Background: an optimization exercise with open tools, aiming at small area, a short achievable clock period and few clock cycles. Do not read the settings as production practice.
In this exercise RTL edits were held to simulation tests only and were not proved equivalent to the original.
Not every run is shown, and edits may drop behaviour that the tests do not exercise.
Treat power and IR drop as tool artefacts here; the default activity estimate runs too high for this design.

Fig. 1: run 1, M1 wires
Scale bar: 200 um.
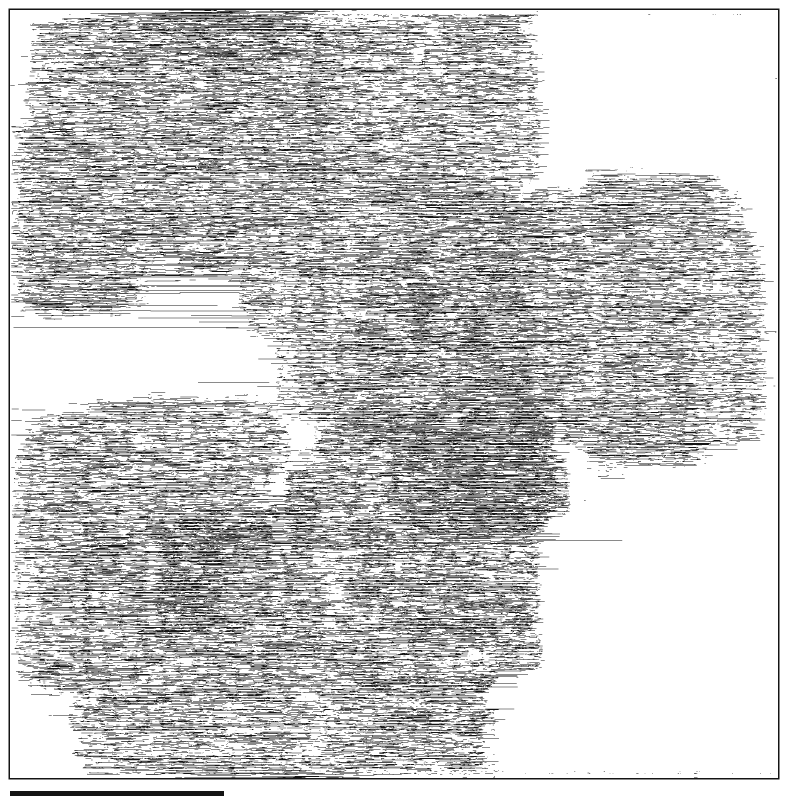
Fig. 2: run 1, metal 2
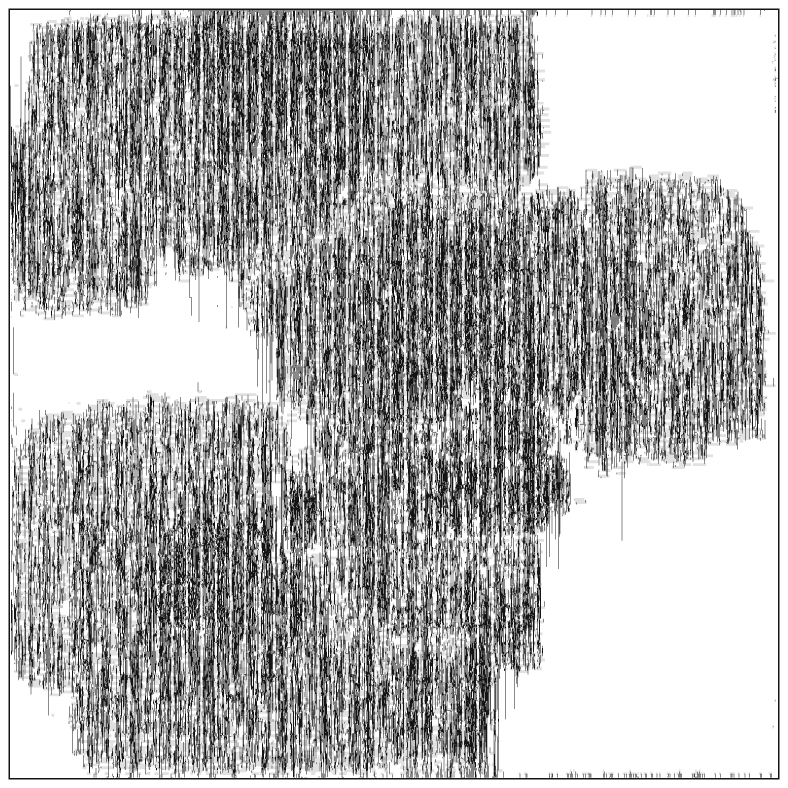
Fig. 3: run 1, signal wires on met3
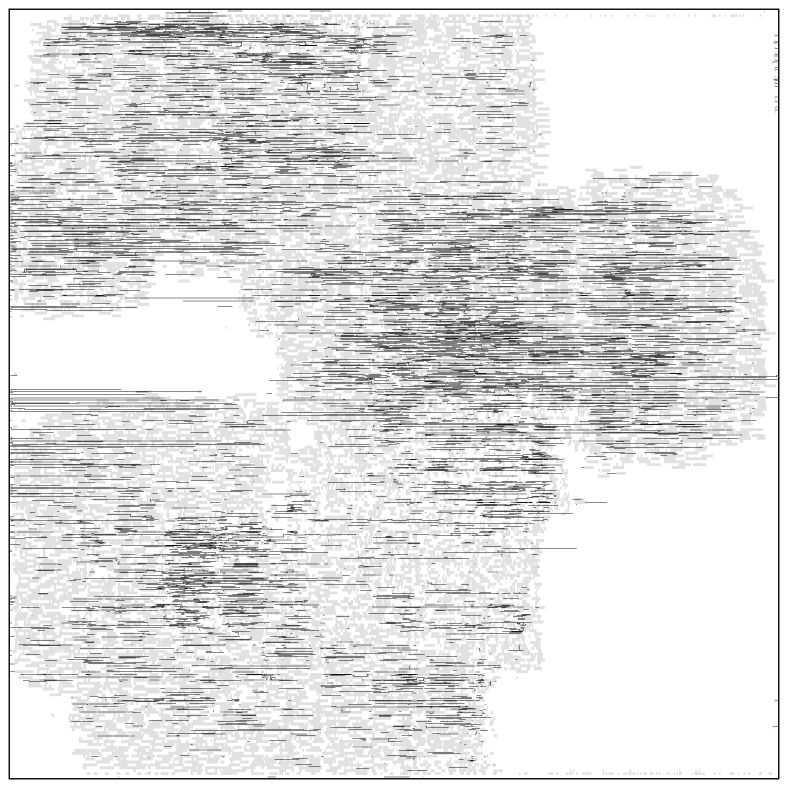
Fig. 4: run 1, met4 routing
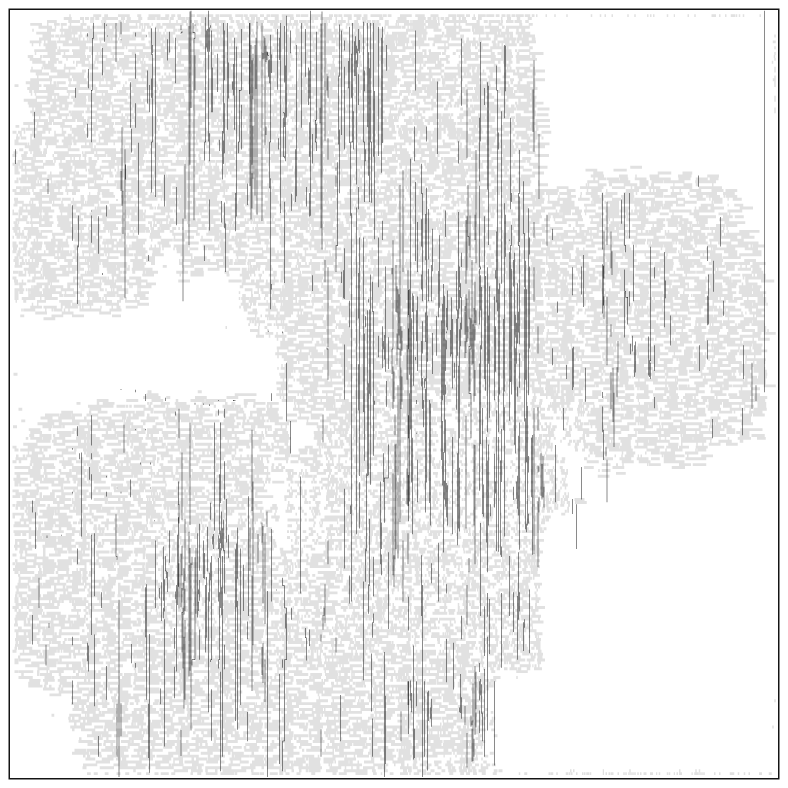
### design.v
module ALU (
    input      signed [31:0] data1_i  ,
    input      signed [31:0] data2_i  ,
    input             [ 3:0] ALUCtrl_i,
    output reg signed [31:0] data_o   ,
    output                   Zero_o
);
    wire signed [31:0] Adder_o     ;
    wire        [32:0] data1_extend;
    wire        [32:0] data2_extend;
    wire               overflow    ;
    wire               neg         ;
    assign neg = ALUCtrl_i[3] || ALUCtrl_i[2];
    assign data1_extend = {data1_i[31], data1_i};
    assign data2_extend = {data2_i[31], data2_i} ^ {33{neg}};
    assign {overflow, Adder_o} = data1_extend + data2_extend + neg;
    assign Zero_o = (data_o == 0);
    always @(*) begin
        case(ALUCtrl_i)
            4'b0000 : data_o = data1_i & data2_i;
            4'b0001  : data_o = data1_i | data2_i;
            4'b0011 : data_o = data1_i ^ data2_i;
            4'b1000 : data_o = overflow;
            4'b1001 : data_o = data1_i << data2_i[4:0];
            4'b1010 : data_o = data1_i >> data2_i[4:0];
            4'b1011 : data_o = data1_i >>> data2_i[4:0];
            default : data_o = Adder_o;
        endcase
    end
endmodule
module ALU_Control (
    input      [2:0] funct3_i ,
    input            funct7_i ,
    input      [1:0] ALUOp_i  ,
    output reg [3:0] ALUCtrl_o
);
    always @(*)
        begin
            if ({funct7_i, funct3_i, ALUOp_i} == 6'b000001)
                ALUCtrl_o = 4'b0010;  
            else if ({funct7_i, funct3_i, ALUOp_i} == 6'b100001)
                ALUCtrl_o = 4'b0110;  
            else if ({funct3_i, ALUOp_i} == 5'b00010)
                ALUCtrl_o = 4'b0010;  
            else if ({funct7_i, funct3_i, ALUOp_i} == 6'b011101)
                ALUCtrl_o = 4'b0000;  
            else if ({funct3_i, ALUOp_i} == 5'b11110)
                ALUCtrl_o = 4'b0000;  
            else if ({funct7_i, funct3_i, ALUOp_i} == 6'b011001)
                ALUCtrl_o = 4'b0001;  
            else if ({funct3_i, ALUOp_i} == 5'b11010)
                ALUCtrl_o = 4'b0001;  
            else if ({funct7_i, funct3_i, ALUOp_i} == 6'b010001)
                ALUCtrl_o = 4'b0011;  
            else if ({funct3_i, ALUOp_i} == 5'b10010)
                ALUCtrl_o = 4'b0011;  
            else if ({funct7_i, funct3_i, ALUOp_i} == 6'b000110)
                ALUCtrl_o = 4'b1001;  
            else if ({funct7_i, funct3_i, ALUOp_i} == 6'b110110)
                ALUCtrl_o = 4'b1011;  
            else if ({funct7_i, funct3_i, ALUOp_i} == 6'b010110)
                ALUCtrl_o = 4'b1010;  
            else if ({funct7_i, funct3_i, ALUOp_i} == 6'b001001)
                ALUCtrl_o = 4'b1000;  
            else if ({funct3_i, ALUOp_i} == 5'b01010)
                ALUCtrl_o = 4'b1000;  
            else if ({funct3_i, ALUOp_i} == 5'b00000)
                ALUCtrl_o = 4'b0110;  
            else
                ALUCtrl_o = 4'b0010;  
        end
endmodule
module Adder (
    input  [31:0] data1_in,
    input  [31:0] data2_in,
    output [31:0] data_o
);
    assign data_o = data1_in + data2_in;
endmodule
module PC (
    input             clk      ,
    input             rst_n    ,
    input             stall_i  ,
    input             PCWrite_i,
    input      [31:0] pc_i     ,
    output reg [31:0] pc_o
);
    always@(posedge clk) begin
        if(~rst_n)
            pc_o <= 32'b0;
        else if (PCWrite_i && ~stall_i)  
            pc_o <= pc_i;
        else
            pc_o <= pc_o;
    end
endmodule
module IF_ID(
        clk,
        rst_n,
        instr_i,
        instr_o,
        pc_plus_i,
        pc_plus_o,
        pc_imm_i,
        pc_imm_o,
        pc_i,
        pc_o,
        BP_hit_i,
        BP_hit_o,
        Stall_i
    );
    input clk, rst_n, Stall_i;
    input [31: 0] instr_i;
    output reg [31: 0] instr_o;
    input [31: 0] pc_plus_i;
    output reg [31: 0] pc_plus_o;
    input [31: 0] pc_i;
    output reg [31: 0] pc_o;
    input [31: 0] pc_imm_i;
    output reg [31: 0] pc_imm_o;
    input BP_hit_i;
    output reg BP_hit_o;
    always @(posedge clk) begin
        if (~rst_n) begin
            instr_o <= 32'b0;
            pc_plus_o <= 32'b0;
            pc_o <= 32'b0;
            pc_imm_o <= 32'b0;
            BP_hit_o <= 0;
        end
        else if (~Stall_i) begin
            instr_o <= instr_i;
            pc_plus_o <= pc_plus_i;
            pc_o <= pc_i;
            pc_imm_o <= pc_imm_i;
            BP_hit_o <= BP_hit_i;
        end
        else begin
            instr_o <= instr_o;
            pc_plus_o <= pc_plus_o;
            pc_o <= pc_o;
            pc_imm_o <= pc_imm_o;
            BP_hit_o <= BP_hit_o;
        end
    end
endmodule
module Registers (
    input                clk       ,
    input                rst_n     ,
    input         [ 4:0] RS1addr_i ,
    input         [ 4:0] RS2addr_i ,
    input         [ 4:0] RDaddr_i  ,
    input  signed [31:0] RDdata_i  ,
    input                RegWrite_i,
    output signed [31:0] RS1data_o ,
    output signed [31:0] RS2data_o
);
    reg signed [31:0] register[0:31];
    integer i;
    assign RS1data_o = (RS1addr_i == RDaddr_i && RegWrite_i && RS1addr_i != 0)? RDdata_i : register[RS1addr_i];
    assign RS2data_o = (RS2addr_i == RDaddr_i && RegWrite_i && RS2addr_i != 0)? RDdata_i : register[RS2addr_i];
    always @(posedge clk) begin
        if (~rst_n)
            for (i = 0; i < 32; i = i + 1)
                register[i] <= 32'b0;
        else if (RegWrite_i && RDaddr_i)
            register[RDaddr_i] <= RDdata_i;
    end
endmodule
module Imm_Gen (
    input      [31:0] instruction_i,
    output reg signed [31:0] imm_o
);
    always @(*) begin
        case (instruction_i[6:0])
            7'b0000011, 7'b1100111: imm_o = {{20{instruction_i[31]}}, instruction_i[31:20]};  
            7'b0100011 : imm_o = {{20{instruction_i[31]}}, instruction_i[31:25], instruction_i[11:7]};
            7'b1100011 : imm_o = {{20{instruction_i[31]}}, instruction_i[7], instruction_i[30:25], instruction_i[11:8], 1'b0};
            7'b1101111 : imm_o = {{12{instruction_i[31]}}, instruction_i[19:12], instruction_i[20], instruction_i[30:21], 1'b0};
            default    : imm_o = {{20{instruction_i[31]}}, instruction_i[31:20]};
        endcase
    end
endmodule
module Jump_Imm_Gen (
    input      [31:0] instruction_i,
    output  reg signed [31:0] imm_o
);
    always @(*) begin
        case (instruction_i[6:0])
            7'b1100011 : imm_o = {{20{instruction_i[31]}}, instruction_i[7], instruction_i[30:25], instruction_i[11:8], 1'b0};
            default    : imm_o = {{12{instruction_i[31]}}, instruction_i[19:12], instruction_i[20], instruction_i[30:21], 1'b0};
        endcase
    end
endmodule
module Control (
    input      [6:0] Op_i      ,
    input            NoOp_i    ,
    output reg       jalr_o    ,
    output reg       jal_o     ,
    output reg       branch_o  ,
    output reg       MemRead_o ,
    output reg       MemtoReg_o,
    output reg [1:0] ALUOp_o   ,
    output reg       MemWrite_o,
    output reg       ALUSrc_o  ,  
    output reg       RegWrite_o
);
    always @(*)
        begin
            ALUOp_o = (Op_i == 7'b0110011) ? 2'b01 : Op_i[4:3];
            if (NoOp_i)
                begin
                    jalr_o     = 0;
                    jal_o      = 0;
                    ALUOp_o    = 2'b0;
                    ALUSrc_o   = 0;
                    RegWrite_o = 0;
                    MemRead_o  = 0;
                    MemWrite_o = 0;
                    MemtoReg_o = 0;
                    branch_o   = 0;
                end
            else
                begin
                    case (Op_i)
                        7'b0110011 :
                            begin
                                jalr_o     = 0;
                                jal_o      = 0;
                                branch_o   = 0;
                                MemRead_o  = 0;
                                MemtoReg_o = 0;
                                MemWrite_o = 0;
                                ALUSrc_o   = 0;
                                RegWrite_o = 1;
                            end
                        7'b0010011 :
                            begin
                                jalr_o     = 0;
                                jal_o      = 0;
                                branch_o   = 0;
                                MemRead_o  = 0;
                                MemtoReg_o = 0;
                                MemWrite_o = 0;
                                ALUSrc_o   = 1;
                                RegWrite_o = 1;
                            end
                        7'b0100011 :
                            begin
                                jalr_o     = 0;
                                jal_o      = 0;
                                branch_o   = 0;
                                MemRead_o  = 0;
                                MemtoReg_o = 0;
                                MemWrite_o = 1;
                                ALUSrc_o   = 1;
                                RegWrite_o = 0;
                            end
                        7'b0000011 :
                            begin
                                jalr_o     = 0;
                                jal_o      = 0;
                                branch_o   = 0;
                                MemRead_o  = 1;
                                MemtoReg_o = 1;
                                MemWrite_o = 0;
                                ALUSrc_o   = 1;
                                RegWrite_o = 1;
                            end
                        7'b1100011 :
                            begin
                                jalr_o     = 0;
                                jal_o      = 0;
                                branch_o   = 1;
                                MemRead_o  = 0;
                                MemtoReg_o = 0;
                                MemWrite_o = 0;
                                ALUSrc_o   = 0;
                                RegWrite_o = 0;
                            end
                        7'b1101111 :
                            begin
                                jalr_o     = 0;
                                jal_o      = 1;
                                branch_o   = 0;
                                MemRead_o  = 0;
                                MemtoReg_o = 0;
                                MemWrite_o = 0;
                                ALUSrc_o   = 0;
                                RegWrite_o = 1;
                            end
                        7'b1100111 :
                            begin
                                jalr_o     = 1;
                                jal_o      = 0;
                                branch_o   = 0;
                                MemRead_o  = 0;
                                MemtoReg_o = 0;
                                MemWrite_o = 0;
                                ALUSrc_o   = 0;
                                RegWrite_o = 1;
                            end
                        default :
                            begin
                                jalr_o     = 0;
                                jal_o      = 0;
                                branch_o   = 0;
                                MemRead_o  = 0;
                                MemtoReg_o = 0;
                                MemWrite_o = 0;
                                ALUSrc_o   = 0;
                                RegWrite_o = 0;
                            end
                    endcase
                end
        end
endmodule
module Hazard_Detection (
    input  [4:0] ID_RS1_i    ,
    input  [4:0] ID_RS2_i    ,
    input  [4:0] EX_RDaddr_i ,
    input        EX_MEMRead_i,
    output       NoOP_o      ,
    output       PCWrite_o   ,
    output       Stall_o
);
    assign NoOP_o    = EX_MEMRead_i & (EX_RDaddr_i == ID_RS1_i | EX_RDaddr_i == ID_RS2_i);
    assign Stall_o   = NoOP_o;
    assign PCWrite_o = ~Stall_o;
endmodule
module ID_EX(
        clk,
        rst_n,
        ctrl_i,
        ctrl_o,
        RS1data_i,
        RS1data_o,
        RS2data_i,
        RS2data_o,
        jump_i,
        jump_o,
        jalr_i,
        jalr_o,
        branch_i,
        branch_o,
        func3_0_i,
        func3_0_o,
        BP_hit_i,
        BP_hit_o,
        pc_imm_i,
        pc_imm_o,
        pc_plus_i,
        pc_plus_o,
        imm_i,
        imm_o,
        funct_i,
        funct_o,
        RS1addr_i,
        RS1addr_o,
        RS2addr_i,
        RS2addr_o,
        RDaddr_i,
        RDaddr_o,
        Stall_i,
        flush_i
    );
    input clk, rst_n, Stall_i, flush_i;
    input [6: 0] ctrl_i;
    output reg [6: 0] ctrl_o;
    input [31: 0] RS1data_i;
    output reg [31: 0] RS1data_o;
    input [31: 0] RS2data_i;
    output reg [31: 0] RS2data_o;
    input jump_i;
    output reg jump_o;
    input jalr_i;
    output reg jalr_o;
    input branch_i;
    output reg branch_o;
    input func3_0_i;
    output reg func3_0_o;
    input BP_hit_i;
    output reg BP_hit_o;
    input [31: 0] pc_imm_i;
    output reg [31: 0] pc_imm_o;
    input [31: 0] pc_plus_i;
    output reg [31: 0] pc_plus_o;
    input [31: 0] imm_i;
    output reg [31: 0] imm_o;
    input [9: 0] funct_i;
    output reg [9: 0] funct_o;
    input [4: 0] RS1addr_i;
    output reg [4: 0] RS1addr_o;
    input [4: 0] RS2addr_i;
    output reg [4: 0] RS2addr_o;
    input [4: 0] RDaddr_i;
    output reg [4: 0] RDaddr_o;
    always @(posedge clk) begin
        if (~rst_n) begin
            ctrl_o <= 7'b0;
            RS1data_o <= 32'b0;
            RS2data_o <= 32'b0;
            jump_o <= 1'b0;
            jalr_o <= 1'b0;
            branch_o <= 1'b0;
            func3_0_o <= 3'b0;
            BP_hit_o <= 1'b0;
            pc_imm_o <= 32'b0;
            pc_plus_o <= 32'b0;
            imm_o <= 32'b0;
            funct_o <= 10'b0;
            RS1addr_o <= 5'b0;
            RS2addr_o <= 5'b0;
            RDaddr_o <= 5'b0;
        end else if (Stall_i) begin
            ctrl_o <= ctrl_o;
            RS1data_o <= RS1data_o;
            RS2data_o <= RS2data_o;
            jump_o <= jump_o;
            jalr_o <= jalr_o;
            branch_o <= branch_o;
            func3_0_o <= func3_0_o;
            BP_hit_o <= BP_hit_o;
            pc_imm_o <= pc_imm_o;
            pc_plus_o <= pc_plus_o;
            imm_o <= imm_o;
            funct_o <= funct_o;
            RS1addr_o <= RS1addr_o;
            RS2addr_o <= RS2addr_o;
            RDaddr_o <= RDaddr_o;
        end
        else if (flush_i) begin
            ctrl_o <= 7'b0;
            RS1data_o <= 32'b0;
            RS2data_o <= 32'b0;
            jump_o <= 1'b0;
            jalr_o <= 1'b0;
            branch_o <= 1'b0;
            func3_0_o <= 3'b0;
            BP_hit_o <= 1'b0;
            pc_imm_o <= 32'b0;
            pc_plus_o <= 32'b0;
            imm_o <= 32'b0;
            funct_o <= 10'b0;
            RS1addr_o <= 5'b0;
            RS2addr_o <= 5'b0;
            RDaddr_o <= 5'b0;
        end
        else begin
            ctrl_o <= ctrl_i;
            RS1data_o <= RS1data_i;
            RS2data_o <= RS2data_i;
            jump_o <= jump_i;
            jalr_o <= jalr_i;
            branch_o <= branch_i;
            func3_0_o <= func3_0_i;
            BP_hit_o <= BP_hit_i;
            pc_imm_o <= pc_imm_i;
            pc_plus_o <= pc_plus_i;
            imm_o <= imm_i;
            funct_o <= funct_i;
            RS1addr_o <= RS1addr_i;
            RS2addr_o <= RS2addr_i;
            RDaddr_o <= RDaddr_i;
        end
    end
endmodule
module Forwarding_Unit (
    input      [4:0] RS1_i         ,
    input      [4:0] RS2_i         ,
    input      [4:0] MEM_RD_i      ,
    input      [4:0] WB_RD_i       ,
    input            MEM_RegWrite_i,
    input            WB_RegWrite_i ,
    output reg [1:0] FowardA_o     ,
    output reg [1:0] FowardB_o
);
    always @(*) begin
        if (MEM_RegWrite_i && MEM_RD_i != 0 && MEM_RD_i == RS1_i)
            FowardA_o = 2'b10;
        else if (WB_RegWrite_i && WB_RD_i != 0 && WB_RD_i == RS1_i)
            FowardA_o = 2'b01;
        else
            FowardA_o = 2'b00;
        if (MEM_RegWrite_i && MEM_RD_i != 0 && MEM_RD_i == RS2_i)
            FowardB_o = 2'b10;
        else if (WB_RegWrite_i && WB_RD_i != 0 && WB_RD_i == RS2_i)
            FowardB_o = 2'b01;
        else
            FowardB_o = 2'b00;
    end
endmodule
module MUX4 (
    input      [31:0] data00_i,
    input      [31:0] data01_i,
    input      [31:0] data10_i,
    input      [31:0] data11_i,
    input      [ 1:0] select_i,
    output reg [31:0] data_o
);
    always @(*) begin
        case (select_i)
            2'b00   : data_o = data00_i;
            2'b01   : data_o = data01_i;
            2'b10   : data_o = data10_i;
            default : data_o = data11_i;
        endcase
    end
endmodule
module EX_MEM(
        clk,
        rst_n,
        ctrl_i,
        ctrl_o,
        ALUResult_i,
        ALUResult_o,
        RS2data_i,
        RS2data_o,
        RDaddr_i,
        RDaddr_o,
        Stall_i,
        flush_i
    );
    input clk, rst_n, Stall_i, flush_i;
    input [3: 0] ctrl_i;
    output reg [3: 0] ctrl_o;
    input signed [31: 0] ALUResult_i;
    output reg signed [31: 0] ALUResult_o;
    input signed [31: 0] RS2data_i;
    output reg signed [31: 0] RS2data_o;
    input [4: 0] RDaddr_i;
    output reg [4: 0] RDaddr_o;
    always @(posedge clk) begin
        if (~rst_n) begin
            ctrl_o <= 4'b0;
            ALUResult_o <= 32'b0;
            RS2data_o <= 32'b0;
            RDaddr_o <= 5'b0;
        end
        else if (~Stall_i) begin
            ctrl_o <= ctrl_i;
            ALUResult_o <= ALUResult_i;
            RS2data_o <= RS2data_i;
            RDaddr_o <= RDaddr_i;
        end
        else if (flush_i) begin
            ctrl_o <= 4'b0;
            ALUResult_o <= 32'b0;
            RS2data_o <= 32'b0;
            RDaddr_o <= 5'b0;
        end
        else begin
            ctrl_o <= ctrl_o;
            ALUResult_o <= ALUResult_o;
            RS2data_o <= RS2data_o;
            RDaddr_o <= RDaddr_o;
        end
    end
endmodule
module MEM_WB(
        clk,
        rst_n,
        ctrl_i,
        ctrl_o,
        ALUResult_i,
        ALUResult_o,
        MemData_i,
        MemData_o,
        RDaddr_i,
        RDaddr_o,
        Stall_i
    );
    input clk, rst_n, Stall_i;
    input [1: 0] ctrl_i;
    output reg [1: 0] ctrl_o;
    input signed [31: 0] ALUResult_i;
    output reg signed [31: 0] ALUResult_o;
    input signed [31: 0] MemData_i;
    output reg signed [31: 0] MemData_o;
    input [4: 0] RDaddr_i;
    output reg [4: 0] RDaddr_o;
    always @(posedge clk) begin
        if (~rst_n) begin
            ctrl_o <= 4'b0;
            ALUResult_o <= 32'b0;
            MemData_o <= 32'b0;
            RDaddr_o <= 5'b0;
        end
        else if (~Stall_i) begin
            ctrl_o <= ctrl_i;
            ALUResult_o <= ALUResult_i;
            MemData_o <= MemData_i;
            RDaddr_o <= RDaddr_i;
        end
        else begin
            ctrl_o <= ctrl_o;
            ALUResult_o <= ALUResult_o;
            MemData_o <= MemData_o;
            RDaddr_o <= RDaddr_o;
        end
    end
endmodule
module PC_Control (
    input  [31:0] imm_ext         ,
    input  [31:0] PC_i            ,
    input  [31:0] PC_branch       ,
    input  [31:0] PC_branch_target,
    input  [31:0] PC_jalr         ,
    input  [31:0] PC_jal          ,
    input         jal_i           ,
    input         jalr_i          ,
    input         IF_jalr_i       ,
    input         IF_jal_i        ,
    input         branch_pred     ,
    input         compressed      ,
    input         miss            ,
    output [31:0] PC_o            ,
    output [31:0] PC_plus2_o      ,
    output [31:0] PC_plus4_o      ,
    output [31:0] PC_plus_o       ,
    output [31:0] PC_imm_o
);
    wire IF_jump;
    assign IF_jump = IF_jalr_i | IF_jal_i;
    assign PC_plus2_o = {PC_i[31:1]+1'b1, PC_i[0]};
    assign PC_plus4_o = {PC_i[31:2]+1'b1, PC_i[1:0]};
    assign PC_plus_o  = compressed ? PC_plus2_o : PC_plus4_o;
    assign PC_o = miss ? PC_branch :
        (branch_pred ? PC_branch_target :
            (jalr_i ? PC_jalr :
                (jal_i ? PC_jal :
                    (IF_jump ? PC_i : PC_plus_o))));
endmodule
module Compare (
    input  equal_i       ,
    input  func3_0_i     ,
    input  branch_i      ,
    output branch_taken_o
);
    assign branch_taken_o = branch_i & (equal_i ^ func3_0_i);
endmodule
module Decompressor (
    input             PC_2    ,  
    input      [31:0] inst_raw,
    output reg [31:0] inst    ,
    output reg        compr
);
    reg [15:0] half_inst;
    always @ (*) begin
        half_inst = inst_raw[15:0];
        inst      = inst_raw;
        if (inst_raw[1:0] == 2'b11) begin  
            compr = 0;  
            inst  = inst_raw;
        end else begin
            compr = 1;  
            case ({half_inst[15:13], half_inst[1:0]})
                5'b01000 : inst = {5'b00000, half_inst[5], half_inst[12:10], half_inst[6], 2'b00, 2'b01, half_inst[9:7], 3'b010, 2'b01, half_inst[4:2], 7'b0000011};
                5'b11000 : inst = {5'b00000, half_inst[5], half_inst[12], 2'b01, half_inst[4:2], 2'b01, half_inst[9:7], 3'b010, half_inst[11:10], half_inst[6], 2'b00, 7'b0100011};
                5'b00001 : begin
                    if (half_inst[12:2] == 11'b0)
                        inst = {25'b0, 7'b0010011};
                    else inst = {{7{half_inst[12]}}, half_inst[6:2], half_inst[11:7], 3'b000, half_inst[11:7], 7'b0010011};
                end
                5'b00101 : inst = {half_inst[12], half_inst[8], half_inst[10:9], half_inst[6], half_inst[7], half_inst[2], half_inst[11], half_inst[5:3], half_inst[12], {8{half_inst[12]}}, 5'd1, 7'b1101111};
                5'b10001 : begin
                    if (half_inst[11:10] == 2'b10)
                        inst = {{7{half_inst[12]}}, half_inst[6:2], 2'b01, half_inst[9:7], 3'b111, 2'b01, half_inst[9:7], 7'b0010011};
                    else if (half_inst[12] == 1'b0 && half_inst[6:2] == 5'b0)
                        inst = 32'b0;
                    else if (half_inst[11:10] == 2'b00)
                        inst = {7'b0000000, half_inst[6:2], 2'b01, half_inst[9:7], 3'b101, 2'b01, half_inst[9:7], 7'b0010011};
                    else
                        inst = {7'b0100000, half_inst[6:2], 2'b01, half_inst[9:7], 3'b101, 2'b01, half_inst[9:7], 7'b0010011};
                end
                5'b10101 : inst = {half_inst[12], half_inst[8], half_inst[10:9], half_inst[6], half_inst[7], half_inst[2], half_inst[11], half_inst[5:3], half_inst[12], {8{half_inst[12]}}, 5'd0, 7'b1101111};
                5'b11001 : inst = {{4{half_inst[12]}}, half_inst[6], half_inst[5], half_inst[2], 5'd0, 2'b01, half_inst[9:7], 3'b000, half_inst[11], half_inst[10], half_inst[4], half_inst[3], half_inst[12], 7'b1100011};
                5'b11101 : inst = {{4{half_inst[12]}}, half_inst[6], half_inst[5], half_inst[2], 5'd0, 2'b01, half_inst[9:7], 3'b001, half_inst[11], half_inst[10], half_inst[4], half_inst[3], half_inst[12], 7'b1100011};
                5'b00010 : inst = {7'b0000000, half_inst[6:2], half_inst[11:7], 3'b001, half_inst[11:7], 7'b0010011};
                5'b10010 : begin
                    if (half_inst[6:2] == 5'd0) begin
                        if (half_inst[12] && half_inst[11:7] != 5'b0)
                            inst = {12'b0, half_inst[11:7], 3'b000, 5'd1, 7'b1100111};
                        else inst = {12'b0, half_inst[11:7], 3'b000, 5'd0, 7'b1100111};
                    end
                    else if (half_inst[11:7] != 5'b0) begin
                        if (half_inst[12] == 1'b0)
                            inst = {7'b0000000, half_inst[6:2], 5'd0, 3'b000, half_inst[11:7], 7'b0110011};
                        else inst = {7'b0000000, half_inst[6:2], half_inst[11:7], 3'b000, half_inst[11:7], 7'b0110011};
                    end
                end
                default : inst = 32'b0;
            endcase
        end
    end
endmodule
module RISCV_Pipeline (
    input         clk         ,
    input         rst_n       ,
    output        ICACHE_ren  ,
    output        ICACHE_wen  ,
    output [30:0] ICACHE_addr ,
    output [31:0] ICACHE_wdata,
    input         ICACHE_stall,
    input  [31:0] ICACHE_rdata,
    output        DCACHE_ren  ,
    output        DCACHE_wen  ,
    output [29:0] DCACHE_addr ,
    output [31:0] DCACHE_wdata,
    input         DCACHE_stall,
    input  [31:0] DCACHE_rdata,
    output [31:0] PC
);
    wire        [31:0] IF_pc_i, IF_pc_o, IF_instruction, IF_instruction_raw, IF_pc_plus, IF_pc_plus2, IF_pc_plus4, IF_BTB_addr4, IF_BTB_addr2, IF_BTB_addr;
    wire signed [31:0] IF_pc_imm, IF_imm;
    wire               IF_jal, IF_jalr, IF_BPHit, IF_compressed, IF_branch, IF_BPHit2, IF_BPHit4;
    wire        [31:0] ID_instr, ID_pc_plus, ID_pc_imm, ID_pc, ID_jal_addr;
    wire signed [31:0] ID_RS1data, ID_RS2data, ID_imm_ext, ID_pc_o;
    wire        [ 6:0] ID_ctrl   ;
    wire        [ 4:0] ID_RS1addr, ID_RS2addr;
    wire        [ 1:0] ID_Foward1, ID_Foward2;
    wire               NoOP, PCWrite, Stall, Flush, Branch, ID_jalr, ID_jal, Branch_taken, ID_BPHit;
    assign ID_RS1addr = ID_instr[19: 15];
    assign ID_RS2addr = ID_instr[24: 20];
    wire        [31:0] EX_pc_plus, EX_pc_imm, EX_imm_addr, EX_RS1data_jalr, EX_jalr_addr;
    wire signed [31:0] EX_RS1data, EX_RS2data, EX_imm_ext, EX_ALUdata1, EX_ALU_data2, EX_ALURS2, EX_ALUResult, EX_ALUResult_final;
    wire        [ 9:0] EX_funct  ;
    wire        [ 6:0] EX_ctrl   ;
    wire        [ 4:0] EX_RDaddr, EX_RS1addr, EX_RS2addr;
    wire        [ 3:0] EX_ALUCtrl;
    wire        [ 1:0] EX_ALUOp, EX_FowardA, EX_FowardB;
    wire               EX_zero, EX_jump, EX_Branch, EX_func3_0, EX_jalr, EX_miss, EX_BPHit, EX_BPHit2, EX_BPHit4;
    wire signed [31:0] MEM_ALUResult, MEM_RS2data, MEM_MemData;
    wire        [ 4:0] MEM_RDaddr   ;
    wire        [ 3:0] MEM_ctrl     ;
    wire               MEM_Stall    ;
    wire signed [31:0] WB_ALUResult, WB_MemData, WB_RDdata;
    wire        [ 4:0] WB_RDaddr   ;
    wire        [ 1:0] WB_ctrl     ;
    assign ICACHE_ren         = 1'b1;
    assign ICACHE_wen         = 1'b0;
    assign ICACHE_addr        = IF_pc_o[31:1]; 
    assign ICACHE_wdata       = 32'd0;
    assign MEM_Stall          = ICACHE_stall | DCACHE_stall;
    assign IF_instruction_raw = {ICACHE_rdata[7:0], ICACHE_rdata[15:8], ICACHE_rdata[23:16], ICACHE_rdata[31:24]};
    assign DCACHE_ren   = MEM_ctrl[2];
    assign DCACHE_wen   = MEM_ctrl[3];
    assign DCACHE_addr  = MEM_ALUResult[31:2];
    assign DCACHE_wdata = {MEM_RS2data[7:0], MEM_RS2data[15:8], MEM_RS2data[23:16], MEM_RS2data[31:24]};
    assign MEM_MemData = {DCACHE_rdata[7:0], DCACHE_rdata[15:8], DCACHE_rdata[23:16], DCACHE_rdata[31:24]};
    assign PC = IF_pc_o;
    assign IF_jal    = (IF_instruction[4:3] == 2'b01);
    assign IF_jalr   = (IF_instruction[4:2] == 3'b001);
    assign IF_branch = IF_compressed ? ({IF_instruction_raw[15:14], IF_instruction_raw[1:0]} == 4'b1101) : (IF_instruction_raw[6:2] == 5'b11000);
    PC_Control PC_Control (
        .imm_ext         (IF_imm       ),
        .PC_i            (IF_pc_o      ),
        .PC_branch       (EX_imm_addr  ),
        .PC_branch_target(IF_BTB_addr  ),
        .PC_jalr         (EX_jalr_addr ),
        .PC_jal          (ID_jal_addr  ),
        .jal_i           (ID_jal       ),
        .jalr_i          (EX_jalr      ),
        .IF_jalr_i       (ID_jalr      ),
        .IF_jal_i        (1'b0         ),
        .branch_pred     (IF_BPHit     ),
        .compressed      (IF_compressed),
        .miss            (EX_miss      ),
        .PC_o            (IF_pc_i      ),
        .PC_plus2_o      (IF_pc_plus2  ),
        .PC_plus4_o      (IF_pc_plus4  ),
        .PC_plus_o       (IF_pc_plus   )
    );
    PC PC_module (
        .clk      (clk      ),
        .rst_n    (rst_n    ),
        .PCWrite_i(PCWrite  ),
        .pc_i     (IF_pc_i  ),
        .pc_o     (IF_pc_o  ),
        .stall_i  (MEM_Stall)
    );
    Decompressor Decompressor (
        .PC_2    (IF_pc_o[1]        ),
        .inst_raw(IF_instruction_raw),
        .inst    (IF_instruction    )
    );
    assign IF_compressed = (IF_instruction_raw[1:0] != 2'b11);
    assign IF_BPHit    = 1'b0;
    assign IF_BTB_addr = 32'd0;
    Jump_Imm_Gen Jump_Imm_Gen (
        .instruction_i(IF_instruction),
        .imm_o        (IF_imm        )
    );
    IF_ID IF_ID (
        .clk      (clk                                                            ),
        .rst_n    (rst_n                                                          ),
        .instr_i  ((ID_jal | EX_jalr | ID_jalr | EX_miss) ? 32'b0 : IF_instruction),
        .instr_o  (ID_instr                                                       ),
        .pc_plus_i(IF_pc_plus                                                     ),
        .pc_plus_o(ID_pc_plus                                                     ),
        .pc_i     (IF_pc_o                                                        ),
        .pc_o     (ID_pc                                                          ),
        .BP_hit_i (IF_BPHit                                                       ),
        .BP_hit_o (ID_BPHit                                                       ),
        .Stall_i  (Stall | MEM_Stall                                              )
    );
    Registers Registers (
        .clk       (clk       ),
        .rst_n     (rst_n     ),
        .RS1addr_i (ID_RS1addr),
        .RS2addr_i (ID_RS2addr),
        .RDaddr_i  (WB_RDaddr ),
        .RDdata_i  (WB_RDdata ),
        .RegWrite_i(WB_ctrl[0]),
        .RS1data_o (ID_RS1data),
        .RS2data_o (ID_RS2data)
    );
    Imm_Gen Imm_Gen (
        .instruction_i(ID_instr  ),
        .imm_o        (ID_imm_ext)
    );
    Adder Add_jal_addr (
        .data1_in(ID_imm_ext ),
        .data2_in(ID_pc      ),
        .data_o  (ID_jal_addr)
    );
    Control Control (
        .Op_i      (ID_instr[6: 0]),
        .NoOp_i    (NoOP          ),
        .jalr_o    (ID_jalr       ),
        .jal_o     (ID_jal        ),
        .RegWrite_o(ID_ctrl[0]    ),
        .MemtoReg_o(ID_ctrl[1]    ),
        .MemRead_o (ID_ctrl[2]    ),
        .MemWrite_o(ID_ctrl[3]    ),
        .ALUOp_o   (ID_ctrl[5: 4] ),
        .ALUSrc_o  (ID_ctrl[6]    ),
        .branch_o  (Branch        )
    );
    Hazard_Detection Hazard_Detection (
        .ID_RS1_i    (ID_instr[19: 15]),
        .ID_RS2_i    (ID_instr[24: 20]),
        .EX_RDaddr_i (EX_RDaddr       ),
        .EX_MEMRead_i(EX_ctrl[2]      ),
        .NoOP_o      (NoOP            ),
        .PCWrite_o   (PCWrite         ),
        .Stall_o     (Stall           )
    );
    ID_EX ID_EX (
        .clk      (clk                                 ),
        .rst_n    (rst_n                               ),
        .ctrl_i   (ID_ctrl                             ),
        .ctrl_o   (EX_ctrl                             ),
        .RS1data_i(ID_RS1data                          ),
        .RS1data_o(EX_RS1data                          ),
        .RS2data_i(ID_RS2data                          ),
        .RS2data_o(EX_RS2data                          ),
        .jump_i   (ID_jalr | ID_jal                    ),
        .jump_o   (EX_jump                             ),
        .jalr_i   (ID_jalr                             ),
        .jalr_o   (EX_jalr                             ),
        .branch_i (Branch                              ),
        .branch_o (EX_Branch                           ),
        .func3_0_i(ID_instr[12]                        ),
        .func3_0_o(EX_func3_0                          ),
        .pc_imm_i (ID_jal_addr                         ),
        .pc_imm_o (EX_pc_imm                           ),
        .pc_plus_i(ID_pc_plus                          ),
        .pc_plus_o(EX_pc_plus                          ),
        .BP_hit_i (ID_BPHit                            ),
        .BP_hit_o (EX_BPHit                            ),
        .imm_i    (ID_imm_ext                          ),
        .imm_o    (EX_imm_ext                          ),
        .funct_i  ({ID_instr[31: 25], ID_instr[14: 12]}),
        .funct_o  (EX_funct                            ),
        .RS1addr_i(ID_instr[19: 15]                    ),
        .RS1addr_o(EX_RS1addr                          ),
        .RS2addr_i(ID_instr[24: 20]                    ),
        .RS2addr_o(EX_RS2addr                          ),
        .RDaddr_i (ID_instr[11: 7]                     ),
        .RDaddr_o (EX_RDaddr                           ),
        .Stall_i  (MEM_Stall                           ),
        .flush_i  (EX_miss                             )
    );
    assign EX_imm_addr = Branch_taken ? EX_pc_imm : EX_pc_plus;
    Forwarding_Unit Forwarding_Unit_EX (
        .RS1_i         (EX_RS1addr ),
        .RS2_i         (EX_RS2addr ),
        .MEM_RD_i      (MEM_RDaddr ),
        .WB_RD_i       (WB_RDaddr  ),
        .MEM_RegWrite_i(MEM_ctrl[0]),
        .WB_RegWrite_i (WB_ctrl[0] ),
        .FowardA_o     (EX_FowardA ),
        .FowardB_o     (EX_FowardB )
    );
    assign EX_ALU_data2 = EX_ctrl[6] ? EX_imm_ext : EX_ALURS2;
    MUX4 MUXA (
        .data00_i(EX_RS1data   ),
        .data01_i(WB_RDdata    ),
        .data10_i(MEM_ALUResult),
        .data11_i(32'b0        ),
        .select_i(EX_FowardA   ),
        .data_o  (EX_ALUdata1  )
    );
    MUX4 MUXB (
        .data00_i(EX_RS2data   ),
        .data01_i(WB_RDdata    ),
        .data10_i(MEM_ALUResult),
        .data11_i(32'b0        ),
        .select_i(EX_FowardB   ),
        .data_o  (EX_ALURS2    )
    );
    Adder Add_jalr_addr (
        .data1_in(EX_imm_ext  ),
        .data2_in(EX_ALUdata1 ),
        .data_o  (EX_jalr_addr)
    );
    Compare Compare (
        .equal_i       (EX_ALUdata1 == EX_ALU_data2),
        .func3_0_i     (EX_func3_0                 ),
        .branch_i      (EX_Branch                  ),
        .branch_taken_o(Branch_taken               )
    );
    assign EX_miss = EX_Branch & (EX_BPHit ^ Branch_taken);
    ALU ALU (
        .data1_i  (EX_ALUdata1 ),
        .data2_i  (EX_ALU_data2),
        .ALUCtrl_i(EX_ALUCtrl  ),
        .data_o   (EX_ALUResult),
        .Zero_o   (EX_zero     )
    );
    assign EX_ALUOp = EX_ctrl[5: 4];
    ALU_Control ALU_Control (
        .funct3_i (EX_funct[2:0]),
        .funct7_i (EX_funct[8]  ),
        .ALUOp_i  (EX_ctrl[5:4] ),
        .ALUCtrl_o(EX_ALUCtrl   )
    );
    assign EX_ALUResult_final = EX_jump ? EX_pc_plus : EX_ALUResult;
    EX_MEM EX_MEM (
        .clk        (clk               ),
        .rst_n      (rst_n             ),
        .ctrl_i     (EX_ctrl[3: 0]     ),
        .ctrl_o     (MEM_ctrl          ),
        .ALUResult_i(EX_ALUResult_final),
        .ALUResult_o(MEM_ALUResult     ),
        .RS2data_i  (EX_ALURS2         ),
        .RS2data_o  (MEM_RS2data       ),
        .RDaddr_i   (EX_RDaddr         ),
        .RDaddr_o   (MEM_RDaddr        ),
        .Stall_i    (MEM_Stall         ),
        .flush_i    (1'b0                 )
    );
    MEM_WB MEM_WB (
        .clk        (clk           ),
        .rst_n      (rst_n         ),
        .ctrl_i     (MEM_ctrl[1: 0]),
        .ctrl_o     (WB_ctrl       ),
        .ALUResult_i(MEM_ALUResult ),
        .ALUResult_o(WB_ALUResult  ),
        .MemData_i  (MEM_MemData   ),
        .MemData_o  (WB_MemData    ),
        .RDaddr_i   (MEM_RDaddr    ),
        .RDaddr_o   (WB_RDaddr     ),
        .Stall_i    (MEM_Stall     )
    );
    assign WB_RDdata = WB_ctrl[1] ? WB_MemData : WB_ALUResult;
endmodule
module cache_sram_2way (
    input          clk    ,
    input          rst    ,
    input  [ 29:0] addr_i ,
    input  [155:0] wdata_i,
    input          write_i,
    output [155:0] rdata_o,
    output         hit_o
);
    integer i, j;
    wire [25:0] tag_i;
    wire [ 1:0] index;
    reg [155:0] sram[0:3][0:1];
    reg  lru    [0:3];  
    wire way         ;
    wire lru_nxt     ;
    wire hit[0:1];
    assign tag_i = addr_i[29:4];
    assign index = addr_i[3:2];
    assign rdata_o = sram[index][way];
    assign hit_o   = hit[0] || hit[1];
    assign lru_nxt = ~way;
    assign way = hit[0] ? 0 : (hit[1] ? 1 : lru[index]);
    assign hit[0] = sram[index][0][155] & (sram[index][0][153:128] == tag_i);
    assign hit[1] = sram[index][1][155] & (sram[index][1][153:128] == tag_i);
    always @(posedge clk) begin
        if (rst) begin
            for (i = 0; i < 4; i = i + 1) begin
                for (j = 0; j < 2; j = j + 1) begin
                    sram[i][j] <= 0;
                end
                lru[i] <= 0;
            end
        end
        else if (write_i) begin
            sram[index][way] <= wdata_i;
            lru[index]       <= lru_nxt;
        end
    end
endmodule
module I_cache (
    input              clk         ,
    input              proc_reset_i,
    input              proc_read_i ,
    input              proc_write_i,
    input      [ 30:0] proc_addr_i ,
    output reg [ 31:0] proc_rdata_o,
    input      [ 31:0] proc_wdata_i,
    output             proc_stall_o,
    output reg         mem_read_o  ,
    output reg         mem_write_o ,
    output reg [ 27:0] mem_addr_o  ,
    input      [127:0] mem_rdata_i ,
    output     [127:0] mem_wdata_o ,
    input              mem_ready_i
);
    localparam STATE_IDLE     = 3'd0;
    localparam STATE_NEXTLINE = 3'd1;
    localparam STATE_ALLOCATE = 3'd2;
    localparam STATE_READY    = 3'd3;
    wire proc_access;
    wire [155:0] sram_rdata     ;
    reg  [155:0] sram_wdata     ;
    wire [ 25:0] sram_tag       ;
    wire [ 25:0] proc_addr_tag  ;
    wire [  1:0] proc_addr_index;
    wire [127:0] sram_data ;
    wire         sram_hit  ;
    wire         sram_dirty;
    reg          sram_write;
    wire [2:0] proc_addr_offset;
    reg [2:0] state    ;
    reg [2:0] state_nxt;
    wire        last_word          ;
    wire        compressed         ;
    reg         fetch_next, fetch_next_nxt, fetch_next_stall, fetch_next_stall_nxt;
    reg  [29:0] sram_addr          ;
    reg  [31:0] sram_data_word     ;
    reg  [15:0] prev_last_half_word;
    assign last_word  = (proc_addr_offset == 3'b111);
    assign compressed = ~(sram_data_word[25:24] == 2'b11);
    always @(*) begin
        if (fetch_next) begin
            proc_rdata_o = {prev_last_half_word, sram_data[31:16]};
            sram_addr    = (proc_addr_i >> 1) + 1'b1;
        end
        else begin
            proc_rdata_o = sram_data_word;
            sram_addr    = (proc_addr_i >> 1);
        end
    end
    integer i;
    cache_sram_2way cache_sram_2way_U (
        .clk    (clk         ),
        .rst    (proc_reset_i),
        .addr_i (sram_addr   ),
        .wdata_i(sram_wdata  ),
        .write_i(sram_write  ),
        .rdata_o(sram_rdata  ),
        .hit_o  (sram_hit    )
    );
    always @* begin
        state_nxt            = state;
        fetch_next_nxt       = fetch_next;
        fetch_next_stall_nxt = fetch_next_stall;
        case (state)
            STATE_IDLE : begin
                if (proc_access && !sram_hit) begin
                    state_nxt = STATE_ALLOCATE;
                end
                else if (last_word & ~compressed & ~fetch_next) begin
                    state_nxt      = STATE_NEXTLINE;
                    fetch_next_nxt = 1;
                end else begin
                    fetch_next_nxt = 0;
                end
                fetch_next_stall_nxt = 1;
            end
            STATE_NEXTLINE : begin
                if (!sram_hit) begin
                    state_nxt = STATE_ALLOCATE;
                end else begin
                    state_nxt      = STATE_IDLE;
                    fetch_next_nxt = 0;
                end
            end
            STATE_ALLOCATE : begin
                if (mem_ready_i) begin
                    state_nxt = STATE_READY;
                end
            end
            STATE_READY : begin
                state_nxt = STATE_IDLE;
                if (last_word & ~compressed & ~fetch_next) begin
                        state_nxt      = STATE_NEXTLINE;
                        fetch_next_nxt = 1;
                    end 
            end
        endcase
    end
    always @(posedge clk) begin
        if (proc_reset_i) begin
            state               <= STATE_IDLE;
            fetch_next          <= 0;
            fetch_next_stall    <= 1;
            prev_last_half_word <= 0;
        end
        else begin
            state            <= state_nxt;
            fetch_next       <= fetch_next_nxt;
            fetch_next_stall <= fetch_next_stall_nxt;
            if (~fetch_next)
                prev_last_half_word <= (state == STATE_READY) ? mem_rdata_i[111:96] : sram_data_word[31:16];
        end
    end
    always @* begin
        mem_read_o  = 0;
        mem_write_o = 0;
        mem_addr_o  = proc_addr_i[30:3];
        sram_write  = 0;
        case (state)
            STATE_IDLE : begin
                sram_write = proc_write_i && sram_hit;
            end
            STATE_NEXTLINE : begin
            end
            STATE_ALLOCATE : begin
                mem_read_o = 1;
                mem_addr_o = sram_addr[29:2];
            end
            STATE_READY : begin
                sram_write = 1;
            end
        endcase
    end
    assign proc_access  = proc_read_i || proc_write_i;
    assign proc_stall_o = proc_access && (!sram_hit || (last_word & ~compressed & ~fetch_next));
    assign mem_wdata_o = sram_data;
    always @* begin
        case(proc_addr_offset)
            3'b000 : sram_data_word = sram_data[ 31:  0];
            3'b001 : sram_data_word = {sram_data[ 15: 0], sram_data[ 63: 48]};
            3'b010 : sram_data_word = sram_data[ 63: 32];
            3'b011 : sram_data_word = {sram_data[ 47: 32], sram_data[ 95: 80]};
            3'b100 : sram_data_word = sram_data[ 95: 64];
            3'b101 : sram_data_word = {sram_data[ 79: 64], sram_data[ 127: 112]};
            3'b110 : sram_data_word = sram_data[127: 96];
            3'b111 : sram_data_word = {sram_data[111: 96], 16'b0};
        endcase
    end
    assign sram_dirty = sram_rdata[154];
    assign sram_tag   = sram_rdata[153:128];
    assign sram_data  = sram_rdata[127:0];
    assign proc_addr_tag    = sram_addr[29:4];
    assign proc_addr_index  = proc_addr_i[4:3];
    assign proc_addr_offset = proc_addr_i[2:0];
    always @* begin
        sram_wdata = { 2'b10, proc_addr_tag, mem_rdata_i };
    end
endmodule
module D_cache (
    input              clk         ,
    input              proc_reset_i,
    input              proc_read_i ,
    input              proc_write_i,
    input      [ 29:0] proc_addr_i ,
    output reg [ 31:0] proc_rdata_o,
    input      [ 31:0] proc_wdata_i,
    output             proc_stall_o,
    output reg         mem_read_o  ,
    output reg         mem_write_o ,
    output reg [ 27:0] mem_addr_o  ,
    input      [127:0] mem_rdata_i ,
    output     [127:0] mem_wdata_o ,
    input              mem_ready_i
);
    localparam STATE_IDLE      = 3'd0;
    localparam STATE_WRITEBACK = 3'd1;
    localparam STATE_ALLOCATE  = 3'd2;
    localparam STATE_READY     = 3'd3;
    wire proc_access;
    wire [155:0] sram_rdata     ;
    reg  [155:0] sram_wdata     ;
    wire [ 25:0] sram_tag       ;
    wire [ 25:0] proc_addr_tag  ;
    wire [  1:0] proc_addr_index;
    wire [127:0] sram_data ;
    wire         sram_hit  ;
    wire         sram_dirty;
    reg          sram_write;
    wire [1:0] proc_addr_offset;
    reg [2:0] state    ;
    reg [2:0] state_nxt;
    integer i;
    cache_sram_2way cache_sram_2way_U (
        .clk    (clk         ),
        .rst    (proc_reset_i),
        .addr_i (proc_addr_i ),
        .wdata_i(sram_wdata  ),
        .write_i(sram_write  ),
        .rdata_o(sram_rdata  ),
        .hit_o  (sram_hit    )
    );
    always @* begin
        state_nxt = state;
        case (state)
            STATE_IDLE : begin
                if (proc_access && !sram_hit) begin
                    if (sram_dirty) begin
                        state_nxt = STATE_WRITEBACK;
                    end
                    else begin
                        state_nxt = STATE_ALLOCATE;
                    end
                end
            end
            STATE_WRITEBACK : begin
                if (mem_ready_i) begin
                    state_nxt = STATE_ALLOCATE;
                end
            end
            STATE_ALLOCATE : begin
                if (mem_ready_i) begin
                    state_nxt = STATE_READY;
                end
            end
            STATE_READY : begin
                state_nxt = STATE_IDLE;
            end
        endcase
    end
    always @(posedge clk) begin
        if (proc_reset_i) begin
            state <= STATE_IDLE;
        end
        else begin
            state <= state_nxt;
        end
    end
    always @* begin
        mem_read_o  = 0;
        mem_write_o = 0;
        mem_addr_o  = proc_addr_i[29:2];
        sram_write  = 0;
        case (state)
            STATE_IDLE : begin
                sram_write = proc_write_i && sram_hit;
            end
            STATE_WRITEBACK : begin
                mem_write_o = 1;
                mem_addr_o  = { sram_tag, proc_addr_index };
            end
            STATE_ALLOCATE : begin
                mem_read_o = 1;
                mem_addr_o = proc_addr_i[29:2];
            end
            STATE_READY : begin
                sram_write = 1;
            end
        endcase
    end
    assign proc_access  = proc_read_i || proc_write_i;
    assign proc_stall_o = proc_access && !sram_hit;
    assign mem_wdata_o = sram_data;
    always @* begin
        for (i = 0; i < 32; i = i + 1) begin
            proc_rdata_o[i] = sram_data[(proc_addr_offset<<5) + i];
        end
    end
    assign sram_dirty = sram_rdata[154];
    assign sram_tag   = sram_rdata[153:128];
    assign sram_data  = sram_rdata[127:0];
    assign proc_addr_tag    = proc_addr_i[29:4];
    assign proc_addr_index  = proc_addr_i[3:2];
    assign proc_addr_offset = proc_addr_i[1:0];
    always @* begin
        sram_wdata = { 2'b11, proc_addr_tag, sram_data };
        if (state == STATE_READY) begin
            sram_wdata[154]   = 0;  
            sram_wdata[127:0] = mem_rdata_i;
        end
        else begin
            sram_wdata[154] = 1;  
            for (i = 0; i < 32; i = i + 1) begin
                sram_wdata[(proc_addr_offset<<5)+i] = proc_wdata_i[i];
            end
        end
    end
endmodule
module CHIP ( clk,
              rst_n,
              mem_read_D,
              mem_write_D,
              mem_addr_D,
              mem_wdata_D,
              mem_rdata_D,
              mem_ready_D,
              mem_read_I,
              mem_write_I,
              mem_addr_I,
              mem_wdata_I,
              mem_rdata_I,
              mem_ready_I,
              DCACHE_addr,
              DCACHE_wdata,
              DCACHE_wen,
              PC
            );
input			clk, rst_n;
output			mem_read_D;
output			mem_write_D;
output	[31:4]	mem_addr_D;
output	[127:0]	mem_wdata_D;
input	[127:0]	mem_rdata_D;
input			mem_ready_D;
output			mem_read_I;
output			mem_write_I;
output	[31:4]	mem_addr_I;
output	[127:0]	mem_wdata_I;
input	[127:0]	mem_rdata_I;
input			mem_ready_I;
output	[29:0]	DCACHE_addr;
output	[31:0]	DCACHE_wdata;
output			DCACHE_wen;
output	[31:0]	PC;
wire        ICACHE_ren;
wire        ICACHE_wen;
wire [30:0] ICACHE_addr;
wire [31:0] ICACHE_wdata;
wire        ICACHE_stall;
wire [31:0] ICACHE_rdata;
wire        DCACHE_ren;
wire        DCACHE_wen;
wire [29:0] DCACHE_addr;
wire [31:0] DCACHE_wdata;
wire        DCACHE_stall;
wire [31:0] DCACHE_rdata;
wire [31:0] PC;
wire           L1i_read ;
wire           L1i_write;
wire   [ 27:0] L1i_addr ;
wire   [127:0] L1i_wdata;
wire   [127:0] L1i_rdata;
wire           L1i_ready;
wire           L1d_read ;
wire           L1d_write;
wire   [ 27:0] L1d_addr ;
wire   [127:0] L1d_wdata;
wire   [127:0] L1d_rdata;
wire           L1d_ready;
RISCV_Pipeline i_RISCV(
                   .clk            (clk)           ,
                   .rst_n          (rst_n)         ,
                   .ICACHE_ren     (ICACHE_ren)    ,
                   .ICACHE_wen     (ICACHE_wen)    ,
                   .ICACHE_addr    (ICACHE_addr)   ,
                   .ICACHE_wdata   (ICACHE_wdata)  ,
                   .ICACHE_stall   (ICACHE_stall)  ,
                   .ICACHE_rdata   (ICACHE_rdata)  ,
                   .DCACHE_ren     (DCACHE_ren)    ,
                   .DCACHE_wen     (DCACHE_wen)    ,
                   .DCACHE_addr    (DCACHE_addr)   ,
                   .DCACHE_wdata   (DCACHE_wdata)  ,
                   .DCACHE_stall   (DCACHE_stall)  ,
                   .DCACHE_rdata   (DCACHE_rdata)	,
                   .PC(PC)
               );
D_cache D_cache(
            .clk          (clk)         ,
            .proc_reset_i (~rst_n)      ,
            .proc_read_i  (DCACHE_ren)  ,
            .proc_write_i (DCACHE_wen)  ,
            .proc_addr_i  (DCACHE_addr) ,
            .proc_rdata_o (DCACHE_rdata),
            .proc_wdata_i (DCACHE_wdata),
            .proc_stall_o (DCACHE_stall),
            .mem_read_o   (mem_read_D)  ,
            .mem_write_o  (mem_write_D) ,
            .mem_addr_o   (mem_addr_D)  ,
            .mem_wdata_o  (mem_wdata_D) ,
            .mem_rdata_i  (mem_rdata_D) ,
            .mem_ready_i  (mem_ready_D)
        );
I_cache I_cache(
            .clk          (clk)         ,
            .proc_reset_i (~rst_n)      ,
            .proc_read_i  (ICACHE_ren)  ,
            .proc_write_i (ICACHE_wen)  ,
            .proc_addr_i  (ICACHE_addr) ,
            .proc_rdata_o (ICACHE_rdata),
            .proc_wdata_i (ICACHE_wdata),
            .proc_stall_o (ICACHE_stall),
            .mem_read_o   (mem_read_I)  ,
            .mem_write_o  (mem_write_I) ,
            .mem_addr_o   (mem_addr_I)  ,
            .mem_wdata_o  (L1i_wdata)   ,
            .mem_rdata_i  (mem_rdata_I) ,
            .mem_ready_i  (mem_ready_I)
        );
assign mem_wdata_I = 128'd0;
endmodule
### run.sh
#!/bin/bash
# synth_recipe.tcl (not shown) runs the flow's synth.tcl, then flattens the netlist and writes it again
# the make line also repeats each setting of config.mk as NAME=value (left out here)
make -C /OpenROAD-flow-scripts/flow DESIGN_CONFIG=/design/flow/config.mk WORK_HOME=/design/flow/orfs CLKGATE_MAP_FILE= SYNTH_SCRIPT=/design/flow/synth_recipe.tcl finish
### config.mk
export PLATFORM = sky130hd
export DESIGN_NAME = CHIP
export DESIGN_NICKNAME = CHIP
export VERILOG_FILES = /design/flow/design.v
export SDC_FILE = /design/flow/constraint.sdc
export NUM_CORES = 4
export LEC_CHECK = 0
export CAP_MARGIN = 20
export CORE_MARGIN = 2
export CORE_UTILIZATION = 40
export SLEW_MARGIN = 20
### constraint.sdc
create_clock -name core_clock -period 20.0 [get_ports {clk}]
set_input_delay 4.0000 -clock core_clock [delete_from_list [all_inputs] [get_ports {clk}]]
set_output_delay 4.0000 -clock core_clock [all_outputs]
set_load 0.01 [all_outputs]
==> qor.yml, run 1 <==
worst_setup_path:
  cp_common_cell: "buf_4"
  worstSetupStartpointType: "flop"
  crit_slowest_cell: "buf_4"
  cp_num_cells: 15
  worstRegToRegCells: 22
  regToRegEndpoint: "i_RISCV.IF_ID.instr_o[17]"
  critPathLaunch: "i_RISCV.EX_MEM.ALUResult_o[4]"
  crit_required_ns: 16.00
  cp-end-kind: "output pin"
  crit_arrival_ns: 9.26
  crit_chain: "buf_4 > mux4_2 > xnor2_1 > nand4_1 > nor4_1 > nand4_1 > nor2b_1 > a21oi_4 > buf_4 > buf_12 > buf_4 > mux4_2 > mux2i_1 > inv_1 > clkdlybuf4s50_1"
  path_delay_family: "buffers and inverters"
  crit_path_end: "mem_wdata_D[65]"
  critPathBufInv: 6
  regToRegSetupSlack_ns: 9.05
yosys:
  synthTopCellsByCount: "edfxtp_1 (3506), nor2_1 (2739), mux4_2 (1268)"
  synth_area_um2: 203000
  yosys.area.top_type: "edfxtp_1"
  seq_area_frac_synth: 0.567
  yosys.area_share.xor_xnor: 0.0152
  synth_compound_area_frac: 0.0648
  synth_most_common_cell: "edfxtp_1"
  synth_top_family_by_area: "multiplexers"
  synth_area_leaders: "edfxtp_1 (52%), mux4_2 (14%), nor2_1 (5.1%)"
  synth_top_area_frac: 0.518
  ys_warn_count: 17
  synth_fa_ha_area_frac: 0.0114
  synth_cells: 16283
  synthFlopType: "edfxtp_1"
  synthSimpleGateAreaFrac: 0.135
  synthArstFlopShare: 0
  synthMuxAreaShare: 0.168
  netlist-cell-type-count: 112
sta:
  final.setup.worst_slack_ns: 6.74
  hold_ws_ns: 0.447
  setup-tns-final_ns: 0
  period_needed_ns: 13.26
  skew_ns: 0.141
  period_share: 0.663
  fmax_mhz: 75.4
  hold_viol_final: 0
  setup_viol: 0
placed_design:
  place_congestion: 0.982
  dp_hpwl_mm: 466
  numPortBuffers: 541
  pre_cts_ws_ns: 7.90
  placed_area_um2: 216000
routing:
  wl_met2_mm: 337
  wl_per_cell_um: 32.3
  wl_met1_mm: 285
  drc: 0
  topRoutingLayerUsed: "met5"
  met3_length_mm: 91.7
  first_iter_violations: 19807
  ant_nets: 0
cells_and_area:
  syn_to_final_growth_pct: 13.0
  final_cell_mix: "edfxtp_1 (3506), nor2_1 (2726), mux4_2 (1268), nand2_1 (1168), a21oi_1 (752)"
  n_fill_cell: 45252
  final_common_cell: "edfxtp_1"
  fin_nets: 16744
  drive_gt1_frac: 0.161
  fin_area_um2: 230000
clock_network:
  cts_setup_buffers: 0
  clk_latency_ns: 1.10
  cts-htree-levels: 5
  cts_tree: "yes"
  clock_sinks: 3999
  ctsResizeCount: 0
  clk_pin_slew_worst_paths_ns: 0.06
  cts_buffers: 429
  hold_buffers: 0
die:
  rows: 261
  dieArea_um2: 513000
  initial_core_util: 0.402
  die_h_um: 717
global_routing:
  grt-ovfl-total: 0
  grt_pass1_vias: 138286
  grt.busiest_layer: "met2"
  grt_usage: 0.286
  grt_pass1_wl_mm: 1060
  grt_max_degree: 254
run_status:
  outcome: "no timing/DRC/antenna violations"
worst_hold_path:
  hp-start: "i_RISCV.ID_EX.pc_imm_o[16]"
  hold_end: "i_RISCV.ID_EX.pc_imm_o[16]"
  holdPathStages: 2
Testbench counts for the RTL of run 1, summed over its fixed seeds: cycles 1,578,980.
## Picture notes: Fig. 1
The layer carries 285 mm of wire. The wires run mostly horizontal. 16046 nets have wire on it. The longest straight run is 210 um.
routed vias: 144875
M1 GR Usage: 0.382
WL final: 755 mm

## Picture notes: Fig. 2
The wires run mostly vertical. The layer holds 45% of the routed length. 13677 nets have wire on it. The layer carries 337 mm of wire.
met2 usage: 0.434

## Picture notes: Fig. 3
The layer holds 12% of the routed length. The wires run mostly horizontal. The layer carries 91.7 mm of wire. The longest straight run is 271 um. 1910 nets have wire on it.
routing usage on met3: 0.0806

## Picture notes: Fig. 4
The layer holds 5.4% of the routed length. The layer carries 40.7 mm of wire. The wires run mostly vertical. 525 nets have wire on it. The longest straight run is 362 um.

==> run 1: registers in the layout, summed over array words and instances (netlist names), 31 cells and up, named ones only <==
signal                          count
i_RISCV.ID_EX.pc_imm_o             32
i_RISCV.IF_ID.pc_o                 32
D_cache.cache_sram_2way_U.sram   1248
i_RISCV.ID_EX.RS1data_o            32
i_RISCV.IF_ID.instr_o              32
i_RISCV.EX_MEM.RS2data_o           32
i_RISCV.PC_module.pc_o             32
i_RISCV.EX_MEM.ALUResult_o         32
i_RISCV.ID_EX.RS2data_o            32
i_RISCV.Registers.register       1024
i_RISCV.MEM_WB.MemData_o           32
i_RISCV.MEM_WB.ALUResult_o         32
i_RISCV.ID_EX.pc_plus_o            32
I_cache.cache_sram_2way_U.sram   1240
i_RISCV.IF_ID.pc_plus_o            31
==> run 1: final cells by class <==
cell class | instances | area (um2) | area share
well taps | 6706 | 8390 | 0.0365
repair buffers | 1030 | 9380 | 0.0409
diodes | 45 | 113 | 0.000491
clock buffers | 594 | 11700 | 0.0509
inverters | 262 | 991 | 0.00432
flip-flops and latches | 3999 | 115000 | 0.502
clock inverters | 196 | 1990 | 0.00867
multi-input cells | 10578 | 81800 | 0.356
Fig. 5: run 1, static IR drop
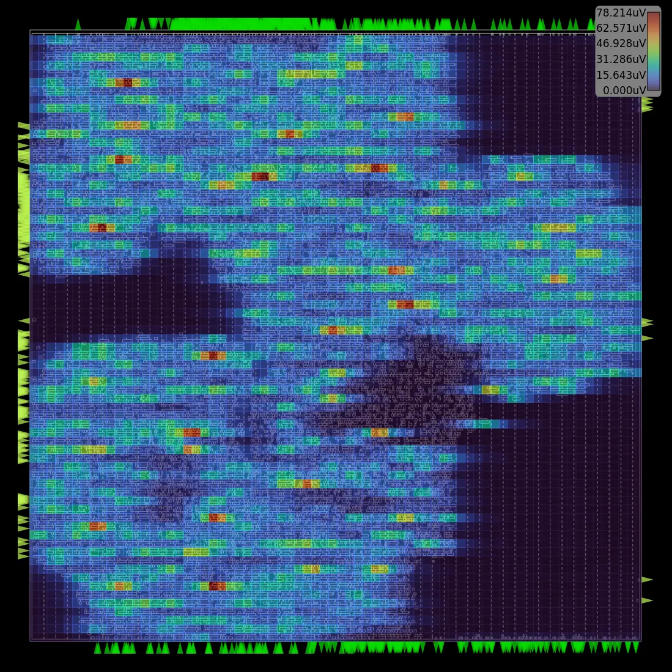

## Run 2: files that changed since run 1, shown whole
==> design.v <==
module ALU (
    input      signed [31:0] data1_i  ,
    input      signed [31:0] data2_i  ,
    input             [ 3:0] ALUCtrl_i,
    output reg signed [31:0] data_o   ,
    output                   Zero_o
);
    wire signed [31:0] Adder_o     ;
    wire        [32:0] data1_extend;
    wire        [32:0] data2_extend;
    wire               overflow    ;
    wire               neg         ;
    assign neg = ALUCtrl_i[3] || ALUCtrl_i[2];
    assign data1_extend = {data1_i[31], data1_i};
    assign data2_extend = {data2_i[31], data2_i} ^ {33{neg}};
    assign {overflow, Adder_o} = data1_extend + data2_extend + neg;
    assign Zero_o = (data_o == 0);
    always @(*) begin
        case(ALUCtrl_i)
            4'b0000 : data_o = data1_i & data2_i;
            4'b0001  : data_o = data1_i | data2_i;
            4'b0011 : data_o = data1_i ^ data2_i;
            4'b1000 : data_o = overflow;
            4'b1001 : data_o = data1_i << data2_i[4:0];
            4'b1010 : data_o = data1_i >> data2_i[4:0];
            4'b1011 : data_o = data1_i >>> data2_i[4:0];
            default : data_o = Adder_o;
        endcase
    end
endmodule
module ALU_Control (
    input      [2:0] funct3_i ,
    input            funct7_i ,
    input      [1:0] ALUOp_i  ,
    output reg [3:0] ALUCtrl_o
);
    always @(*)
        begin
            if ({funct7_i, funct3_i, ALUOp_i} == 6'b000001)
                ALUCtrl_o = 4'b0010;  
            else if ({funct7_i, funct3_i, ALUOp_i} == 6'b100001)
                ALUCtrl_o = 4'b0110;  
            else if ({funct3_i, ALUOp_i} == 5'b00010)
                ALUCtrl_o = 4'b0010;  
            else if ({funct7_i, funct3_i, ALUOp_i} == 6'b011101)
                ALUCtrl_o = 4'b0000;  
            else if ({funct3_i, ALUOp_i} == 5'b11110)
                ALUCtrl_o = 4'b0000;  
            else if ({funct7_i, funct3_i, ALUOp_i} == 6'b011001)
                ALUCtrl_o = 4'b0001;  
            else if ({funct3_i, ALUOp_i} == 5'b11010)
                ALUCtrl_o = 4'b0001;  
            else if ({funct7_i, funct3_i, ALUOp_i} == 6'b010001)
                ALUCtrl_o = 4'b0011;  
            else if ({funct3_i, ALUOp_i} == 5'b10010)
                ALUCtrl_o = 4'b0011;  
            else if ({funct7_i, funct3_i, ALUOp_i} == 6'b000110)
                ALUCtrl_o = 4'b1001;  
            else if ({funct7_i, funct3_i, ALUOp_i} == 6'b110110)
                ALUCtrl_o = 4'b1011;  
            else if ({funct7_i, funct3_i, ALUOp_i} == 6'b010110)
                ALUCtrl_o = 4'b1010;  
            else if ({funct7_i, funct3_i, ALUOp_i} == 6'b001001)
                ALUCtrl_o = 4'b1000;  
            else if ({funct3_i, ALUOp_i} == 5'b01010)
                ALUCtrl_o = 4'b1000;  
            else if ({funct3_i, ALUOp_i} == 5'b00000)
                ALUCtrl_o = 4'b0110;  
            else
                ALUCtrl_o = 4'b0010;  
        end
endmodule
module Imm_Gen (
    input      [31:0] instruction_i,
    output reg signed [31:0] imm_o
);
    always @(*) begin
        case (instruction_i[6:0])
            7'b0000011, 7'b1100111: imm_o = {{20{instruction_i[31]}}, instruction_i[31:20]};  
            7'b0100011 : imm_o = {{20{instruction_i[31]}}, instruction_i[31:25], instruction_i[11:7]};
            7'b1100011 : imm_o = {{20{instruction_i[31]}}, instruction_i[7], instruction_i[30:25], instruction_i[11:8], 1'b0};
            7'b1101111 : imm_o = {{12{instruction_i[31]}}, instruction_i[19:12], instruction_i[20], instruction_i[30:21], 1'b0};
            default    : imm_o = {{20{instruction_i[31]}}, instruction_i[31:20]};
        endcase
    end
endmodule
module Control (
    input      [6:0] Op_i      ,
    input            NoOp_i    ,
    output reg       jalr_o    ,
    output reg       jal_o     ,
    output reg       branch_o  ,
    output reg       MemRead_o ,
    output reg       MemtoReg_o,
    output reg [1:0] ALUOp_o   ,
    output reg       MemWrite_o,
    output reg       ALUSrc_o  ,  
    output reg       RegWrite_o
);
    always @(*)
        begin
            ALUOp_o = (Op_i == 7'b0110011) ? 2'b01 : Op_i[4:3];
            if (NoOp_i)
                begin
                    jalr_o     = 0;
                    jal_o      = 0;
                    ALUOp_o    = 2'b0;
                    ALUSrc_o   = 0;
                    RegWrite_o = 0;
                    MemRead_o  = 0;
                    MemWrite_o = 0;
                    MemtoReg_o = 0;
                    branch_o   = 0;
                end
            else
                begin
                    case (Op_i)
                        7'b0110011 :
                            begin
                                jalr_o     = 0;
                                jal_o      = 0;
                                branch_o   = 0;
                                MemRead_o  = 0;
                                MemtoReg_o = 0;
                                MemWrite_o = 0;
                                ALUSrc_o   = 0;
                                RegWrite_o = 1;
                            end
                        7'b0010011 :
                            begin
                                jalr_o     = 0;
                                jal_o      = 0;
                                branch_o   = 0;
                                MemRead_o  = 0;
                                MemtoReg_o = 0;
                                MemWrite_o = 0;
                                ALUSrc_o   = 1;
                                RegWrite_o = 1;
                            end
                        7'b0100011 :
                            begin
                                jalr_o     = 0;
                                jal_o      = 0;
                                branch_o   = 0;
                                MemRead_o  = 0;
                                MemtoReg_o = 0;
                                MemWrite_o = 1;
                                ALUSrc_o   = 1;
                                RegWrite_o = 0;
                            end
                        7'b0000011 :
                            begin
                                jalr_o     = 0;
                                jal_o      = 0;
                                branch_o   = 0;
                                MemRead_o  = 1;
                                MemtoReg_o = 1;
                                MemWrite_o = 0;
                                ALUSrc_o   = 1;
                                RegWrite_o = 1;
                            end
                        7'b1100011 :
                            begin
                                jalr_o     = 0;
                                jal_o      = 0;
                                branch_o   = 1;
                                MemRead_o  = 0;
                                MemtoReg_o = 0;
                                MemWrite_o = 0;
                                ALUSrc_o   = 0;
                                RegWrite_o = 0;
                            end
                        7'b1101111 :
                            begin
                                jalr_o     = 0;
                                jal_o      = 1;
                                branch_o   = 0;
                                MemRead_o  = 0;
                                MemtoReg_o = 0;
                                MemWrite_o = 0;
                                ALUSrc_o   = 0;
                                RegWrite_o = 1;
                            end
                        7'b1100111 :
                            begin
                                jalr_o     = 1;
                                jal_o      = 0;
                                branch_o   = 0;
                                MemRead_o  = 0;
                                MemtoReg_o = 0;
                                MemWrite_o = 0;
                                ALUSrc_o   = 0;
                                RegWrite_o = 1;
                            end
                        default :
                            begin
                                jalr_o     = 0;
                                jal_o      = 0;
                                branch_o   = 0;
                                MemRead_o  = 0;
                                MemtoReg_o = 0;
                                MemWrite_o = 0;
                                ALUSrc_o   = 0;
                                RegWrite_o = 0;
                            end
                    endcase
                end
        end
endmodule
module Decompressor (
    input             PC_2    ,  
    input      [31:0] inst_raw,
    output reg [31:0] inst    ,
    output reg        compr
);
    reg [15:0] half_inst;
    always @ (*) begin
        half_inst = inst_raw[15:0];
        inst      = inst_raw;
        if (inst_raw[1:0] == 2'b11) begin  
            compr = 0;  
            inst  = inst_raw;
        end else begin
            compr = 1;  
            case ({half_inst[15:13], half_inst[1:0]})
                5'b01000 : inst = {5'b00000, half_inst[5], half_inst[12:10], half_inst[6], 2'b00, 2'b01, half_inst[9:7], 3'b010, 2'b01, half_inst[4:2], 7'b0000011};
                5'b11000 : inst = {5'b00000, half_inst[5], half_inst[12], 2'b01, half_inst[4:2], 2'b01, half_inst[9:7], 3'b010, half_inst[11:10], half_inst[6], 2'b00, 7'b0100011};
                5'b00001 : begin
                    if (half_inst[12:2] == 11'b0)
                        inst = {25'b0, 7'b0010011};
                    else inst = {{7{half_inst[12]}}, half_inst[6:2], half_inst[11:7], 3'b000, half_inst[11:7], 7'b0010011};
                end
                5'b00101 : inst = {half_inst[12], half_inst[8], half_inst[10:9], half_inst[6], half_inst[7], half_inst[2], half_inst[11], half_inst[5:3], half_inst[12], {8{half_inst[12]}}, 5'd1, 7'b1101111};
                5'b10001 : begin
                    if (half_inst[11:10] == 2'b10)
                        inst = {{7{half_inst[12]}}, half_inst[6:2], 2'b01, half_inst[9:7], 3'b111, 2'b01, half_inst[9:7], 7'b0010011};
                    else if (half_inst[12] == 1'b0 && half_inst[6:2] == 5'b0)
                        inst = 32'b0;
                    else if (half_inst[11:10] == 2'b00)
                        inst = {7'b0000000, half_inst[6:2], 2'b01, half_inst[9:7], 3'b101, 2'b01, half_inst[9:7], 7'b0010011};
                    else
                        inst = {7'b0100000, half_inst[6:2], 2'b01, half_inst[9:7], 3'b101, 2'b01, half_inst[9:7], 7'b0010011};
                end
                5'b10101 : inst = {half_inst[12], half_inst[8], half_inst[10:9], half_inst[6], half_inst[7], half_inst[2], half_inst[11], half_inst[5:3], half_inst[12], {8{half_inst[12]}}, 5'd0, 7'b1101111};
                5'b11001 : inst = {{4{half_inst[12]}}, half_inst[6], half_inst[5], half_inst[2], 5'd0, 2'b01, half_inst[9:7], 3'b000, half_inst[11], half_inst[10], half_inst[4], half_inst[3], half_inst[12], 7'b1100011};
                5'b11101 : inst = {{4{half_inst[12]}}, half_inst[6], half_inst[5], half_inst[2], 5'd0, 2'b01, half_inst[9:7], 3'b001, half_inst[11], half_inst[10], half_inst[4], half_inst[3], half_inst[12], 7'b1100011};
                5'b00010 : inst = {7'b0000000, half_inst[6:2], half_inst[11:7], 3'b001, half_inst[11:7], 7'b0010011};
                5'b10010 : begin
                    if (half_inst[6:2] == 5'd0) begin
                        if (half_inst[12] && half_inst[11:7] != 5'b0)
                            inst = {12'b0, half_inst[11:7], 3'b000, 5'd1, 7'b1100111};
                        else inst = {12'b0, half_inst[11:7], 3'b000, 5'd0, 7'b1100111};
                    end
                    else if (half_inst[11:7] != 5'b0) begin
                        if (half_inst[12] == 1'b0)
                            inst = {7'b0000000, half_inst[6:2], 5'd0, 3'b000, half_inst[11:7], 7'b0110011};
                        else inst = {7'b0000000, half_inst[6:2], half_inst[11:7], 3'b000, half_inst[11:7], 7'b0110011};
                    end
                end
                default : inst = 32'b0;
            endcase
        end
    end
endmodule
module CHIP ( clk,
              rst_n,
              mem_read_D,
              mem_write_D,
              mem_addr_D,
              mem_wdata_D,
              mem_rdata_D,
              mem_ready_D,
              mem_read_I,
              mem_write_I,
              mem_addr_I,
              mem_wdata_I,
              mem_rdata_I,
              mem_ready_I,
              DCACHE_addr,
              DCACHE_wdata,
              DCACHE_wen,
              PC
            );
input           clk, rst_n;
output          mem_read_D;
output          mem_write_D;
output  [31:4]  mem_addr_D;
output  [127:0] mem_wdata_D;
input   [127:0] mem_rdata_D;
input           mem_ready_D;
output          mem_read_I;
output          mem_write_I;
output  [31:4]  mem_addr_I;
output  [127:0] mem_wdata_I;
input   [127:0] mem_rdata_I;
input           mem_ready_I;
output  [29:0]  DCACHE_addr;
output  [31:0]  DCACHE_wdata;
output          DCACHE_wen;
output  [31:0]  PC;
    wire rst = ~rst_n;
    genvar gi, gj;
    reg  [31:0] pc;
    reg         ifid_v;
    reg  [31:0] ifid_win;       
    reg  [31:0] ifid_pc;
    reg         ex_regwrite, ex_memtoreg, ex_memread, ex_memwrite;
    reg         ex_branch, ex_jump, ex_jalr, ex_alusrc;
    reg  [1:0]  ex_aluop;
    reg  [2:0]  ex_funct3;
    reg         ex_funct7;
    reg  [31:0] ex_rs1v, ex_rs2v, ex_imm, ex_aux;
    reg  [4:0]  ex_rd;
    reg         ex_fa_mem, ex_fa_wb, ex_fb_mem, ex_fb_wb;
    reg         m_regwrite, m_memtoreg, m_memread, m_memwrite;
    reg  [31:0] m_res, m_rs2v;
    reg  [4:0]  m_rd;
    reg         w_regwrite;
    reg  [4:0]  w_rd;
    reg  [31:0] w_data;
    wire        dstall;
    wire [127:0] ic_data [0:7];
    wire [6:0]   ic_tag  [0:7];
    reg  [7:0]   ic_valid;
    reg          ic_busy;
    reg  [9:0]   ic_line;           
    reg          ic_rd_q;
    wire [127:0] ic_fill;
    generate
        for (gi = 0; gi < 16; gi = gi + 1) begin : g_icfill
            assign ic_fill[8*gi+7:8*gi] = mem_rdata_I[32*(gi/4) + 24 - 8*(gi%4) +: 8];
        end
    endgenerate
    wire [2:0]   f_idx  = pc[6:4];
    wire [2:0]   f_off  = pc[3:1];
    wire [6:0]   f_tag  = pc[13:7];
    wire [2:0]   f_idx1 = f_idx + 3'd1;
    wire [6:0]   f_tag1 = (f_idx == 3'd7) ? (f_tag + 7'd1) : f_tag;
    wire [127:0] f_line = ic_data[f_idx];
    wire [15:0]  f_nhw  = ic_data[f_idx1][15:0];
    wire [143:0] f_ext  = {f_nhw, f_line};
    wire [31:0]  f_win  = f_ext[f_off*16 +: 32];
    wire         f_c    = (f_win[1:0] != 2'b11);
    wire         f_hit1 = ic_valid[f_idx]  & (ic_tag[f_idx]  == f_tag);
    wire         f_hit2 = ic_valid[f_idx1] & (ic_tag[f_idx1] == f_tag1);
    wire         f_strad = (f_off == 3'd7) & ~f_c;
    wire         f_hit  = f_hit1 & (~f_strad | f_hit2);
    wire [9:0]   f_mline = f_hit1 ? (pc[13:4] + 10'd1) : pc[13:4];
    wire         f_live;           
    always @(posedge clk) begin
        if (rst) begin
            ic_busy  <= 1'b0;
            ic_rd_q  <= 1'b0;
            ic_valid <= 8'd0;
        end else if (!ic_busy) begin
            if (f_live && !f_hit) begin
                ic_busy <= 1'b1;
                ic_rd_q <= 1'b1;
                ic_valid[f_mline[2:0]] <= 1'b0;
            end
        end else if (mem_ready_I) begin
            ic_busy <= 1'b0;
            ic_rd_q <= 1'b0;
            ic_valid[ic_line[2:0]] <= 1'b1;
        end
    end
    always @(posedge clk) begin
        if (!ic_busy && f_live && !f_hit)
            ic_line <= f_mline;
    end
    generate
        for (gi = 0; gi < 8; gi = gi + 1) begin : g_icline
            reg [127:0] d;
            reg [6:0]   t;
            always @(posedge clk) begin
                if (!ic_busy && f_live && !f_hit && f_mline[2:0] == gi)
                    t <= f_mline[9:3];
                if (ic_busy && ic_line[2:0] == gi)
                    d <= ic_fill;
            end
            assign ic_data[gi] = d;
            assign ic_tag[gi]  = t;
        end
    endgenerate
    assign mem_read_I  = ic_rd_q;
    assign mem_write_I = 1'b0;
    assign mem_addr_I  = {18'd0, ic_line};
    assign mem_wdata_I = 128'd0;
    wire [31:0] id_inst;
    Decompressor Decompressor (
        .PC_2    (1'b0    ),
        .inst_raw(ifid_win),
        .inst    (id_inst ),
        .compr   (        )
    );
    wire        id_c = (ifid_win[1:0] != 2'b11);
    wire        c_jalr, c_jal, c_branch, c_memread, c_memtoreg, c_memwrite, c_alusrc, c_regwrite;
    wire [1:0]  c_aluop;
    Control Control (
        .Op_i      (id_inst[6:0]),
        .NoOp_i    (1'b0        ),
        .jalr_o    (c_jalr      ),
        .jal_o     (c_jal       ),
        .RegWrite_o(c_regwrite  ),
        .MemtoReg_o(c_memtoreg  ),
        .MemRead_o (c_memread   ),
        .MemWrite_o(c_memwrite  ),
        .ALUOp_o   (c_aluop     ),
        .ALUSrc_o  (c_alusrc    ),
        .branch_o  (c_branch    )
    );
    wire [31:0] id_imm;
    Imm_Gen Imm_Gen (
        .instruction_i(id_inst),
        .imm_o        (id_imm )
    );
    wire [4:0]  id_rs1 = id_inst[19:15];
    wire [4:0]  id_rs2 = id_inst[24:20];
    wire [4:0]  id_rd  = id_inst[11:7];
    wire [31:0] id_target = ifid_pc + id_imm;
    wire [31:0] id_link   = ifid_pc + (id_c ? 32'd2 : 32'd4);
    wire [31:0] rf [0:31];
    wire [31:0] rf_wd = rst ? 32'd0 : w_data;
    assign rf[0] = 32'd0;
    generate
        for (gi = 1; gi < 32; gi = gi + 1) begin : g_rf
            reg [31:0] r;
            always @(posedge clk)
                if (rst || (w_regwrite && w_rd == gi))
                    r <= rf_wd;
            assign rf[gi] = r;
        end
    endgenerate
    wire [31:0] rf_r1 = rf[id_rs1];
    wire [31:0] rf_r2 = rf[id_rs2];
    wire [31:0] id_rs1v = (w_regwrite && w_rd == id_rs1 && id_rs1 != 5'd0) ? w_data : rf_r1;
    wire [31:0] id_rs2v = (w_regwrite && w_rd == id_rs2 && id_rs2 != 5'd0) ? w_data : rf_r2;
    wire        ld_stall  = ifid_v & ex_memread & (ex_rd == id_rs1 | ex_rd == id_rs2);
    wire        id_jal    = ifid_v & c_jal & ~ld_stall;
    wire        id_jalr   = ifid_v & c_jalr;
    wire [31:0] ex_alu;
    wire        ex_taken;
    wire        ex_redirect = ex_taken | ex_jalr;
    wire [31:0] ex_target   = ex_jalr ? ex_alu : ex_aux;
    assign f_live = ~ex_redirect & ~id_jal & ~id_jalr;
    wire id_fa_mem = ex_regwrite & (ex_rd != 5'd0) & (ex_rd == id_rs1);
    wire id_fb_mem = ex_regwrite & (ex_rd != 5'd0) & (ex_rd == id_rs2);
    wire id_fa_wb  = m_regwrite  & (m_rd  != 5'd0) & (m_rd  == id_rs1);
    wire id_fb_wb  = m_regwrite  & (m_rd  != 5'd0) & (m_rd  == id_rs2);
    always @(posedge clk) begin
        if (rst) begin
            pc     <= 32'd0;
            ifid_v <= 1'b0;
        end else if (!dstall) begin
            if (ex_redirect) begin
                pc     <= ex_target;
                ifid_v <= 1'b0;
            end else if (ld_stall) begin
            end else if (id_jal) begin
                pc     <= id_target;
                ifid_v <= 1'b0;
            end else if (id_jalr) begin
                ifid_v <= 1'b0;
            end else begin
                ifid_v <= f_hit;
                if (f_hit)
                    pc <= pc + (f_c ? 32'd2 : 32'd4);
            end
        end
    end
    always @(posedge clk) begin
        if (!dstall && !ex_redirect && !ld_stall) begin
            ifid_win <= f_win;
            ifid_pc  <= pc;
        end
    end
    wire id_go = ifid_v & ~ld_stall & ~ex_redirect;
    always @(posedge clk) begin
        if (rst) begin
            ex_regwrite <= 1'b0; ex_memtoreg <= 1'b0; ex_memread <= 1'b0; ex_memwrite <= 1'b0;
            ex_branch   <= 1'b0; ex_jump     <= 1'b0; ex_jalr    <= 1'b0;
        end else if (!dstall) begin
            ex_regwrite <= id_go & c_regwrite;
            ex_memtoreg <= id_go & c_memtoreg;
            ex_memread  <= id_go & c_memread;
            ex_memwrite <= id_go & c_memwrite;
            ex_branch   <= id_go & c_branch;
            ex_jump     <= id_go & (c_jal | c_jalr);
            ex_jalr     <= id_go & c_jalr;
        end
    end
    always @(posedge clk) begin
        if (!dstall) begin
            ex_alusrc <= c_alusrc | c_jalr;
            ex_aluop  <= c_aluop;
            ex_funct3 <= id_inst[14:12];
            ex_funct7 <= id_inst[30];
            ex_rs1v   <= id_rs1v;
            ex_rs2v   <= id_rs2v;
            ex_imm    <= id_imm;
            ex_aux    <= c_branch ? id_target : id_link;
            ex_rd     <= id_rd;
            ex_fa_mem <= id_fa_mem;
            ex_fa_wb  <= id_fa_wb & ~id_fa_mem;
            ex_fb_mem <= id_fb_mem;
            ex_fb_wb  <= id_fb_wb & ~id_fb_mem;
        end
    end
    wire [31:0] ex_a  = ex_fa_mem ? m_res : (ex_fa_wb ? w_data : ex_rs1v);
    wire [31:0] ex_bf = ex_fb_mem ? m_res : (ex_fb_wb ? w_data : ex_rs2v);
    wire [31:0] ex_b  = ex_alusrc ? ex_imm : ex_bf;
    wire [3:0]  ex_aluctl_d;
    ALU_Control ALU_Control (
        .funct3_i (ex_funct3  ),
        .funct7_i (ex_funct7  ),
        .ALUOp_i  (ex_aluop   ),
        .ALUCtrl_o(ex_aluctl_d)
    );
    wire [3:0]  ex_aluctl = ex_jalr ? 4'b0010 : ex_aluctl_d;
    ALU ALU (
        .data1_i  (ex_a     ),
        .data2_i  (ex_b     ),
        .ALUCtrl_i(ex_aluctl),
        .data_o   (ex_alu   ),
        .Zero_o   (         )
    );
    assign ex_taken = ex_branch & ((ex_a == ex_bf) ^ ex_funct3[0]);
    always @(posedge clk) begin
        if (rst) begin
            m_regwrite <= 1'b0; m_memtoreg <= 1'b0; m_memread <= 1'b0; m_memwrite <= 1'b0;
        end else if (!dstall) begin
            m_regwrite <= ex_regwrite;
            m_memtoreg <= ex_memtoreg;
            m_memread  <= ex_memread;
            m_memwrite <= ex_memwrite;
        end
    end
    always @(posedge clk) begin
        if (!dstall) begin
            m_res  <= ex_jump ? ex_aux : ex_alu;
            m_rs2v <= ex_bf;
            m_rd   <= ex_rd;
        end
    end
    localparam DS_IDLE = 2'd0, DS_WB = 2'd1, DS_RD = 2'd2;
    wire [127:0] dc_data [0:7];      
    wire [7:0]   dc_tag  [0:7];
    reg  [7:0]   dc_valid, dc_dirty;
    reg  [3:0]   dc_lru;             
    reg  [1:0]   dc_state;
    reg          dc_vw;
    reg          dc_rd_q, dc_wr_q;
    reg  [9:0]   dc_maddr;
    reg  [127:0] dc_wdata_q;
    wire [1:0]   d_set  = m_res[5:4];
    wire [7:0]   d_tag  = m_res[13:6];
    wire [1:0]   d_word = m_res[3:2];
    wire         d_h0   = dc_valid[{d_set,1'b0}] & (dc_tag[{d_set,1'b0}] == d_tag);
    wire         d_h1   = dc_valid[{d_set,1'b1}] & (dc_tag[{d_set,1'b1}] == d_tag);
    wire         d_hit  = d_h0 | d_h1;
    wire         d_acc  = m_memread | m_memwrite;
    assign       dstall = d_acc & ~d_hit;
    wire         d_lw   = dc_lru[d_set];
    wire [2:0]   d_vi   = {d_set, d_lw};           
    wire [2:0]   d_fi   = {d_set, dc_vw};          
    wire [127:0] d_line = dc_data[{d_set, d_h1}];
    wire [31:0]  d_word_m = d_line[32*d_word +: 32];
    wire [31:0]  d_load = {d_word_m[7:0], d_word_m[15:8], d_word_m[23:16], d_word_m[31:24]};
    wire [31:0]  d_swdata = {m_rs2v[7:0], m_rs2v[15:8], m_rs2v[23:16], m_rs2v[31:24]};
    always @(posedge clk) begin
        if (rst) begin
            dc_state <= DS_IDLE;
            dc_rd_q  <= 1'b0;
            dc_wr_q  <= 1'b0;
            dc_valid <= 8'd0;
            dc_dirty <= 8'd0;
            dc_lru   <= 4'd0;
        end else begin
            case (dc_state)
                DS_IDLE: begin
                    if (dstall) begin
                        if (dc_valid[d_vi] && dc_dirty[d_vi]) begin
                            dc_state <= DS_WB;
                            dc_wr_q  <= 1'b1;
                        end else begin
                            dc_state <= DS_RD;
                            dc_rd_q  <= 1'b1;
                            dc_valid[d_vi] <= 1'b0;
                        end
                    end else if (d_acc) begin
                        dc_lru[d_set] <= ~d_h1;
                        if (m_memwrite)
                            dc_dirty[{d_set, d_h1}] <= 1'b1;
                    end
                end
                DS_WB: begin
                    if (mem_ready_D) begin
                        dc_state <= DS_RD;
                        dc_wr_q  <= 1'b0;
                        dc_rd_q  <= 1'b1;
                        dc_valid[d_fi] <= 1'b0;
                    end
                end
                default: begin
                    if (mem_ready_D) begin
                        dc_state <= DS_IDLE;
                        dc_rd_q  <= 1'b0;
                        dc_valid[d_fi] <= 1'b1;
                        dc_dirty[d_fi] <= 1'b0;
                    end
                end
            endcase
        end
    end
    always @(posedge clk) begin
        if (dc_state == DS_IDLE) begin
            dc_vw    <= d_lw;
            dc_maddr <= (dc_valid[d_vi] && dc_dirty[d_vi]) ? {dc_tag[d_vi], d_set} : m_res[13:4];
        end else if (dc_state == DS_WB && mem_ready_D) begin
            dc_maddr <= m_res[13:4];
        end
        dc_wdata_q <= dc_data[d_vi];
    end
    generate
        for (gi = 0; gi < 8; gi = gi + 1) begin : g_dcline
            reg [7:0] t;
            always @(posedge clk) begin
                if (dc_state == DS_RD && d_fi == gi)
                    t <= d_tag;
            end
            assign dc_tag[gi] = t;
            for (gj = 0; gj < 4; gj = gj + 1) begin : g_word
                reg [31:0] d;
                always @(posedge clk) begin
                    if (dc_state == DS_RD && d_fi == gi)
                        d <= mem_rdata_D[32*gj +: 32];
                    else if (dc_state == DS_IDLE && m_memwrite && d_hit && {d_set, d_h1} == gi && d_word == gj)
                        d <= d_swdata;
                end
                assign dc_data[gi][32*gj +: 32] = d;
            end
        end
    endgenerate
    assign mem_read_D  = dc_rd_q;
    assign mem_write_D = dc_wr_q;
    assign mem_addr_D  = {18'd0, dc_maddr};
    assign mem_wdata_D = dc_wdata_q;
    assign DCACHE_wen   = m_memwrite;
    assign DCACHE_addr  = m_res[31:2];
    assign DCACHE_wdata = d_swdata;
    always @(posedge clk) begin
        if (rst) begin
            w_regwrite <= 1'b0;
        end else if (!dstall) begin
            w_regwrite <= m_regwrite;
        end
    end
    always @(posedge clk) begin
        if (!dstall) begin
            w_rd   <= m_rd;
            w_data <= m_memtoreg ? d_load : m_res;
        end
    end
    assign PC = pc;
endmodule
==> config.mk <==
export PLATFORM = sky130hd
export DESIGN_NAME = CHIP
export DESIGN_NICKNAME = CHIP
export VERILOG_FILES = /design/flow/design.v
export SDC_FILE = /design/flow/constraint.sdc
export NUM_CORES = 4
export LEC_CHECK = 0
export ABC_CLOCK_PERIOD_IN_PS = 5000
export CAP_MARGIN = 20
export CORE_MARGIN = 2
export CORE_UTILIZATION = 50
export SLEW_MARGIN = 20
Fig. 6: run 2, static IR drop
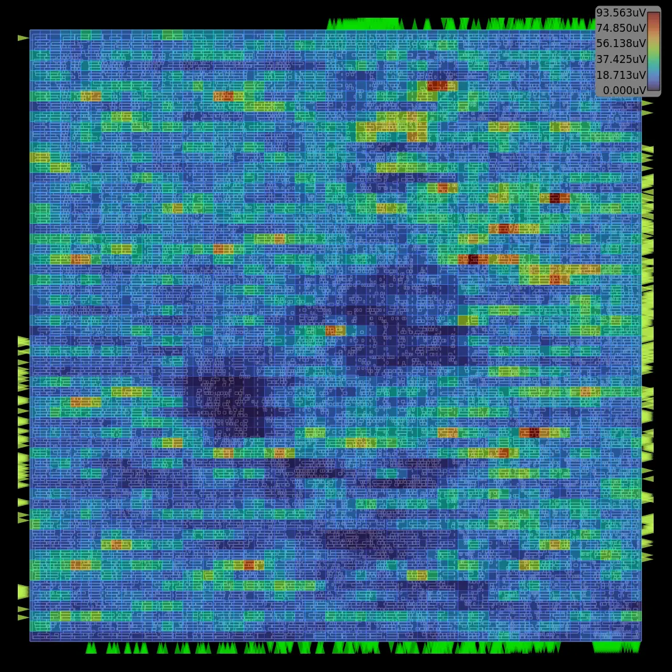

Fig. 7: run 2, the clock network
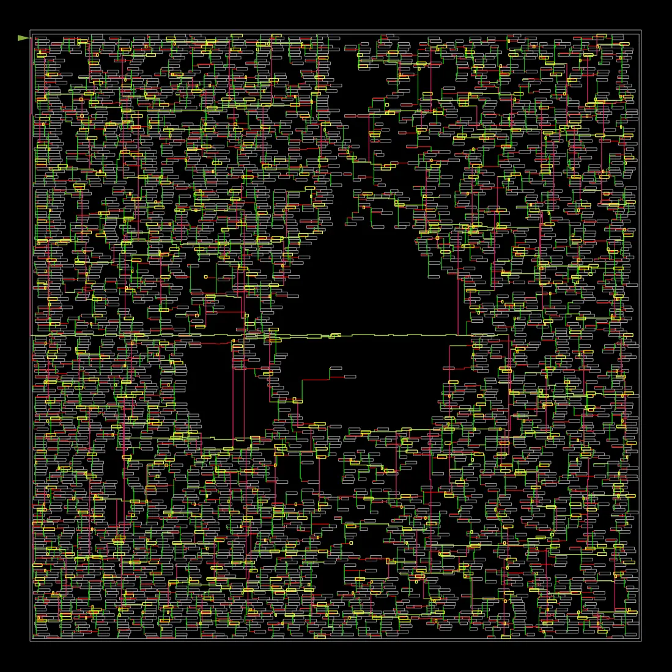
Sink Count: 3688
clk latency of the worst-skew pair: 1.08 ns
Worst Skew: 0.112 ns
TritonCTS buffer count: 389

==> qor.yml, run 2 <==
worst_setup_path:
  critPathKind: "reg2reg"
  worstSetupStartpointType: "flop"
  regToRegSetupSlack_ns: 11.70  # +2.65 ns
  crit_slowest_cell: "o21ai_4"
  cp-end-kind: "flop"
  max_stage_delay_ns: 0.92
  path_delay_family: "buffers and inverters"
  worstRegToRegCells: 16  # -27%
  regToRegEndpoint: "g_dcline[3].g_word[3].d[20]"
  r2r_start: "m_res[4]"
  crit_required_ns: 20.64  # +4.64 ns
  critPathBufInv: 6  # unchanged
  crit_chain: "buf_4 > inv_1 > ha_1 > buf_4 > or4_1 > o211ai_1 > xnor2_1 > o2111ai_1 > nor4_2 > buf_4 > ha_4 > buf_4 > nor2b_4 > nand2_1 > o21ai_4 > buf_4"
  crit_arrival_ns: 8.95  # -0.31 ns
  cp_common_cell: "buf_4"
  critPathMaxFanout: 61
yosys:
  synth_cells: 15042  # -7.6%
  synthFlopType: "edfxtp_1"
  synth_area_leaders: "edfxtp_1 (59%), nand2_1 (7.0%), a22oi_1 (3.2%)"
  synth_area_um2: 178000  # -13%
  ys_ff_latch: 3688
  seq_area_frac_synth: 0.612  # +0.0453
  synth_compound_area_frac: 0.155  # +0.0901
  yosys.area.top_type: "edfxtp_1"
  synthTopCellsByCount: "edfxtp_1 (3483), nand2_1 (3307), clkbuf_1 (887)"
  synthSimpleGateAreaFrac: 0.113  # -0.0219
  synth_area_per_cell_um2: 11.8
  synth_fa_ha_area_frac: 0.0127  # +0.00127
  synth_most_common_cell: "edfxtp_1"
  yosys.area_share.xor_xnor: 0.0108  # -0.00449
  synthMuxAreaShare: 0.0556  # -0.113
  synth_edf_count: 3483
  synthArstFlopShare: 0  # unchanged
  synth_top_family_by_area: "compound AO/OA/AOI/OAI gates"
  ys_warn_count: 6  # -11
  synth_top_area_frac: 0.589  # +0.0708
  netlist-cell-type-count: 101  # -9.8%
cells_and_area:
  n_fill_cell: 29093  # -36%
  finish.utilization: 0.568
  multi_input_gates: 9916  # -6.3%
  flops_and_latches: 3688  # -7.8%
  n_all_inverters: 180  # -31%
  seq_area_um2: 109000  # -5.6%
  fin_nets: 15537  # -7.2%
  syn_to_final_growth_pct: 13.0  # about the same
  clkbuf_count: 501  # -16%
  buffers: 924  # -10%
  clkCellAreaFrac: 0.0632  # +0.00369
  seq_share: 0.542  # +0.0399
  buffer_area_frac: 0.0420  # +0.00112
  final_common_cell: "edfxtp_1"
  multi_input_area_um2: 64000  # -22%
  final_cells: 20222
  fin_area_um2: 201000  # -13%
  dominant-cell-class: "registers"
  final_cell_mix: "edfxtp_1 (3483), nand2_1 (3304), a22oi_1 (768), nor2_1 (691), a21oi_1 (566)"
  multi_input_area_share: 0.319  # -0.0375
  drive_gt1_frac: 0.120  # -0.0414
  top_regs: "g_dcline.g_word.d (1024), g_icline.d (1024), g_rf.r (992)"
  diodes: 75  # +67%
routing:
  ant_nets: 0  # unchanged
  drc: 0  # unchanged
  dr.pass1.iters: 15
  wl_met1_mm: 281  # -1.2%
  viasPerCell: 7.27
  wl_per_cell_um: 40.9  # +27%
  topRoutingLayerUsed: "met5"
  first_iter_violations: 29632  # +50%
  wl_met2_mm: 352  # +4.4%
  met3_length_mm: 118  # +29%
run_status:
  outcome: "no timing/DRC/antenna violations"
die:
  die_w_um: 600
  initial_core_util: 0.503  # +0.101
  io-pin-count: 671
  tapCellCount: 4730  # -29%
  die_h_um: 600  # -16%
  rows: 218  # -16%
  dieArea_um2: 360000  # -30%
  core-area_um2: 353000
global_routing:
  grt_usage: 0.446  # +0.160
  grt.busiest_layer: "met2"
  grt_pass1_vias: 138124  # -0.12%
  grt_pass1_wl_mm: 1120  # +5.8%
  grt_max_degree: 127  # -50%
  antenna_found_initial: 92
  met2_usage: 0.657  # +0.223
  met3_usage: 0.152  # +0.0710
  grtUsageMet1: 0.549  # +0.167
  grt-ovfl-total: 0  # unchanged
placed_design:
  dp_cells: 19436
  pre_cts_ws_ns: 12.15  # +4.25 ns
  place_congestion: 1.01  # +2.4%
  dp_hpwl_mm: 510  # +9.5%
  numPortBuffers: 505  # -6.7%
  placed_area_um2: 188000  # -13%
sta:
  hold_viol_final: 0  # unchanged
  drv_slew: 0
  hold_ws_ns: 0.457  # +0.00988 ns
  slew_headroom: 0.111
  fmax_mhz: 120  # +60%
  grt_setup_unrepaired: "no"
  period_needed_ns: 8.30  # -4.96 ns
  final.setup.worst_slack_ns: 11.70  # +4.96 ns
  setup_viol: 0  # unchanged
  period_share: 0.415  # -0.248
  worstMarginPinSlew_ns: 1.32
  setup-tns-final_ns: 0  # unchanged
clock_network:
  cts_tree: "yes"
  clockRootBuffer: "clkbuf_16"
  cts-htree-levels: 5  # unchanged
  ctsResizeCount: 0  # unchanged
  hold_buffers: 0  # unchanged
  clk_pin_slew_worst_paths_ns: 0.07  # about the same
  cts_setup_buffers: 0  # unchanged
  clk_path_buf_depth: 4
worst_hold_path:
  hold_end: "dc_dirty[1]"
  hp-start: "dc_dirty[1]"
  holdPathStages: 2  # unchanged
  hold_class: "reg2reg"
job:
  cap_violations: 0
Testbench counts for the RTL of run 2, summed over its fixed seeds: cycles 1,432,779.
Fig. 8: run 2, M1 wires
Scale bar: 200 um.
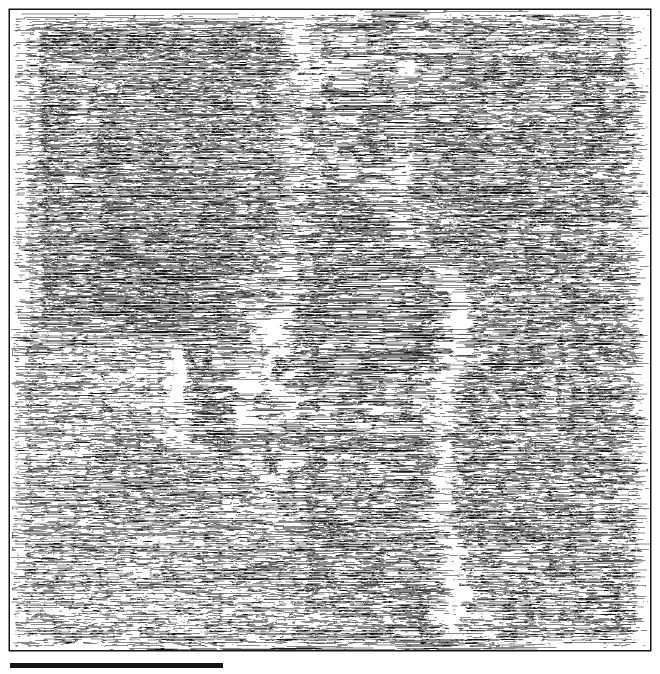
The layer carries 281 mm of wire. The longest straight run is 111 um. 14637 nets have wire on it.
routed vias: 147114
WL final: 827 mm

-- run 2: cell count changes in the layout (fill, tap and decap cells not counted), moves of 273 or more --
cell,previous run,this run
a221oi_1,28,311
nor2_1,2726,691
dfxtp_1,472,199
a22oi_1,40,768
mux2_2,78,505
and2_1,640,47
nand2_1,1168,3304
and3_1,662,63
a222oi_1,8,510
mux4_2,1268,68
-- run 2: worst max-delay path by stage --
stage	from	slack, ns	to	cells after the start
final	m_res[4]	11.70	g_dcline[3].g_word[3].d[20]	16
after floorplan	m_res[5]	7.90	ifid_pc[0]	18
after global routing	pc[4]	11.69	pc[31]	21
after detailed placement	m_res[4]	12.15	g_dcline[3].g_word[3].d[17]	16
after CTS	m_res[4]	12.10	g_dcline[3].g_word[3].d[13]	16
after global placement	m_res[4]	12.15	g_dcline[3].g_word[3].d[17]	16
-- run 2: cell families after synthesis --
family                     count (synthesis)
AOI/OAI and AO/OA                       3682
xor gates and xnor gates                 218
adders and majority gates                178
buffers and inverters                   1602
DFF                                     3688
muxes                                    837
other                                      1
and+or+nand+nor                         4836
==> run 3, diff against run 2 <==
--- a/design.v
+++ b/design.v
@@ -309,7 +309,8 @@
     reg  [1:0]  ex_aluop;
     reg  [2:0]  ex_funct3;
     reg         ex_funct7;
-    reg  [31:0] ex_rs1v, ex_rs2v, ex_imm, ex_aux;
+    reg  [31:0] ex_rs1v, ex_rs2v, ex_imm, ex_pc;
+    reg         ex_c;
     reg  [4:0]  ex_rd;
     reg         ex_fa_mem, ex_fa_wb, ex_fb_mem, ex_fb_wb;
     reg         m_regwrite, m_memtoreg, m_memread, m_memwrite;
@@ -334,29 +335,47 @@
     wire [2:0]   f_idx  = pc[6:4];
     wire [2:0]   f_off  = pc[3:1];
     wire [6:0]   f_tag  = pc[13:7];
-    wire [2:0]   f_idx1 = f_idx + 3'd1;
-    wire [6:0]   f_tag1 = (f_idx == 3'd7) ? (f_tag + 7'd1) : f_tag;
+    wire [6:0]   f_tagp = f_tag + 7'd1;
+    wire [9:0]   f_linep = pc[13:4] + 10'd1;
+    wire [7:0]   l_ok;             
+    wire [7:0]   l_nok;            
+    wire [15:0]  l_nhw [0:7];      
+    generate
+        for (gi = 0; gi < 8; gi = gi + 1) begin : g_iclk
+            wire vj = ic_valid[(gi+1)%8] & ~(ic_busy & (ic_line[2:0] == (gi+1)%8));
+            assign l_ok[gi]  = ic_valid[gi] & ~(ic_busy & (ic_line[2:0] == gi)) & (ic_tag[gi] == f_tag);
+            assign l_nok[gi] = vj & (ic_tag[(gi+1)%8] == ((gi == 7) ? f_tagp : f_tag));
+            assign l_nhw[gi] = ic_data[(gi+1)%8][15:0];
+        end
+    endgenerate
     wire [127:0] f_line = ic_data[f_idx];
-    wire [15:0]  f_nhw  = ic_data[f_idx1][15:0];
+    wire [15:0]  f_nhw  = l_nhw[f_idx];
     wire [143:0] f_ext  = {f_nhw, f_line};
     wire [31:0]  f_win  = f_ext[f_off*16 +: 32];
     wire         f_c    = (f_win[1:0] != 2'b11);
-    wire         f_hit1 = ic_valid[f_idx]  & (ic_tag[f_idx]  == f_tag);
-    wire         f_hit2 = ic_valid[f_idx1] & (ic_tag[f_idx1] == f_tag1);
+    wire         f_hit1 = l_ok[f_idx];
+    wire         f_hit2 = l_nok[f_idx];
     wire         f_strad = (f_off == 3'd7) & ~f_c;
     wire         f_hit  = f_hit1 & (~f_strad | f_hit2);
-    wire [9:0]   f_mline = f_hit1 ? (pc[13:4] + 10'd1) : pc[13:4];
+    wire [9:0]   f_mline = f_hit1 ? f_linep : pc[13:4];
+    wire [31:0]  pc_p2 = pc + 32'd2;
+    wire [31:0]  pc_p4 = pc + 32'd4;
+    wire         f_isjal = f_c ? (f_win[1:0] == 2'b01 && f_win[14:13] == 2'b01)
+                               : (f_win[6:0] == 7'b1101111);
+    wire [31:0]  f_jimm  = f_c ? {{21{f_win[12]}}, f_win[8], f_win[10:9], f_win[6], f_win[7], f_win[2], f_win[11], f_win[5:3], 1'b0}
+                               : {{12{f_win[31]}}, f_win[19:12], f_win[20], f_win[30:21], 1'b0};
+    wire [31:0]  pc_jt   = pc + f_jimm;
     wire         f_live;           
+    wire         f_req  = f_live & (~f_hit | (f_hit1 & ~f_hit2 & ~f_isjal & (f_off >= 3'd2)));
     always @(posedge clk) begin
         if (rst) begin
             ic_busy  <= 1'b0;
             ic_rd_q  <= 1'b0;
             ic_valid <= 8'd0;
         end else if (!ic_busy) begin
-            if (f_live && !f_hit) begin
+            if (f_req) begin
                 ic_busy <= 1'b1;
                 ic_rd_q <= 1'b1;
-                ic_valid[f_mline[2:0]] <= 1'b0;
             end
         end else if (mem_ready_I) begin
             ic_busy <= 1'b0;
@@ -365,7 +384,7 @@
         end
     end
     always @(posedge clk) begin
-        if (!ic_busy && f_live && !f_hit)
+        if (!ic_busy && f_req)
             ic_line <= f_mline;
     end
     generate
@@ -373,8 +392,8 @@
             reg [127:0] d;
             reg [6:0]   t;
             always @(posedge clk) begin
-                if (!ic_busy && f_live && !f_hit && f_mline[2:0] == gi)
-                    t <= f_mline[9:3];
+                if (ic_busy && mem_ready_I && ic_line[2:0] == gi)
+                    t <= ic_line[9:3];
                 if (ic_busy && ic_line[2:0] == gi)
                     d <= ic_fill;
             end
@@ -417,8 +436,6 @@
     wire [4:0]  id_rs1 = id_inst[19:15];
     wire [4:0]  id_rs2 = id_inst[24:20];
     wire [4:0]  id_rd  = id_inst[11:7];
-    wire [31:0] id_target = ifid_pc + id_imm;
-    wire [31:0] id_link   = ifid_pc + (id_c ? 32'd2 : 32'd4);
     wire [31:0] rf [0:31];
     wire [31:0] rf_wd = rst ? 32'd0 : w_data;
     assign rf[0] = 32'd0;
@@ -436,13 +453,15 @@
     wire [31:0] id_rs1v = (w_regwrite && w_rd == id_rs1 && id_rs1 != 5'd0) ? w_data : rf_r1;
     wire [31:0] id_rs2v = (w_regwrite && w_rd == id_rs2 && id_rs2 != 5'd0) ? w_data : rf_r2;
     wire        ld_stall  = ifid_v & ex_memread & (ex_rd == id_rs1 | ex_rd == id_rs2);
-    wire        id_jal    = ifid_v & c_jal & ~ld_stall;
     wire        id_jalr   = ifid_v & c_jalr;
     wire [31:0] ex_alu;
     wire        ex_taken;
     wire        ex_redirect = ex_taken | ex_jalr;
-    wire [31:0] ex_target   = ex_jalr ? ex_alu : ex_aux;
-    assign f_live = ~ex_redirect & ~id_jal & ~id_jalr;
+    wire [31:0] ex_jt       = ex_a + ex_imm;
+    wire [31:0] ex_bt       = ex_pc + ex_imm;
+    wire [31:0] ex_link     = ex_pc + (ex_c ? 32'd2 : 32'd4);
+    wire [31:0] ex_target   = ex_jalr ? ex_jt : ex_bt;
+    assign f_live = ~id_jalr;
     wire id_fa_mem = ex_regwrite & (ex_rd != 5'd0) & (ex_rd == id_rs1);
     wire id_fb_mem = ex_regwrite & (ex_rd != 5'd0) & (ex_rd == id_rs2);
     wire id_fa_wb  = m_regwrite  & (m_rd  != 5'd0) & (m_rd  == id_rs1);
@@ -456,23 +475,24 @@
                 pc     <= ex_target;
                 ifid_v <= 1'b0;
             end else if (ld_stall) begin
-            end else if (id_jal) begin
-                pc     <= id_target;
-                ifid_v <= 1'b0;
             end else if (id_jalr) begin
                 ifid_v <= 1'b0;
             end else begin
                 ifid_v <= f_hit;
                 if (f_hit)
-                    pc <= pc + (f_c ? 32'd2 : 32'd4);
+                    pc <= f_isjal ? pc_jt : (f_c ? pc_p2 : pc_p4);
             end
         end
     end
     always @(posedge clk) begin
-        if (!dstall && !ex_redirect && !ld_stall) begin
+        if (!dstall && !ex_redirect && !ld_stall)
             ifid_win <= f_win;
-            ifid_pc  <= pc;
-        end
+    end
+    always @(posedge clk) begin
+        if (rst)
+            ifid_pc <= 32'd0;
+        else if (!dstall && !ex_redirect && !ld_stall)
+            ifid_pc <= pc;
     end
     wire id_go = ifid_v & ~ld_stall & ~ex_redirect;
     always @(posedge clk) begin
@@ -491,14 +511,15 @@
     end
     always @(posedge clk) begin
         if (!dstall) begin
-            ex_alusrc <= c_alusrc | c_jalr;
+            ex_alusrc <= c_alusrc;
             ex_aluop  <= c_aluop;
             ex_funct3 <= id_inst[14:12];
             ex_funct7 <= id_inst[30];
             ex_rs1v   <= id_rs1v;
             ex_rs2v   <= id_rs2v;
             ex_imm    <= id_imm;
-            ex_aux    <= c_branch ? id_target : id_link;
+            ex_pc     <= ifid_pc;
+            ex_c      <= id_c;
             ex_rd     <= id_rd;
             ex_fa_mem <= id_fa_mem;
             ex_fa_wb  <= id_fa_wb & ~id_fa_mem;
@@ -516,7 +537,7 @@
         .ALUOp_i  (ex_aluop   ),
         .ALUCtrl_o(ex_aluctl_d)
     );
-    wire [3:0]  ex_aluctl = ex_jalr ? 4'b0010 : ex_aluctl_d;
+    wire [3:0]  ex_aluctl = ex_aluctl_d;
     ALU ALU (
         .data1_i  (ex_a     ),
         .data2_i  (ex_b     ),
@@ -537,104 +558,98 @@
     end
     always @(posedge clk) begin
         if (!dstall) begin
-            m_res  <= ex_jump ? ex_aux : ex_alu;
+            m_res  <= ex_jump ? ex_link : ex_alu;
             m_rs2v <= ex_bf;
             m_rd   <= ex_rd;
         end
     end
-    localparam DS_IDLE = 2'd0, DS_WB = 2'd1, DS_RD = 2'd2;
-    wire [127:0] dc_data [0:7];      
-    wire [7:0]   dc_tag  [0:7];
-    reg  [7:0]   dc_valid, dc_dirty;
-    reg  [3:0]   dc_lru;             
-    reg  [1:0]   dc_state;
-    reg          dc_vw;
-    reg          dc_rd_q, dc_wr_q;
-    reg  [9:0]   dc_maddr;
+    reg  [3:0]   dc_valid, dc_dirty;
+    reg  [1:0]   dc_lru;             
+    reg          dc_vw;              
+    reg          dc_rd_q, dc_wr_q;   
+    reg          dc_wbp;             
+    reg  [9:0]   dc_maddr, dc_wbaddr;
     reg  [127:0] dc_wdata_q;
-    wire [1:0]   d_set  = m_res[5:4];
-    wire [7:0]   d_tag  = m_res[13:6];
+    wire [127:0] dc_data [0:3];      
+    wire [8:0]   dc_tag  [0:3];
+    wire         d_set  = m_res[4];
+    wire [8:0]   d_tag  = m_res[13:5];
     wire [1:0]   d_word = m_res[3:2];
     wire         d_h0   = dc_valid[{d_set,1'b0}] & (dc_tag[{d_set,1'b0}] == d_tag);
     wire         d_h1   = dc_valid[{d_set,1'b1}] & (dc_tag[{d_set,1'b1}] == d_tag);
     wire         d_hit  = d_h0 | d_h1;
     wire         d_acc  = m_memread | m_memwrite;
     assign       dstall = d_acc & ~d_hit;
-    wire         d_lw   = dc_lru[d_set];
-    wire [2:0]   d_vi   = {d_set, d_lw};           
-    wire [2:0]   d_fi   = {d_set, dc_vw};          
-    wire [127:0] d_line = dc_data[{d_set, d_h1}];
-    wire [31:0]  d_word_m = d_line[32*d_word +: 32];
+    wire         d_lw    = dc_lru[d_set];
+    wire [1:0]   d_vi    = {d_set, d_lw};           
+    wire [1:0]   d_fi    = {d_set, dc_vw};          
+    wire         d_vdirty = dc_valid[d_vi] & dc_dirty[d_vi];
+    wire         d_start = dstall & ~dc_rd_q & ~dc_wbp;
+    wire         d_rdone = dc_rd_q & mem_ready_D;
+    wire [127:0] d_line0 = dc_data[{d_set, 1'b0}];
+    wire [127:0] d_line1 = dc_data[{d_set, 1'b1}];
+    wire [31:0]  d_w0 = d_line0[32*d_word +: 32];
+    wire [31:0]  d_w1 = d_line1[32*d_word +: 32];
+    wire [31:0]  d_word_m = d_h1 ? d_w1 : d_w0;
     wire [31:0]  d_load = {d_word_m[7:0], d_word_m[15:8], d_word_m[23:16], d_word_m[31:24]};
     wire [31:0]  d_swdata = {m_rs2v[7:0], m_rs2v[15:8], m_rs2v[23:16], m_rs2v[31:24]};
     always @(posedge clk) begin
         if (rst) begin
-            dc_state <= DS_IDLE;
             dc_rd_q  <= 1'b0;
             dc_wr_q  <= 1'b0;
-            dc_valid <= 8'd0;
-            dc_dirty <= 8'd0;
-            dc_lru   <= 4'd0;
+            dc_wbp   <= 1'b0;
+            dc_valid <= 4'd0;
+            dc_dirty <= 4'd0;
+            dc_lru   <= 2'd0;
         end else begin
-            case (dc_state)
-                DS_IDLE: begin
-                    if (dstall) begin
-                        if (dc_valid[d_vi] && dc_dirty[d_vi]) begin
-                            dc_state <= DS_WB;
-                            dc_wr_q  <= 1'b1;
-                        end else begin
-                            dc_state <= DS_RD;
-                            dc_rd_q  <= 1'b1;
-                            dc_valid[d_vi] <= 1'b0;
-                        end
-                    end else if (d_acc) begin
-                        dc_lru[d_set] <= ~d_h1;
-                        if (m_memwrite)
-                            dc_dirty[{d_set, d_h1}] <= 1'b1;
-                    end
-                end
-                DS_WB: begin
-                    if (mem_ready_D) begin
-                        dc_state <= DS_RD;
-                        dc_wr_q  <= 1'b0;
-                        dc_rd_q  <= 1'b1;
-                        dc_valid[d_fi] <= 1'b0;
-                    end
-                end
-                default: begin
-                    if (mem_ready_D) begin
-                        dc_state <= DS_IDLE;
-                        dc_rd_q  <= 1'b0;
-                        dc_valid[d_fi] <= 1'b1;
-                        dc_dirty[d_fi] <= 1'b0;
-                    end
-                end
-            endcase
+            if (d_start) begin
+                dc_rd_q <= 1'b1;
+                dc_valid[d_vi] <= 1'b0;
+                if (d_vdirty)
+                    dc_wbp <= 1'b1;
+            end
+            if (d_rdone) begin
+                dc_rd_q <= 1'b0;
+                dc_valid[d_fi] <= 1'b1;
+                dc_dirty[d_fi] <= 1'b0;
+                if (dc_wbp)
+                    dc_wr_q <= 1'b1;
+            end
+            if (dc_wr_q && mem_ready_D) begin
+                dc_wr_q <= 1'b0;
+                dc_wbp  <= 1'b0;
+            end
+            if (d_acc && d_hit) begin
+                dc_lru[d_set] <= ~d_h1;
+                if (m_memwrite)
+                    dc_dirty[{d_set, d_h1}] <= 1'b1;
+            end
         end
     end
     always @(posedge clk) begin
-        if (dc_state == DS_IDLE) begin
-            dc_vw    <= d_lw;
-            dc_maddr <= (dc_valid[d_vi] && dc_dirty[d_vi]) ? {dc_tag[d_vi], d_set} : m_res[13:4];
-        end else if (dc_state == DS_WB && mem_ready_D) begin
-            dc_maddr <= m_res[13:4];
+        if (d_start) begin
+            dc_vw      <= d_lw;
+            dc_maddr   <= m_res[13:4];
+            dc_wbaddr  <= {dc_tag[d_vi], d_set};
+            dc_wdata_q <= dc_data[d_vi];
+        end else if (d_rdone) begin
+            dc_maddr   <= dc_wbaddr;
         end
-        dc_wdata_q <= dc_data[d_vi];
     end
     generate
-        for (gi = 0; gi < 8; gi = gi + 1) begin : g_dcline
-            reg [7:0] t;
+        for (gi = 0; gi < 4; gi = gi + 1) begin : g_dcline
+            reg [8:0] t;
             always @(posedge clk) begin
-                if (dc_state == DS_RD && d_fi == gi)
+                if (dc_rd_q && d_fi == gi)
                     t <= d_tag;
             end
             assign dc_tag[gi] = t;
             for (gj = 0; gj < 4; gj = gj + 1) begin : g_word
                 reg [31:0] d;
                 always @(posedge clk) begin
-                    if (dc_state == DS_RD && d_fi == gi)
+                    if (dc_rd_q && d_fi == gi)
                         d <= mem_rdata_D[32*gj +: 32];
-                    else if (dc_state == DS_IDLE && m_memwrite && d_hit && {d_set, d_h1} == gi && d_word == gj)
+                    else if (m_memwrite && !dc_rd_q && d_set == gi/2 && ((gi%2) ? d_h1 : d_h0) && d_word == gj)
                         d <= d_swdata;
                 end
                 assign dc_data[gi][32*gj +: 32] = d;
@@ -661,5 +676,5 @@
             w_data <= m_memtoreg ? d_load : m_res;
         end
     end
-    assign PC = pc;
+    assign PC = ifid_pc;
 endmodule
--- a/config.mk
+++ b/config.mk
@@ -8,5 +8,5 @@
 export ABC_CLOCK_PERIOD_IN_PS = 5000
 export CAP_MARGIN = 20
 export CORE_MARGIN = 2
-export CORE_UTILIZATION = 50
+export CORE_UTILIZATION = 55
 export SLEW_MARGIN = 20
Fig. 9: run 3, M1 wires
Scale bar: 200 um.
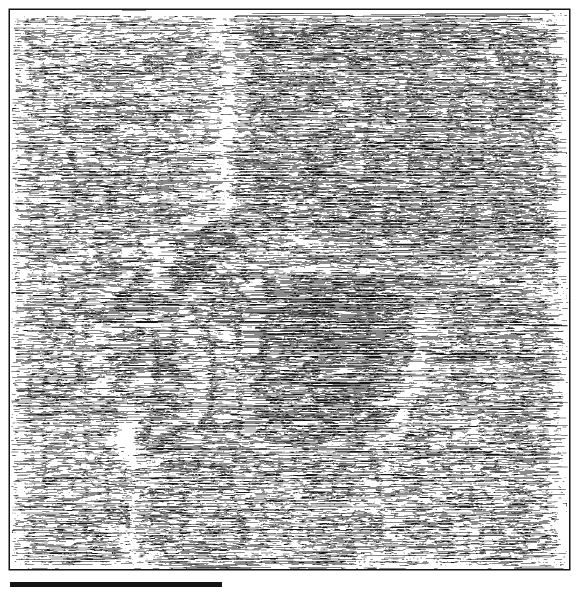
The layer holds 36% of the routed length. The wires run mostly horizontal. The layer carries 213 mm of wire. The longest straight run is 121 um.
WL final: 588 mm
M1 GR Usage: 0.554
routed vias: 114379

Fig. 10: run 3, the clock network
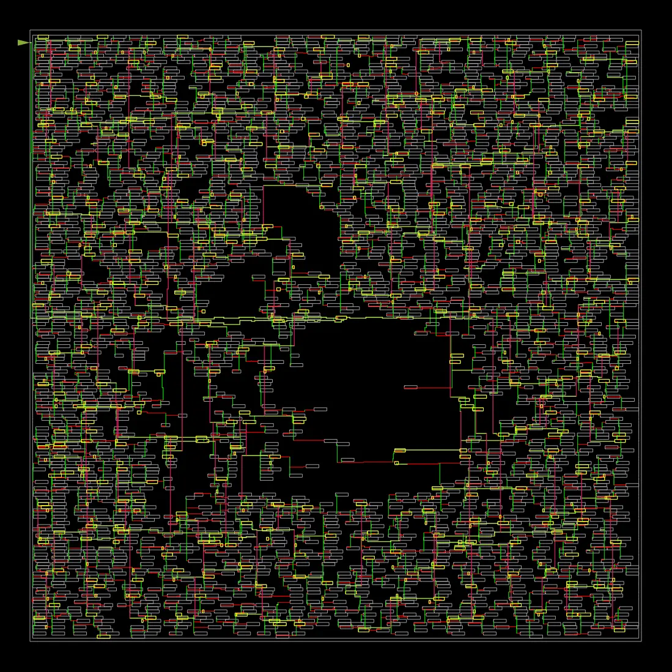
Sink Count: 3148
Worst Skew: 0.0700 ns

==> qor.yml, run 3 <==
cells_and_area:
  n_all_inverters: 171  # -5.0%
  final_common_cell: "edfxtp_1"
  top_regs: "g_icline.d (1024), g_rf.r (992), g_dcline.g_word.d (512)"
  dominant-cell-class: "registers"
  final_cells: 15776  # -22%
  multi_input_area_share: 0.311  # -0.00770
  diodes: 38  # -49%
  drive_gt1_frac: 0.119  # -0.000949
  final_cell_mix: "edfxtp_1 (3050), nand2_1 (1438), a22oi_1 (531), clkdlybuf4s50_1 (504), a21oi_1 (469)"
  n_fill_cell: 20441  # -30%
  buffer_area_frac: 0.0450  # +0.00300
  buffers: 841  # -9.0%
  fin_area_um2: 171000  # -15%
  clkbuf_count: 421  # -16%
  syn_to_final_growth_pct: 13.5
  multi_input_gates: 7394  # -25%
  clkCellAreaFrac: 0.0647  # +0.00145
  seq_share: 0.548  # +0.00669
  seq_area_um2: 93600  # -14%
  fin_nets: 12331  # -21%
  flops_and_latches: 3148  # -15%
sta:
  setup-tns-final_ns: 0  # unchanged
  final.setup.worst_slack_ns: 11.17  # -0.525 ns
  drv_slew: 0  # unchanged
  grt_setup_unrepaired: "no"
  worstMarginPinSlew_ns: 1.30  # -0.0192 ns
  slew_headroom: 0.123  # +0.0120
  period_share: 0.441  # +0.0263
  fmax_mhz: 113  # -5.9%
  period_needed_ns: 8.83  # +0.525 ns
  setup_viol: 0  # unchanged
  hold_viol_final: 0  # unchanged
global_routing:
  grt_max_degree: 145  # +14%
  grt_pass1_wl_mm: 817  # -27%
  grt_pass1_vias: 108785  # -21%
  grt_usage: 0.412  # -0.0340
  antenna_found_initial: 38  # -59%
yosys:
  synth_area_leaders: "edfxtp_1 (61%), nand2_1 (3.6%), mux4_2 (2.7%)"
  synth_cells: 11550  # -23%
  netlist-cell-type-count: 107  # +5.9%
  synth_top_area_frac: 0.610  # +0.0203
  synth_most_common_cell: "edfxtp_1"
  yosys.area.top_type: "edfxtp_1"
  synthArstFlopShare: 0  # unchanged
  synth_edf_count: 3050  # -12%
  synth_area_um2: 150000  # -15%
  ys_ff_latch: 3148  # -15%
placed_design:
  dp_cells: 15121  # -22%
  place_congestion: 1.00  # -0.15%
  numPortBuffers: 505  # unchanged
  pre_cts_ws_ns: 11.27  # -0.883 ns
  placed_area_um2: 159000  # -15%
die:
  dieArea_um2: 277000  # -23%
  initial_core_util: 0.554  # +0.0511
  die_h_um: 527  # -12%
  die_w_um: 527  # -12%
  io-pin-count: 671  # unchanged
  rows: 191  # -12%
  core-area_um2: 271000  # -23%
routing:
  ant_nets: 0  # unchanged
  dr.pass1.iters: 15  # unchanged
  first_iter_violations: 20610  # -30%
  wl_per_cell_um: 37.3  # -8.8%
  drc: 0  # unchanged
  viasPerCell: 7.25  # -0.34%
clock_network:
  cts_buffers: 334  # -14%
  cts_tree: "yes"
  clockRootBuffer: "clkbuf_16"
  hold_buffers: 0  # unchanged
  cts-htree-levels: 5  # unchanged
  clk_latency_ns: 0.98  # -0.10 ns
  clk_path_buf_depth: 4  # unchanged
  ctsResizeCount: 0  # unchanged
worst_setup_path:
  crit_slowest_cell: "dfxtp_1"
  cp-end-kind: "flop"
  max_stage_delay_ns: 0.82  # -0.10 ns
  critPathKind: "reg2reg"
  worstRegToRegCells: 26  # +10
  cp_common_cell: "buf_4"
  critPathLaunch: "pc[4]"
  critPathMaxFanout: 71  # +16%
  cp_num_cells: 26  # +10
  crit_path_end: "pc[29]"
  crit_arrival_ns: 9.69  # +0.74 ns
  critPathBufInv: 5  # -1
  crit_required_ns: 20.86  # +0.22 ns
  regToRegSetupSlack_ns: 11.17  # -0.53 ns
  worstSetupStartpointType: "flop"
run_status:
  outcome: "no timing/DRC/antenna violations"
worst_hold_path:
  hold_class: "reg2reg"
job:
  cap_violations: 0  # unchanged
Testbench counts for the RTL of run 3, summed over its fixed seeds: cycles 1,295,347.
Fig. 11: run 3, static IR drop
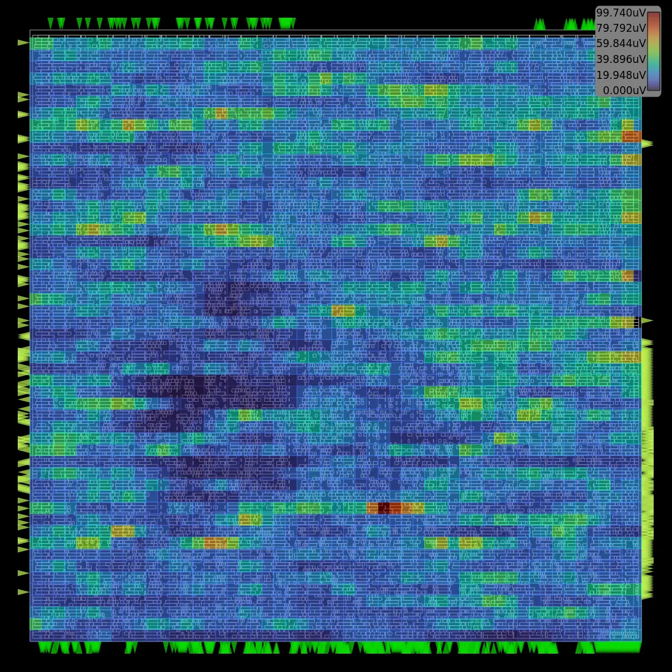

## run 3: how the worst min path moves through the flow
stage	start	end	slack, ns	cells after the start
after floorplan	ic_valid[5]	ic_valid[5]	0.43	2
after global placement	dc_dirty[2]	dc_dirty[2]	0.45	2
after detailed placement	dc_dirty[2]	dc_dirty[2]	0.45	2
after CTS	dc_dirty[2]	dc_dirty[2]	0.46	2
after global routing	ifid_pc[0]	ex_pc[0]	0.48	0
final	dc_dirty[2]	dc_dirty[2]	0.46	2
## run 3: per-layer routing
layer  GRT usage  share of wire
met5     0.00294        0.00035
met4       0.230          0.068
met3       0.121           0.14
met2       0.601           0.43
met1       0.554           0.36
## run 3: cells by family after synthesis
logic type / count (synthesis) / synth area share
AO/OA/AOI/OAI: 3075 / 0.150
XOR/XNOR: 287 / 0.0167
adder cells (fa/ha/maj): 181 / 0.0153
buffers and inverters: 1172 / 0.0359
flip-flops: 3148 / 0.623
multiplexers: 794 / 0.0699
other: 1 / 0.0000250
AND/OR/NAND/NOR: 2892 / 0.0896
==> run 4, diff against run 3 <==
==> flow/run.sh (new file) <==
#!/bin/bash
# The standard layout (standard.sh: standard synthesis, floorplan, placement,
# CTS, routing, finish) with two changes:
#  - timing repair aims for a setup margin of 14.2 ns on the 20 ns constraint
#    instead of 0, so that the repair steps after CTS and global routing size
#    and buffer the slowest paths;
#  - the buffers that global placement puts on every input and output port are
#    sky130_fd_sc_hd__buf_4 cells.
# The make output of the whole run goes to standard_finish.log; ORFS keeps
# each step's log under orfs/logs/.
set -euo pipefail
bash standard.sh SETUP_SLACK_MARGIN=14.2 "BUFFER_PORTS_ARGS=-buffer_cell sky130_fd_sc_hd__buf_4" finish > standard_finish.log 2>&1
==> standard.sh (new file) <==
#!/bin/bash
# synth_recipe.tcl (not shown) runs the flow's synth.tcl, then flattens the netlist and writes it again
# the make line also repeats each setting of config.mk as NAME=value (left out here)
make -C /OpenROAD-flow-scripts/flow DESIGN_CONFIG=/design/flow/config.mk WORK_HOME=/design/flow/orfs CLKGATE_MAP_FILE= SYNTH_SCRIPT=/design/flow/synth_recipe.tcl "${@:-finish}"
removed: run.sh
==> qor.yml, run 4 <==
routing:
  topRoutingLayerUsed: "met5"
  wl_per_cell_um: 38.3  # +2.6%
  wl_met1_mm: 216  # +1.6%
  viasPerCell: 7.29  # +0.49%
sta:
  final.setup.worst_slack_ns: 13.92  # +2.75 ns
  skew_ns: 0.0846  # +0.0147 ns
  fmax_mhz: 164  # +45%
  setup_viol: 0  # unchanged
  period_needed_ns: 6.08  # -2.75 ns
  slew_headroom: 0.138  # +0.0148
  period_share: 0.304  # -0.137
  setup-tns-final_ns: 0  # unchanged
cells_and_area:
  drive_gt1_frac: 0.187  # +0.0678
  n_fill_cell: 20317  # -0.61%
  fin_area_um2: 173000  # +1.2%
  fin_nets: 12513  # +1.5%
  final_cells: 15952  # +1.1%
  final_cell_mix: "edfxtp_1 (3050), nand2_1 (1434), buf_4 (917), a22oi_1 (527), a21oi_1 (457)"
  top_regs: "g_icline.d (1024), g_rf.r (992), g_dcline.g_word.d (512)"
worst_setup_path:
  max_stage_delay_ns: 0.62  # -0.20 ns
  crit_path_end: "pc[27]"
  crit_required_ns: 20.80  # -0.06 ns
  crit_slowest_cell: "or4_4"
  worstSetupStartpointType: "flop"
  worstRegToRegCells: 29  # +12%
clock_network:
  clk_latency_ns: 0.98  # about the same
  ctsResizeCount: 207  # +207
  clk_path_buf_depth: 4  # unchanged
  cts_tree: "yes"
  clockRootBuffer: "clkbuf_16"
  cts_buffers: 332  # -0.60%
placed_design:
  dp_cells: 15144  # +0.15%
  placed_area_um2: 158000  # -0.62%
  numPortBuffers: 505  # unchanged
yosys:
  synth_top_family_by_area: "compound AO/OA/AOI/OAI gates"
  synth_cells: 11550  # unchanged
  synth_area_um2: 150000  # unchanged
  synth_most_common_cell: "edfxtp_1"
  synth_area_leaders: "edfxtp_1 (61%), nand2_1 (3.6%), mux4_2 (2.7%)"
  synth_edf_count: 3050  # unchanged
  yosys.area.top_type: "edfxtp_1"
  synthSimpleGateAreaFrac: 0.0896  # unchanged
  ys_ff_latch: 3148  # unchanged
  synthMuxAreaShare: 0.0699  # unchanged
  synth_top_area_frac: 0.610  # unchanged
  synth_compound_area_frac: 0.150  # unchanged
worst_hold_path:
  hp-start: "dc_dirty[2]"
  hold_end: "dc_dirty[2]"
global_routing:
  grt.busiest_layer: "met2"
  grt_pass1_vias: 110397  # +1.5%
  grt_max_degree: 146  # +0.69%
  antenna_found_initial: 55  # +45%
  met3_usage: 0.131  # +0.0106
run_status:
  outcome: "no timing/DRC/antenna violations"
die:
  io-pin-count: 671  # unchanged
  rows: 191  # unchanged
  initial_core_util: 0.554  # unchanged
  die_h_um: 527  # unchanged
  core-area_um2: 271000  # unchanged
  die_w_um: 527  # unchanged
-- run 4: cell counts after synthesis --
No cell type changed its count.
-- run 4: critical path: cells and delay by family, from the launching register on --
| family | cells | cell delay (ns) |
|---|---|---|
| compound gates | 11 | 2.23 |
| xor+xnor | 1 | 0.12 |
| fa+ha+maj | 4 | 0.84 |
| buf+inv | 7 | 0.86 |
| flops | 1 | 0.41 |
| mux | 1 | 0.21 |
| simple gates | 5 | 1.28 |
-- run 4: logic make-up after synthesis --
group | Yosys count
DFF | 3148
other | 1
xor gates and xnor gates | 287
adders and majority gates | 181
muxes | 794
and+or+nand+nor | 2892
buffers and inverters | 1172
AOI/OAI and AO/OA | 3075
-- run 4: final cells by class --
| cell class | instances | area (um2) | area share |
|---|---|---|---|
| clock inverter | 178 | 1850 | 0.0107 |
| clock buffer | 416 | 8790 | 0.0509 |
| sequential | 3148 | 93600 | 0.542 |
| timing repair buffer | 1022 | 9030 | 0.0523 |
| antenna | 50 | 125 | 0.000725 |
| inverter | 171 | 717 | 0.00415 |
| multi-input combinational | 7396 | 54000 | 0.313 |
| tap | 3570 | 4470 | 0.0259 |
| timing repair inverter | 1 | 5.00 | 0.0000290 |
Fig. 12: run 4, static IR drop
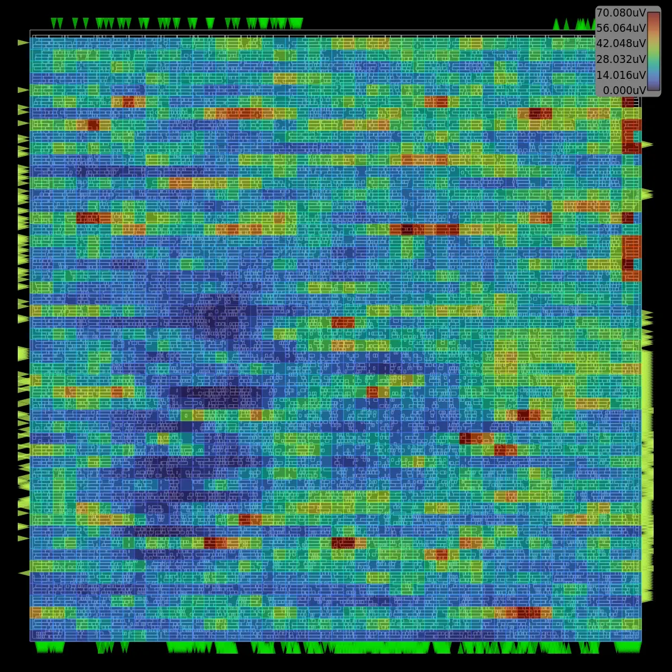

Fig. 13: run 4, M1 wires
Scale bar: 200 um.
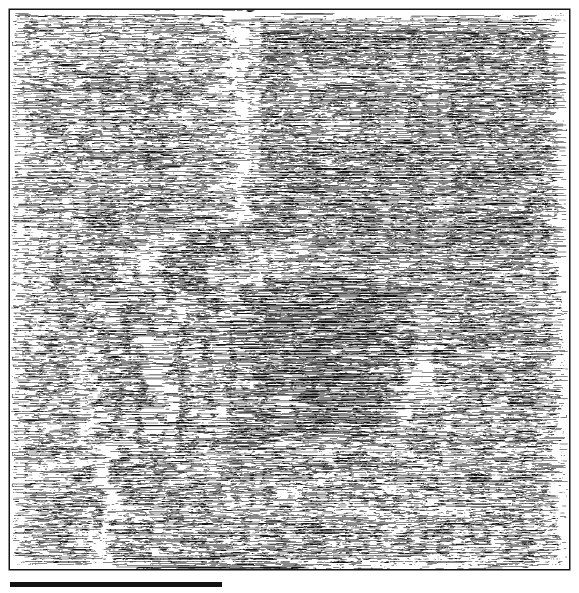
routed vias: 116225
WL final: 610 mm
M1 GR Usage: 0.561

Fig. 14: run 4, metal 2
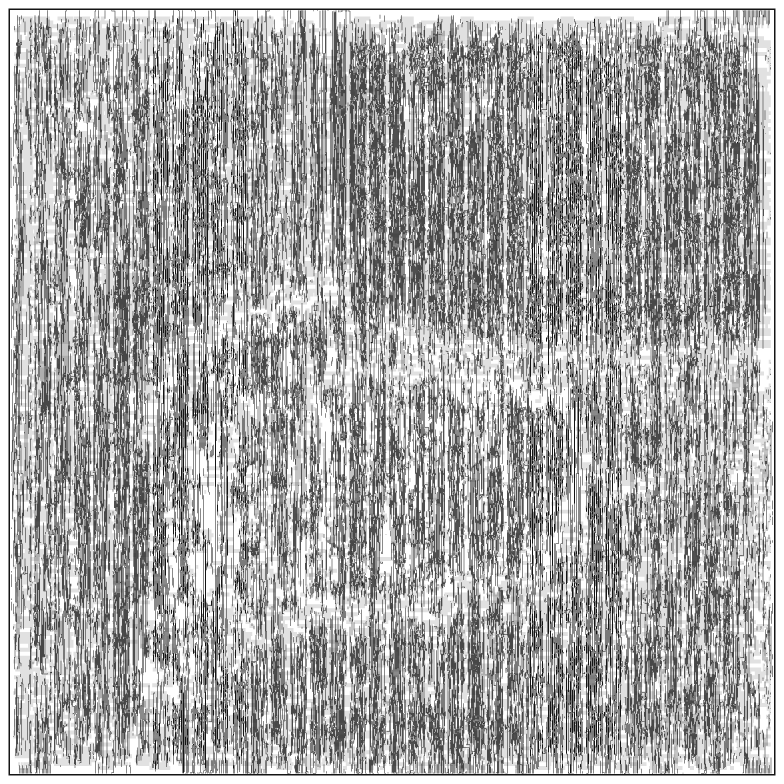
met2 usage: 0.624

==> run 5, diff against run 4 <==
--- a/design.v
+++ b/design.v
@@ -302,6 +302,7 @@
     genvar gi, gj;
     reg  [31:0] pc;
     reg         ifid_v;
+    reg         ifid_pred;      
     reg  [31:0] ifid_win;       
     reg  [31:0] ifid_pc;
     reg         ex_regwrite, ex_memtoreg, ex_memread, ex_memwrite;
@@ -315,6 +316,7 @@
     reg         ex_fa_mem, ex_fa_wb, ex_fb_mem, ex_fb_wb;
     reg         m_regwrite, m_memtoreg, m_memread, m_memwrite;
     reg  [31:0] m_res, m_rs2v;
+    reg  [13:2] m_addr;         
     reg  [4:0]  m_rd;
     reg         w_regwrite;
     reg  [4:0]  w_rd;
@@ -325,6 +327,7 @@
     reg  [7:0]   ic_valid;
     reg          ic_busy;
     reg  [9:0]   ic_line;           
+    reg  [7:0]   ic_fsel;           
     reg          ic_rd_q;
     wire [127:0] ic_fill;
     generate
@@ -342,8 +345,8 @@
     wire [15:0]  l_nhw [0:7];      
     generate
         for (gi = 0; gi < 8; gi = gi + 1) begin : g_iclk
-            wire vj = ic_valid[(gi+1)%8] & ~(ic_busy & (ic_line[2:0] == (gi+1)%8));
-            assign l_ok[gi]  = ic_valid[gi] & ~(ic_busy & (ic_line[2:0] == gi)) & (ic_tag[gi] == f_tag);
+            wire vj = ic_valid[(gi+1)%8] & ~ic_fsel[(gi+1)%8];
+            assign l_ok[gi]  = ic_valid[gi] & ~ic_fsel[gi] & (ic_tag[gi] == f_tag);
             assign l_nok[gi] = vj & (ic_tag[(gi+1)%8] == ((gi == 7) ? f_tagp : f_tag));
             assign l_nhw[gi] = ic_data[(gi+1)%8][15:0];
         end
@@ -360,13 +363,14 @@
     wire [9:0]   f_mline = f_hit1 ? f_linep : pc[13:4];
     wire [31:0]  pc_p2 = pc + 32'd2;
     wire [31:0]  pc_p4 = pc + 32'd4;
-    wire         f_isjal = f_c ? (f_win[1:0] == 2'b01 && f_win[14:13] == 2'b01)
-                               : (f_win[6:0] == 7'b1101111);
-    wire [31:0]  f_jimm  = f_c ? {{21{f_win[12]}}, f_win[8], f_win[10:9], f_win[6], f_win[7], f_win[2], f_win[11], f_win[5:3], 1'b0}
-                               : {{12{f_win[31]}}, f_win[19:12], f_win[20], f_win[30:21], 1'b0};
-    wire [31:0]  pc_jt   = pc + f_jimm;
+    reg  [1:0]   btb_v;
+    reg  [12:0]  btb_tag [0:1];    
+    reg  [13:0]  btb_tgt [0:1];    
+    wire         f_bi   = pc[2];
+    wire         f_btb  = btb_v[f_bi] & (btb_tag[f_bi] == pc[13:1]);
+    wire [31:0]  f_btgt = {18'd0, btb_tgt[f_bi]};
     wire         f_live;           
-    wire         f_req  = f_live & (~f_hit | (f_hit1 & ~f_hit2 & ~f_isjal & (f_off >= 3'd2)));
+    wire         f_req  = f_live & (~f_hit | (f_hit1 & ~f_hit2 & ~f_btb & (f_off >= 3'd2)));
     always @(posedge clk) begin
         if (rst) begin
             ic_busy  <= 1'b0;
@@ -380,21 +384,29 @@
         end else if (mem_ready_I) begin
             ic_busy <= 1'b0;
             ic_rd_q <= 1'b0;
-            ic_valid[ic_line[2:0]] <= 1'b1;
+            ic_valid <= ic_valid | ic_fsel;
         end
     end
     always @(posedge clk) begin
         if (!ic_busy && f_req)
             ic_line <= f_mline;
     end
+    always @(posedge clk) begin
+        if (rst)
+            ic_fsel <= 8'd0;
+        else if (!ic_busy && f_req)
+            ic_fsel <= 8'd1 << f_mline[2:0];
+        else if (ic_busy && mem_ready_I)
+            ic_fsel <= 8'd0;
+    end
     generate
         for (gi = 0; gi < 8; gi = gi + 1) begin : g_icline
             reg [127:0] d;
             reg [6:0]   t;
             always @(posedge clk) begin
-                if (ic_busy && mem_ready_I && ic_line[2:0] == gi)
+                if (ic_fsel[gi] && mem_ready_I)
                     t <= ic_line[9:3];
-                if (ic_busy && ic_line[2:0] == gi)
+                if (ic_fsel[gi])
                     d <= ic_fill;
             end
             assign ic_data[gi] = d;
@@ -454,6 +466,12 @@
     wire [31:0] id_rs2v = (w_regwrite && w_rd == id_rs2 && id_rs2 != 5'd0) ? w_data : rf_r2;
     wire        ld_stall  = ifid_v & ex_memread & (ex_rd == id_rs1 | ex_rd == id_rs2);
     wire        id_jalr   = ifid_v & c_jalr;
+    wire        id_jal    = ifid_v & c_jal & ~ifid_pred & ~ld_stall;
+    wire [31:0] id_cjimm  = {{21{ifid_win[12]}}, ifid_win[8], ifid_win[10:9], ifid_win[6], ifid_win[7], ifid_win[2], ifid_win[11], ifid_win[5:3], 1'b0};
+    wire [31:0] id_jjimm  = {{12{ifid_win[31]}}, ifid_win[19:12], ifid_win[20], ifid_win[30:21], 1'b0};
+    wire [31:0] id_cjt    = ifid_pc + id_cjimm;
+    wire [31:0] id_jjt    = ifid_pc + id_jjimm;
+    wire [31:0] id_jt     = id_c ? id_cjt : id_jjt;
     wire [31:0] ex_alu;
     wire        ex_taken;
     wire        ex_redirect = ex_taken | ex_jalr;
@@ -461,7 +479,7 @@
     wire [31:0] ex_bt       = ex_pc + ex_imm;
     wire [31:0] ex_link     = ex_pc + (ex_c ? 32'd2 : 32'd4);
     wire [31:0] ex_target   = ex_jalr ? ex_jt : ex_bt;
-    assign f_live = ~id_jalr;
+    assign f_live = ~id_jal & ~id_jalr;
     wire id_fa_mem = ex_regwrite & (ex_rd != 5'd0) & (ex_rd == id_rs1);
     wire id_fb_mem = ex_regwrite & (ex_rd != 5'd0) & (ex_rd == id_rs2);
     wire id_fa_wb  = m_regwrite  & (m_rd  != 5'd0) & (m_rd  == id_rs1);
@@ -475,18 +493,35 @@
                 pc     <= ex_target;
                 ifid_v <= 1'b0;
             end else if (ld_stall) begin
+            end else if (id_jal) begin
+                pc     <= id_jt;
+                ifid_v <= 1'b0;
             end else if (id_jalr) begin
                 ifid_v <= 1'b0;
             end else begin
                 ifid_v <= f_hit;
                 if (f_hit)
-                    pc <= f_isjal ? pc_jt : (f_c ? pc_p2 : pc_p4);
+                    pc <= f_btb ? f_btgt : (f_c ? pc_p2 : pc_p4);
             end
         end
     end
     always @(posedge clk) begin
-        if (!dstall && !ex_redirect && !ld_stall)
-            ifid_win <= f_win;
+        if (!dstall && !ex_redirect && !ld_stall) begin
+            ifid_win  <= f_win;
+            ifid_pred <= f_btb;
+        end
+    end
+    always @(posedge clk) begin
+        if (rst)
+            btb_v <= 2'd0;
+        else if (!dstall && !ex_redirect && id_jal)
+            btb_v[ifid_pc[2]] <= 1'b1;
+    end
+    always @(posedge clk) begin
+        if (!dstall && !ex_redirect && id_jal) begin
+            btb_tag[ifid_pc[2]] <= ifid_pc[13:1];
+            btb_tgt[ifid_pc[2]] <= id_jt[13:0];
+        end
     end
     always @(posedge clk) begin
         if (rst)
@@ -559,6 +594,7 @@
     always @(posedge clk) begin
         if (!dstall) begin
             m_res  <= ex_jump ? ex_link : ex_alu;
+            m_addr <= ex_alu[13:2];
             m_rs2v <= ex_bf;
             m_rd   <= ex_rd;
         end
@@ -572,9 +608,9 @@
     reg  [127:0] dc_wdata_q;
     wire [127:0] dc_data [0:3];      
     wire [8:0]   dc_tag  [0:3];
-    wire         d_set  = m_res[4];
-    wire [8:0]   d_tag  = m_res[13:5];
-    wire [1:0]   d_word = m_res[3:2];
+    wire         d_set  = m_addr[4];
+    wire [8:0]   d_tag  = m_addr[13:5];
+    wire [1:0]   d_word = m_addr[3:2];
     wire         d_h0   = dc_valid[{d_set,1'b0}] & (dc_tag[{d_set,1'b0}] == d_tag);
     wire         d_h1   = dc_valid[{d_set,1'b1}] & (dc_tag[{d_set,1'b1}] == d_tag);
     wire         d_hit  = d_h0 | d_h1;
@@ -629,7 +665,7 @@
     always @(posedge clk) begin
         if (d_start) begin
             dc_vw      <= d_lw;
-            dc_maddr   <= m_res[13:4];
+            dc_maddr   <= m_addr[13:4];
             dc_wbaddr  <= {dc_tag[d_vi], d_set};
             dc_wdata_q <= dc_data[d_vi];
         end else if (d_rdone) begin
Fig. 15: run 5, met4 routing
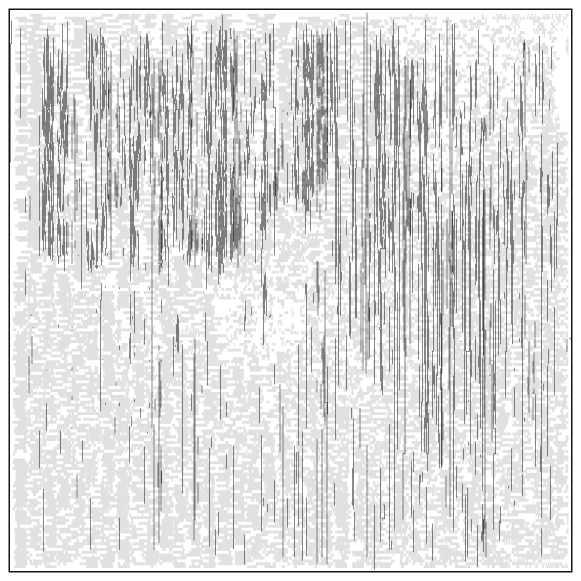
WL final: 638 mm
routed vias: 118185

Fig. 16: run 5, metal 2
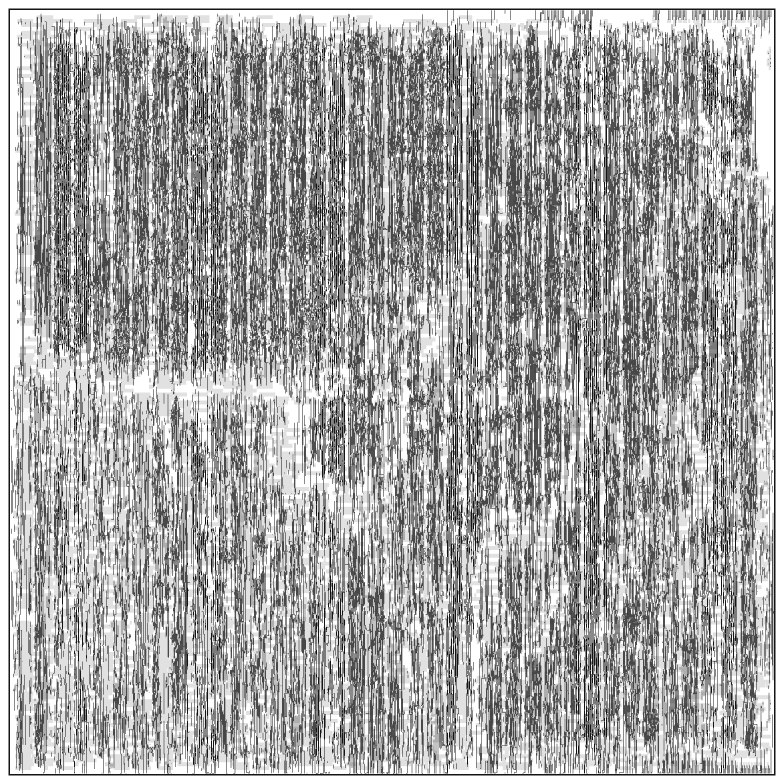
The longest straight run is 144 um. The layer carries 264 mm of wire. The wires run mostly vertical.
met2 usage: 0.625

==> qor.yml, run 5 <==
run_status:
  outcome: "no timing/DRC/antenna violations"
yosys:
  synth_compound_area_frac: 0.152  # +0.00204
  synth_most_common_cell: "edfxtp_1"
  seq_area_frac_synth: 0.633
  synthArstFlopShare: 0
  synthFlopType: "edfxtp_1"
  synthMuxAreaShare: 0.0627  # -0.00721
  synth_edf_count: 3117  # +2.2%
  synth_cells: 11562  # +0.10%
  synthTopCellsByCount: "edfxtp_1 (3117), nand2_1 (1483), clkbuf_1 (600)"
  synthSimpleGateAreaFrac: 0.0854  # -0.00426
  synth_top_area_frac: 0.619  # +0.00907
  synth_top_family_by_area: "compound AO/OA/AOI/OAI gates"
  ys_warn_count: 6
  synth_area_leaders: "edfxtp_1 (62%), nand2_1 (3.7%), mux4_2 (2.7%)"
  synth_area_um2: 151000  # +0.70%
  ys_ff_latch: 3226  # +2.5%
  synth_area_per_cell_um2: 13.1
  synth_fa_ha_area_frac: 0.0146
  yosys.area.top_type: "edfxtp_1"
routing:
  wl_met1_mm: 218  # +0.89%
  ant_nets: 0
  first_iter_violations: 23650
  drc: 0
  wl_per_cell_um: 40.1  # +4.9%
  dr.pass1.iters: 13
  viasPerCell: 7.43  # +2.0%
  wl_met2_mm: 264
  topRoutingLayerUsed: "met5"
  met3_length_mm: 104
worst_setup_path:
  cp_common_cell: "nand2_1"
  crit_arrival_ns: 6.63
  worstRegToRegCells: 11  # -62%
  worstSetupStartpointType: "flop"
  cp-end-kind: "flop"
  critPathMaxFanout: 22
  crit_slowest_cell: "nor3_4"
  crit_required_ns: 20.72  # -0.08 ns
  r2r_start: "ifid_win[7]"
  critPathKind: "reg2reg"
  max_stage_delay_ns: 0.82  # +0.20 ns
  critPathBufInv: 2  # -5
  path_delay_family: "simple AND/OR/NAND/NOR gates"
clock_network:
  ctsResizeCount: 37  # -82%
  clk_path_buf_depth: 4  # unchanged
  cts_buffers: 338  # +1.8%
  cts_setup_buffers: 28
  cts-htree-levels: 5
  clk_latency_ns: 0.98  # about the same
  clock_sinks: 3226
  hold_buffers: 0
  clockRootBuffer: "clkbuf_16"
  clk_pin_slew_worst_paths_ns: 0.06
  cts_tree: "yes"
sta:
  slew_headroom: 0.123  # -0.0157
  skew_ns: 0.0812  # -0.00344 ns
  hold_ws_ns: 0.460
  fmax_mhz: 169  # +2.9%
  grt_setup_unrepaired: "no"
  period_needed_ns: 5.91  # -0.173 ns
  final.setup.worst_slack_ns: 14.09  # +0.173 ns
  period_share: 0.295  # -0.00866
  setup_viol: 0  # unchanged
  worstMarginPinSlew_ns: 1.31
  drv_slew: 0
  hold_viol_final: 0
  setup-tns-final_ns: 0  # unchanged
cells_and_area:
  fin_area_um2: 171000  # -0.78%
  drive_gt1_frac: 0.163  # -0.0239
  final_common_cell: "edfxtp_1"
  top_regs: "g_icline.d (1024), g_rf.r (992), g_dcline.g_word.d (512)"
  syn_to_final_growth_pct: 13.2
  final_cells: 15899  # -0.33%
  largest_reg_flops: 1024
  fin_nets: 12401  # -0.90%
  final_cell_mix: "edfxtp_1 (3117), nand2_1 (1477), buf_4 (857), a22oi_1 (510), nor2_1 (490)"
die:
  core-area_um2: 274000  # +0.88%
  initial_core_util: 0.553  # -0.000984
  die_w_um: 529  # +0.35%
  rows: 192  # +0.52%
  io-pin-count: 671  # unchanged
  die_h_um: 529  # +0.35%
global_routing:
  grt_pass1_vias: 109119  # -1.2%
  grt_max_degree: 128  # -12%
  grt-ovfl-total: 0
  antenna_found_initial: 97  # +76%
  grtUsageMet1: 0.571  # +0.00957
  grt.busiest_layer: "met2"
worst_hold_path:
  hold_class: "reg2reg"
  hp-start: "dc_dirty[0]"
  holdPathStages: 2
  hold_end: "dc_dirty[0]"
placed_design:
  dp_cells: 15163  # +0.13%
  numPortBuffers: 505  # unchanged
  placed_area_um2: 160000  # +0.76%
  pre_cts_ws_ns: 13.18
job:
  cap_violations: 0
Testbench counts for the RTL of run 5, summed over its fixed seeds: cycles 1,310,546.
Fig. 17: run 5, signal wires on met3
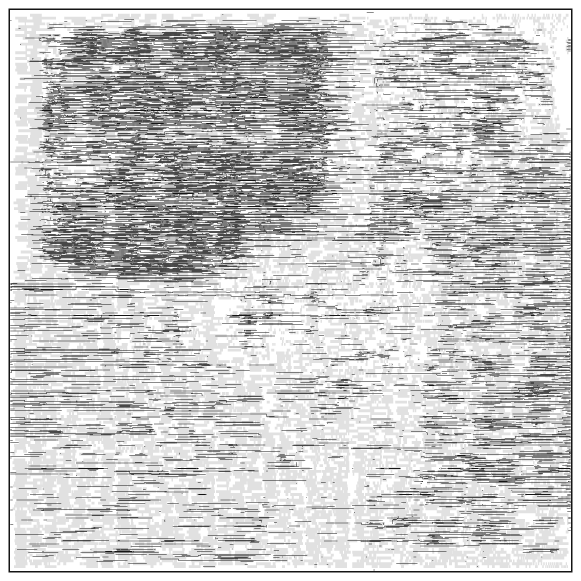
The longest straight run is 262 um. 2251 nets have wire on it. The layer holds 16% of the routed length.
routing usage on met3: 0.179

## run 5: worst max-delay path by stage
stage	endpoint	slack, ns	cells after the start
floorplan	dc_vw	13.03	13
global placement	g_rf[17].r[19]	13.28	4
detailed placement	g_rf[17].r[28]	13.18	3
CTS	ex_rs1v[17]	14.17	13
global route	ex_rs2v[10]	14.21	13
finish	ex_rs1v[16]	14.09	11
## run 5: final cells by class
| cell class | instances | area (um2) |
|---|---|---|
| Inverter | 166 | 662 |
| Antenna cell | 78 | 195 |
| Fill cell | 20744 | 102000 |
| Clock buffer | 422 | 9040 |
| Clock inverter | 183 | 1500 |
| Timing Repair Buffer | 894 | 7020 |
| Tap cell | 3589 | 4490 |
| Multi-Input combinational cell | 7341 | 52500 |
| Sequential cell | 3226 | 95800 |
## run 5: per-stage QoR
| stage | utilization |
|---|---|
| floorplan | - |
| global placement | 0.583 |
| detailed placement | 0.583 |
| CTS | 0.623 |
| global route | 0.625 |
| finish | 0.626 |
==> run 6, diff against run 5 <==
--- a/config.mk
+++ b/config.mk
@@ -8,5 +8,5 @@
 export ABC_CLOCK_PERIOD_IN_PS = 5000
 export CAP_MARGIN = 20
 export CORE_MARGIN = 2
-export CORE_UTILIZATION = 55
+export CORE_UTILIZATION = 62
 export SLEW_MARGIN = 20
==> qor.yml, run 6 <==
routing:
  first_iter_violations: 25900  # +9.5%
  drc: 0  # unchanged
  viasPerCell: 7.73  # +4.0%
  wl_per_cell_um: 39.9  # -0.44%
  wl_met2_mm: 254  # -3.8%
  topRoutingLayerUsed: "met5"
  dr.pass1.iters: 17  # +4
  met3_length_mm: 111  # +5.9%
  ant_nets: 0  # unchanged
  wl_met1_mm: 202  # -7.3%
worst_setup_path:
  critPathKind: "reg2reg"
  worstRegToRegCells: 14  # +3
  crit_required_ns: 20.80  # +0.08 ns
  cp-end-kind: "flop"
  path_delay_family: "simple AND/OR/NAND/NOR gates"
  crit_slowest_cell: "nor3_4"
  critPathMaxFanout: 18  # -18%
  max_stage_delay_ns: 0.86  # +0.04 ns
  cp_common_cell: "buf_4"
  crit_arrival_ns: 6.78  # +0.15 ns
  cp_num_cells: 14  # +3
  regToRegEndpoint: "ex_rs1v[11]"
  critPathBufInv: 3  # +1
  worstSetupStartpointType: "flop"
  r2r_start: "ifid_win[14]"
  regToRegSetupSlack_ns: 14.02
  crit_chain: "or3b_1 > a211oi_4 > a32oi_1 > o21ai_2 > buf_4 > nand2_2 > buf_4 > nor3_4 > buf_4 > a22o_1 > a221oi_1 > and3_1 > nand4_1 > a22o_1"
cells_and_area:
  n_all_inverters: 166  # unchanged
  multi_input_gates: 7340  # -0.014%
  largest-register: "g_icline.d"
  syn_to_final_growth_pct: 13.1  # about the same
  multi_input_area_um2: 52500  # about the same
  n_fill_cell: 16242  # -22%
  fin_area_um2: 171000  # about the same
  dominant-cell-class: "registers"
  finish.utilization: 0.705  # +0.0787
  final_cells: 15535  # -2.3%
  diodes: 80  # +2.6%
  top_regs: "g_icline.d (1024), g_rf.r (992), g_dcline.g_word.d (512)"
  buffer_area_frac: 0.0419  # +0.000913
  drive_gt1_frac: 0.167  # +0.00421
  multi_input_area_share: 0.306  # about the same
  buffers: 916  # +2.5%
  final_common_cell: "edfxtp_1"
  seq_share: 0.560  # about the same
  clkCellAreaFrac: 0.0633  # +0.00166
  fin_nets: 12424  # +0.19%
  largest_reg_flops: 1024  # unchanged
  flops_and_latches: 3226  # unchanged
  seq_area_um2: 95900  # about the same
  clkbuf_count: 410  # -2.8%
  final_cell_mix: "edfxtp_1 (3117), nand2_1 (1477), buf_4 (880), a22oi_1 (510), nor2_1 (491)"
yosys:
  synthArstFlopShare: 0  # unchanged
  synth_edf_count: 3117  # unchanged
  synth_fa_ha_area_frac: 0.0146  # unchanged
  seq_area_frac_synth: 0.633  # unchanged
  synthTopCellsByCount: "edfxtp_1 (3117), nand2_1 (1483), clkbuf_1 (600)"
  yosys.area_share.xor_xnor: 0.0178
  synth_area_leaders: "edfxtp_1 (62%), nand2_1 (3.7%), mux4_2 (2.7%)"
  synth_cells: 11562  # unchanged
  synth_top_area_frac: 0.619  # unchanged
  netlist-cell-type-count: 96
  synthSimpleGateAreaFrac: 0.0854  # unchanged
  synth_most_common_cell: "edfxtp_1"
  synth_area_per_cell_um2: 13.1  # unchanged
  synth_compound_area_frac: 0.152  # unchanged
  ys_ff_latch: 3226  # unchanged
  synth_area_um2: 151000  # unchanged
  ys_warn_count: 6  # unchanged
  synthMuxAreaShare: 0.0627  # unchanged
  yosys.area.top_type: "edfxtp_1"
  synthFlopType: "edfxtp_1"
  synth_top_family_by_area: "compound AO/OA/AOI/OAI gates"
clock_network:
  ctsResizeCount: 56  # +51%
  clockRootBuffer: "clkbuf_16"
  cts-htree-levels: 5  # unchanged
  cts_setup_buffers: 55  # +96%
  cts_buffers: 340  # +0.59%
  clk_pin_slew_worst_paths_ns: 0.07  # about the same
  hold_buffers: 0  # unchanged
  clk_path_buf_depth: 4  # unchanged
  clock_sinks: 3226  # unchanged
  cts_tree: "yes"
  clk_latency_ns: 1.03  # +0.05 ns
placed_design:
  numPortBuffers: 505  # unchanged
  placed_area_um2: 159000  # -0.37%
  dp_hpwl_mm: 383
  dp_cells: 14773  # -2.6%
  place_congestion: 1.03
  pre_cts_ws_ns: 13.27  # +0.0860 ns
die:
  rows: 181  # -5.7%
  tapCellCount: 3202  # -11%
  initial_core_util: 0.623  # +0.0697
  die_h_um: 498  # -5.8%
  io-pin-count: 671  # unchanged
  dieArea_um2: 248000
  die_w_um: 498  # -5.8%
  core-area_um2: 243000  # -11%
sta:
  final.setup.worst_slack_ns: 14.02  # -0.0748 ns
  period_share: 0.299  # +0.00374
  period_needed_ns: 5.98  # +0.0748 ns
  setup_viol: 0  # unchanged
  setup-tns-final_ns: 0  # unchanged
  slew_headroom: 0.138  # +0.0154
  skew_ns: 0.133  # +0.0521 ns
  hold_ws_ns: 0.454  # -0.00582 ns
  fmax_mhz: 167  # -1.3%
  worstMarginPinSlew_ns: 1.29  # -0.0238 ns
  drv_slew: 0  # unchanged
  grt_setup_unrepaired: "yes"
  hold_viol_final: 0  # unchanged
global_routing:
  antenna_found_initial: 87  # -10%
  grt_pass1_vias: 111484  # +2.2%
  grt_usage: 0.487
  grt-ovfl-total: 0  # unchanged
  grt_pass1_wl_mm: 853
  met3_usage: 0.221  # +0.0425
  met2_usage: 0.678  # +0.0523
  grt.busiest_layer: "met2"
  grt_max_degree: 109  # -15%
run_status:
  outcome: "no timing/DRC/antenna violations"
job:
  cap_violations: 0  # unchanged
worst_hold_path:
  hp-start: "dc_dirty[0]"
  hold_end: "dc_dirty[0]"
  hold_class: "reg2reg"
  holdPathStages: 2  # unchanged
[run 6: cell count changes in the layout (fill, tap and decap cells not counted), moves of 8 or more]
cell and delta:
bufinv_16 +18, nor3_2 +12, buf_4 +23, dfxtp_1 -9
dfxtp_2 +8, clkinv_2 -15, buf_12 +8, clkinvlp_4 +9
[run 6: worst max-delay path by stage]
stage                  from             end  slack (ns)
6_report       ifid_win[14]     ex_rs1v[11]       14.02
5_1_grt            ex_fb_wb       m_res[23]       14.17
4_1_cts         ifid_win[1]     ex_rs1v[15]       14.20
3_5_place_dp          rst_n  g_rf[21].r[18]       13.27
3_3_place_gp          rst_n  g_rf[17].r[18]       13.41
2_1_floorplan     m_addr[4]           dc_vw       13.03
Fig. 18: run 6, met4 routing
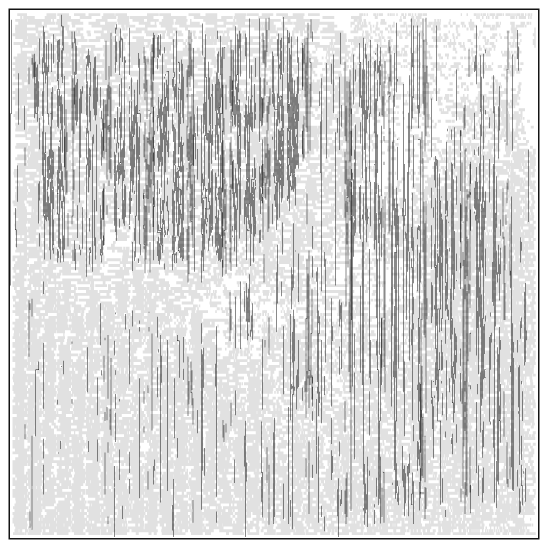
routed vias: 120078
WL final: 620 mm

Fig. 19: run 6, M1 wires
Scale bar: 100 um.
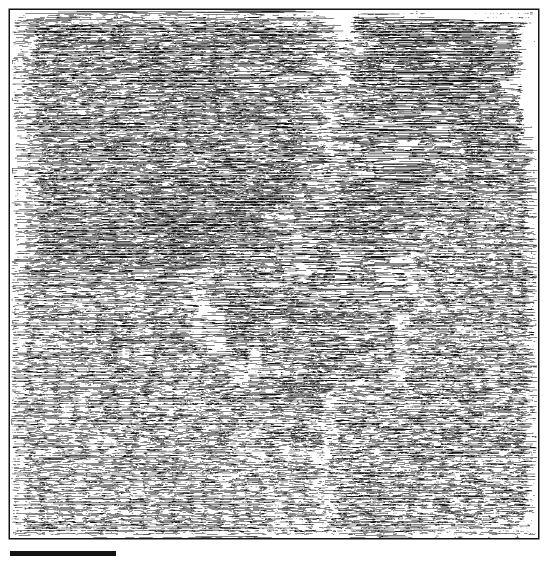
The longest straight run is 99.4 um. The layer carries 202 mm of wire. The layer holds 33% of the routed length.
M1 GR Usage: 0.615

Fig. 20: run 6, static IR drop
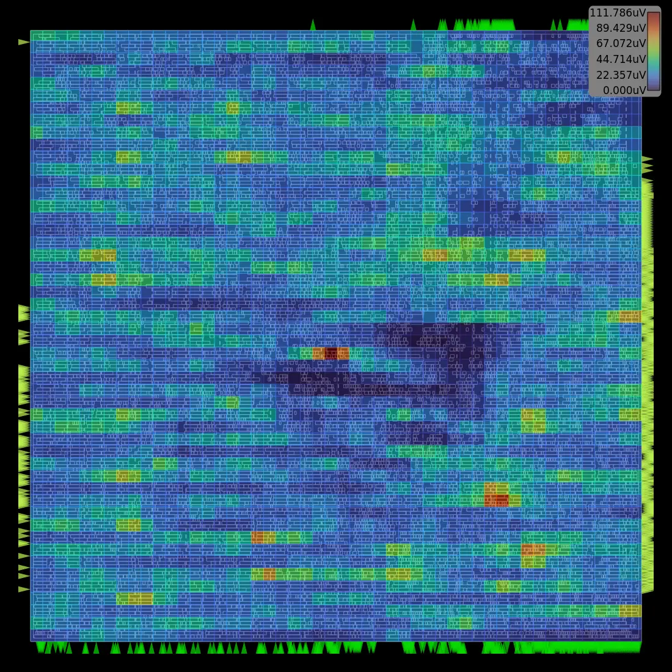

==> run 7, diff against run 6 <==
--- a/design.v
+++ b/design.v
@@ -300,17 +300,21 @@
 output  [31:0]  PC;
     wire rst = ~rst_n;
     genvar gi, gj;
-    reg  [31:0] pc;
+    reg  [13:0] pc;             
     reg         ifid_v;
     reg         ifid_pred;      
+    reg  [6:0]  ifid_op;        
+    reg  [4:0]  ifid_rs1;       
+    reg  [4:0]  ifid_rs2;
     reg  [31:0] ifid_win;       
-    reg  [31:0] ifid_pc;
+    reg  [13:0] ifid_pc;
     reg         ex_regwrite, ex_memtoreg, ex_memread, ex_memwrite;
     reg         ex_branch, ex_jump, ex_jalr, ex_alusrc;
     reg  [1:0]  ex_aluop;
     reg  [2:0]  ex_funct3;
     reg         ex_funct7;
-    reg  [31:0] ex_rs1v, ex_rs2v, ex_imm, ex_pc;
+    reg  [31:0] ex_rs1v, ex_rs2v, ex_imm;
+    reg  [13:0] ex_pc;
     reg         ex_c;
     reg  [4:0]  ex_rd;
     reg         ex_fa_mem, ex_fa_wb, ex_fb_mem, ex_fb_wb;
@@ -361,14 +365,21 @@
     wire         f_strad = (f_off == 3'd7) & ~f_c;
     wire         f_hit  = f_hit1 & (~f_strad | f_hit2);
     wire [9:0]   f_mline = f_hit1 ? f_linep : pc[13:4];
-    wire [31:0]  pc_p2 = pc + 32'd2;
-    wire [31:0]  pc_p4 = pc + 32'd4;
+    wire [13:0]  pc_p2 = pc + 14'd2;
+    wire [13:0]  pc_p4 = pc + 14'd4;
     reg  [1:0]   btb_v;
     reg  [12:0]  btb_tag [0:1];    
     reg  [13:0]  btb_tgt [0:1];    
     wire         f_bi   = pc[2];
     wire         f_btb  = btb_v[f_bi] & (btb_tag[f_bi] == pc[13:1]);
-    wire [31:0]  f_btgt = {18'd0, btb_tgt[f_bi]};
+    wire [13:0]  f_btgt = btb_tgt[f_bi];
+    wire [31:0]  f_inst;
+    Decompressor Decompressor_IF (
+        .PC_2    (1'b0  ),
+        .inst_raw(f_win ),
+        .inst    (f_inst),
+        .compr   (      )
+    );
     wire         f_live;           
     wire         f_req  = f_live & (~f_hit | (f_hit1 & ~f_hit2 & ~f_btb & (f_off >= 3'd2)));
     always @(posedge clk) begin
@@ -428,7 +439,7 @@
     wire        c_jalr, c_jal, c_branch, c_memread, c_memtoreg, c_memwrite, c_alusrc, c_regwrite;
     wire [1:0]  c_aluop;
     Control Control (
-        .Op_i      (id_inst[6:0]),
+        .Op_i      (ifid_op     ),
         .NoOp_i    (1'b0        ),
         .jalr_o    (c_jalr      ),
         .jal_o     (c_jal       ),
@@ -445,8 +456,8 @@
         .instruction_i(id_inst),
         .imm_o        (id_imm )
     );
-    wire [4:0]  id_rs1 = id_inst[19:15];
-    wire [4:0]  id_rs2 = id_inst[24:20];
+    wire [4:0]  id_rs1 = ifid_rs1;
+    wire [4:0]  id_rs2 = ifid_rs2;
     wire [4:0]  id_rd  = id_inst[11:7];
     wire [31:0] rf [0:31];
     wire [31:0] rf_wd = rst ? 32'd0 : w_data;
@@ -469,16 +480,16 @@
     wire        id_jal    = ifid_v & c_jal & ~ifid_pred & ~ld_stall;
     wire [31:0] id_cjimm  = {{21{ifid_win[12]}}, ifid_win[8], ifid_win[10:9], ifid_win[6], ifid_win[7], ifid_win[2], ifid_win[11], ifid_win[5:3], 1'b0};
     wire [31:0] id_jjimm  = {{12{ifid_win[31]}}, ifid_win[19:12], ifid_win[20], ifid_win[30:21], 1'b0};
-    wire [31:0] id_cjt    = ifid_pc + id_cjimm;
-    wire [31:0] id_jjt    = ifid_pc + id_jjimm;
-    wire [31:0] id_jt     = id_c ? id_cjt : id_jjt;
+    wire [13:0] id_cjt    = ifid_pc + id_cjimm[13:0];
+    wire [13:0] id_jjt    = ifid_pc + id_jjimm[13:0];
+    wire [13:0] id_jt     = id_c ? id_cjt : id_jjt;
     wire [31:0] ex_alu;
     wire        ex_taken;
     wire        ex_redirect = ex_taken | ex_jalr;
-    wire [31:0] ex_jt       = ex_a + ex_imm;
-    wire [31:0] ex_bt       = ex_pc + ex_imm;
-    wire [31:0] ex_link     = ex_pc + (ex_c ? 32'd2 : 32'd4);
-    wire [31:0] ex_target   = ex_jalr ? ex_jt : ex_bt;
+    wire [13:0] ex_jt       = ex_a[13:0] + ex_imm[13:0];
+    wire [13:0] ex_bt       = ex_pc + ex_imm[13:0];
+    wire [13:0] ex_link     = ex_pc + (ex_c ? 14'd2 : 14'd4);
+    wire [13:0] ex_target   = ex_jalr ? ex_jt : ex_bt;
     assign f_live = ~id_jal & ~id_jalr;
     wire id_fa_mem = ex_regwrite & (ex_rd != 5'd0) & (ex_rd == id_rs1);
     wire id_fb_mem = ex_regwrite & (ex_rd != 5'd0) & (ex_rd == id_rs2);
@@ -486,7 +497,7 @@
     wire id_fb_wb  = m_regwrite  & (m_rd  != 5'd0) & (m_rd  == id_rs2);
     always @(posedge clk) begin
         if (rst) begin
-            pc     <= 32'd0;
+            pc     <= 14'd0;
             ifid_v <= 1'b0;
         end else if (!dstall) begin
             if (ex_redirect) begin
@@ -509,6 +520,9 @@
         if (!dstall && !ex_redirect && !ld_stall) begin
             ifid_win  <= f_win;
             ifid_pred <= f_btb;
+            ifid_op   <= f_inst[6:0];
+            ifid_rs1  <= f_inst[19:15];
+            ifid_rs2  <= f_inst[24:20];
         end
     end
     always @(posedge clk) begin
@@ -520,12 +534,12 @@
     always @(posedge clk) begin
         if (!dstall && !ex_redirect && id_jal) begin
             btb_tag[ifid_pc[2]] <= ifid_pc[13:1];
-            btb_tgt[ifid_pc[2]] <= id_jt[13:0];
+            btb_tgt[ifid_pc[2]] <= id_jt;
         end
     end
     always @(posedge clk) begin
         if (rst)
-            ifid_pc <= 32'd0;
+            ifid_pc <= 14'd0;
         else if (!dstall && !ex_redirect && !ld_stall)
             ifid_pc <= pc;
     end
@@ -593,7 +607,7 @@
     end
     always @(posedge clk) begin
         if (!dstall) begin
-            m_res  <= ex_jump ? ex_link : ex_alu;
+            m_res  <= ex_jump ? {18'd0, ex_link} : ex_alu;
             m_addr <= ex_alu[13:2];
             m_rs2v <= ex_bf;
             m_rd   <= ex_rd;
@@ -712,5 +726,5 @@
             w_data <= m_memtoreg ? d_load : m_res;
         end
     end
-    assign PC = ifid_pc;
+    assign PC = {18'd0, ifid_pc};
 endmodule
--- a/config.mk
+++ b/config.mk
@@ -8,5 +8,7 @@
 export ABC_CLOCK_PERIOD_IN_PS = 5000
 export CAP_MARGIN = 20
 export CORE_MARGIN = 2
-export CORE_UTILIZATION = 62
+export CORE_UTILIZATION = 60
+export CTS_CLUSTER_DIAMETER = 80
+export CTS_CLUSTER_SIZE = 24
 export SLEW_MARGIN = 20
==> qor.yml, run 7 <==
routing:
  first_iter_violations: 22396  # -14%
  drc: 0  # unchanged
  topRoutingLayerUsed: "met5"
  viasPerCell: 7.54  # -2.5%
  wl_met1_mm: 196  # -3.3%
  wl_per_cell_um: 38.8  # -2.9%
  dr.pass1.iters: 14  # -3
  wl_met2_mm: 249  # -2.3%
  met3_length_mm: 88.9  # -20%
  ant_nets: 0  # unchanged
clock_network:
  clock_sinks: 3189  # -1.1%
  cts_setup_buffers: 9  # -84%
  clk_pin_slew_worst_paths_ns: 0.09  # +0.02 ns
  cts_tree: "yes"
  clk_latency_ns: 0.91  # -0.12 ns
  ctsResizeCount: 28  # -50%
  clk_path_buf_depth: 3  # -1
  cts_buffers: 170  # -50%
  cts-htree-levels: 4  # -1
  clockRootBuffer: "clkbuf_16"
  hold_buffers: 0  # unchanged
cells_and_area:
  dominant-cell-class: "registers"
  top_regs: "g_icline.d (1024), g_rf.r (992), g_dcline.g_word.d (512)"
  diodes: 44  # -45%
  buffer_area_frac: 0.0390  # -0.00294
  syn_to_final_growth_pct: 8.70
  drive_gt1_frac: 0.142  # -0.0248
  seq_share: 0.585  # +0.0255
  fin_area_um2: 162000  # -5.1%
  multi_input_gates: 7064  # -3.8%
  n_all_inverters: 166  # unchanged
  clkbuf_count: 197  # -52%
  largest-register: "g_icline.d"
  fin_nets: 11807  # -5.0%
  flops_and_latches: 3189  # -1.1%
  n_fill_cell: 18282  # +13%
  clkCellAreaFrac: 0.0324  # -0.0309
  multi_input_area_share: 0.313  # +0.00629
  multi_input_area_um2: 50800  # -3.2%
  final_common_cell: "edfxtp_1"
  buffers: 817  # -11%
  seq_area_um2: 95100  # -0.81%
  final_cell_mix: "edfxtp_1 (3116), nand2_1 (1366), buf_4 (789), a22oi_1 (483), a21oi_1 (373)"
  largest_reg_flops: 1024  # unchanged
sta:
  skew_ns: 0.0756  # -0.0577 ns
  grt_setup_unrepaired: "no"
  period_needed_ns: 5.80  # -0.182 ns
  worstMarginPinSlew_ns: 1.42  # +0.131 ns
  setup-tns-final_ns: 0  # unchanged
  hold_viol_final: 0  # unchanged
  slew_headroom: 0.0466  # -0.0914
  final.setup.worst_slack_ns: 14.20  # +0.182 ns
  period_share: 0.290  # -0.00909
  setup_viol: 0  # unchanged
  drv_slew: 0  # unchanged
  hold_ws_ns: 0.476  # +0.0222 ns
  fmax_mhz: 172  # +3.1%
placed_design:
  numPortBuffers: 487  # -3.6%
  placed_area_um2: 157000  # -1.6%
  place_congestion: 1.00  # -2.9%
  pre_cts_ws_ns: 12.81  # -0.456 ns
  dp_hpwl_mm: 351  # -8.3%
yosys:
  ys_warn_count: 6  # unchanged
  synth_area_um2: 149000  # -1.3%
  netlist-cell-type-count: 109  # +14%
  synthMuxAreaShare: 0.0609  # -0.00174
  synthFlopType: "edfxtp_1"
  yosys.area.top_type: "edfxtp_1"
  synth_top_area_frac: 0.626  # +0.00764
  synth_edf_count: 3116  # -0.032%
  synth_area_leaders: "edfxtp_1 (63%), nand2_1 (3.4%), mux4_2 (2.7%)"
  synth_area_per_cell_um2: 13.3  # +1.4%
  seq_area_frac_synth: 0.636  # +0.00300
  ys_ff_latch: 3189  # -1.1%
  yosys.area_share.xor_xnor: 0.0144  # -0.00341
  synth_cells: 11256  # -2.6%
  synth_compound_area_frac: 0.155  # +0.00310
  synthArstFlopShare: 0  # unchanged
  synthSimpleGateAreaFrac: 0.0839  # -0.00146
  synth_top_family_by_area: "compound AO/OA/AOI/OAI gates"
  synth_fa_ha_area_frac: 0.0118  # -0.00275
  synthTopCellsByCount: "edfxtp_1 (3116), nand2_1 (1366), clkbuf_1 (571)"
  synth_most_common_cell: "edfxtp_1"
worst_setup_path:
  crit_arrival_ns: 6.38  # -0.40 ns
  critPathMaxFanout: 36  # +18
  critPathKind: "in2reg"
  worstSetupStartpointType: "input pin"
  crit_required_ns: 20.58  # -0.22 ns
  cp-end-kind: "flop"
die:
  die_w_um: 503  # +1.0%
  tapCellCount: 3330  # +4.0%
  io-pin-count: 671  # unchanged
  initial_core_util: 0.602  # -0.0207
  die_h_um: 503  # +1.0%
  dieArea_um2: 253000  # +2.0%
  core-area_um2: 248000  # +2.1%
  rows: 183  # +1.1%
global_routing:
  grt_usage: 0.444  # -0.0426
  grt_pass1_wl_mm: 794  # -7.0%
  grt_pass1_vias: 105751  # -5.1%
  grt.busiest_layer: "met2"
  antenna_found_initial: 59  # -32%
  grtUsageMet1: 0.580  # -0.0348
  grt-ovfl-total: 0  # unchanged
  grt_max_degree: 131  # +20%
  met2_usage: 0.650  # -0.0278
worst_hold_path:
  hold_class: "reg2reg"
run_status:
  outcome: "no timing/DRC/antenna violations"
job:
  cap_violations: 0  # unchanged
Testbench counts for the RTL of run 7, summed over its fixed seeds: cycles 1,310,546.
==> run 7: cell count changes in the layout (fill, tap and decap cells not counted), moves of 81 or more <==
cell / previous run / this run
a211oi_1: 82 / 197
a222oi_1: 291 / 192
buf_4: 880 / 789
clkbuf_16: 345 / 172
nand2_1: 1477 / 1366
nor2_1: 491 / 271
nor2b_1: 96 / 203
xnor2_1: 231 / 150
==> run 7: critical path, cell delays in order <==
cell     delay, ns
buf_4         0.34
buf_6         0.44
buf_8         0.53
o21ai_4       0.42
buf_4         0.46
==> run 7: stage by stage <==
stage / std cells / utilization
after detailed placement: 14538 / 0.631
after global routing: 14848 / 0.654
after floorplan: 11438 / -
after global placement: 14534 / 0.631
final: 14869 / 0.654
after CTS: 14807 / 0.653
==> run 7: final timing paths <==
path          startpoint        endpoint  slack (ns)  depth (start not counted)
max                rst_n   g_rf[11].r[4]       14.20                          5
min          ic_valid[5]     ic_valid[5]        0.48                          2
max reg2reg     ex_fa_wb  btb_tgt[1][11]       14.26                         12
min reg2reg  ic_valid[5]     ic_valid[5]        0.48                          2
Fig. 21: run 7, signal wires on met3
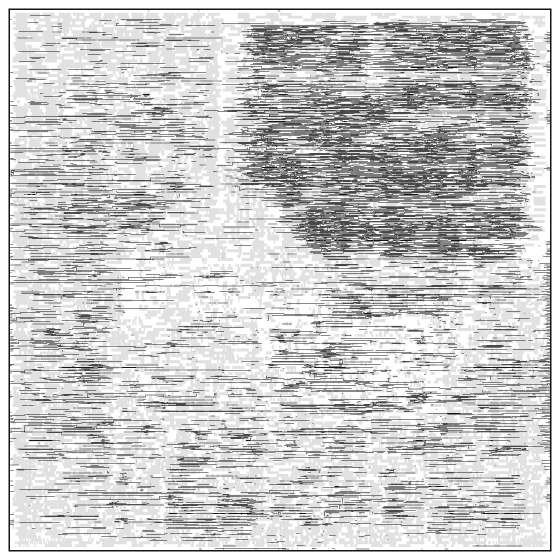
The layer holds 15% of the routed length. The layer carries 88.9 mm of wire.
routing usage on met3: 0.153
WL final: 576 mm
routed vias: 112048

Fig. 22: run 7, static IR drop
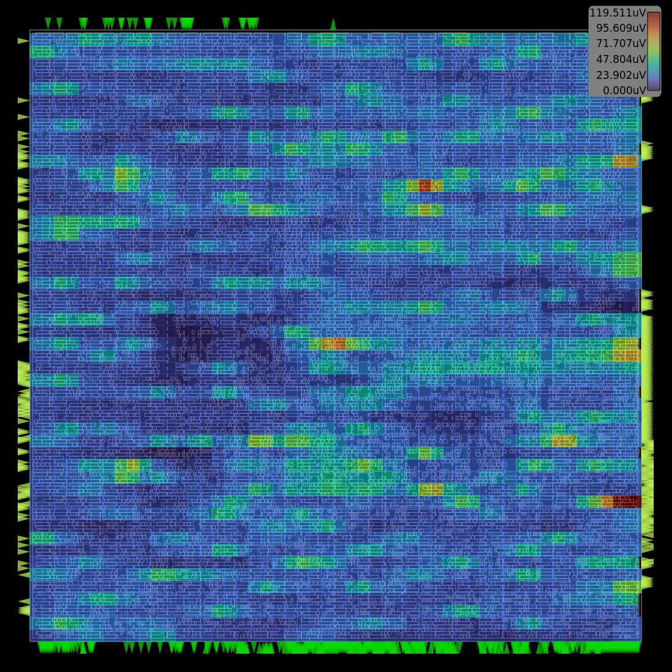

Fig. 23: run 7, met4 routing
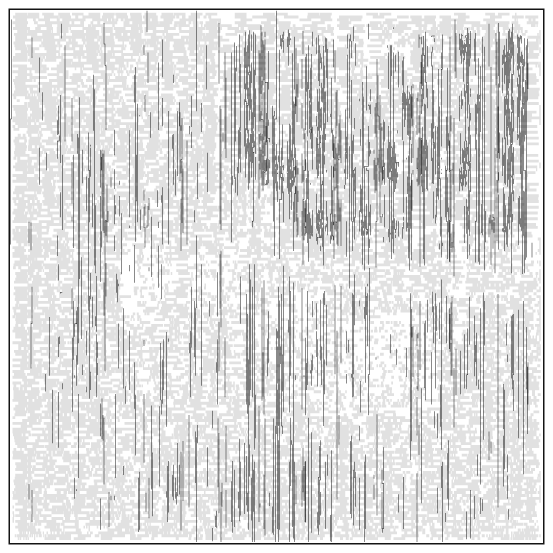

Fig. 24: run 7, the clock network
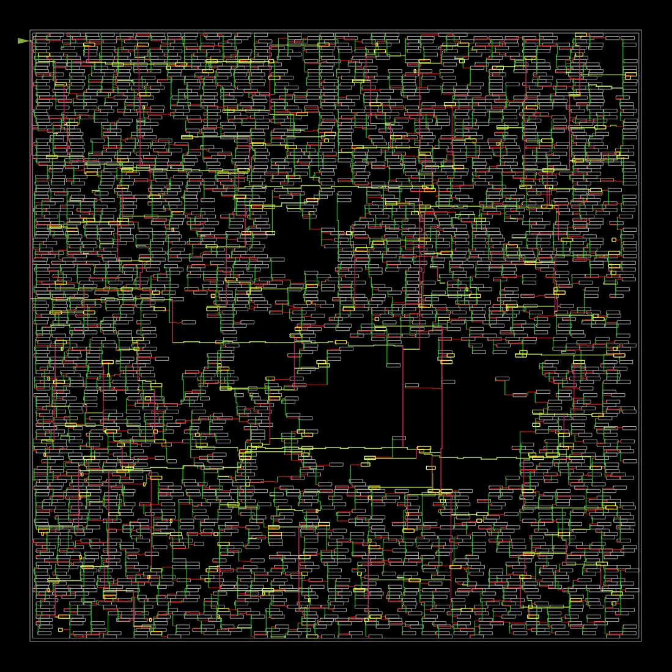

==> run 8, diff against run 7 <==
--- a/design.v
+++ b/design.v
@@ -313,7 +313,9 @@
     reg  [1:0]  ex_aluop;
     reg  [2:0]  ex_funct3;
     reg         ex_funct7;
-    reg  [31:0] ex_rs1v, ex_rs2v, ex_imm;
+    reg  [31:0] ex_rs1v, ex_rs2v;
+    reg  [12:0] ex_imm13;       
+    wire [31:0] ex_imm = {{19{ex_imm13[12]}}, ex_imm13};
     reg  [13:0] ex_pc;
     reg         ex_c;
     reg  [4:0]  ex_rd;
@@ -566,7 +568,7 @@
             ex_funct7 <= id_inst[30];
             ex_rs1v   <= id_rs1v;
             ex_rs2v   <= id_rs2v;
-            ex_imm    <= id_imm;
+            ex_imm13  <= id_imm[12:0];
             ex_pc     <= ifid_pc;
             ex_c      <= id_c;
             ex_rd     <= id_rd;
@@ -613,31 +615,27 @@
             m_rd   <= ex_rd;
         end
     end
-    reg  [3:0]   dc_valid, dc_dirty;
-    reg  [1:0]   dc_lru;             
+    reg  [1:0]   dc_valid, dc_dirty;
+    reg          dc_lru;             
     reg          dc_vw;              
     reg          dc_rd_q, dc_wr_q;   
     reg          dc_wbp;             
     reg  [9:0]   dc_maddr, dc_wbaddr;
     reg  [127:0] dc_wdata_q;
-    wire [127:0] dc_data [0:3];      
-    wire [8:0]   dc_tag  [0:3];
-    wire         d_set  = m_addr[4];
-    wire [8:0]   d_tag  = m_addr[13:5];
+    wire [127:0] dc_data [0:1];
+    wire [9:0]   dc_tag  [0:1];      
+    wire [9:0]   d_tag  = m_addr[13:4];
     wire [1:0]   d_word = m_addr[3:2];
-    wire         d_h0   = dc_valid[{d_set,1'b0}] & (dc_tag[{d_set,1'b0}] == d_tag);
-    wire         d_h1   = dc_valid[{d_set,1'b1}] & (dc_tag[{d_set,1'b1}] == d_tag);
+    wire         d_h0   = dc_valid[0] & (dc_tag[0] == d_tag);
+    wire         d_h1   = dc_valid[1] & (dc_tag[1] == d_tag);
     wire         d_hit  = d_h0 | d_h1;
     wire         d_acc  = m_memread | m_memwrite;
     assign       dstall = d_acc & ~d_hit;
-    wire         d_lw    = dc_lru[d_set];
-    wire [1:0]   d_vi    = {d_set, d_lw};           
-    wire [1:0]   d_fi    = {d_set, dc_vw};          
-    wire         d_vdirty = dc_valid[d_vi] & dc_dirty[d_vi];
+    wire         d_vdirty = dc_valid[dc_lru] & dc_dirty[dc_lru];
     wire         d_start = dstall & ~dc_rd_q & ~dc_wbp;
     wire         d_rdone = dc_rd_q & mem_ready_D;
-    wire [127:0] d_line0 = dc_data[{d_set, 1'b0}];
-    wire [127:0] d_line1 = dc_data[{d_set, 1'b1}];
+    wire [127:0] d_line0 = dc_data[0];
+    wire [127:0] d_line1 = dc_data[1];
     wire [31:0]  d_w0 = d_line0[32*d_word +: 32];
     wire [31:0]  d_w1 = d_line1[32*d_word +: 32];
     wire [31:0]  d_word_m = d_h1 ? d_w1 : d_w0;
@@ -648,20 +646,20 @@
             dc_rd_q  <= 1'b0;
             dc_wr_q  <= 1'b0;
             dc_wbp   <= 1'b0;
-            dc_valid <= 4'd0;
-            dc_dirty <= 4'd0;
-            dc_lru   <= 2'd0;
+            dc_valid <= 2'd0;
+            dc_dirty <= 2'd0;
+            dc_lru   <= 1'b0;
         end else begin
             if (d_start) begin
                 dc_rd_q <= 1'b1;
-                dc_valid[d_vi] <= 1'b0;
+                dc_valid[dc_lru] <= 1'b0;
                 if (d_vdirty)
                     dc_wbp <= 1'b1;
             end
             if (d_rdone) begin
                 dc_rd_q <= 1'b0;
-                dc_valid[d_fi] <= 1'b1;
-                dc_dirty[d_fi] <= 1'b0;
+                dc_valid[dc_vw] <= 1'b1;
+                dc_dirty[dc_vw] <= 1'b0;
                 if (dc_wbp)
                     dc_wr_q <= 1'b1;
             end
@@ -670,36 +668,36 @@
                 dc_wbp  <= 1'b0;
             end
             if (d_acc && d_hit) begin
-                dc_lru[d_set] <= ~d_h1;
+                dc_lru <= ~d_h1;
                 if (m_memwrite)
-                    dc_dirty[{d_set, d_h1}] <= 1'b1;
+                    dc_dirty[d_h1] <= 1'b1;
             end
         end
     end
     always @(posedge clk) begin
         if (d_start) begin
-            dc_vw      <= d_lw;
+            dc_vw      <= dc_lru;
             dc_maddr   <= m_addr[13:4];
-            dc_wbaddr  <= {dc_tag[d_vi], d_set};
-            dc_wdata_q <= dc_data[d_vi];
+            dc_wbaddr  <= dc_tag[dc_lru];
+            dc_wdata_q <= dc_data[dc_lru];
         end else if (d_rdone) begin
             dc_maddr   <= dc_wbaddr;
         end
     end
     generate
-        for (gi = 0; gi < 4; gi = gi + 1) begin : g_dcline
-            reg [8:0] t;
+        for (gi = 0; gi < 2; gi = gi + 1) begin : g_dcline
+            reg [9:0] t;
             always @(posedge clk) begin
-                if (dc_rd_q && d_fi == gi)
+                if (dc_rd_q && dc_vw == gi)
                     t <= d_tag;
             end
             assign dc_tag[gi] = t;
             for (gj = 0; gj < 4; gj = gj + 1) begin : g_word
                 reg [31:0] d;
                 always @(posedge clk) begin
-                    if (dc_rd_q && d_fi == gi)
+                    if (dc_rd_q && dc_vw == gi)
                         d <= mem_rdata_D[32*gj +: 32];
-                    else if (m_memwrite && !dc_rd_q && d_set == gi/2 && ((gi%2) ? d_h1 : d_h0) && d_word == gj)
+                    else if (m_memwrite && !dc_rd_q && ((gi == 1) ? d_h1 : d_h0) && d_word == gj)
                         d <= d_swdata;
                 end
                 assign dc_data[gi][32*gj +: 32] = d;
==> flow/run.sh (replaced) <==
#!/bin/bash
# The standard layout (standard.sh: standard synthesis, floorplan, placement,
# CTS, routing, finish) with two changes:
#  - timing repair aims for a setup margin of 14.2 ns on the 20 ns constraint
#    instead of 0, so that the repair steps after CTS and global routing size
#    and buffer the slowest paths;
#  - the buffers that global placement puts on every input and output port are
#    sky130_fd_sc_hd__buf_2 cells.
# The make output of the whole run goes to standard_finish.log; ORFS keeps
# each step's log under orfs/logs/.
set -euo pipefail
bash standard.sh SETUP_SLACK_MARGIN=14.2 "BUFFER_PORTS_ARGS=-buffer_cell sky130_fd_sc_hd__buf_2" finish > standard_finish.log 2>&1
--- a/config.mk
+++ b/config.mk
@@ -8,7 +8,7 @@
 export ABC_CLOCK_PERIOD_IN_PS = 5000
 export CAP_MARGIN = 20
 export CORE_MARGIN = 2
-export CORE_UTILIZATION = 60
+export CORE_UTILIZATION = 55
 export CTS_CLUSTER_DIAMETER = 80
 export CTS_CLUSTER_SIZE = 24
 export SLEW_MARGIN = 20
Fig. 25: run 8, the clock network
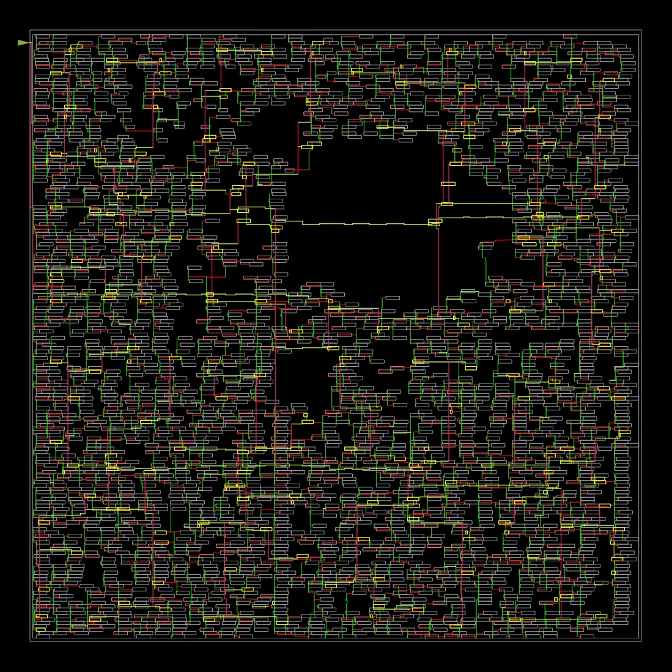
clk latency of the worst-skew pair: 0.91 ns
sequential cell count: 2900

Fig. 26: run 8, met4 routing
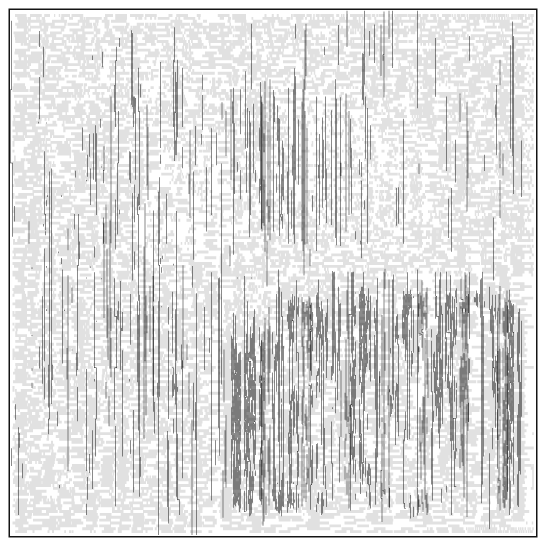
The layer holds 7.8% of the routed length. The wires run mostly vertical.
WL final: 523 mm
routed vias: 98105

==> qor.yml, run 8 <==
cells_and_area:
  n_fill_cell: 18688  # +2.2%
  largest_reg_flops: 1024  # unchanged
  multi_input_area_um2: 43700  # -14%
  top_regs: "g_icline.d (1024), g_rf.r (992), g_dcline.g_word.d (256)"
  fin_area_um2: 145000  # -11%
  final_common_cell: "edfxtp_1"
  syn_to_final_growth_pct: 8.64  # about the same
  seq_area_um2: 86500  # -9.1%
routing:
  first_iter_violations: 16953  # -24%
  topRoutingLayerUsed: "met5"
  drc: 0  # unchanged
  met3_length_mm: 69.7  # -22%
  wl_met2_mm: 228  # -8.1%
  viasPerCell: 7.29  # -3.3%
yosys:
  synth_edf_count: 2832  # -9.1%
  synth_top_area_frac: 0.638  # +0.0120
  synthTopCellsByCount: "edfxtp_1 (2832), nand2_1 (1124), a22oi_1 (497)"
  yosys.area_share.xor_xnor: 0.0171  # +0.00273
  synth_area_per_cell_um2: 13.5  # +1.4%
worst_setup_path:
  cp-end-kind: "flop"
  crit_chain: "buf_4 > buf_6 > o21ai_4 > buf_4"
  cp_num_cells: 4  # -1
  critPathMaxFanout: 40  # +11%
  critPathLaunch: "rst_n"
  crit_required_ns: 20.57  # about the same
  regToRegEndpoint: "m_res[11]"
sta:
  setup-tns-final_ns: 0  # unchanged
  drv_slew: 0  # unchanged
  hold_viol_final: 0  # unchanged
  final.setup.worst_slack_ns: 14.13  # -0.0683 ns
  setup_viol: 0  # unchanged
  grt_setup_unrepaired: "yes"
  worstMarginPinSlew_ns: 1.34  # -0.0802 ns
  slew_headroom: 0.0999  # +0.0533
  hold_ws_ns: 0.475  # -0.00122 ns
  period_share: 0.294  # +0.00341
clock_network:
  ctsResizeCount: 28  # unchanged
  cts_buffers: 151  # -11%
die:
  die_h_um: 496  # -1.4%
  io-pin-count: 671  # unchanged
  rows: 180  # -1.6%
  dieArea_um2: 246000  # -2.7%
  die_w_um: 496  # -1.4%
global_routing:
  grt.busiest_layer: "met2"
  grt-ovfl-total: 0  # unchanged
  met3_usage: 0.128  # -0.0245
  grt_usage: 0.414  # -0.0298
  grt_pass1_wl_mm: 718  # -9.6%
  grt_max_degree: 112  # -15%
  grtUsageMet1: 0.531  # -0.0495
job:
  cap_violations: 0  # unchanged
placed_design:
  pre_cts_ws_ns: 13.09  # +0.272 ns
  dp_cells: 13158  # -9.5%
worst_hold_path:
  hp-start: "pc[0]"
  hold_class: "reg2reg"
run_status:
  outcome: "no timing/DRC/antenna violations"
Testbench counts for the RTL of run 8, summed over its fixed seeds: cycles 1,368,894.
Fig. 27: run 8, metal 2
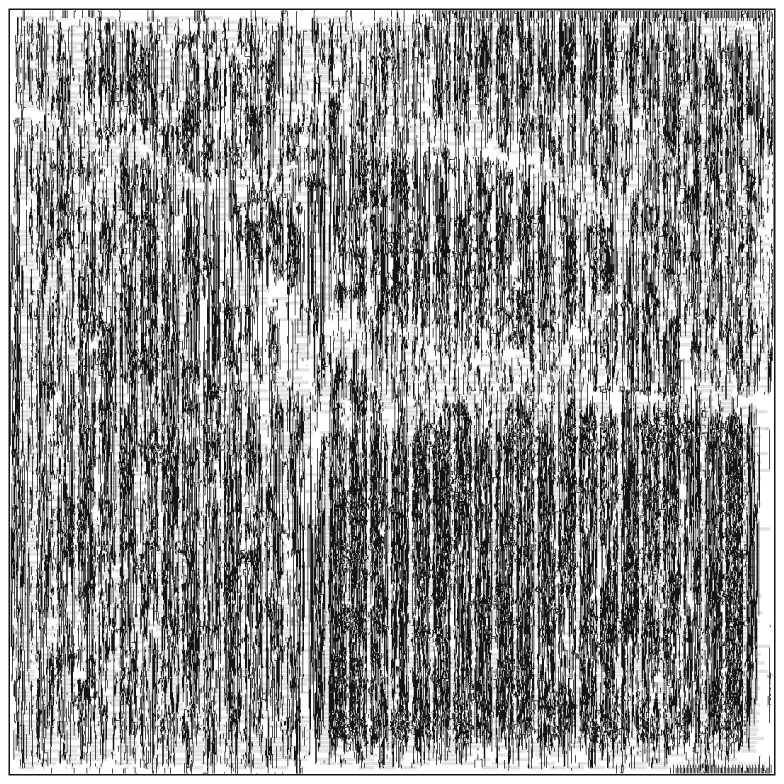
The longest straight run is 150 um. 8982 nets have wire on it. The wires run mostly vertical. The layer carries 228 mm of wire. The layer holds 44% of the routed length.
met2 usage: 0.621

## run 8: changes by cell type after synthesis, moves of 38 or more
cell	change
mux4_2	-99
mux2_2	+191
nand2_1	-242
a22o_1	-39
nor2b_1	-178
edfxtp_1	-284
a221oi_1	-38
a21o_1	-124
mux2i_1	-54
clkbuf_1	-111
a211oi_1	-137
nor2_1	+72
a21oi_1	-82
## run 8: logic make-up (layout without fill, tap and decap cells)
| logic type | after synthesis | after routing |
|---|---|---|
| flops | 2900 | 2900 |
| fa+ha+maj | 139 | 139 |
| compound gates | 2560 | 2560 |
| buf+inv | 1071 | 1216 |
| simple gates | 2275 | 2278 |
| other cells | 1 | 229 |
| mux | 695 | 695 |
| xor+xnor | 260 | 260 |
## run 8: area by class of cell
| cell class | instances | share of cell area |
|---|---|---|
| Antenna cell | 46 | 0.000795 |
| Clock buffer | 175 | 0.0269 |
| Clock inverter | 57 | 0.00615 |
| Tap cell | 3185 | 0.0275 |
| Sequential cell | 2900 | 0.597 |
| Inverter | 184 | 0.00492 |
| Multi-Input combinational cell | 6115 | 0.302 |
| Timing Repair Buffer | 800 | 0.0348 |
Fig. 28: run 8, static IR drop
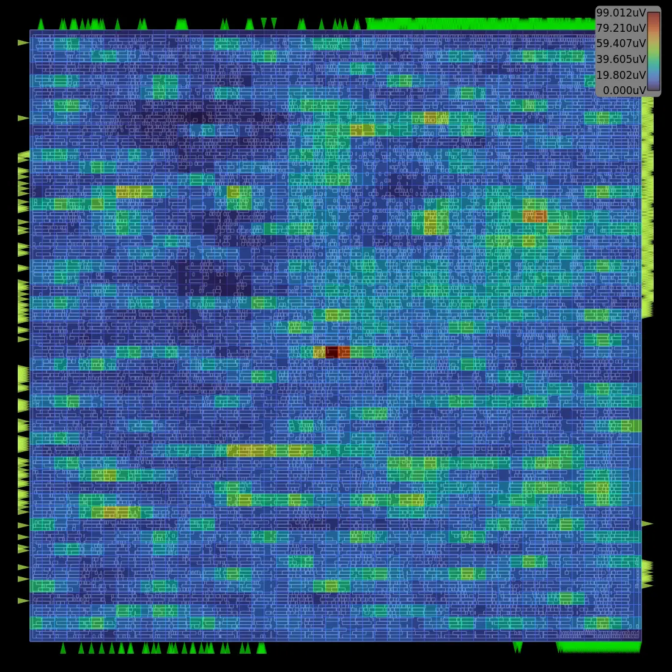

==> run 9, diff against run 8 <==
==> flow/run.sh (replaced) <==
#!/bin/bash
# The standard layout (standard.sh: standard synthesis, floorplan, placement,
# CTS, routing, finish) with two changes:
#  - timing repair aims for a setup margin of 14.4 ns on the 20 ns constraint
#    instead of 0, so that the repair steps after CTS and global routing size
#    and buffer the slowest paths;
#  - the buffers that global placement puts on every input and output port are
#    sky130_fd_sc_hd__buf_2 cells.
# The make output of the whole run goes to standard_finish.log; ORFS keeps
# each step's log under orfs/logs/.
set -euo pipefail
bash standard.sh SETUP_SLACK_MARGIN=14.4 "BUFFER_PORTS_ARGS=-buffer_cell sky130_fd_sc_hd__buf_2" finish > standard_finish.log 2>&1
--- a/config.mk
+++ b/config.mk
@@ -8,7 +8,7 @@
 export ABC_CLOCK_PERIOD_IN_PS = 5000
 export CAP_MARGIN = 20
 export CORE_MARGIN = 2
-export CORE_UTILIZATION = 55
+export CORE_UTILIZATION = 60
 export CTS_CLUSTER_DIAMETER = 80
 export CTS_CLUSTER_SIZE = 24
 export SLEW_MARGIN = 20
Fig. 29: run 9, static IR drop
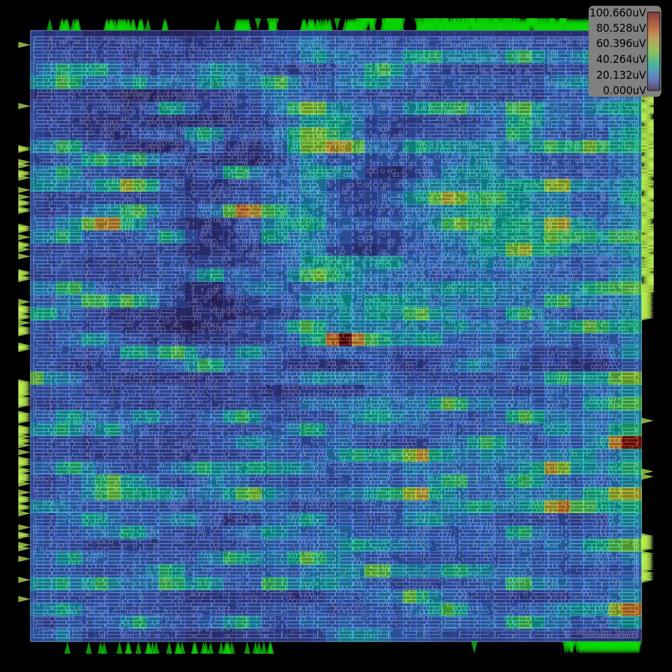

Fig. 30: run 9, metal 2
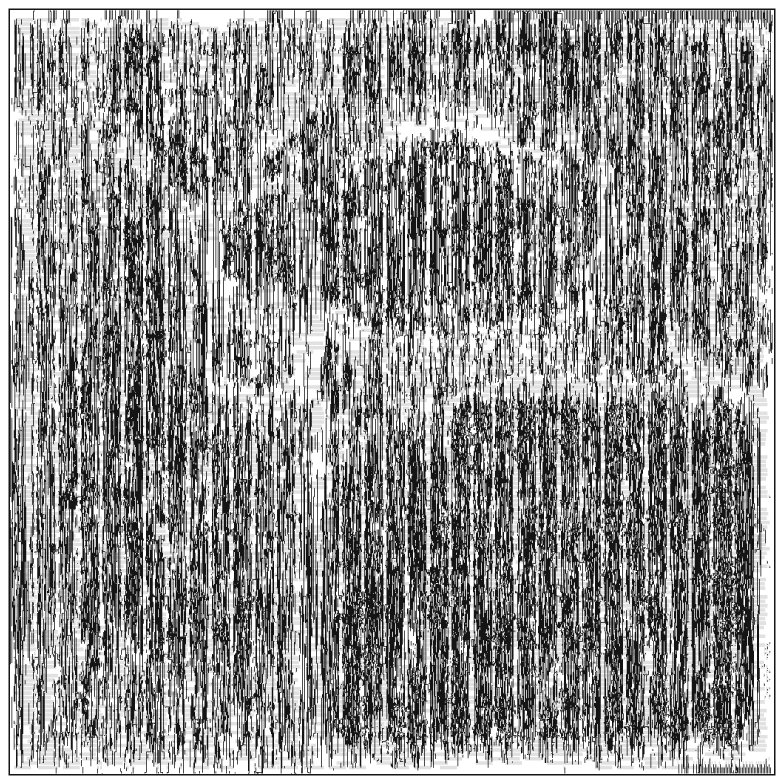
routed vias: 98315
met2 usage: 0.640
WL final: 504 mm

==> qor.yml, run 9 <==
routing:
  wl_met1_mm: 170
  drc: 0  # unchanged
  first_iter_violations: 18464  # +8.9%
  wl_met2_mm: 218  # -4.6%
  met3_length_mm: 72.9  # +4.6%
  viasPerCell: 7.41  # +1.7%
  topRoutingLayerUsed: "met5"
  wl_per_cell_um: 38.0
  ant_nets: 0
  dr.pass1.iters: 9
clock_network:
  hold_buffers: 0
  clock_sinks: 2900
  clockRootBuffer: "clkbuf_16"
  clk_path_buf_depth: 3
  cts_buffers: 150  # -0.66%
  cts-htree-levels: 4
  clk_pin_slew_worst_paths_ns: 0.09
  cts_tree: "yes"
  clk_latency_ns: 0.88  # -0.03 ns
worst_setup_path:
  crit_chain: "buf_2"
  critPathKind: "reg2out"
  regToRegSetupSlack_ns: 14.53
  cp_num_cells: 1  # -3
  crit_slowest_cell: "edfxtp_1"
  path_delay_family: "flip-flops"
  crit_required_ns: 16.00  # -4.57 ns
  regToRegEndpoint: "ifid_rs1[1]"
  r2r_start: "pc[5]"
  cp-end-kind: "output pin"
  crit_arrival_ns: 1.61
  critPathMaxFanout: 3  # -93%
  worstRegToRegCells: 14
  worstSetupStartpointType: "flop"
  crit_path_end: "DCACHE_wdata[11]"
  critPathLaunch: "m_rs2v[19]"
  max_stage_delay_ns: 0.55
  critPathBufInv: 1
placed_design:
  numPortBuffers: 487
  place_congestion: 1.01
  dp_cells: 12930  # -1.7%
  pre_cts_ws_ns: 13.01  # -0.0797 ns
  dp_hpwl_mm: 310
  placed_area_um2: 139000
yosys:
  synth_fa_ha_area_frac: 0.0133
  synthFlopType: "edfxtp_1"
  synth_edf_count: 2832  # unchanged
  synthArstFlopShare: 0
  synthMuxAreaShare: 0.0628
  netlist-cell-type-count: 108
  synth_area_um2: 133000
  yosys.area.top_type: "edfxtp_1"
  ys_warn_count: 6
  ys_ff_latch: 2900
  synth_top_family_by_area: "compound AO/OA/AOI/OAI gates"
  synth_compound_area_frac: 0.143
  synth_area_leaders: "edfxtp_1 (64%), nand2_1 (3.2%), a22oi_1 (2.8%)"
  synth_cells: 9901
  synthTopCellsByCount: "edfxtp_1 (2832), nand2_1 (1124), a22oi_1 (497)"
  synth_top_area_frac: 0.638  # unchanged
  synth_most_common_cell: "edfxtp_1"
  synth_area_per_cell_um2: 13.5  # unchanged
  yosys.area_share.xor_xnor: 0.0171  # unchanged
  synthSimpleGateAreaFrac: 0.0765
  seq_area_frac_synth: 0.648
sta:
  period_share: 0.281  # -0.0129
  hold_ws_ns: 0.471  # -0.00397 ns
  hold_viol_final: 0  # unchanged
  drv_slew: 0  # unchanged
  grt_setup_unrepaired: "yes"
  skew_ns: 0.0507
  setup-tns-final_ns: 0  # unchanged
  period_needed_ns: 5.61
  final.setup.worst_slack_ns: 14.39  # +0.259 ns
  slew_headroom: 0.127  # +0.0275
  worstMarginPinSlew_ns: 1.30  # -0.0401 ns
  fmax_mhz: 178
  setup_viol: 0  # unchanged
cells_and_area:
  fin_area_um2: 144000  # -0.20%
  final_cell_mix: "edfxtp_1 (2832), nand2_1 (1123), a22oi_1 (497), buf_2 (483), nor2_1 (343)"
  drive_gt1_frac: 0.164
  final_cells: 13263
  fin_nets: 10584
  largest-register: "g_icline.d"
  finish.utilization: 0.656
  final_common_cell: "edfxtp_1"
  largest_reg_flops: 1024  # unchanged
  syn_to_final_growth_pct: 8.42
  top_regs: "g_icline.d (1024), g_rf.r (992), g_dcline.g_word.d (256)"
  n_fill_cell: 16113  # -14%
job:
  cap_violations: 0  # unchanged
global_routing:
  grt_pass1_wl_mm: 697  # -2.8%
  met3_usage: 0.146  # +0.0172
  grt_usage: 0.437  # +0.0229
  grtUsageMet1: 0.557  # +0.0263
  grt.busiest_layer: "met2"
  grt_pass1_vias: 92372
  grt-ovfl-total: 0  # unchanged
  antenna_found_initial: 92
  grt_max_degree: 163  # +46%
die:
  dieArea_um2: 226000  # -8.3%
  core-area_um2: 220000
  rows: 172  # -4.4%
  die_h_um: 475  # -4.2%
  die_w_um: 475  # -4.2%
  initial_core_util: 0.605
  io-pin-count: 671  # unchanged
worst_hold_path:
  hold_class: "reg2reg"
run_status:
  outcome: "no timing/DRC/antenna violations"
Fig. 31: run 9, met4 routing
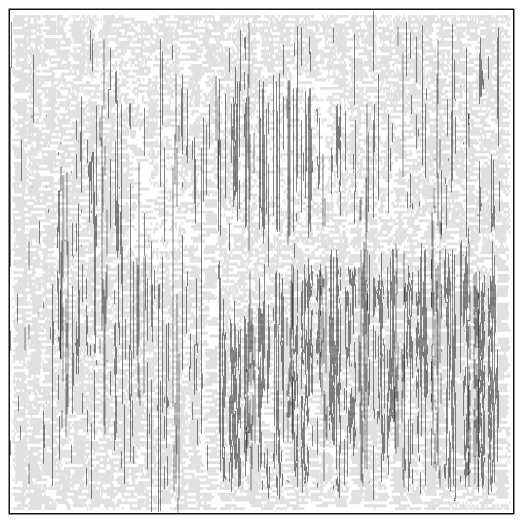
The layer holds 8.4% of the routed length. 540 nets have wire on it.

## run 9: cell counts after synthesis
Identical to the previous run, type by type.
## run 9: what timing repair did
action | in CTS | in global routing
setup endpoints to repair | 987 | 512
buffers inserted | 37 | 18
cloned | 2 | 1
resized for setup | 44 | 35
pin swaps | 2 | 6
## run 9: worst min-delay path by stage
stage | start | endpoint | slack [ns] | cells after the start
final | pc[0] | ifid_pc[0] | 0.47 | 2
after global routing | pc[0] | pc[0] | 0.49 | 2
after CTS | pc[0] | ifid_pc[0] | 0.47 | 2
after detailed placement | pc[0] | ifid_pc[0] | 0.46 | 2
after global placement | pc[0] | ifid_pc[0] | 0.44 | 2
after floorplan | dc_lru | dc_vw | 0.41 | 0
## run 9: cell type report
cell class                 instances  area, um2  share of cell area
antenna                           53        133            0.000918
clock buffer                     166       3890              0.0269
clock inverter                    53        696             0.00482
inverter                         184        712             0.00493
multi-input combinational       6114      43600               0.302
sequential                      2900      86500               0.599
tap                             2958       3700              0.0256
timing repair buffer             835       5290              0.0366
Fig. 32: run 9, M1 wires
Scale bar: 100 um.
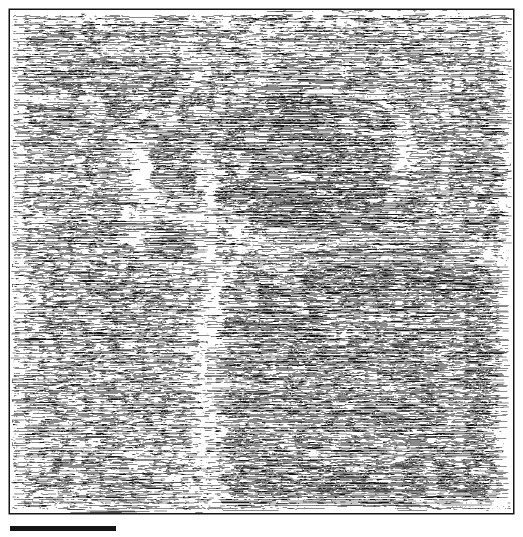

==> run 10, diff against run 9 <==
--- a/design.v
+++ b/design.v
@@ -383,7 +383,7 @@
         .compr   (      )
     );
     wire         f_live;           
-    wire         f_req  = f_live & (~f_hit | (f_hit1 & ~f_hit2 & ~f_btb & (f_off >= 3'd2)));
+    wire         f_req  = f_live & (~f_hit | (f_hit1 & ~f_hit2 & ~f_btb & (f_off >= 3'd1)));
     always @(posedge clk) begin
         if (rst) begin
             ic_busy  <= 1'b0;
==> flow/run.sh (replaced) <==
#!/bin/bash
# The standard layout (standard.sh: standard synthesis, floorplan, placement,
# CTS, routing, finish) with two changes:
#  - timing repair aims for a setup margin of 14.6 ns on the 20 ns constraint
#    instead of 0, so that the repair steps after CTS and global routing size
#    and buffer the slowest paths;
#  - the buffers that global placement puts on every input and output port are
#    sky130_fd_sc_hd__buf_2 cells.
# The make output of the whole run goes to standard_finish.log; ORFS keeps
# each step's log under orfs/logs/.
set -euo pipefail
bash standard.sh SETUP_SLACK_MARGIN=14.6 "BUFFER_PORTS_ARGS=-buffer_cell sky130_fd_sc_hd__buf_2" finish > standard_finish.log 2>&1
Fig. 33: run 10, M1 wires
Scale bar: 100 um.
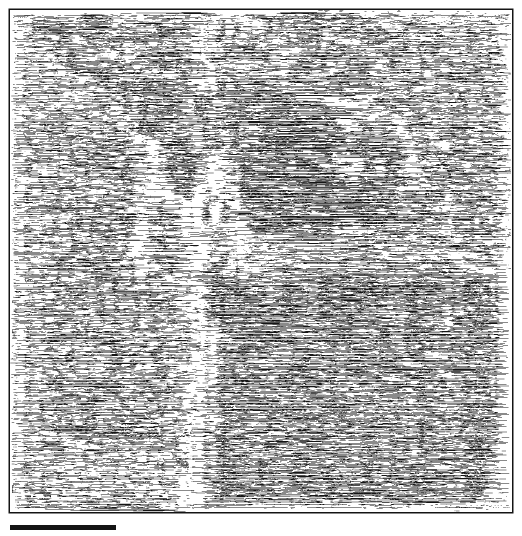
WL final: 512 mm
routed vias: 98712
M1 GR Usage: 0.560

Fig. 34: run 10, met4 routing
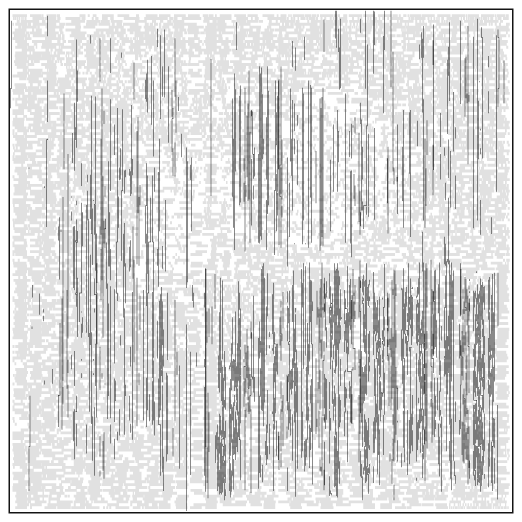
521 nets have wire on it. The wires run mostly vertical. The layer holds 8.5% of the routed length. The layer carries 43.7 mm of wire. The longest straight run is 192 um.

Fig. 35: run 10, static IR drop
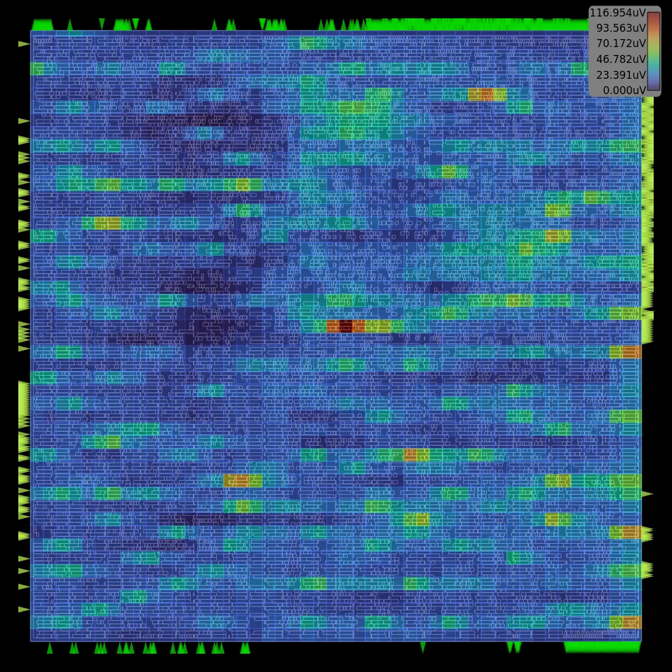

==> qor.yml, run 10 <==
yosys:
  synthArstFlopShare: 0  # unchanged
  synth_top_family_by_area: "compound AO/OA/AOI/OAI gates"
  synth_area_um2: 133000  # -0.31%
  synthMuxAreaShare: 0.0568  # -0.00607
  synth_most_common_cell: "edfxtp_1"
  synth_compound_area_frac: 0.148  # +0.00504
  synth_edf_count: 2832  # unchanged
  seq_area_frac_synth: 0.650  # +0.00199
  synth_top_area_frac: 0.640  # +0.00195
  synth_area_per_cell_um2: 13.6  # +0.85%
  synthFlopType: "edfxtp_1"
  synth_fa_ha_area_frac: 0.0133  # +0.0000406
  netlist-cell-type-count: 98  # -9.3%
  synthTopCellsByCount: "edfxtp_1 (2832), nand2_1 (1075), clkbuf_1 (488)"
  synthSimpleGateAreaFrac: 0.0773  # +0.000837
  synth_cells: 9788  # -1.1%
  ys_warn_count: 6  # unchanged
  yosys.area_share.xor_xnor: 0.0163  # -0.000805
  ys_ff_latch: 2900  # unchanged
  yosys.area.top_type: "edfxtp_1"
  synth_area_leaders: "edfxtp_1 (64%), nand2_1 (3.0%), a221oi_1 (2.5%)"
cells_and_area:
  largest_reg_flops: 1024  # unchanged
  fin_nets: 10521  # -0.60%
  largest-register: "g_icline.d"
  final_cell_mix: "edfxtp_1 (2832), nand2_1 (1073), a22oi_1 (431), buf_2 (419), a221oi_1 (378)"
  final_cells: 13194  # -0.52%
  n_fill_cell: 15928  # -1.1%
  drive_gt1_frac: 0.174  # +0.00998
  final_common_cell: "edfxtp_1"
  syn_to_final_growth_pct: 9.49
  finish.utilization: 0.661  # +0.00509
  fin_area_um2: 145000  # +0.68%
  top_regs: "g_icline.d (1024), g_rf.r (992), g_dcline.g_word.d (256)"
die:
  die_h_um: 475  # -0.15%
  io-pin-count: 671  # unchanged
  dieArea_um2: 225000  # -0.30%
  initial_core_util: 0.604  # -0.00126
  core-area_um2: 220000  # about the same
  die_w_um: 475  # -0.15%
  rows: 172  # unchanged
clock_network:
  cts_buffers: 150  # unchanged
  cts_tree: "yes"
  hold_buffers: 0  # unchanged
  clk_latency_ns: 0.89  # about the same
  clk_path_buf_depth: 3  # unchanged
  clock_sinks: 2900  # unchanged
  cts-htree-levels: 4  # unchanged
  clk_pin_slew_worst_paths_ns: 0.10  # about the same
  clockRootBuffer: "clkbuf_16"
placed_design:
  numPortBuffers: 487  # unchanged
  placed_area_um2: 139000  # -0.29%
  place_congestion: 1.00  # -0.40%
  pre_cts_ws_ns: 12.56  # -0.445 ns
  dp_hpwl_mm: 310  # +0.14%
  dp_cells: 12804  # -0.97%
worst_setup_path:
  crit_chain: "buf_2"
  crit_required_ns: 16.00  # about the same
  cp-end-kind: "output pin"
  max_stage_delay_ns: 0.57  # +0.02 ns
  regToRegSetupSlack_ns: 14.61  # +0.08 ns
  crit_arrival_ns: 1.65  # +0.04 ns
  worstSetupStartpointType: "flop"
  critPathBufInv: 1  # unchanged
  path_delay_family: "flip-flops"
  critPathKind: "reg2out"
  critPathMaxFanout: 2  # -1
  crit_slowest_cell: "edfxtp_1"
routing:
  ant_nets: 0  # unchanged
  topRoutingLayerUsed: "met5"
  dr.pass1.iters: 13  # +4
  first_iter_violations: 19016  # +3.0%
  met3_length_mm: 75.7  # +3.9%
  wl_per_cell_um: 38.8  # +2.0%
  wl_met1_mm: 172  # +0.91%
  wl_met2_mm: 220  # +0.93%
  viasPerCell: 7.48  # +0.93%
  drc: 0  # unchanged
sta:
  period_share: 0.282  # +0.00187
  grt_setup_unrepaired: "yes"
  setup_viol: 0  # unchanged
  hold_ws_ns: 0.471  # +0.0000880 ns
  setup-tns-final_ns: 0  # unchanged
  hold_viol_final: 0  # unchanged
  period_needed_ns: 5.65  # +0.0375 ns
  final.setup.worst_slack_ns: 14.35  # -0.0375 ns
  worstMarginPinSlew_ns: 1.26  # -0.0371 ns
  skew_ns: 0.0709  # +0.0202 ns
  slew_headroom: 0.152  # +0.0249
  drv_slew: 0  # unchanged
  fmax_mhz: 177  # -0.66%
global_routing:
  grt_max_degree: 96  # -41%
  met3_usage: 0.158  # +0.0126
  grt_usage: 0.444  # +0.00717
  grt_pass1_vias: 93580  # +1.3%
  grt_pass1_wl_mm: 705  # +1.1%
  antenna_found_initial: 70  # -24%
  grt.busiest_layer: "met2"
  met2_usage: 0.649  # +0.00888
  grt-ovfl-total: 0  # unchanged
run_status:
  outcome: "no timing/DRC/antenna violations"
job:
  cap_violations: 0  # unchanged
worst_hold_path:
  hold_class: "reg2reg"
Testbench counts for the RTL of run 10, summed over its fixed seeds: cycles 1,364,503.
## run 10: final cells by class
class,instances,area [um2],share of cell area
inverter,164,644,0.00443
multi-input combinational,6019,43600,0.300
sequential,2900,86500,0.595
clock inverter,45,643,0.00442
antenna,49,123,0.000843
clock buffer,172,3980,0.0274
timing repair buffer,887,6260,0.0430
tap,2958,3700,0.0254
## run 10: path summary, 6_finish.rpt
path,cells after the start,end,from
worst min-delay path,2,dc_dirty[0],dc_dirty[0]
worst max-delay path,1,DCACHE_wdata[19],m_rs2v[11]
worst min register to register,2,dc_dirty[0],dc_dirty[0]
worst max register to register,16,pc[4],pc[5]
## run 10: repair_timing
item,CTS,global route
gates resized for setup,198,88
setup buffers,96,16
setup endpoints to repair,1465,1272
gates cloned,8,0
pin swaps,12,2
Fig. 36: run 10, metal 2
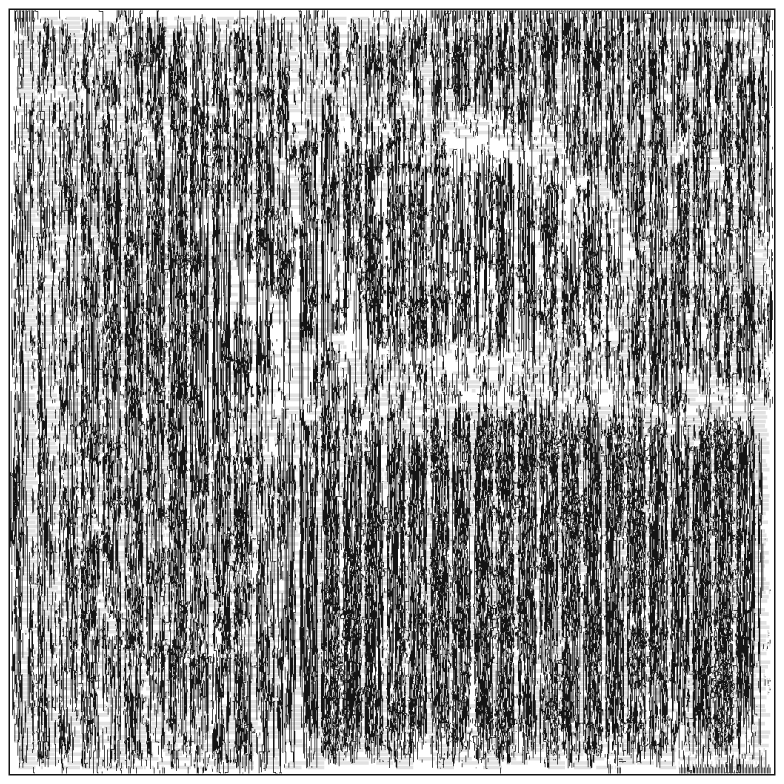

==> run 11, diff against run 10 <==
==> flow/run.sh (replaced) <==
#!/bin/bash
# The standard layout (standard.sh: standard synthesis, floorplan, placement,
# CTS, routing, finish) with two changes:
#  - timing repair aims for a setup margin of 14.8 ns on the 20 ns constraint
#    instead of 0, so that the repair steps after CTS and global routing size
#    and buffer the slowest paths;
#  - the buffers that global placement puts on every input and output port are
#    sky130_fd_sc_hd__buf_2 cells.
# The make output of the whole run goes to standard_finish.log; ORFS keeps
# each step's log under orfs/logs/.
set -euo pipefail
bash standard.sh SETUP_SLACK_MARGIN=14.8 "BUFFER_PORTS_ARGS=-buffer_cell sky130_fd_sc_hd__buf_2" finish > standard_finish.log 2>&1
Fig. 37: run 11, metal 2
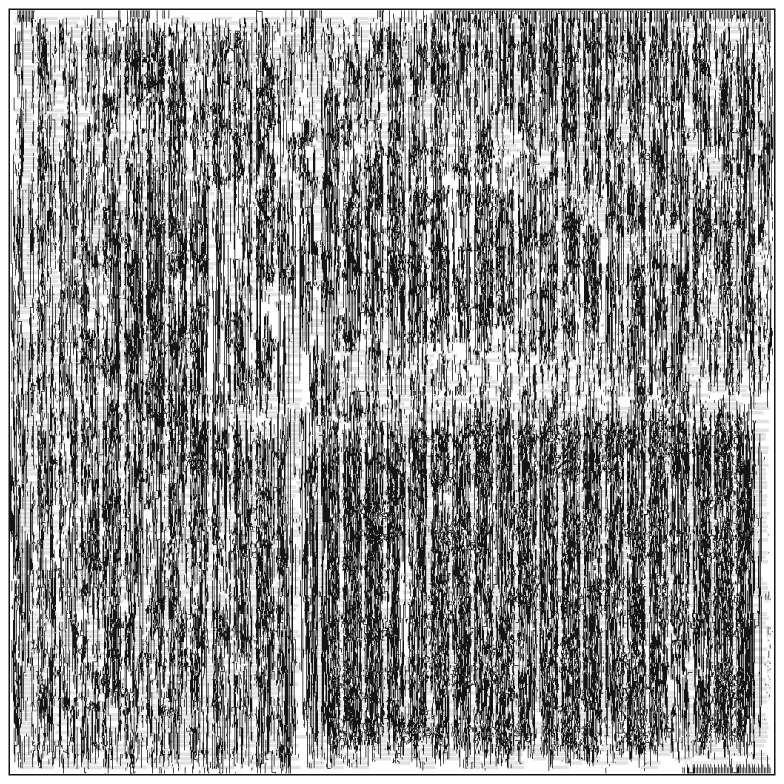
9129 nets have wire on it. The layer holds 43% of the routed length. The wires run mostly vertical.
met2 usage: 0.644
routed vias: 99366

Fig. 38: run 11, met4 routing
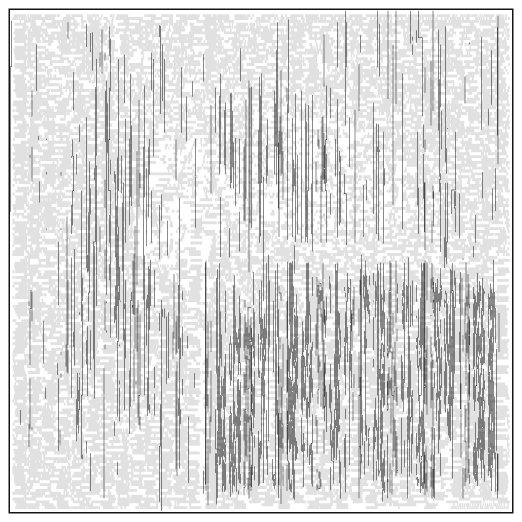
The wires run mostly vertical. 498 nets have wire on it.
WL final: 506 mm

==> qor.yml, run 11 <==
run_status:
  outcome: "no timing/DRC/antenna violations"
worst_setup_path:
  cp-end-kind: "output pin"
  crit_slowest_cell: "edfxtp_1"
  critPathBufInv: 1  # unchanged
  crit_required_ns: 16.00  # about the same
  max_stage_delay_ns: 0.57  # about the same
  critPathKind: "reg2out"
  cp_num_cells: 1  # unchanged
  path_delay_family: "flip-flops"
  worstSetupStartpointType: "flop"
  worstRegToRegCells: 17  # +1
placed_design:
  dp_cells: 12806  # +0.016%
  dp_hpwl_mm: 302  # -2.5%
  placed_area_um2: 139000  # about the same
  numPortBuffers: 487  # unchanged
cells_and_area:
  drive_gt1_frac: 0.178  # +0.00375
  fin_area_um2: 146000  # +0.24%
  top_regs: "g_icline.d (1024), g_rf.r (992), g_dcline.g_word.d (256)"
  syn_to_final_growth_pct: 9.75
  final_common_cell: "edfxtp_1"
  largest_reg_flops: 1024  # unchanged
global_routing:
  antenna_found_initial: 61  # -13%
  grt_pass1_wl_mm: 699  # -0.86%
  grt_pass1_vias: 93551  # -0.031%
  grt_usage: 0.439  # -0.00552
  met3_usage: 0.148  # -0.00959
  grt_max_degree: 121  # +26%
  grt-ovfl-total: 0  # unchanged
yosys:
  synth_area_per_cell_um2: 13.6  # unchanged
  yosys.area.top_type: "edfxtp_1"
  ys_ff_latch: 2900  # unchanged
  ys_warn_count: 6  # unchanged
  synth_top_area_frac: 0.640  # unchanged
  synth_area_leaders: "edfxtp_1 (64%), nand2_1 (3.0%), a221oi_1 (2.5%)"
  synth_fa_ha_area_frac: 0.0133  # unchanged
  synthFlopType: "edfxtp_1"
  synthMuxAreaShare: 0.0568  # unchanged
  synthArstFlopShare: 0  # unchanged
  seq_area_frac_synth: 0.650  # unchanged
  synth_most_common_cell: "edfxtp_1"
  synth_edf_count: 2832  # unchanged
  synth_cells: 9788  # unchanged
  synthTopCellsByCount: "edfxtp_1 (2832), nand2_1 (1075), clkbuf_1 (488)"
  netlist-cell-type-count: 98  # unchanged
worst_hold_path:
  holdPathStages: 2  # unchanged
  hold_class: "reg2reg"
sta:
  period_share: 0.284  # +0.00115
  skew_ns: 0.0818  # +0.0108 ns
  hold_viol_final: 0  # unchanged
  fmax_mhz: 176  # -0.41%
  grt_setup_unrepaired: "yes"
  slew_headroom: 0.0350  # -0.117
  drv_slew: 0  # unchanged
  setup-tns-final_ns: 0  # unchanged
  hold_ws_ns: 0.474  # +0.00296 ns
  period_needed_ns: 5.67  # +0.0231 ns
die:
  initial_core_util: 0.604  # unchanged
  io-pin-count: 671  # unchanged
  rows: 172  # unchanged
  die_w_um: 475  # unchanged
  die_h_um: 475  # unchanged
  core-area_um2: 220000  # unchanged
routing:
  viasPerCell: 7.51  # +0.32%
  wl_per_cell_um: 38.3  # -1.4%
  drc: 0  # unchanged
  first_iter_violations: 18719  # -1.6%
  met3_length_mm: 73.7  # -2.7%
  wl_met1_mm: 171  # -0.44%
  dr.pass1.iters: 14  # +1
  topRoutingLayerUsed: "met5"
clock_network:
  clockRootBuffer: "clkbuf_16"
  cts-htree-levels: 4  # unchanged
  clk_pin_slew_worst_paths_ns: 0.10  # about the same
  cts_buffers: 156  # +4.0%
  cts_tree: "yes"
job:
  cap_violations: 0  # unchanged
Fig. 39: run 11, static IR drop
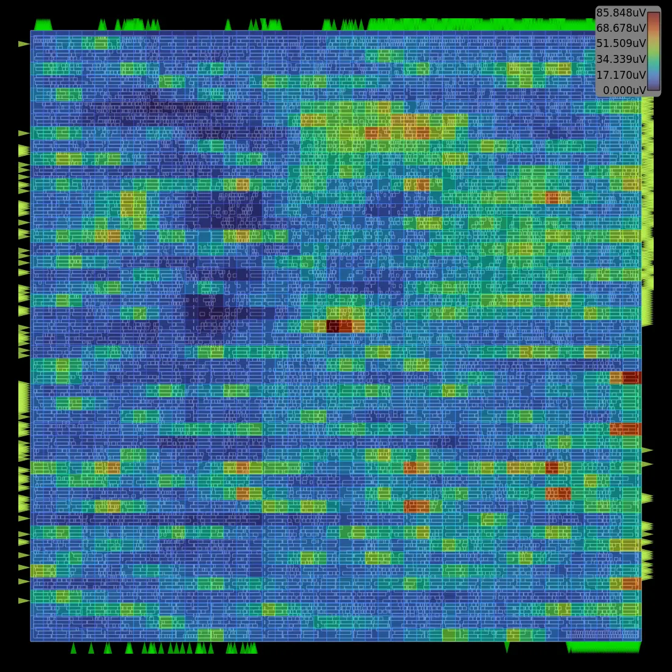

-- run 11: cell counts after synthesis --
No cell type changed its count.
-- run 11: final timing paths --
path / start / to / slack, ns
max: m_res[17] / DCACHE_addr[15] / 14.33
min: ic_valid[4] / ic_valid[4] / 0.47
max reg2reg: ex_fb_wb / m_res[15] / 14.86
min reg2reg: ic_valid[4] / ic_valid[4] / 0.47
-- run 11: area by class of cell --
class / count / area, um2
flip-flops and latches: 2900 / 86500
fillers: 15830 / 74200
multi-input cells: 6016 / 43500
repair buffers: 916 / 6510
clock buffers: 168 / 3960
well taps: 2958 / 3700
clock inverters: 61 / 792
inverters: 164 / 652
diodes: 56 / 140
-- run 11: metrics by stage --
step                setup WS (ns)   util
floorplan                   14.81      -
global placement            12.85  0.630
detailed placement          12.79  0.630
CTS                         14.32  0.659
global route                14.33  0.662
finish                      14.33  0.663
-- run 11: what timing repair did --
item                        CTS  global route
pin swaps                    11             5
gates resized for setup     221            63
hold buffers                  0             0
buffers inserted            109            35
cloned                        2             1
setup endpoints to repair  1779           294

## Gallery

The clock network.
(a)
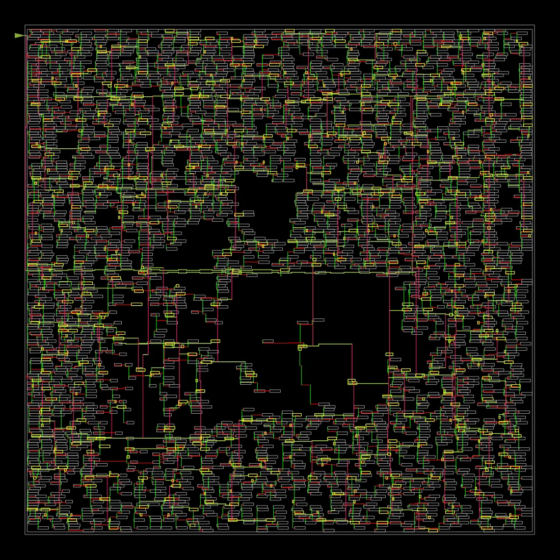
(b)
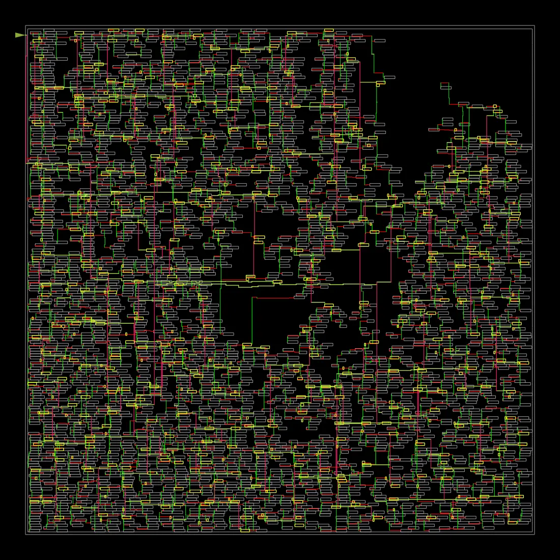
(c)
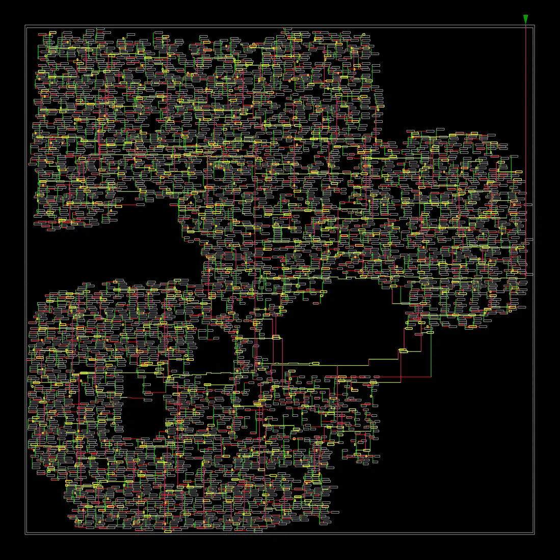
(d)
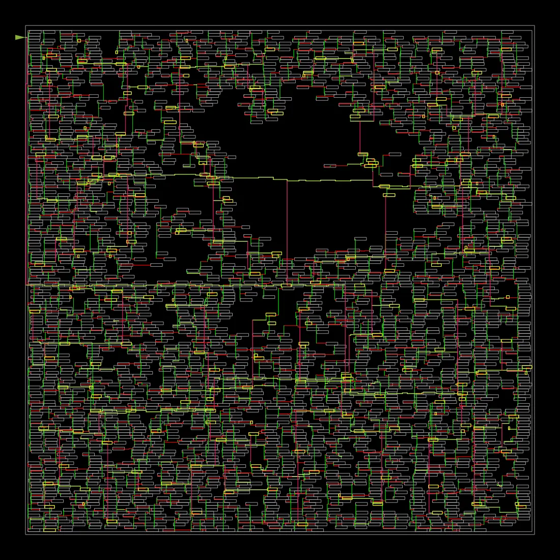
Of these, most sequential cells: (c)
(d) is run 9.
(a) is run 4.
(b) is run 5.
(c) is run 1.


## Gallery

The clock network.
panel A
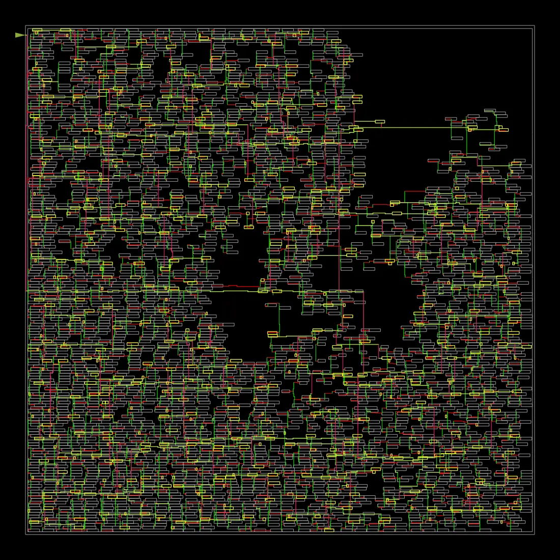
panel B
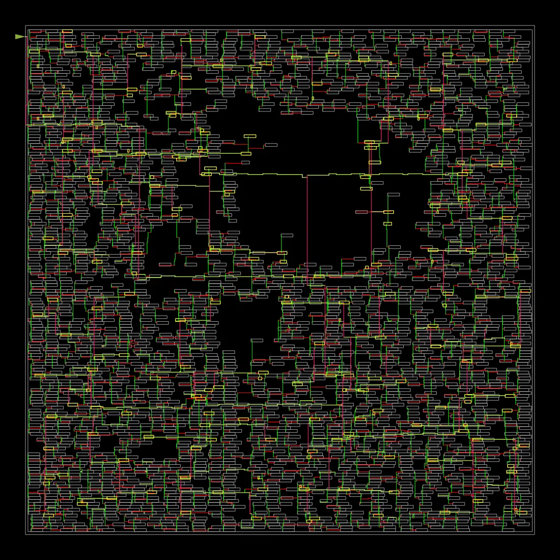
- most clock buffers: panel A
Run 6 is panel A.
Run 10 is panel B.

-- afterwards: timing with drivers on the ports --
In the flow no input, the clock included, has a driving cell. The finished layouts below were timed again as built, in two steps.
Step 1 sets driving cells, clkbuf_16 on the clock port and buf_2 on the other inputs (assumed; they add their load-dependent delay and slew).
Step 2 times the ports against the registers' clock, not the clock port: input delays grow and output delays shrink by t, the midpoint of the rising clock arrivals with the driver on.
Three values: ideal, step 1, step 2; two values: the first two.
| run | t, ns | slack for setup (ns) | hold slack, ns | latest minus earliest clock arrival (ns) |
|---|---|---|---|---|
| run 1 | 1.160 | 6.739 / 6.603 / 7.763 | 0.447 / 0.447 / 0.447 | 0.144 / 0.144 |
| run 2 | 1.130 | 11.695 / 11.695 / 11.695 | 0.457 / 0.457 / 0.457 | 0.111 / 0.112 |
| run 3 | 1.028 | 11.170 / 11.170 / 11.170 | 0.462 / 0.462 / 0.462 | 0.071 / 0.071 |
| run 4 | 1.035 | 13.918 / 13.918 / 13.247 | 0.457 / 0.457 / 0.457 | 0.091 / 0.091 |
| run 5 | 1.044 | 14.091 / 14.061 / 13.117 | 0.460 / 0.460 / 0.460 | 0.082 / 0.082 |
| run 6 | 1.068 | 14.016 / 14.016 / 13.084 | 0.454 / 0.454 / 0.454 | 0.154 / 0.154 |
| run 7 | 0.986 | 14.198 / 14.090 / 13.290 | 0.476 / 0.476 / 0.476 | 0.076 / 0.076 |
| run 8 | 0.970 | 14.130 / 14.113 / 13.186 | 0.475 / 0.475 / 0.475 | 0.082 / 0.082 |
| run 9 | 0.944 | 14.389 / 14.289 / 13.505 | 0.471 / 0.471 / 0.471 | 0.065 / 0.066 |
| run 10 | 0.962 | 14.351 / 14.248 / 13.729 | 0.471 / 0.471 / 0.471 | 0.071 / 0.071 |
| run 11 | 0.952 | 14.328 / 14.234 / 13.798 | 0.474 / 0.474 / 0.474 | 0.092 / 0.093 |
After both steps every run listed still meets setup and hold. For run 5, which loses most, drivers alone change the setup slack by -0.030 ns; drivers and shift together by -0.974 ns.
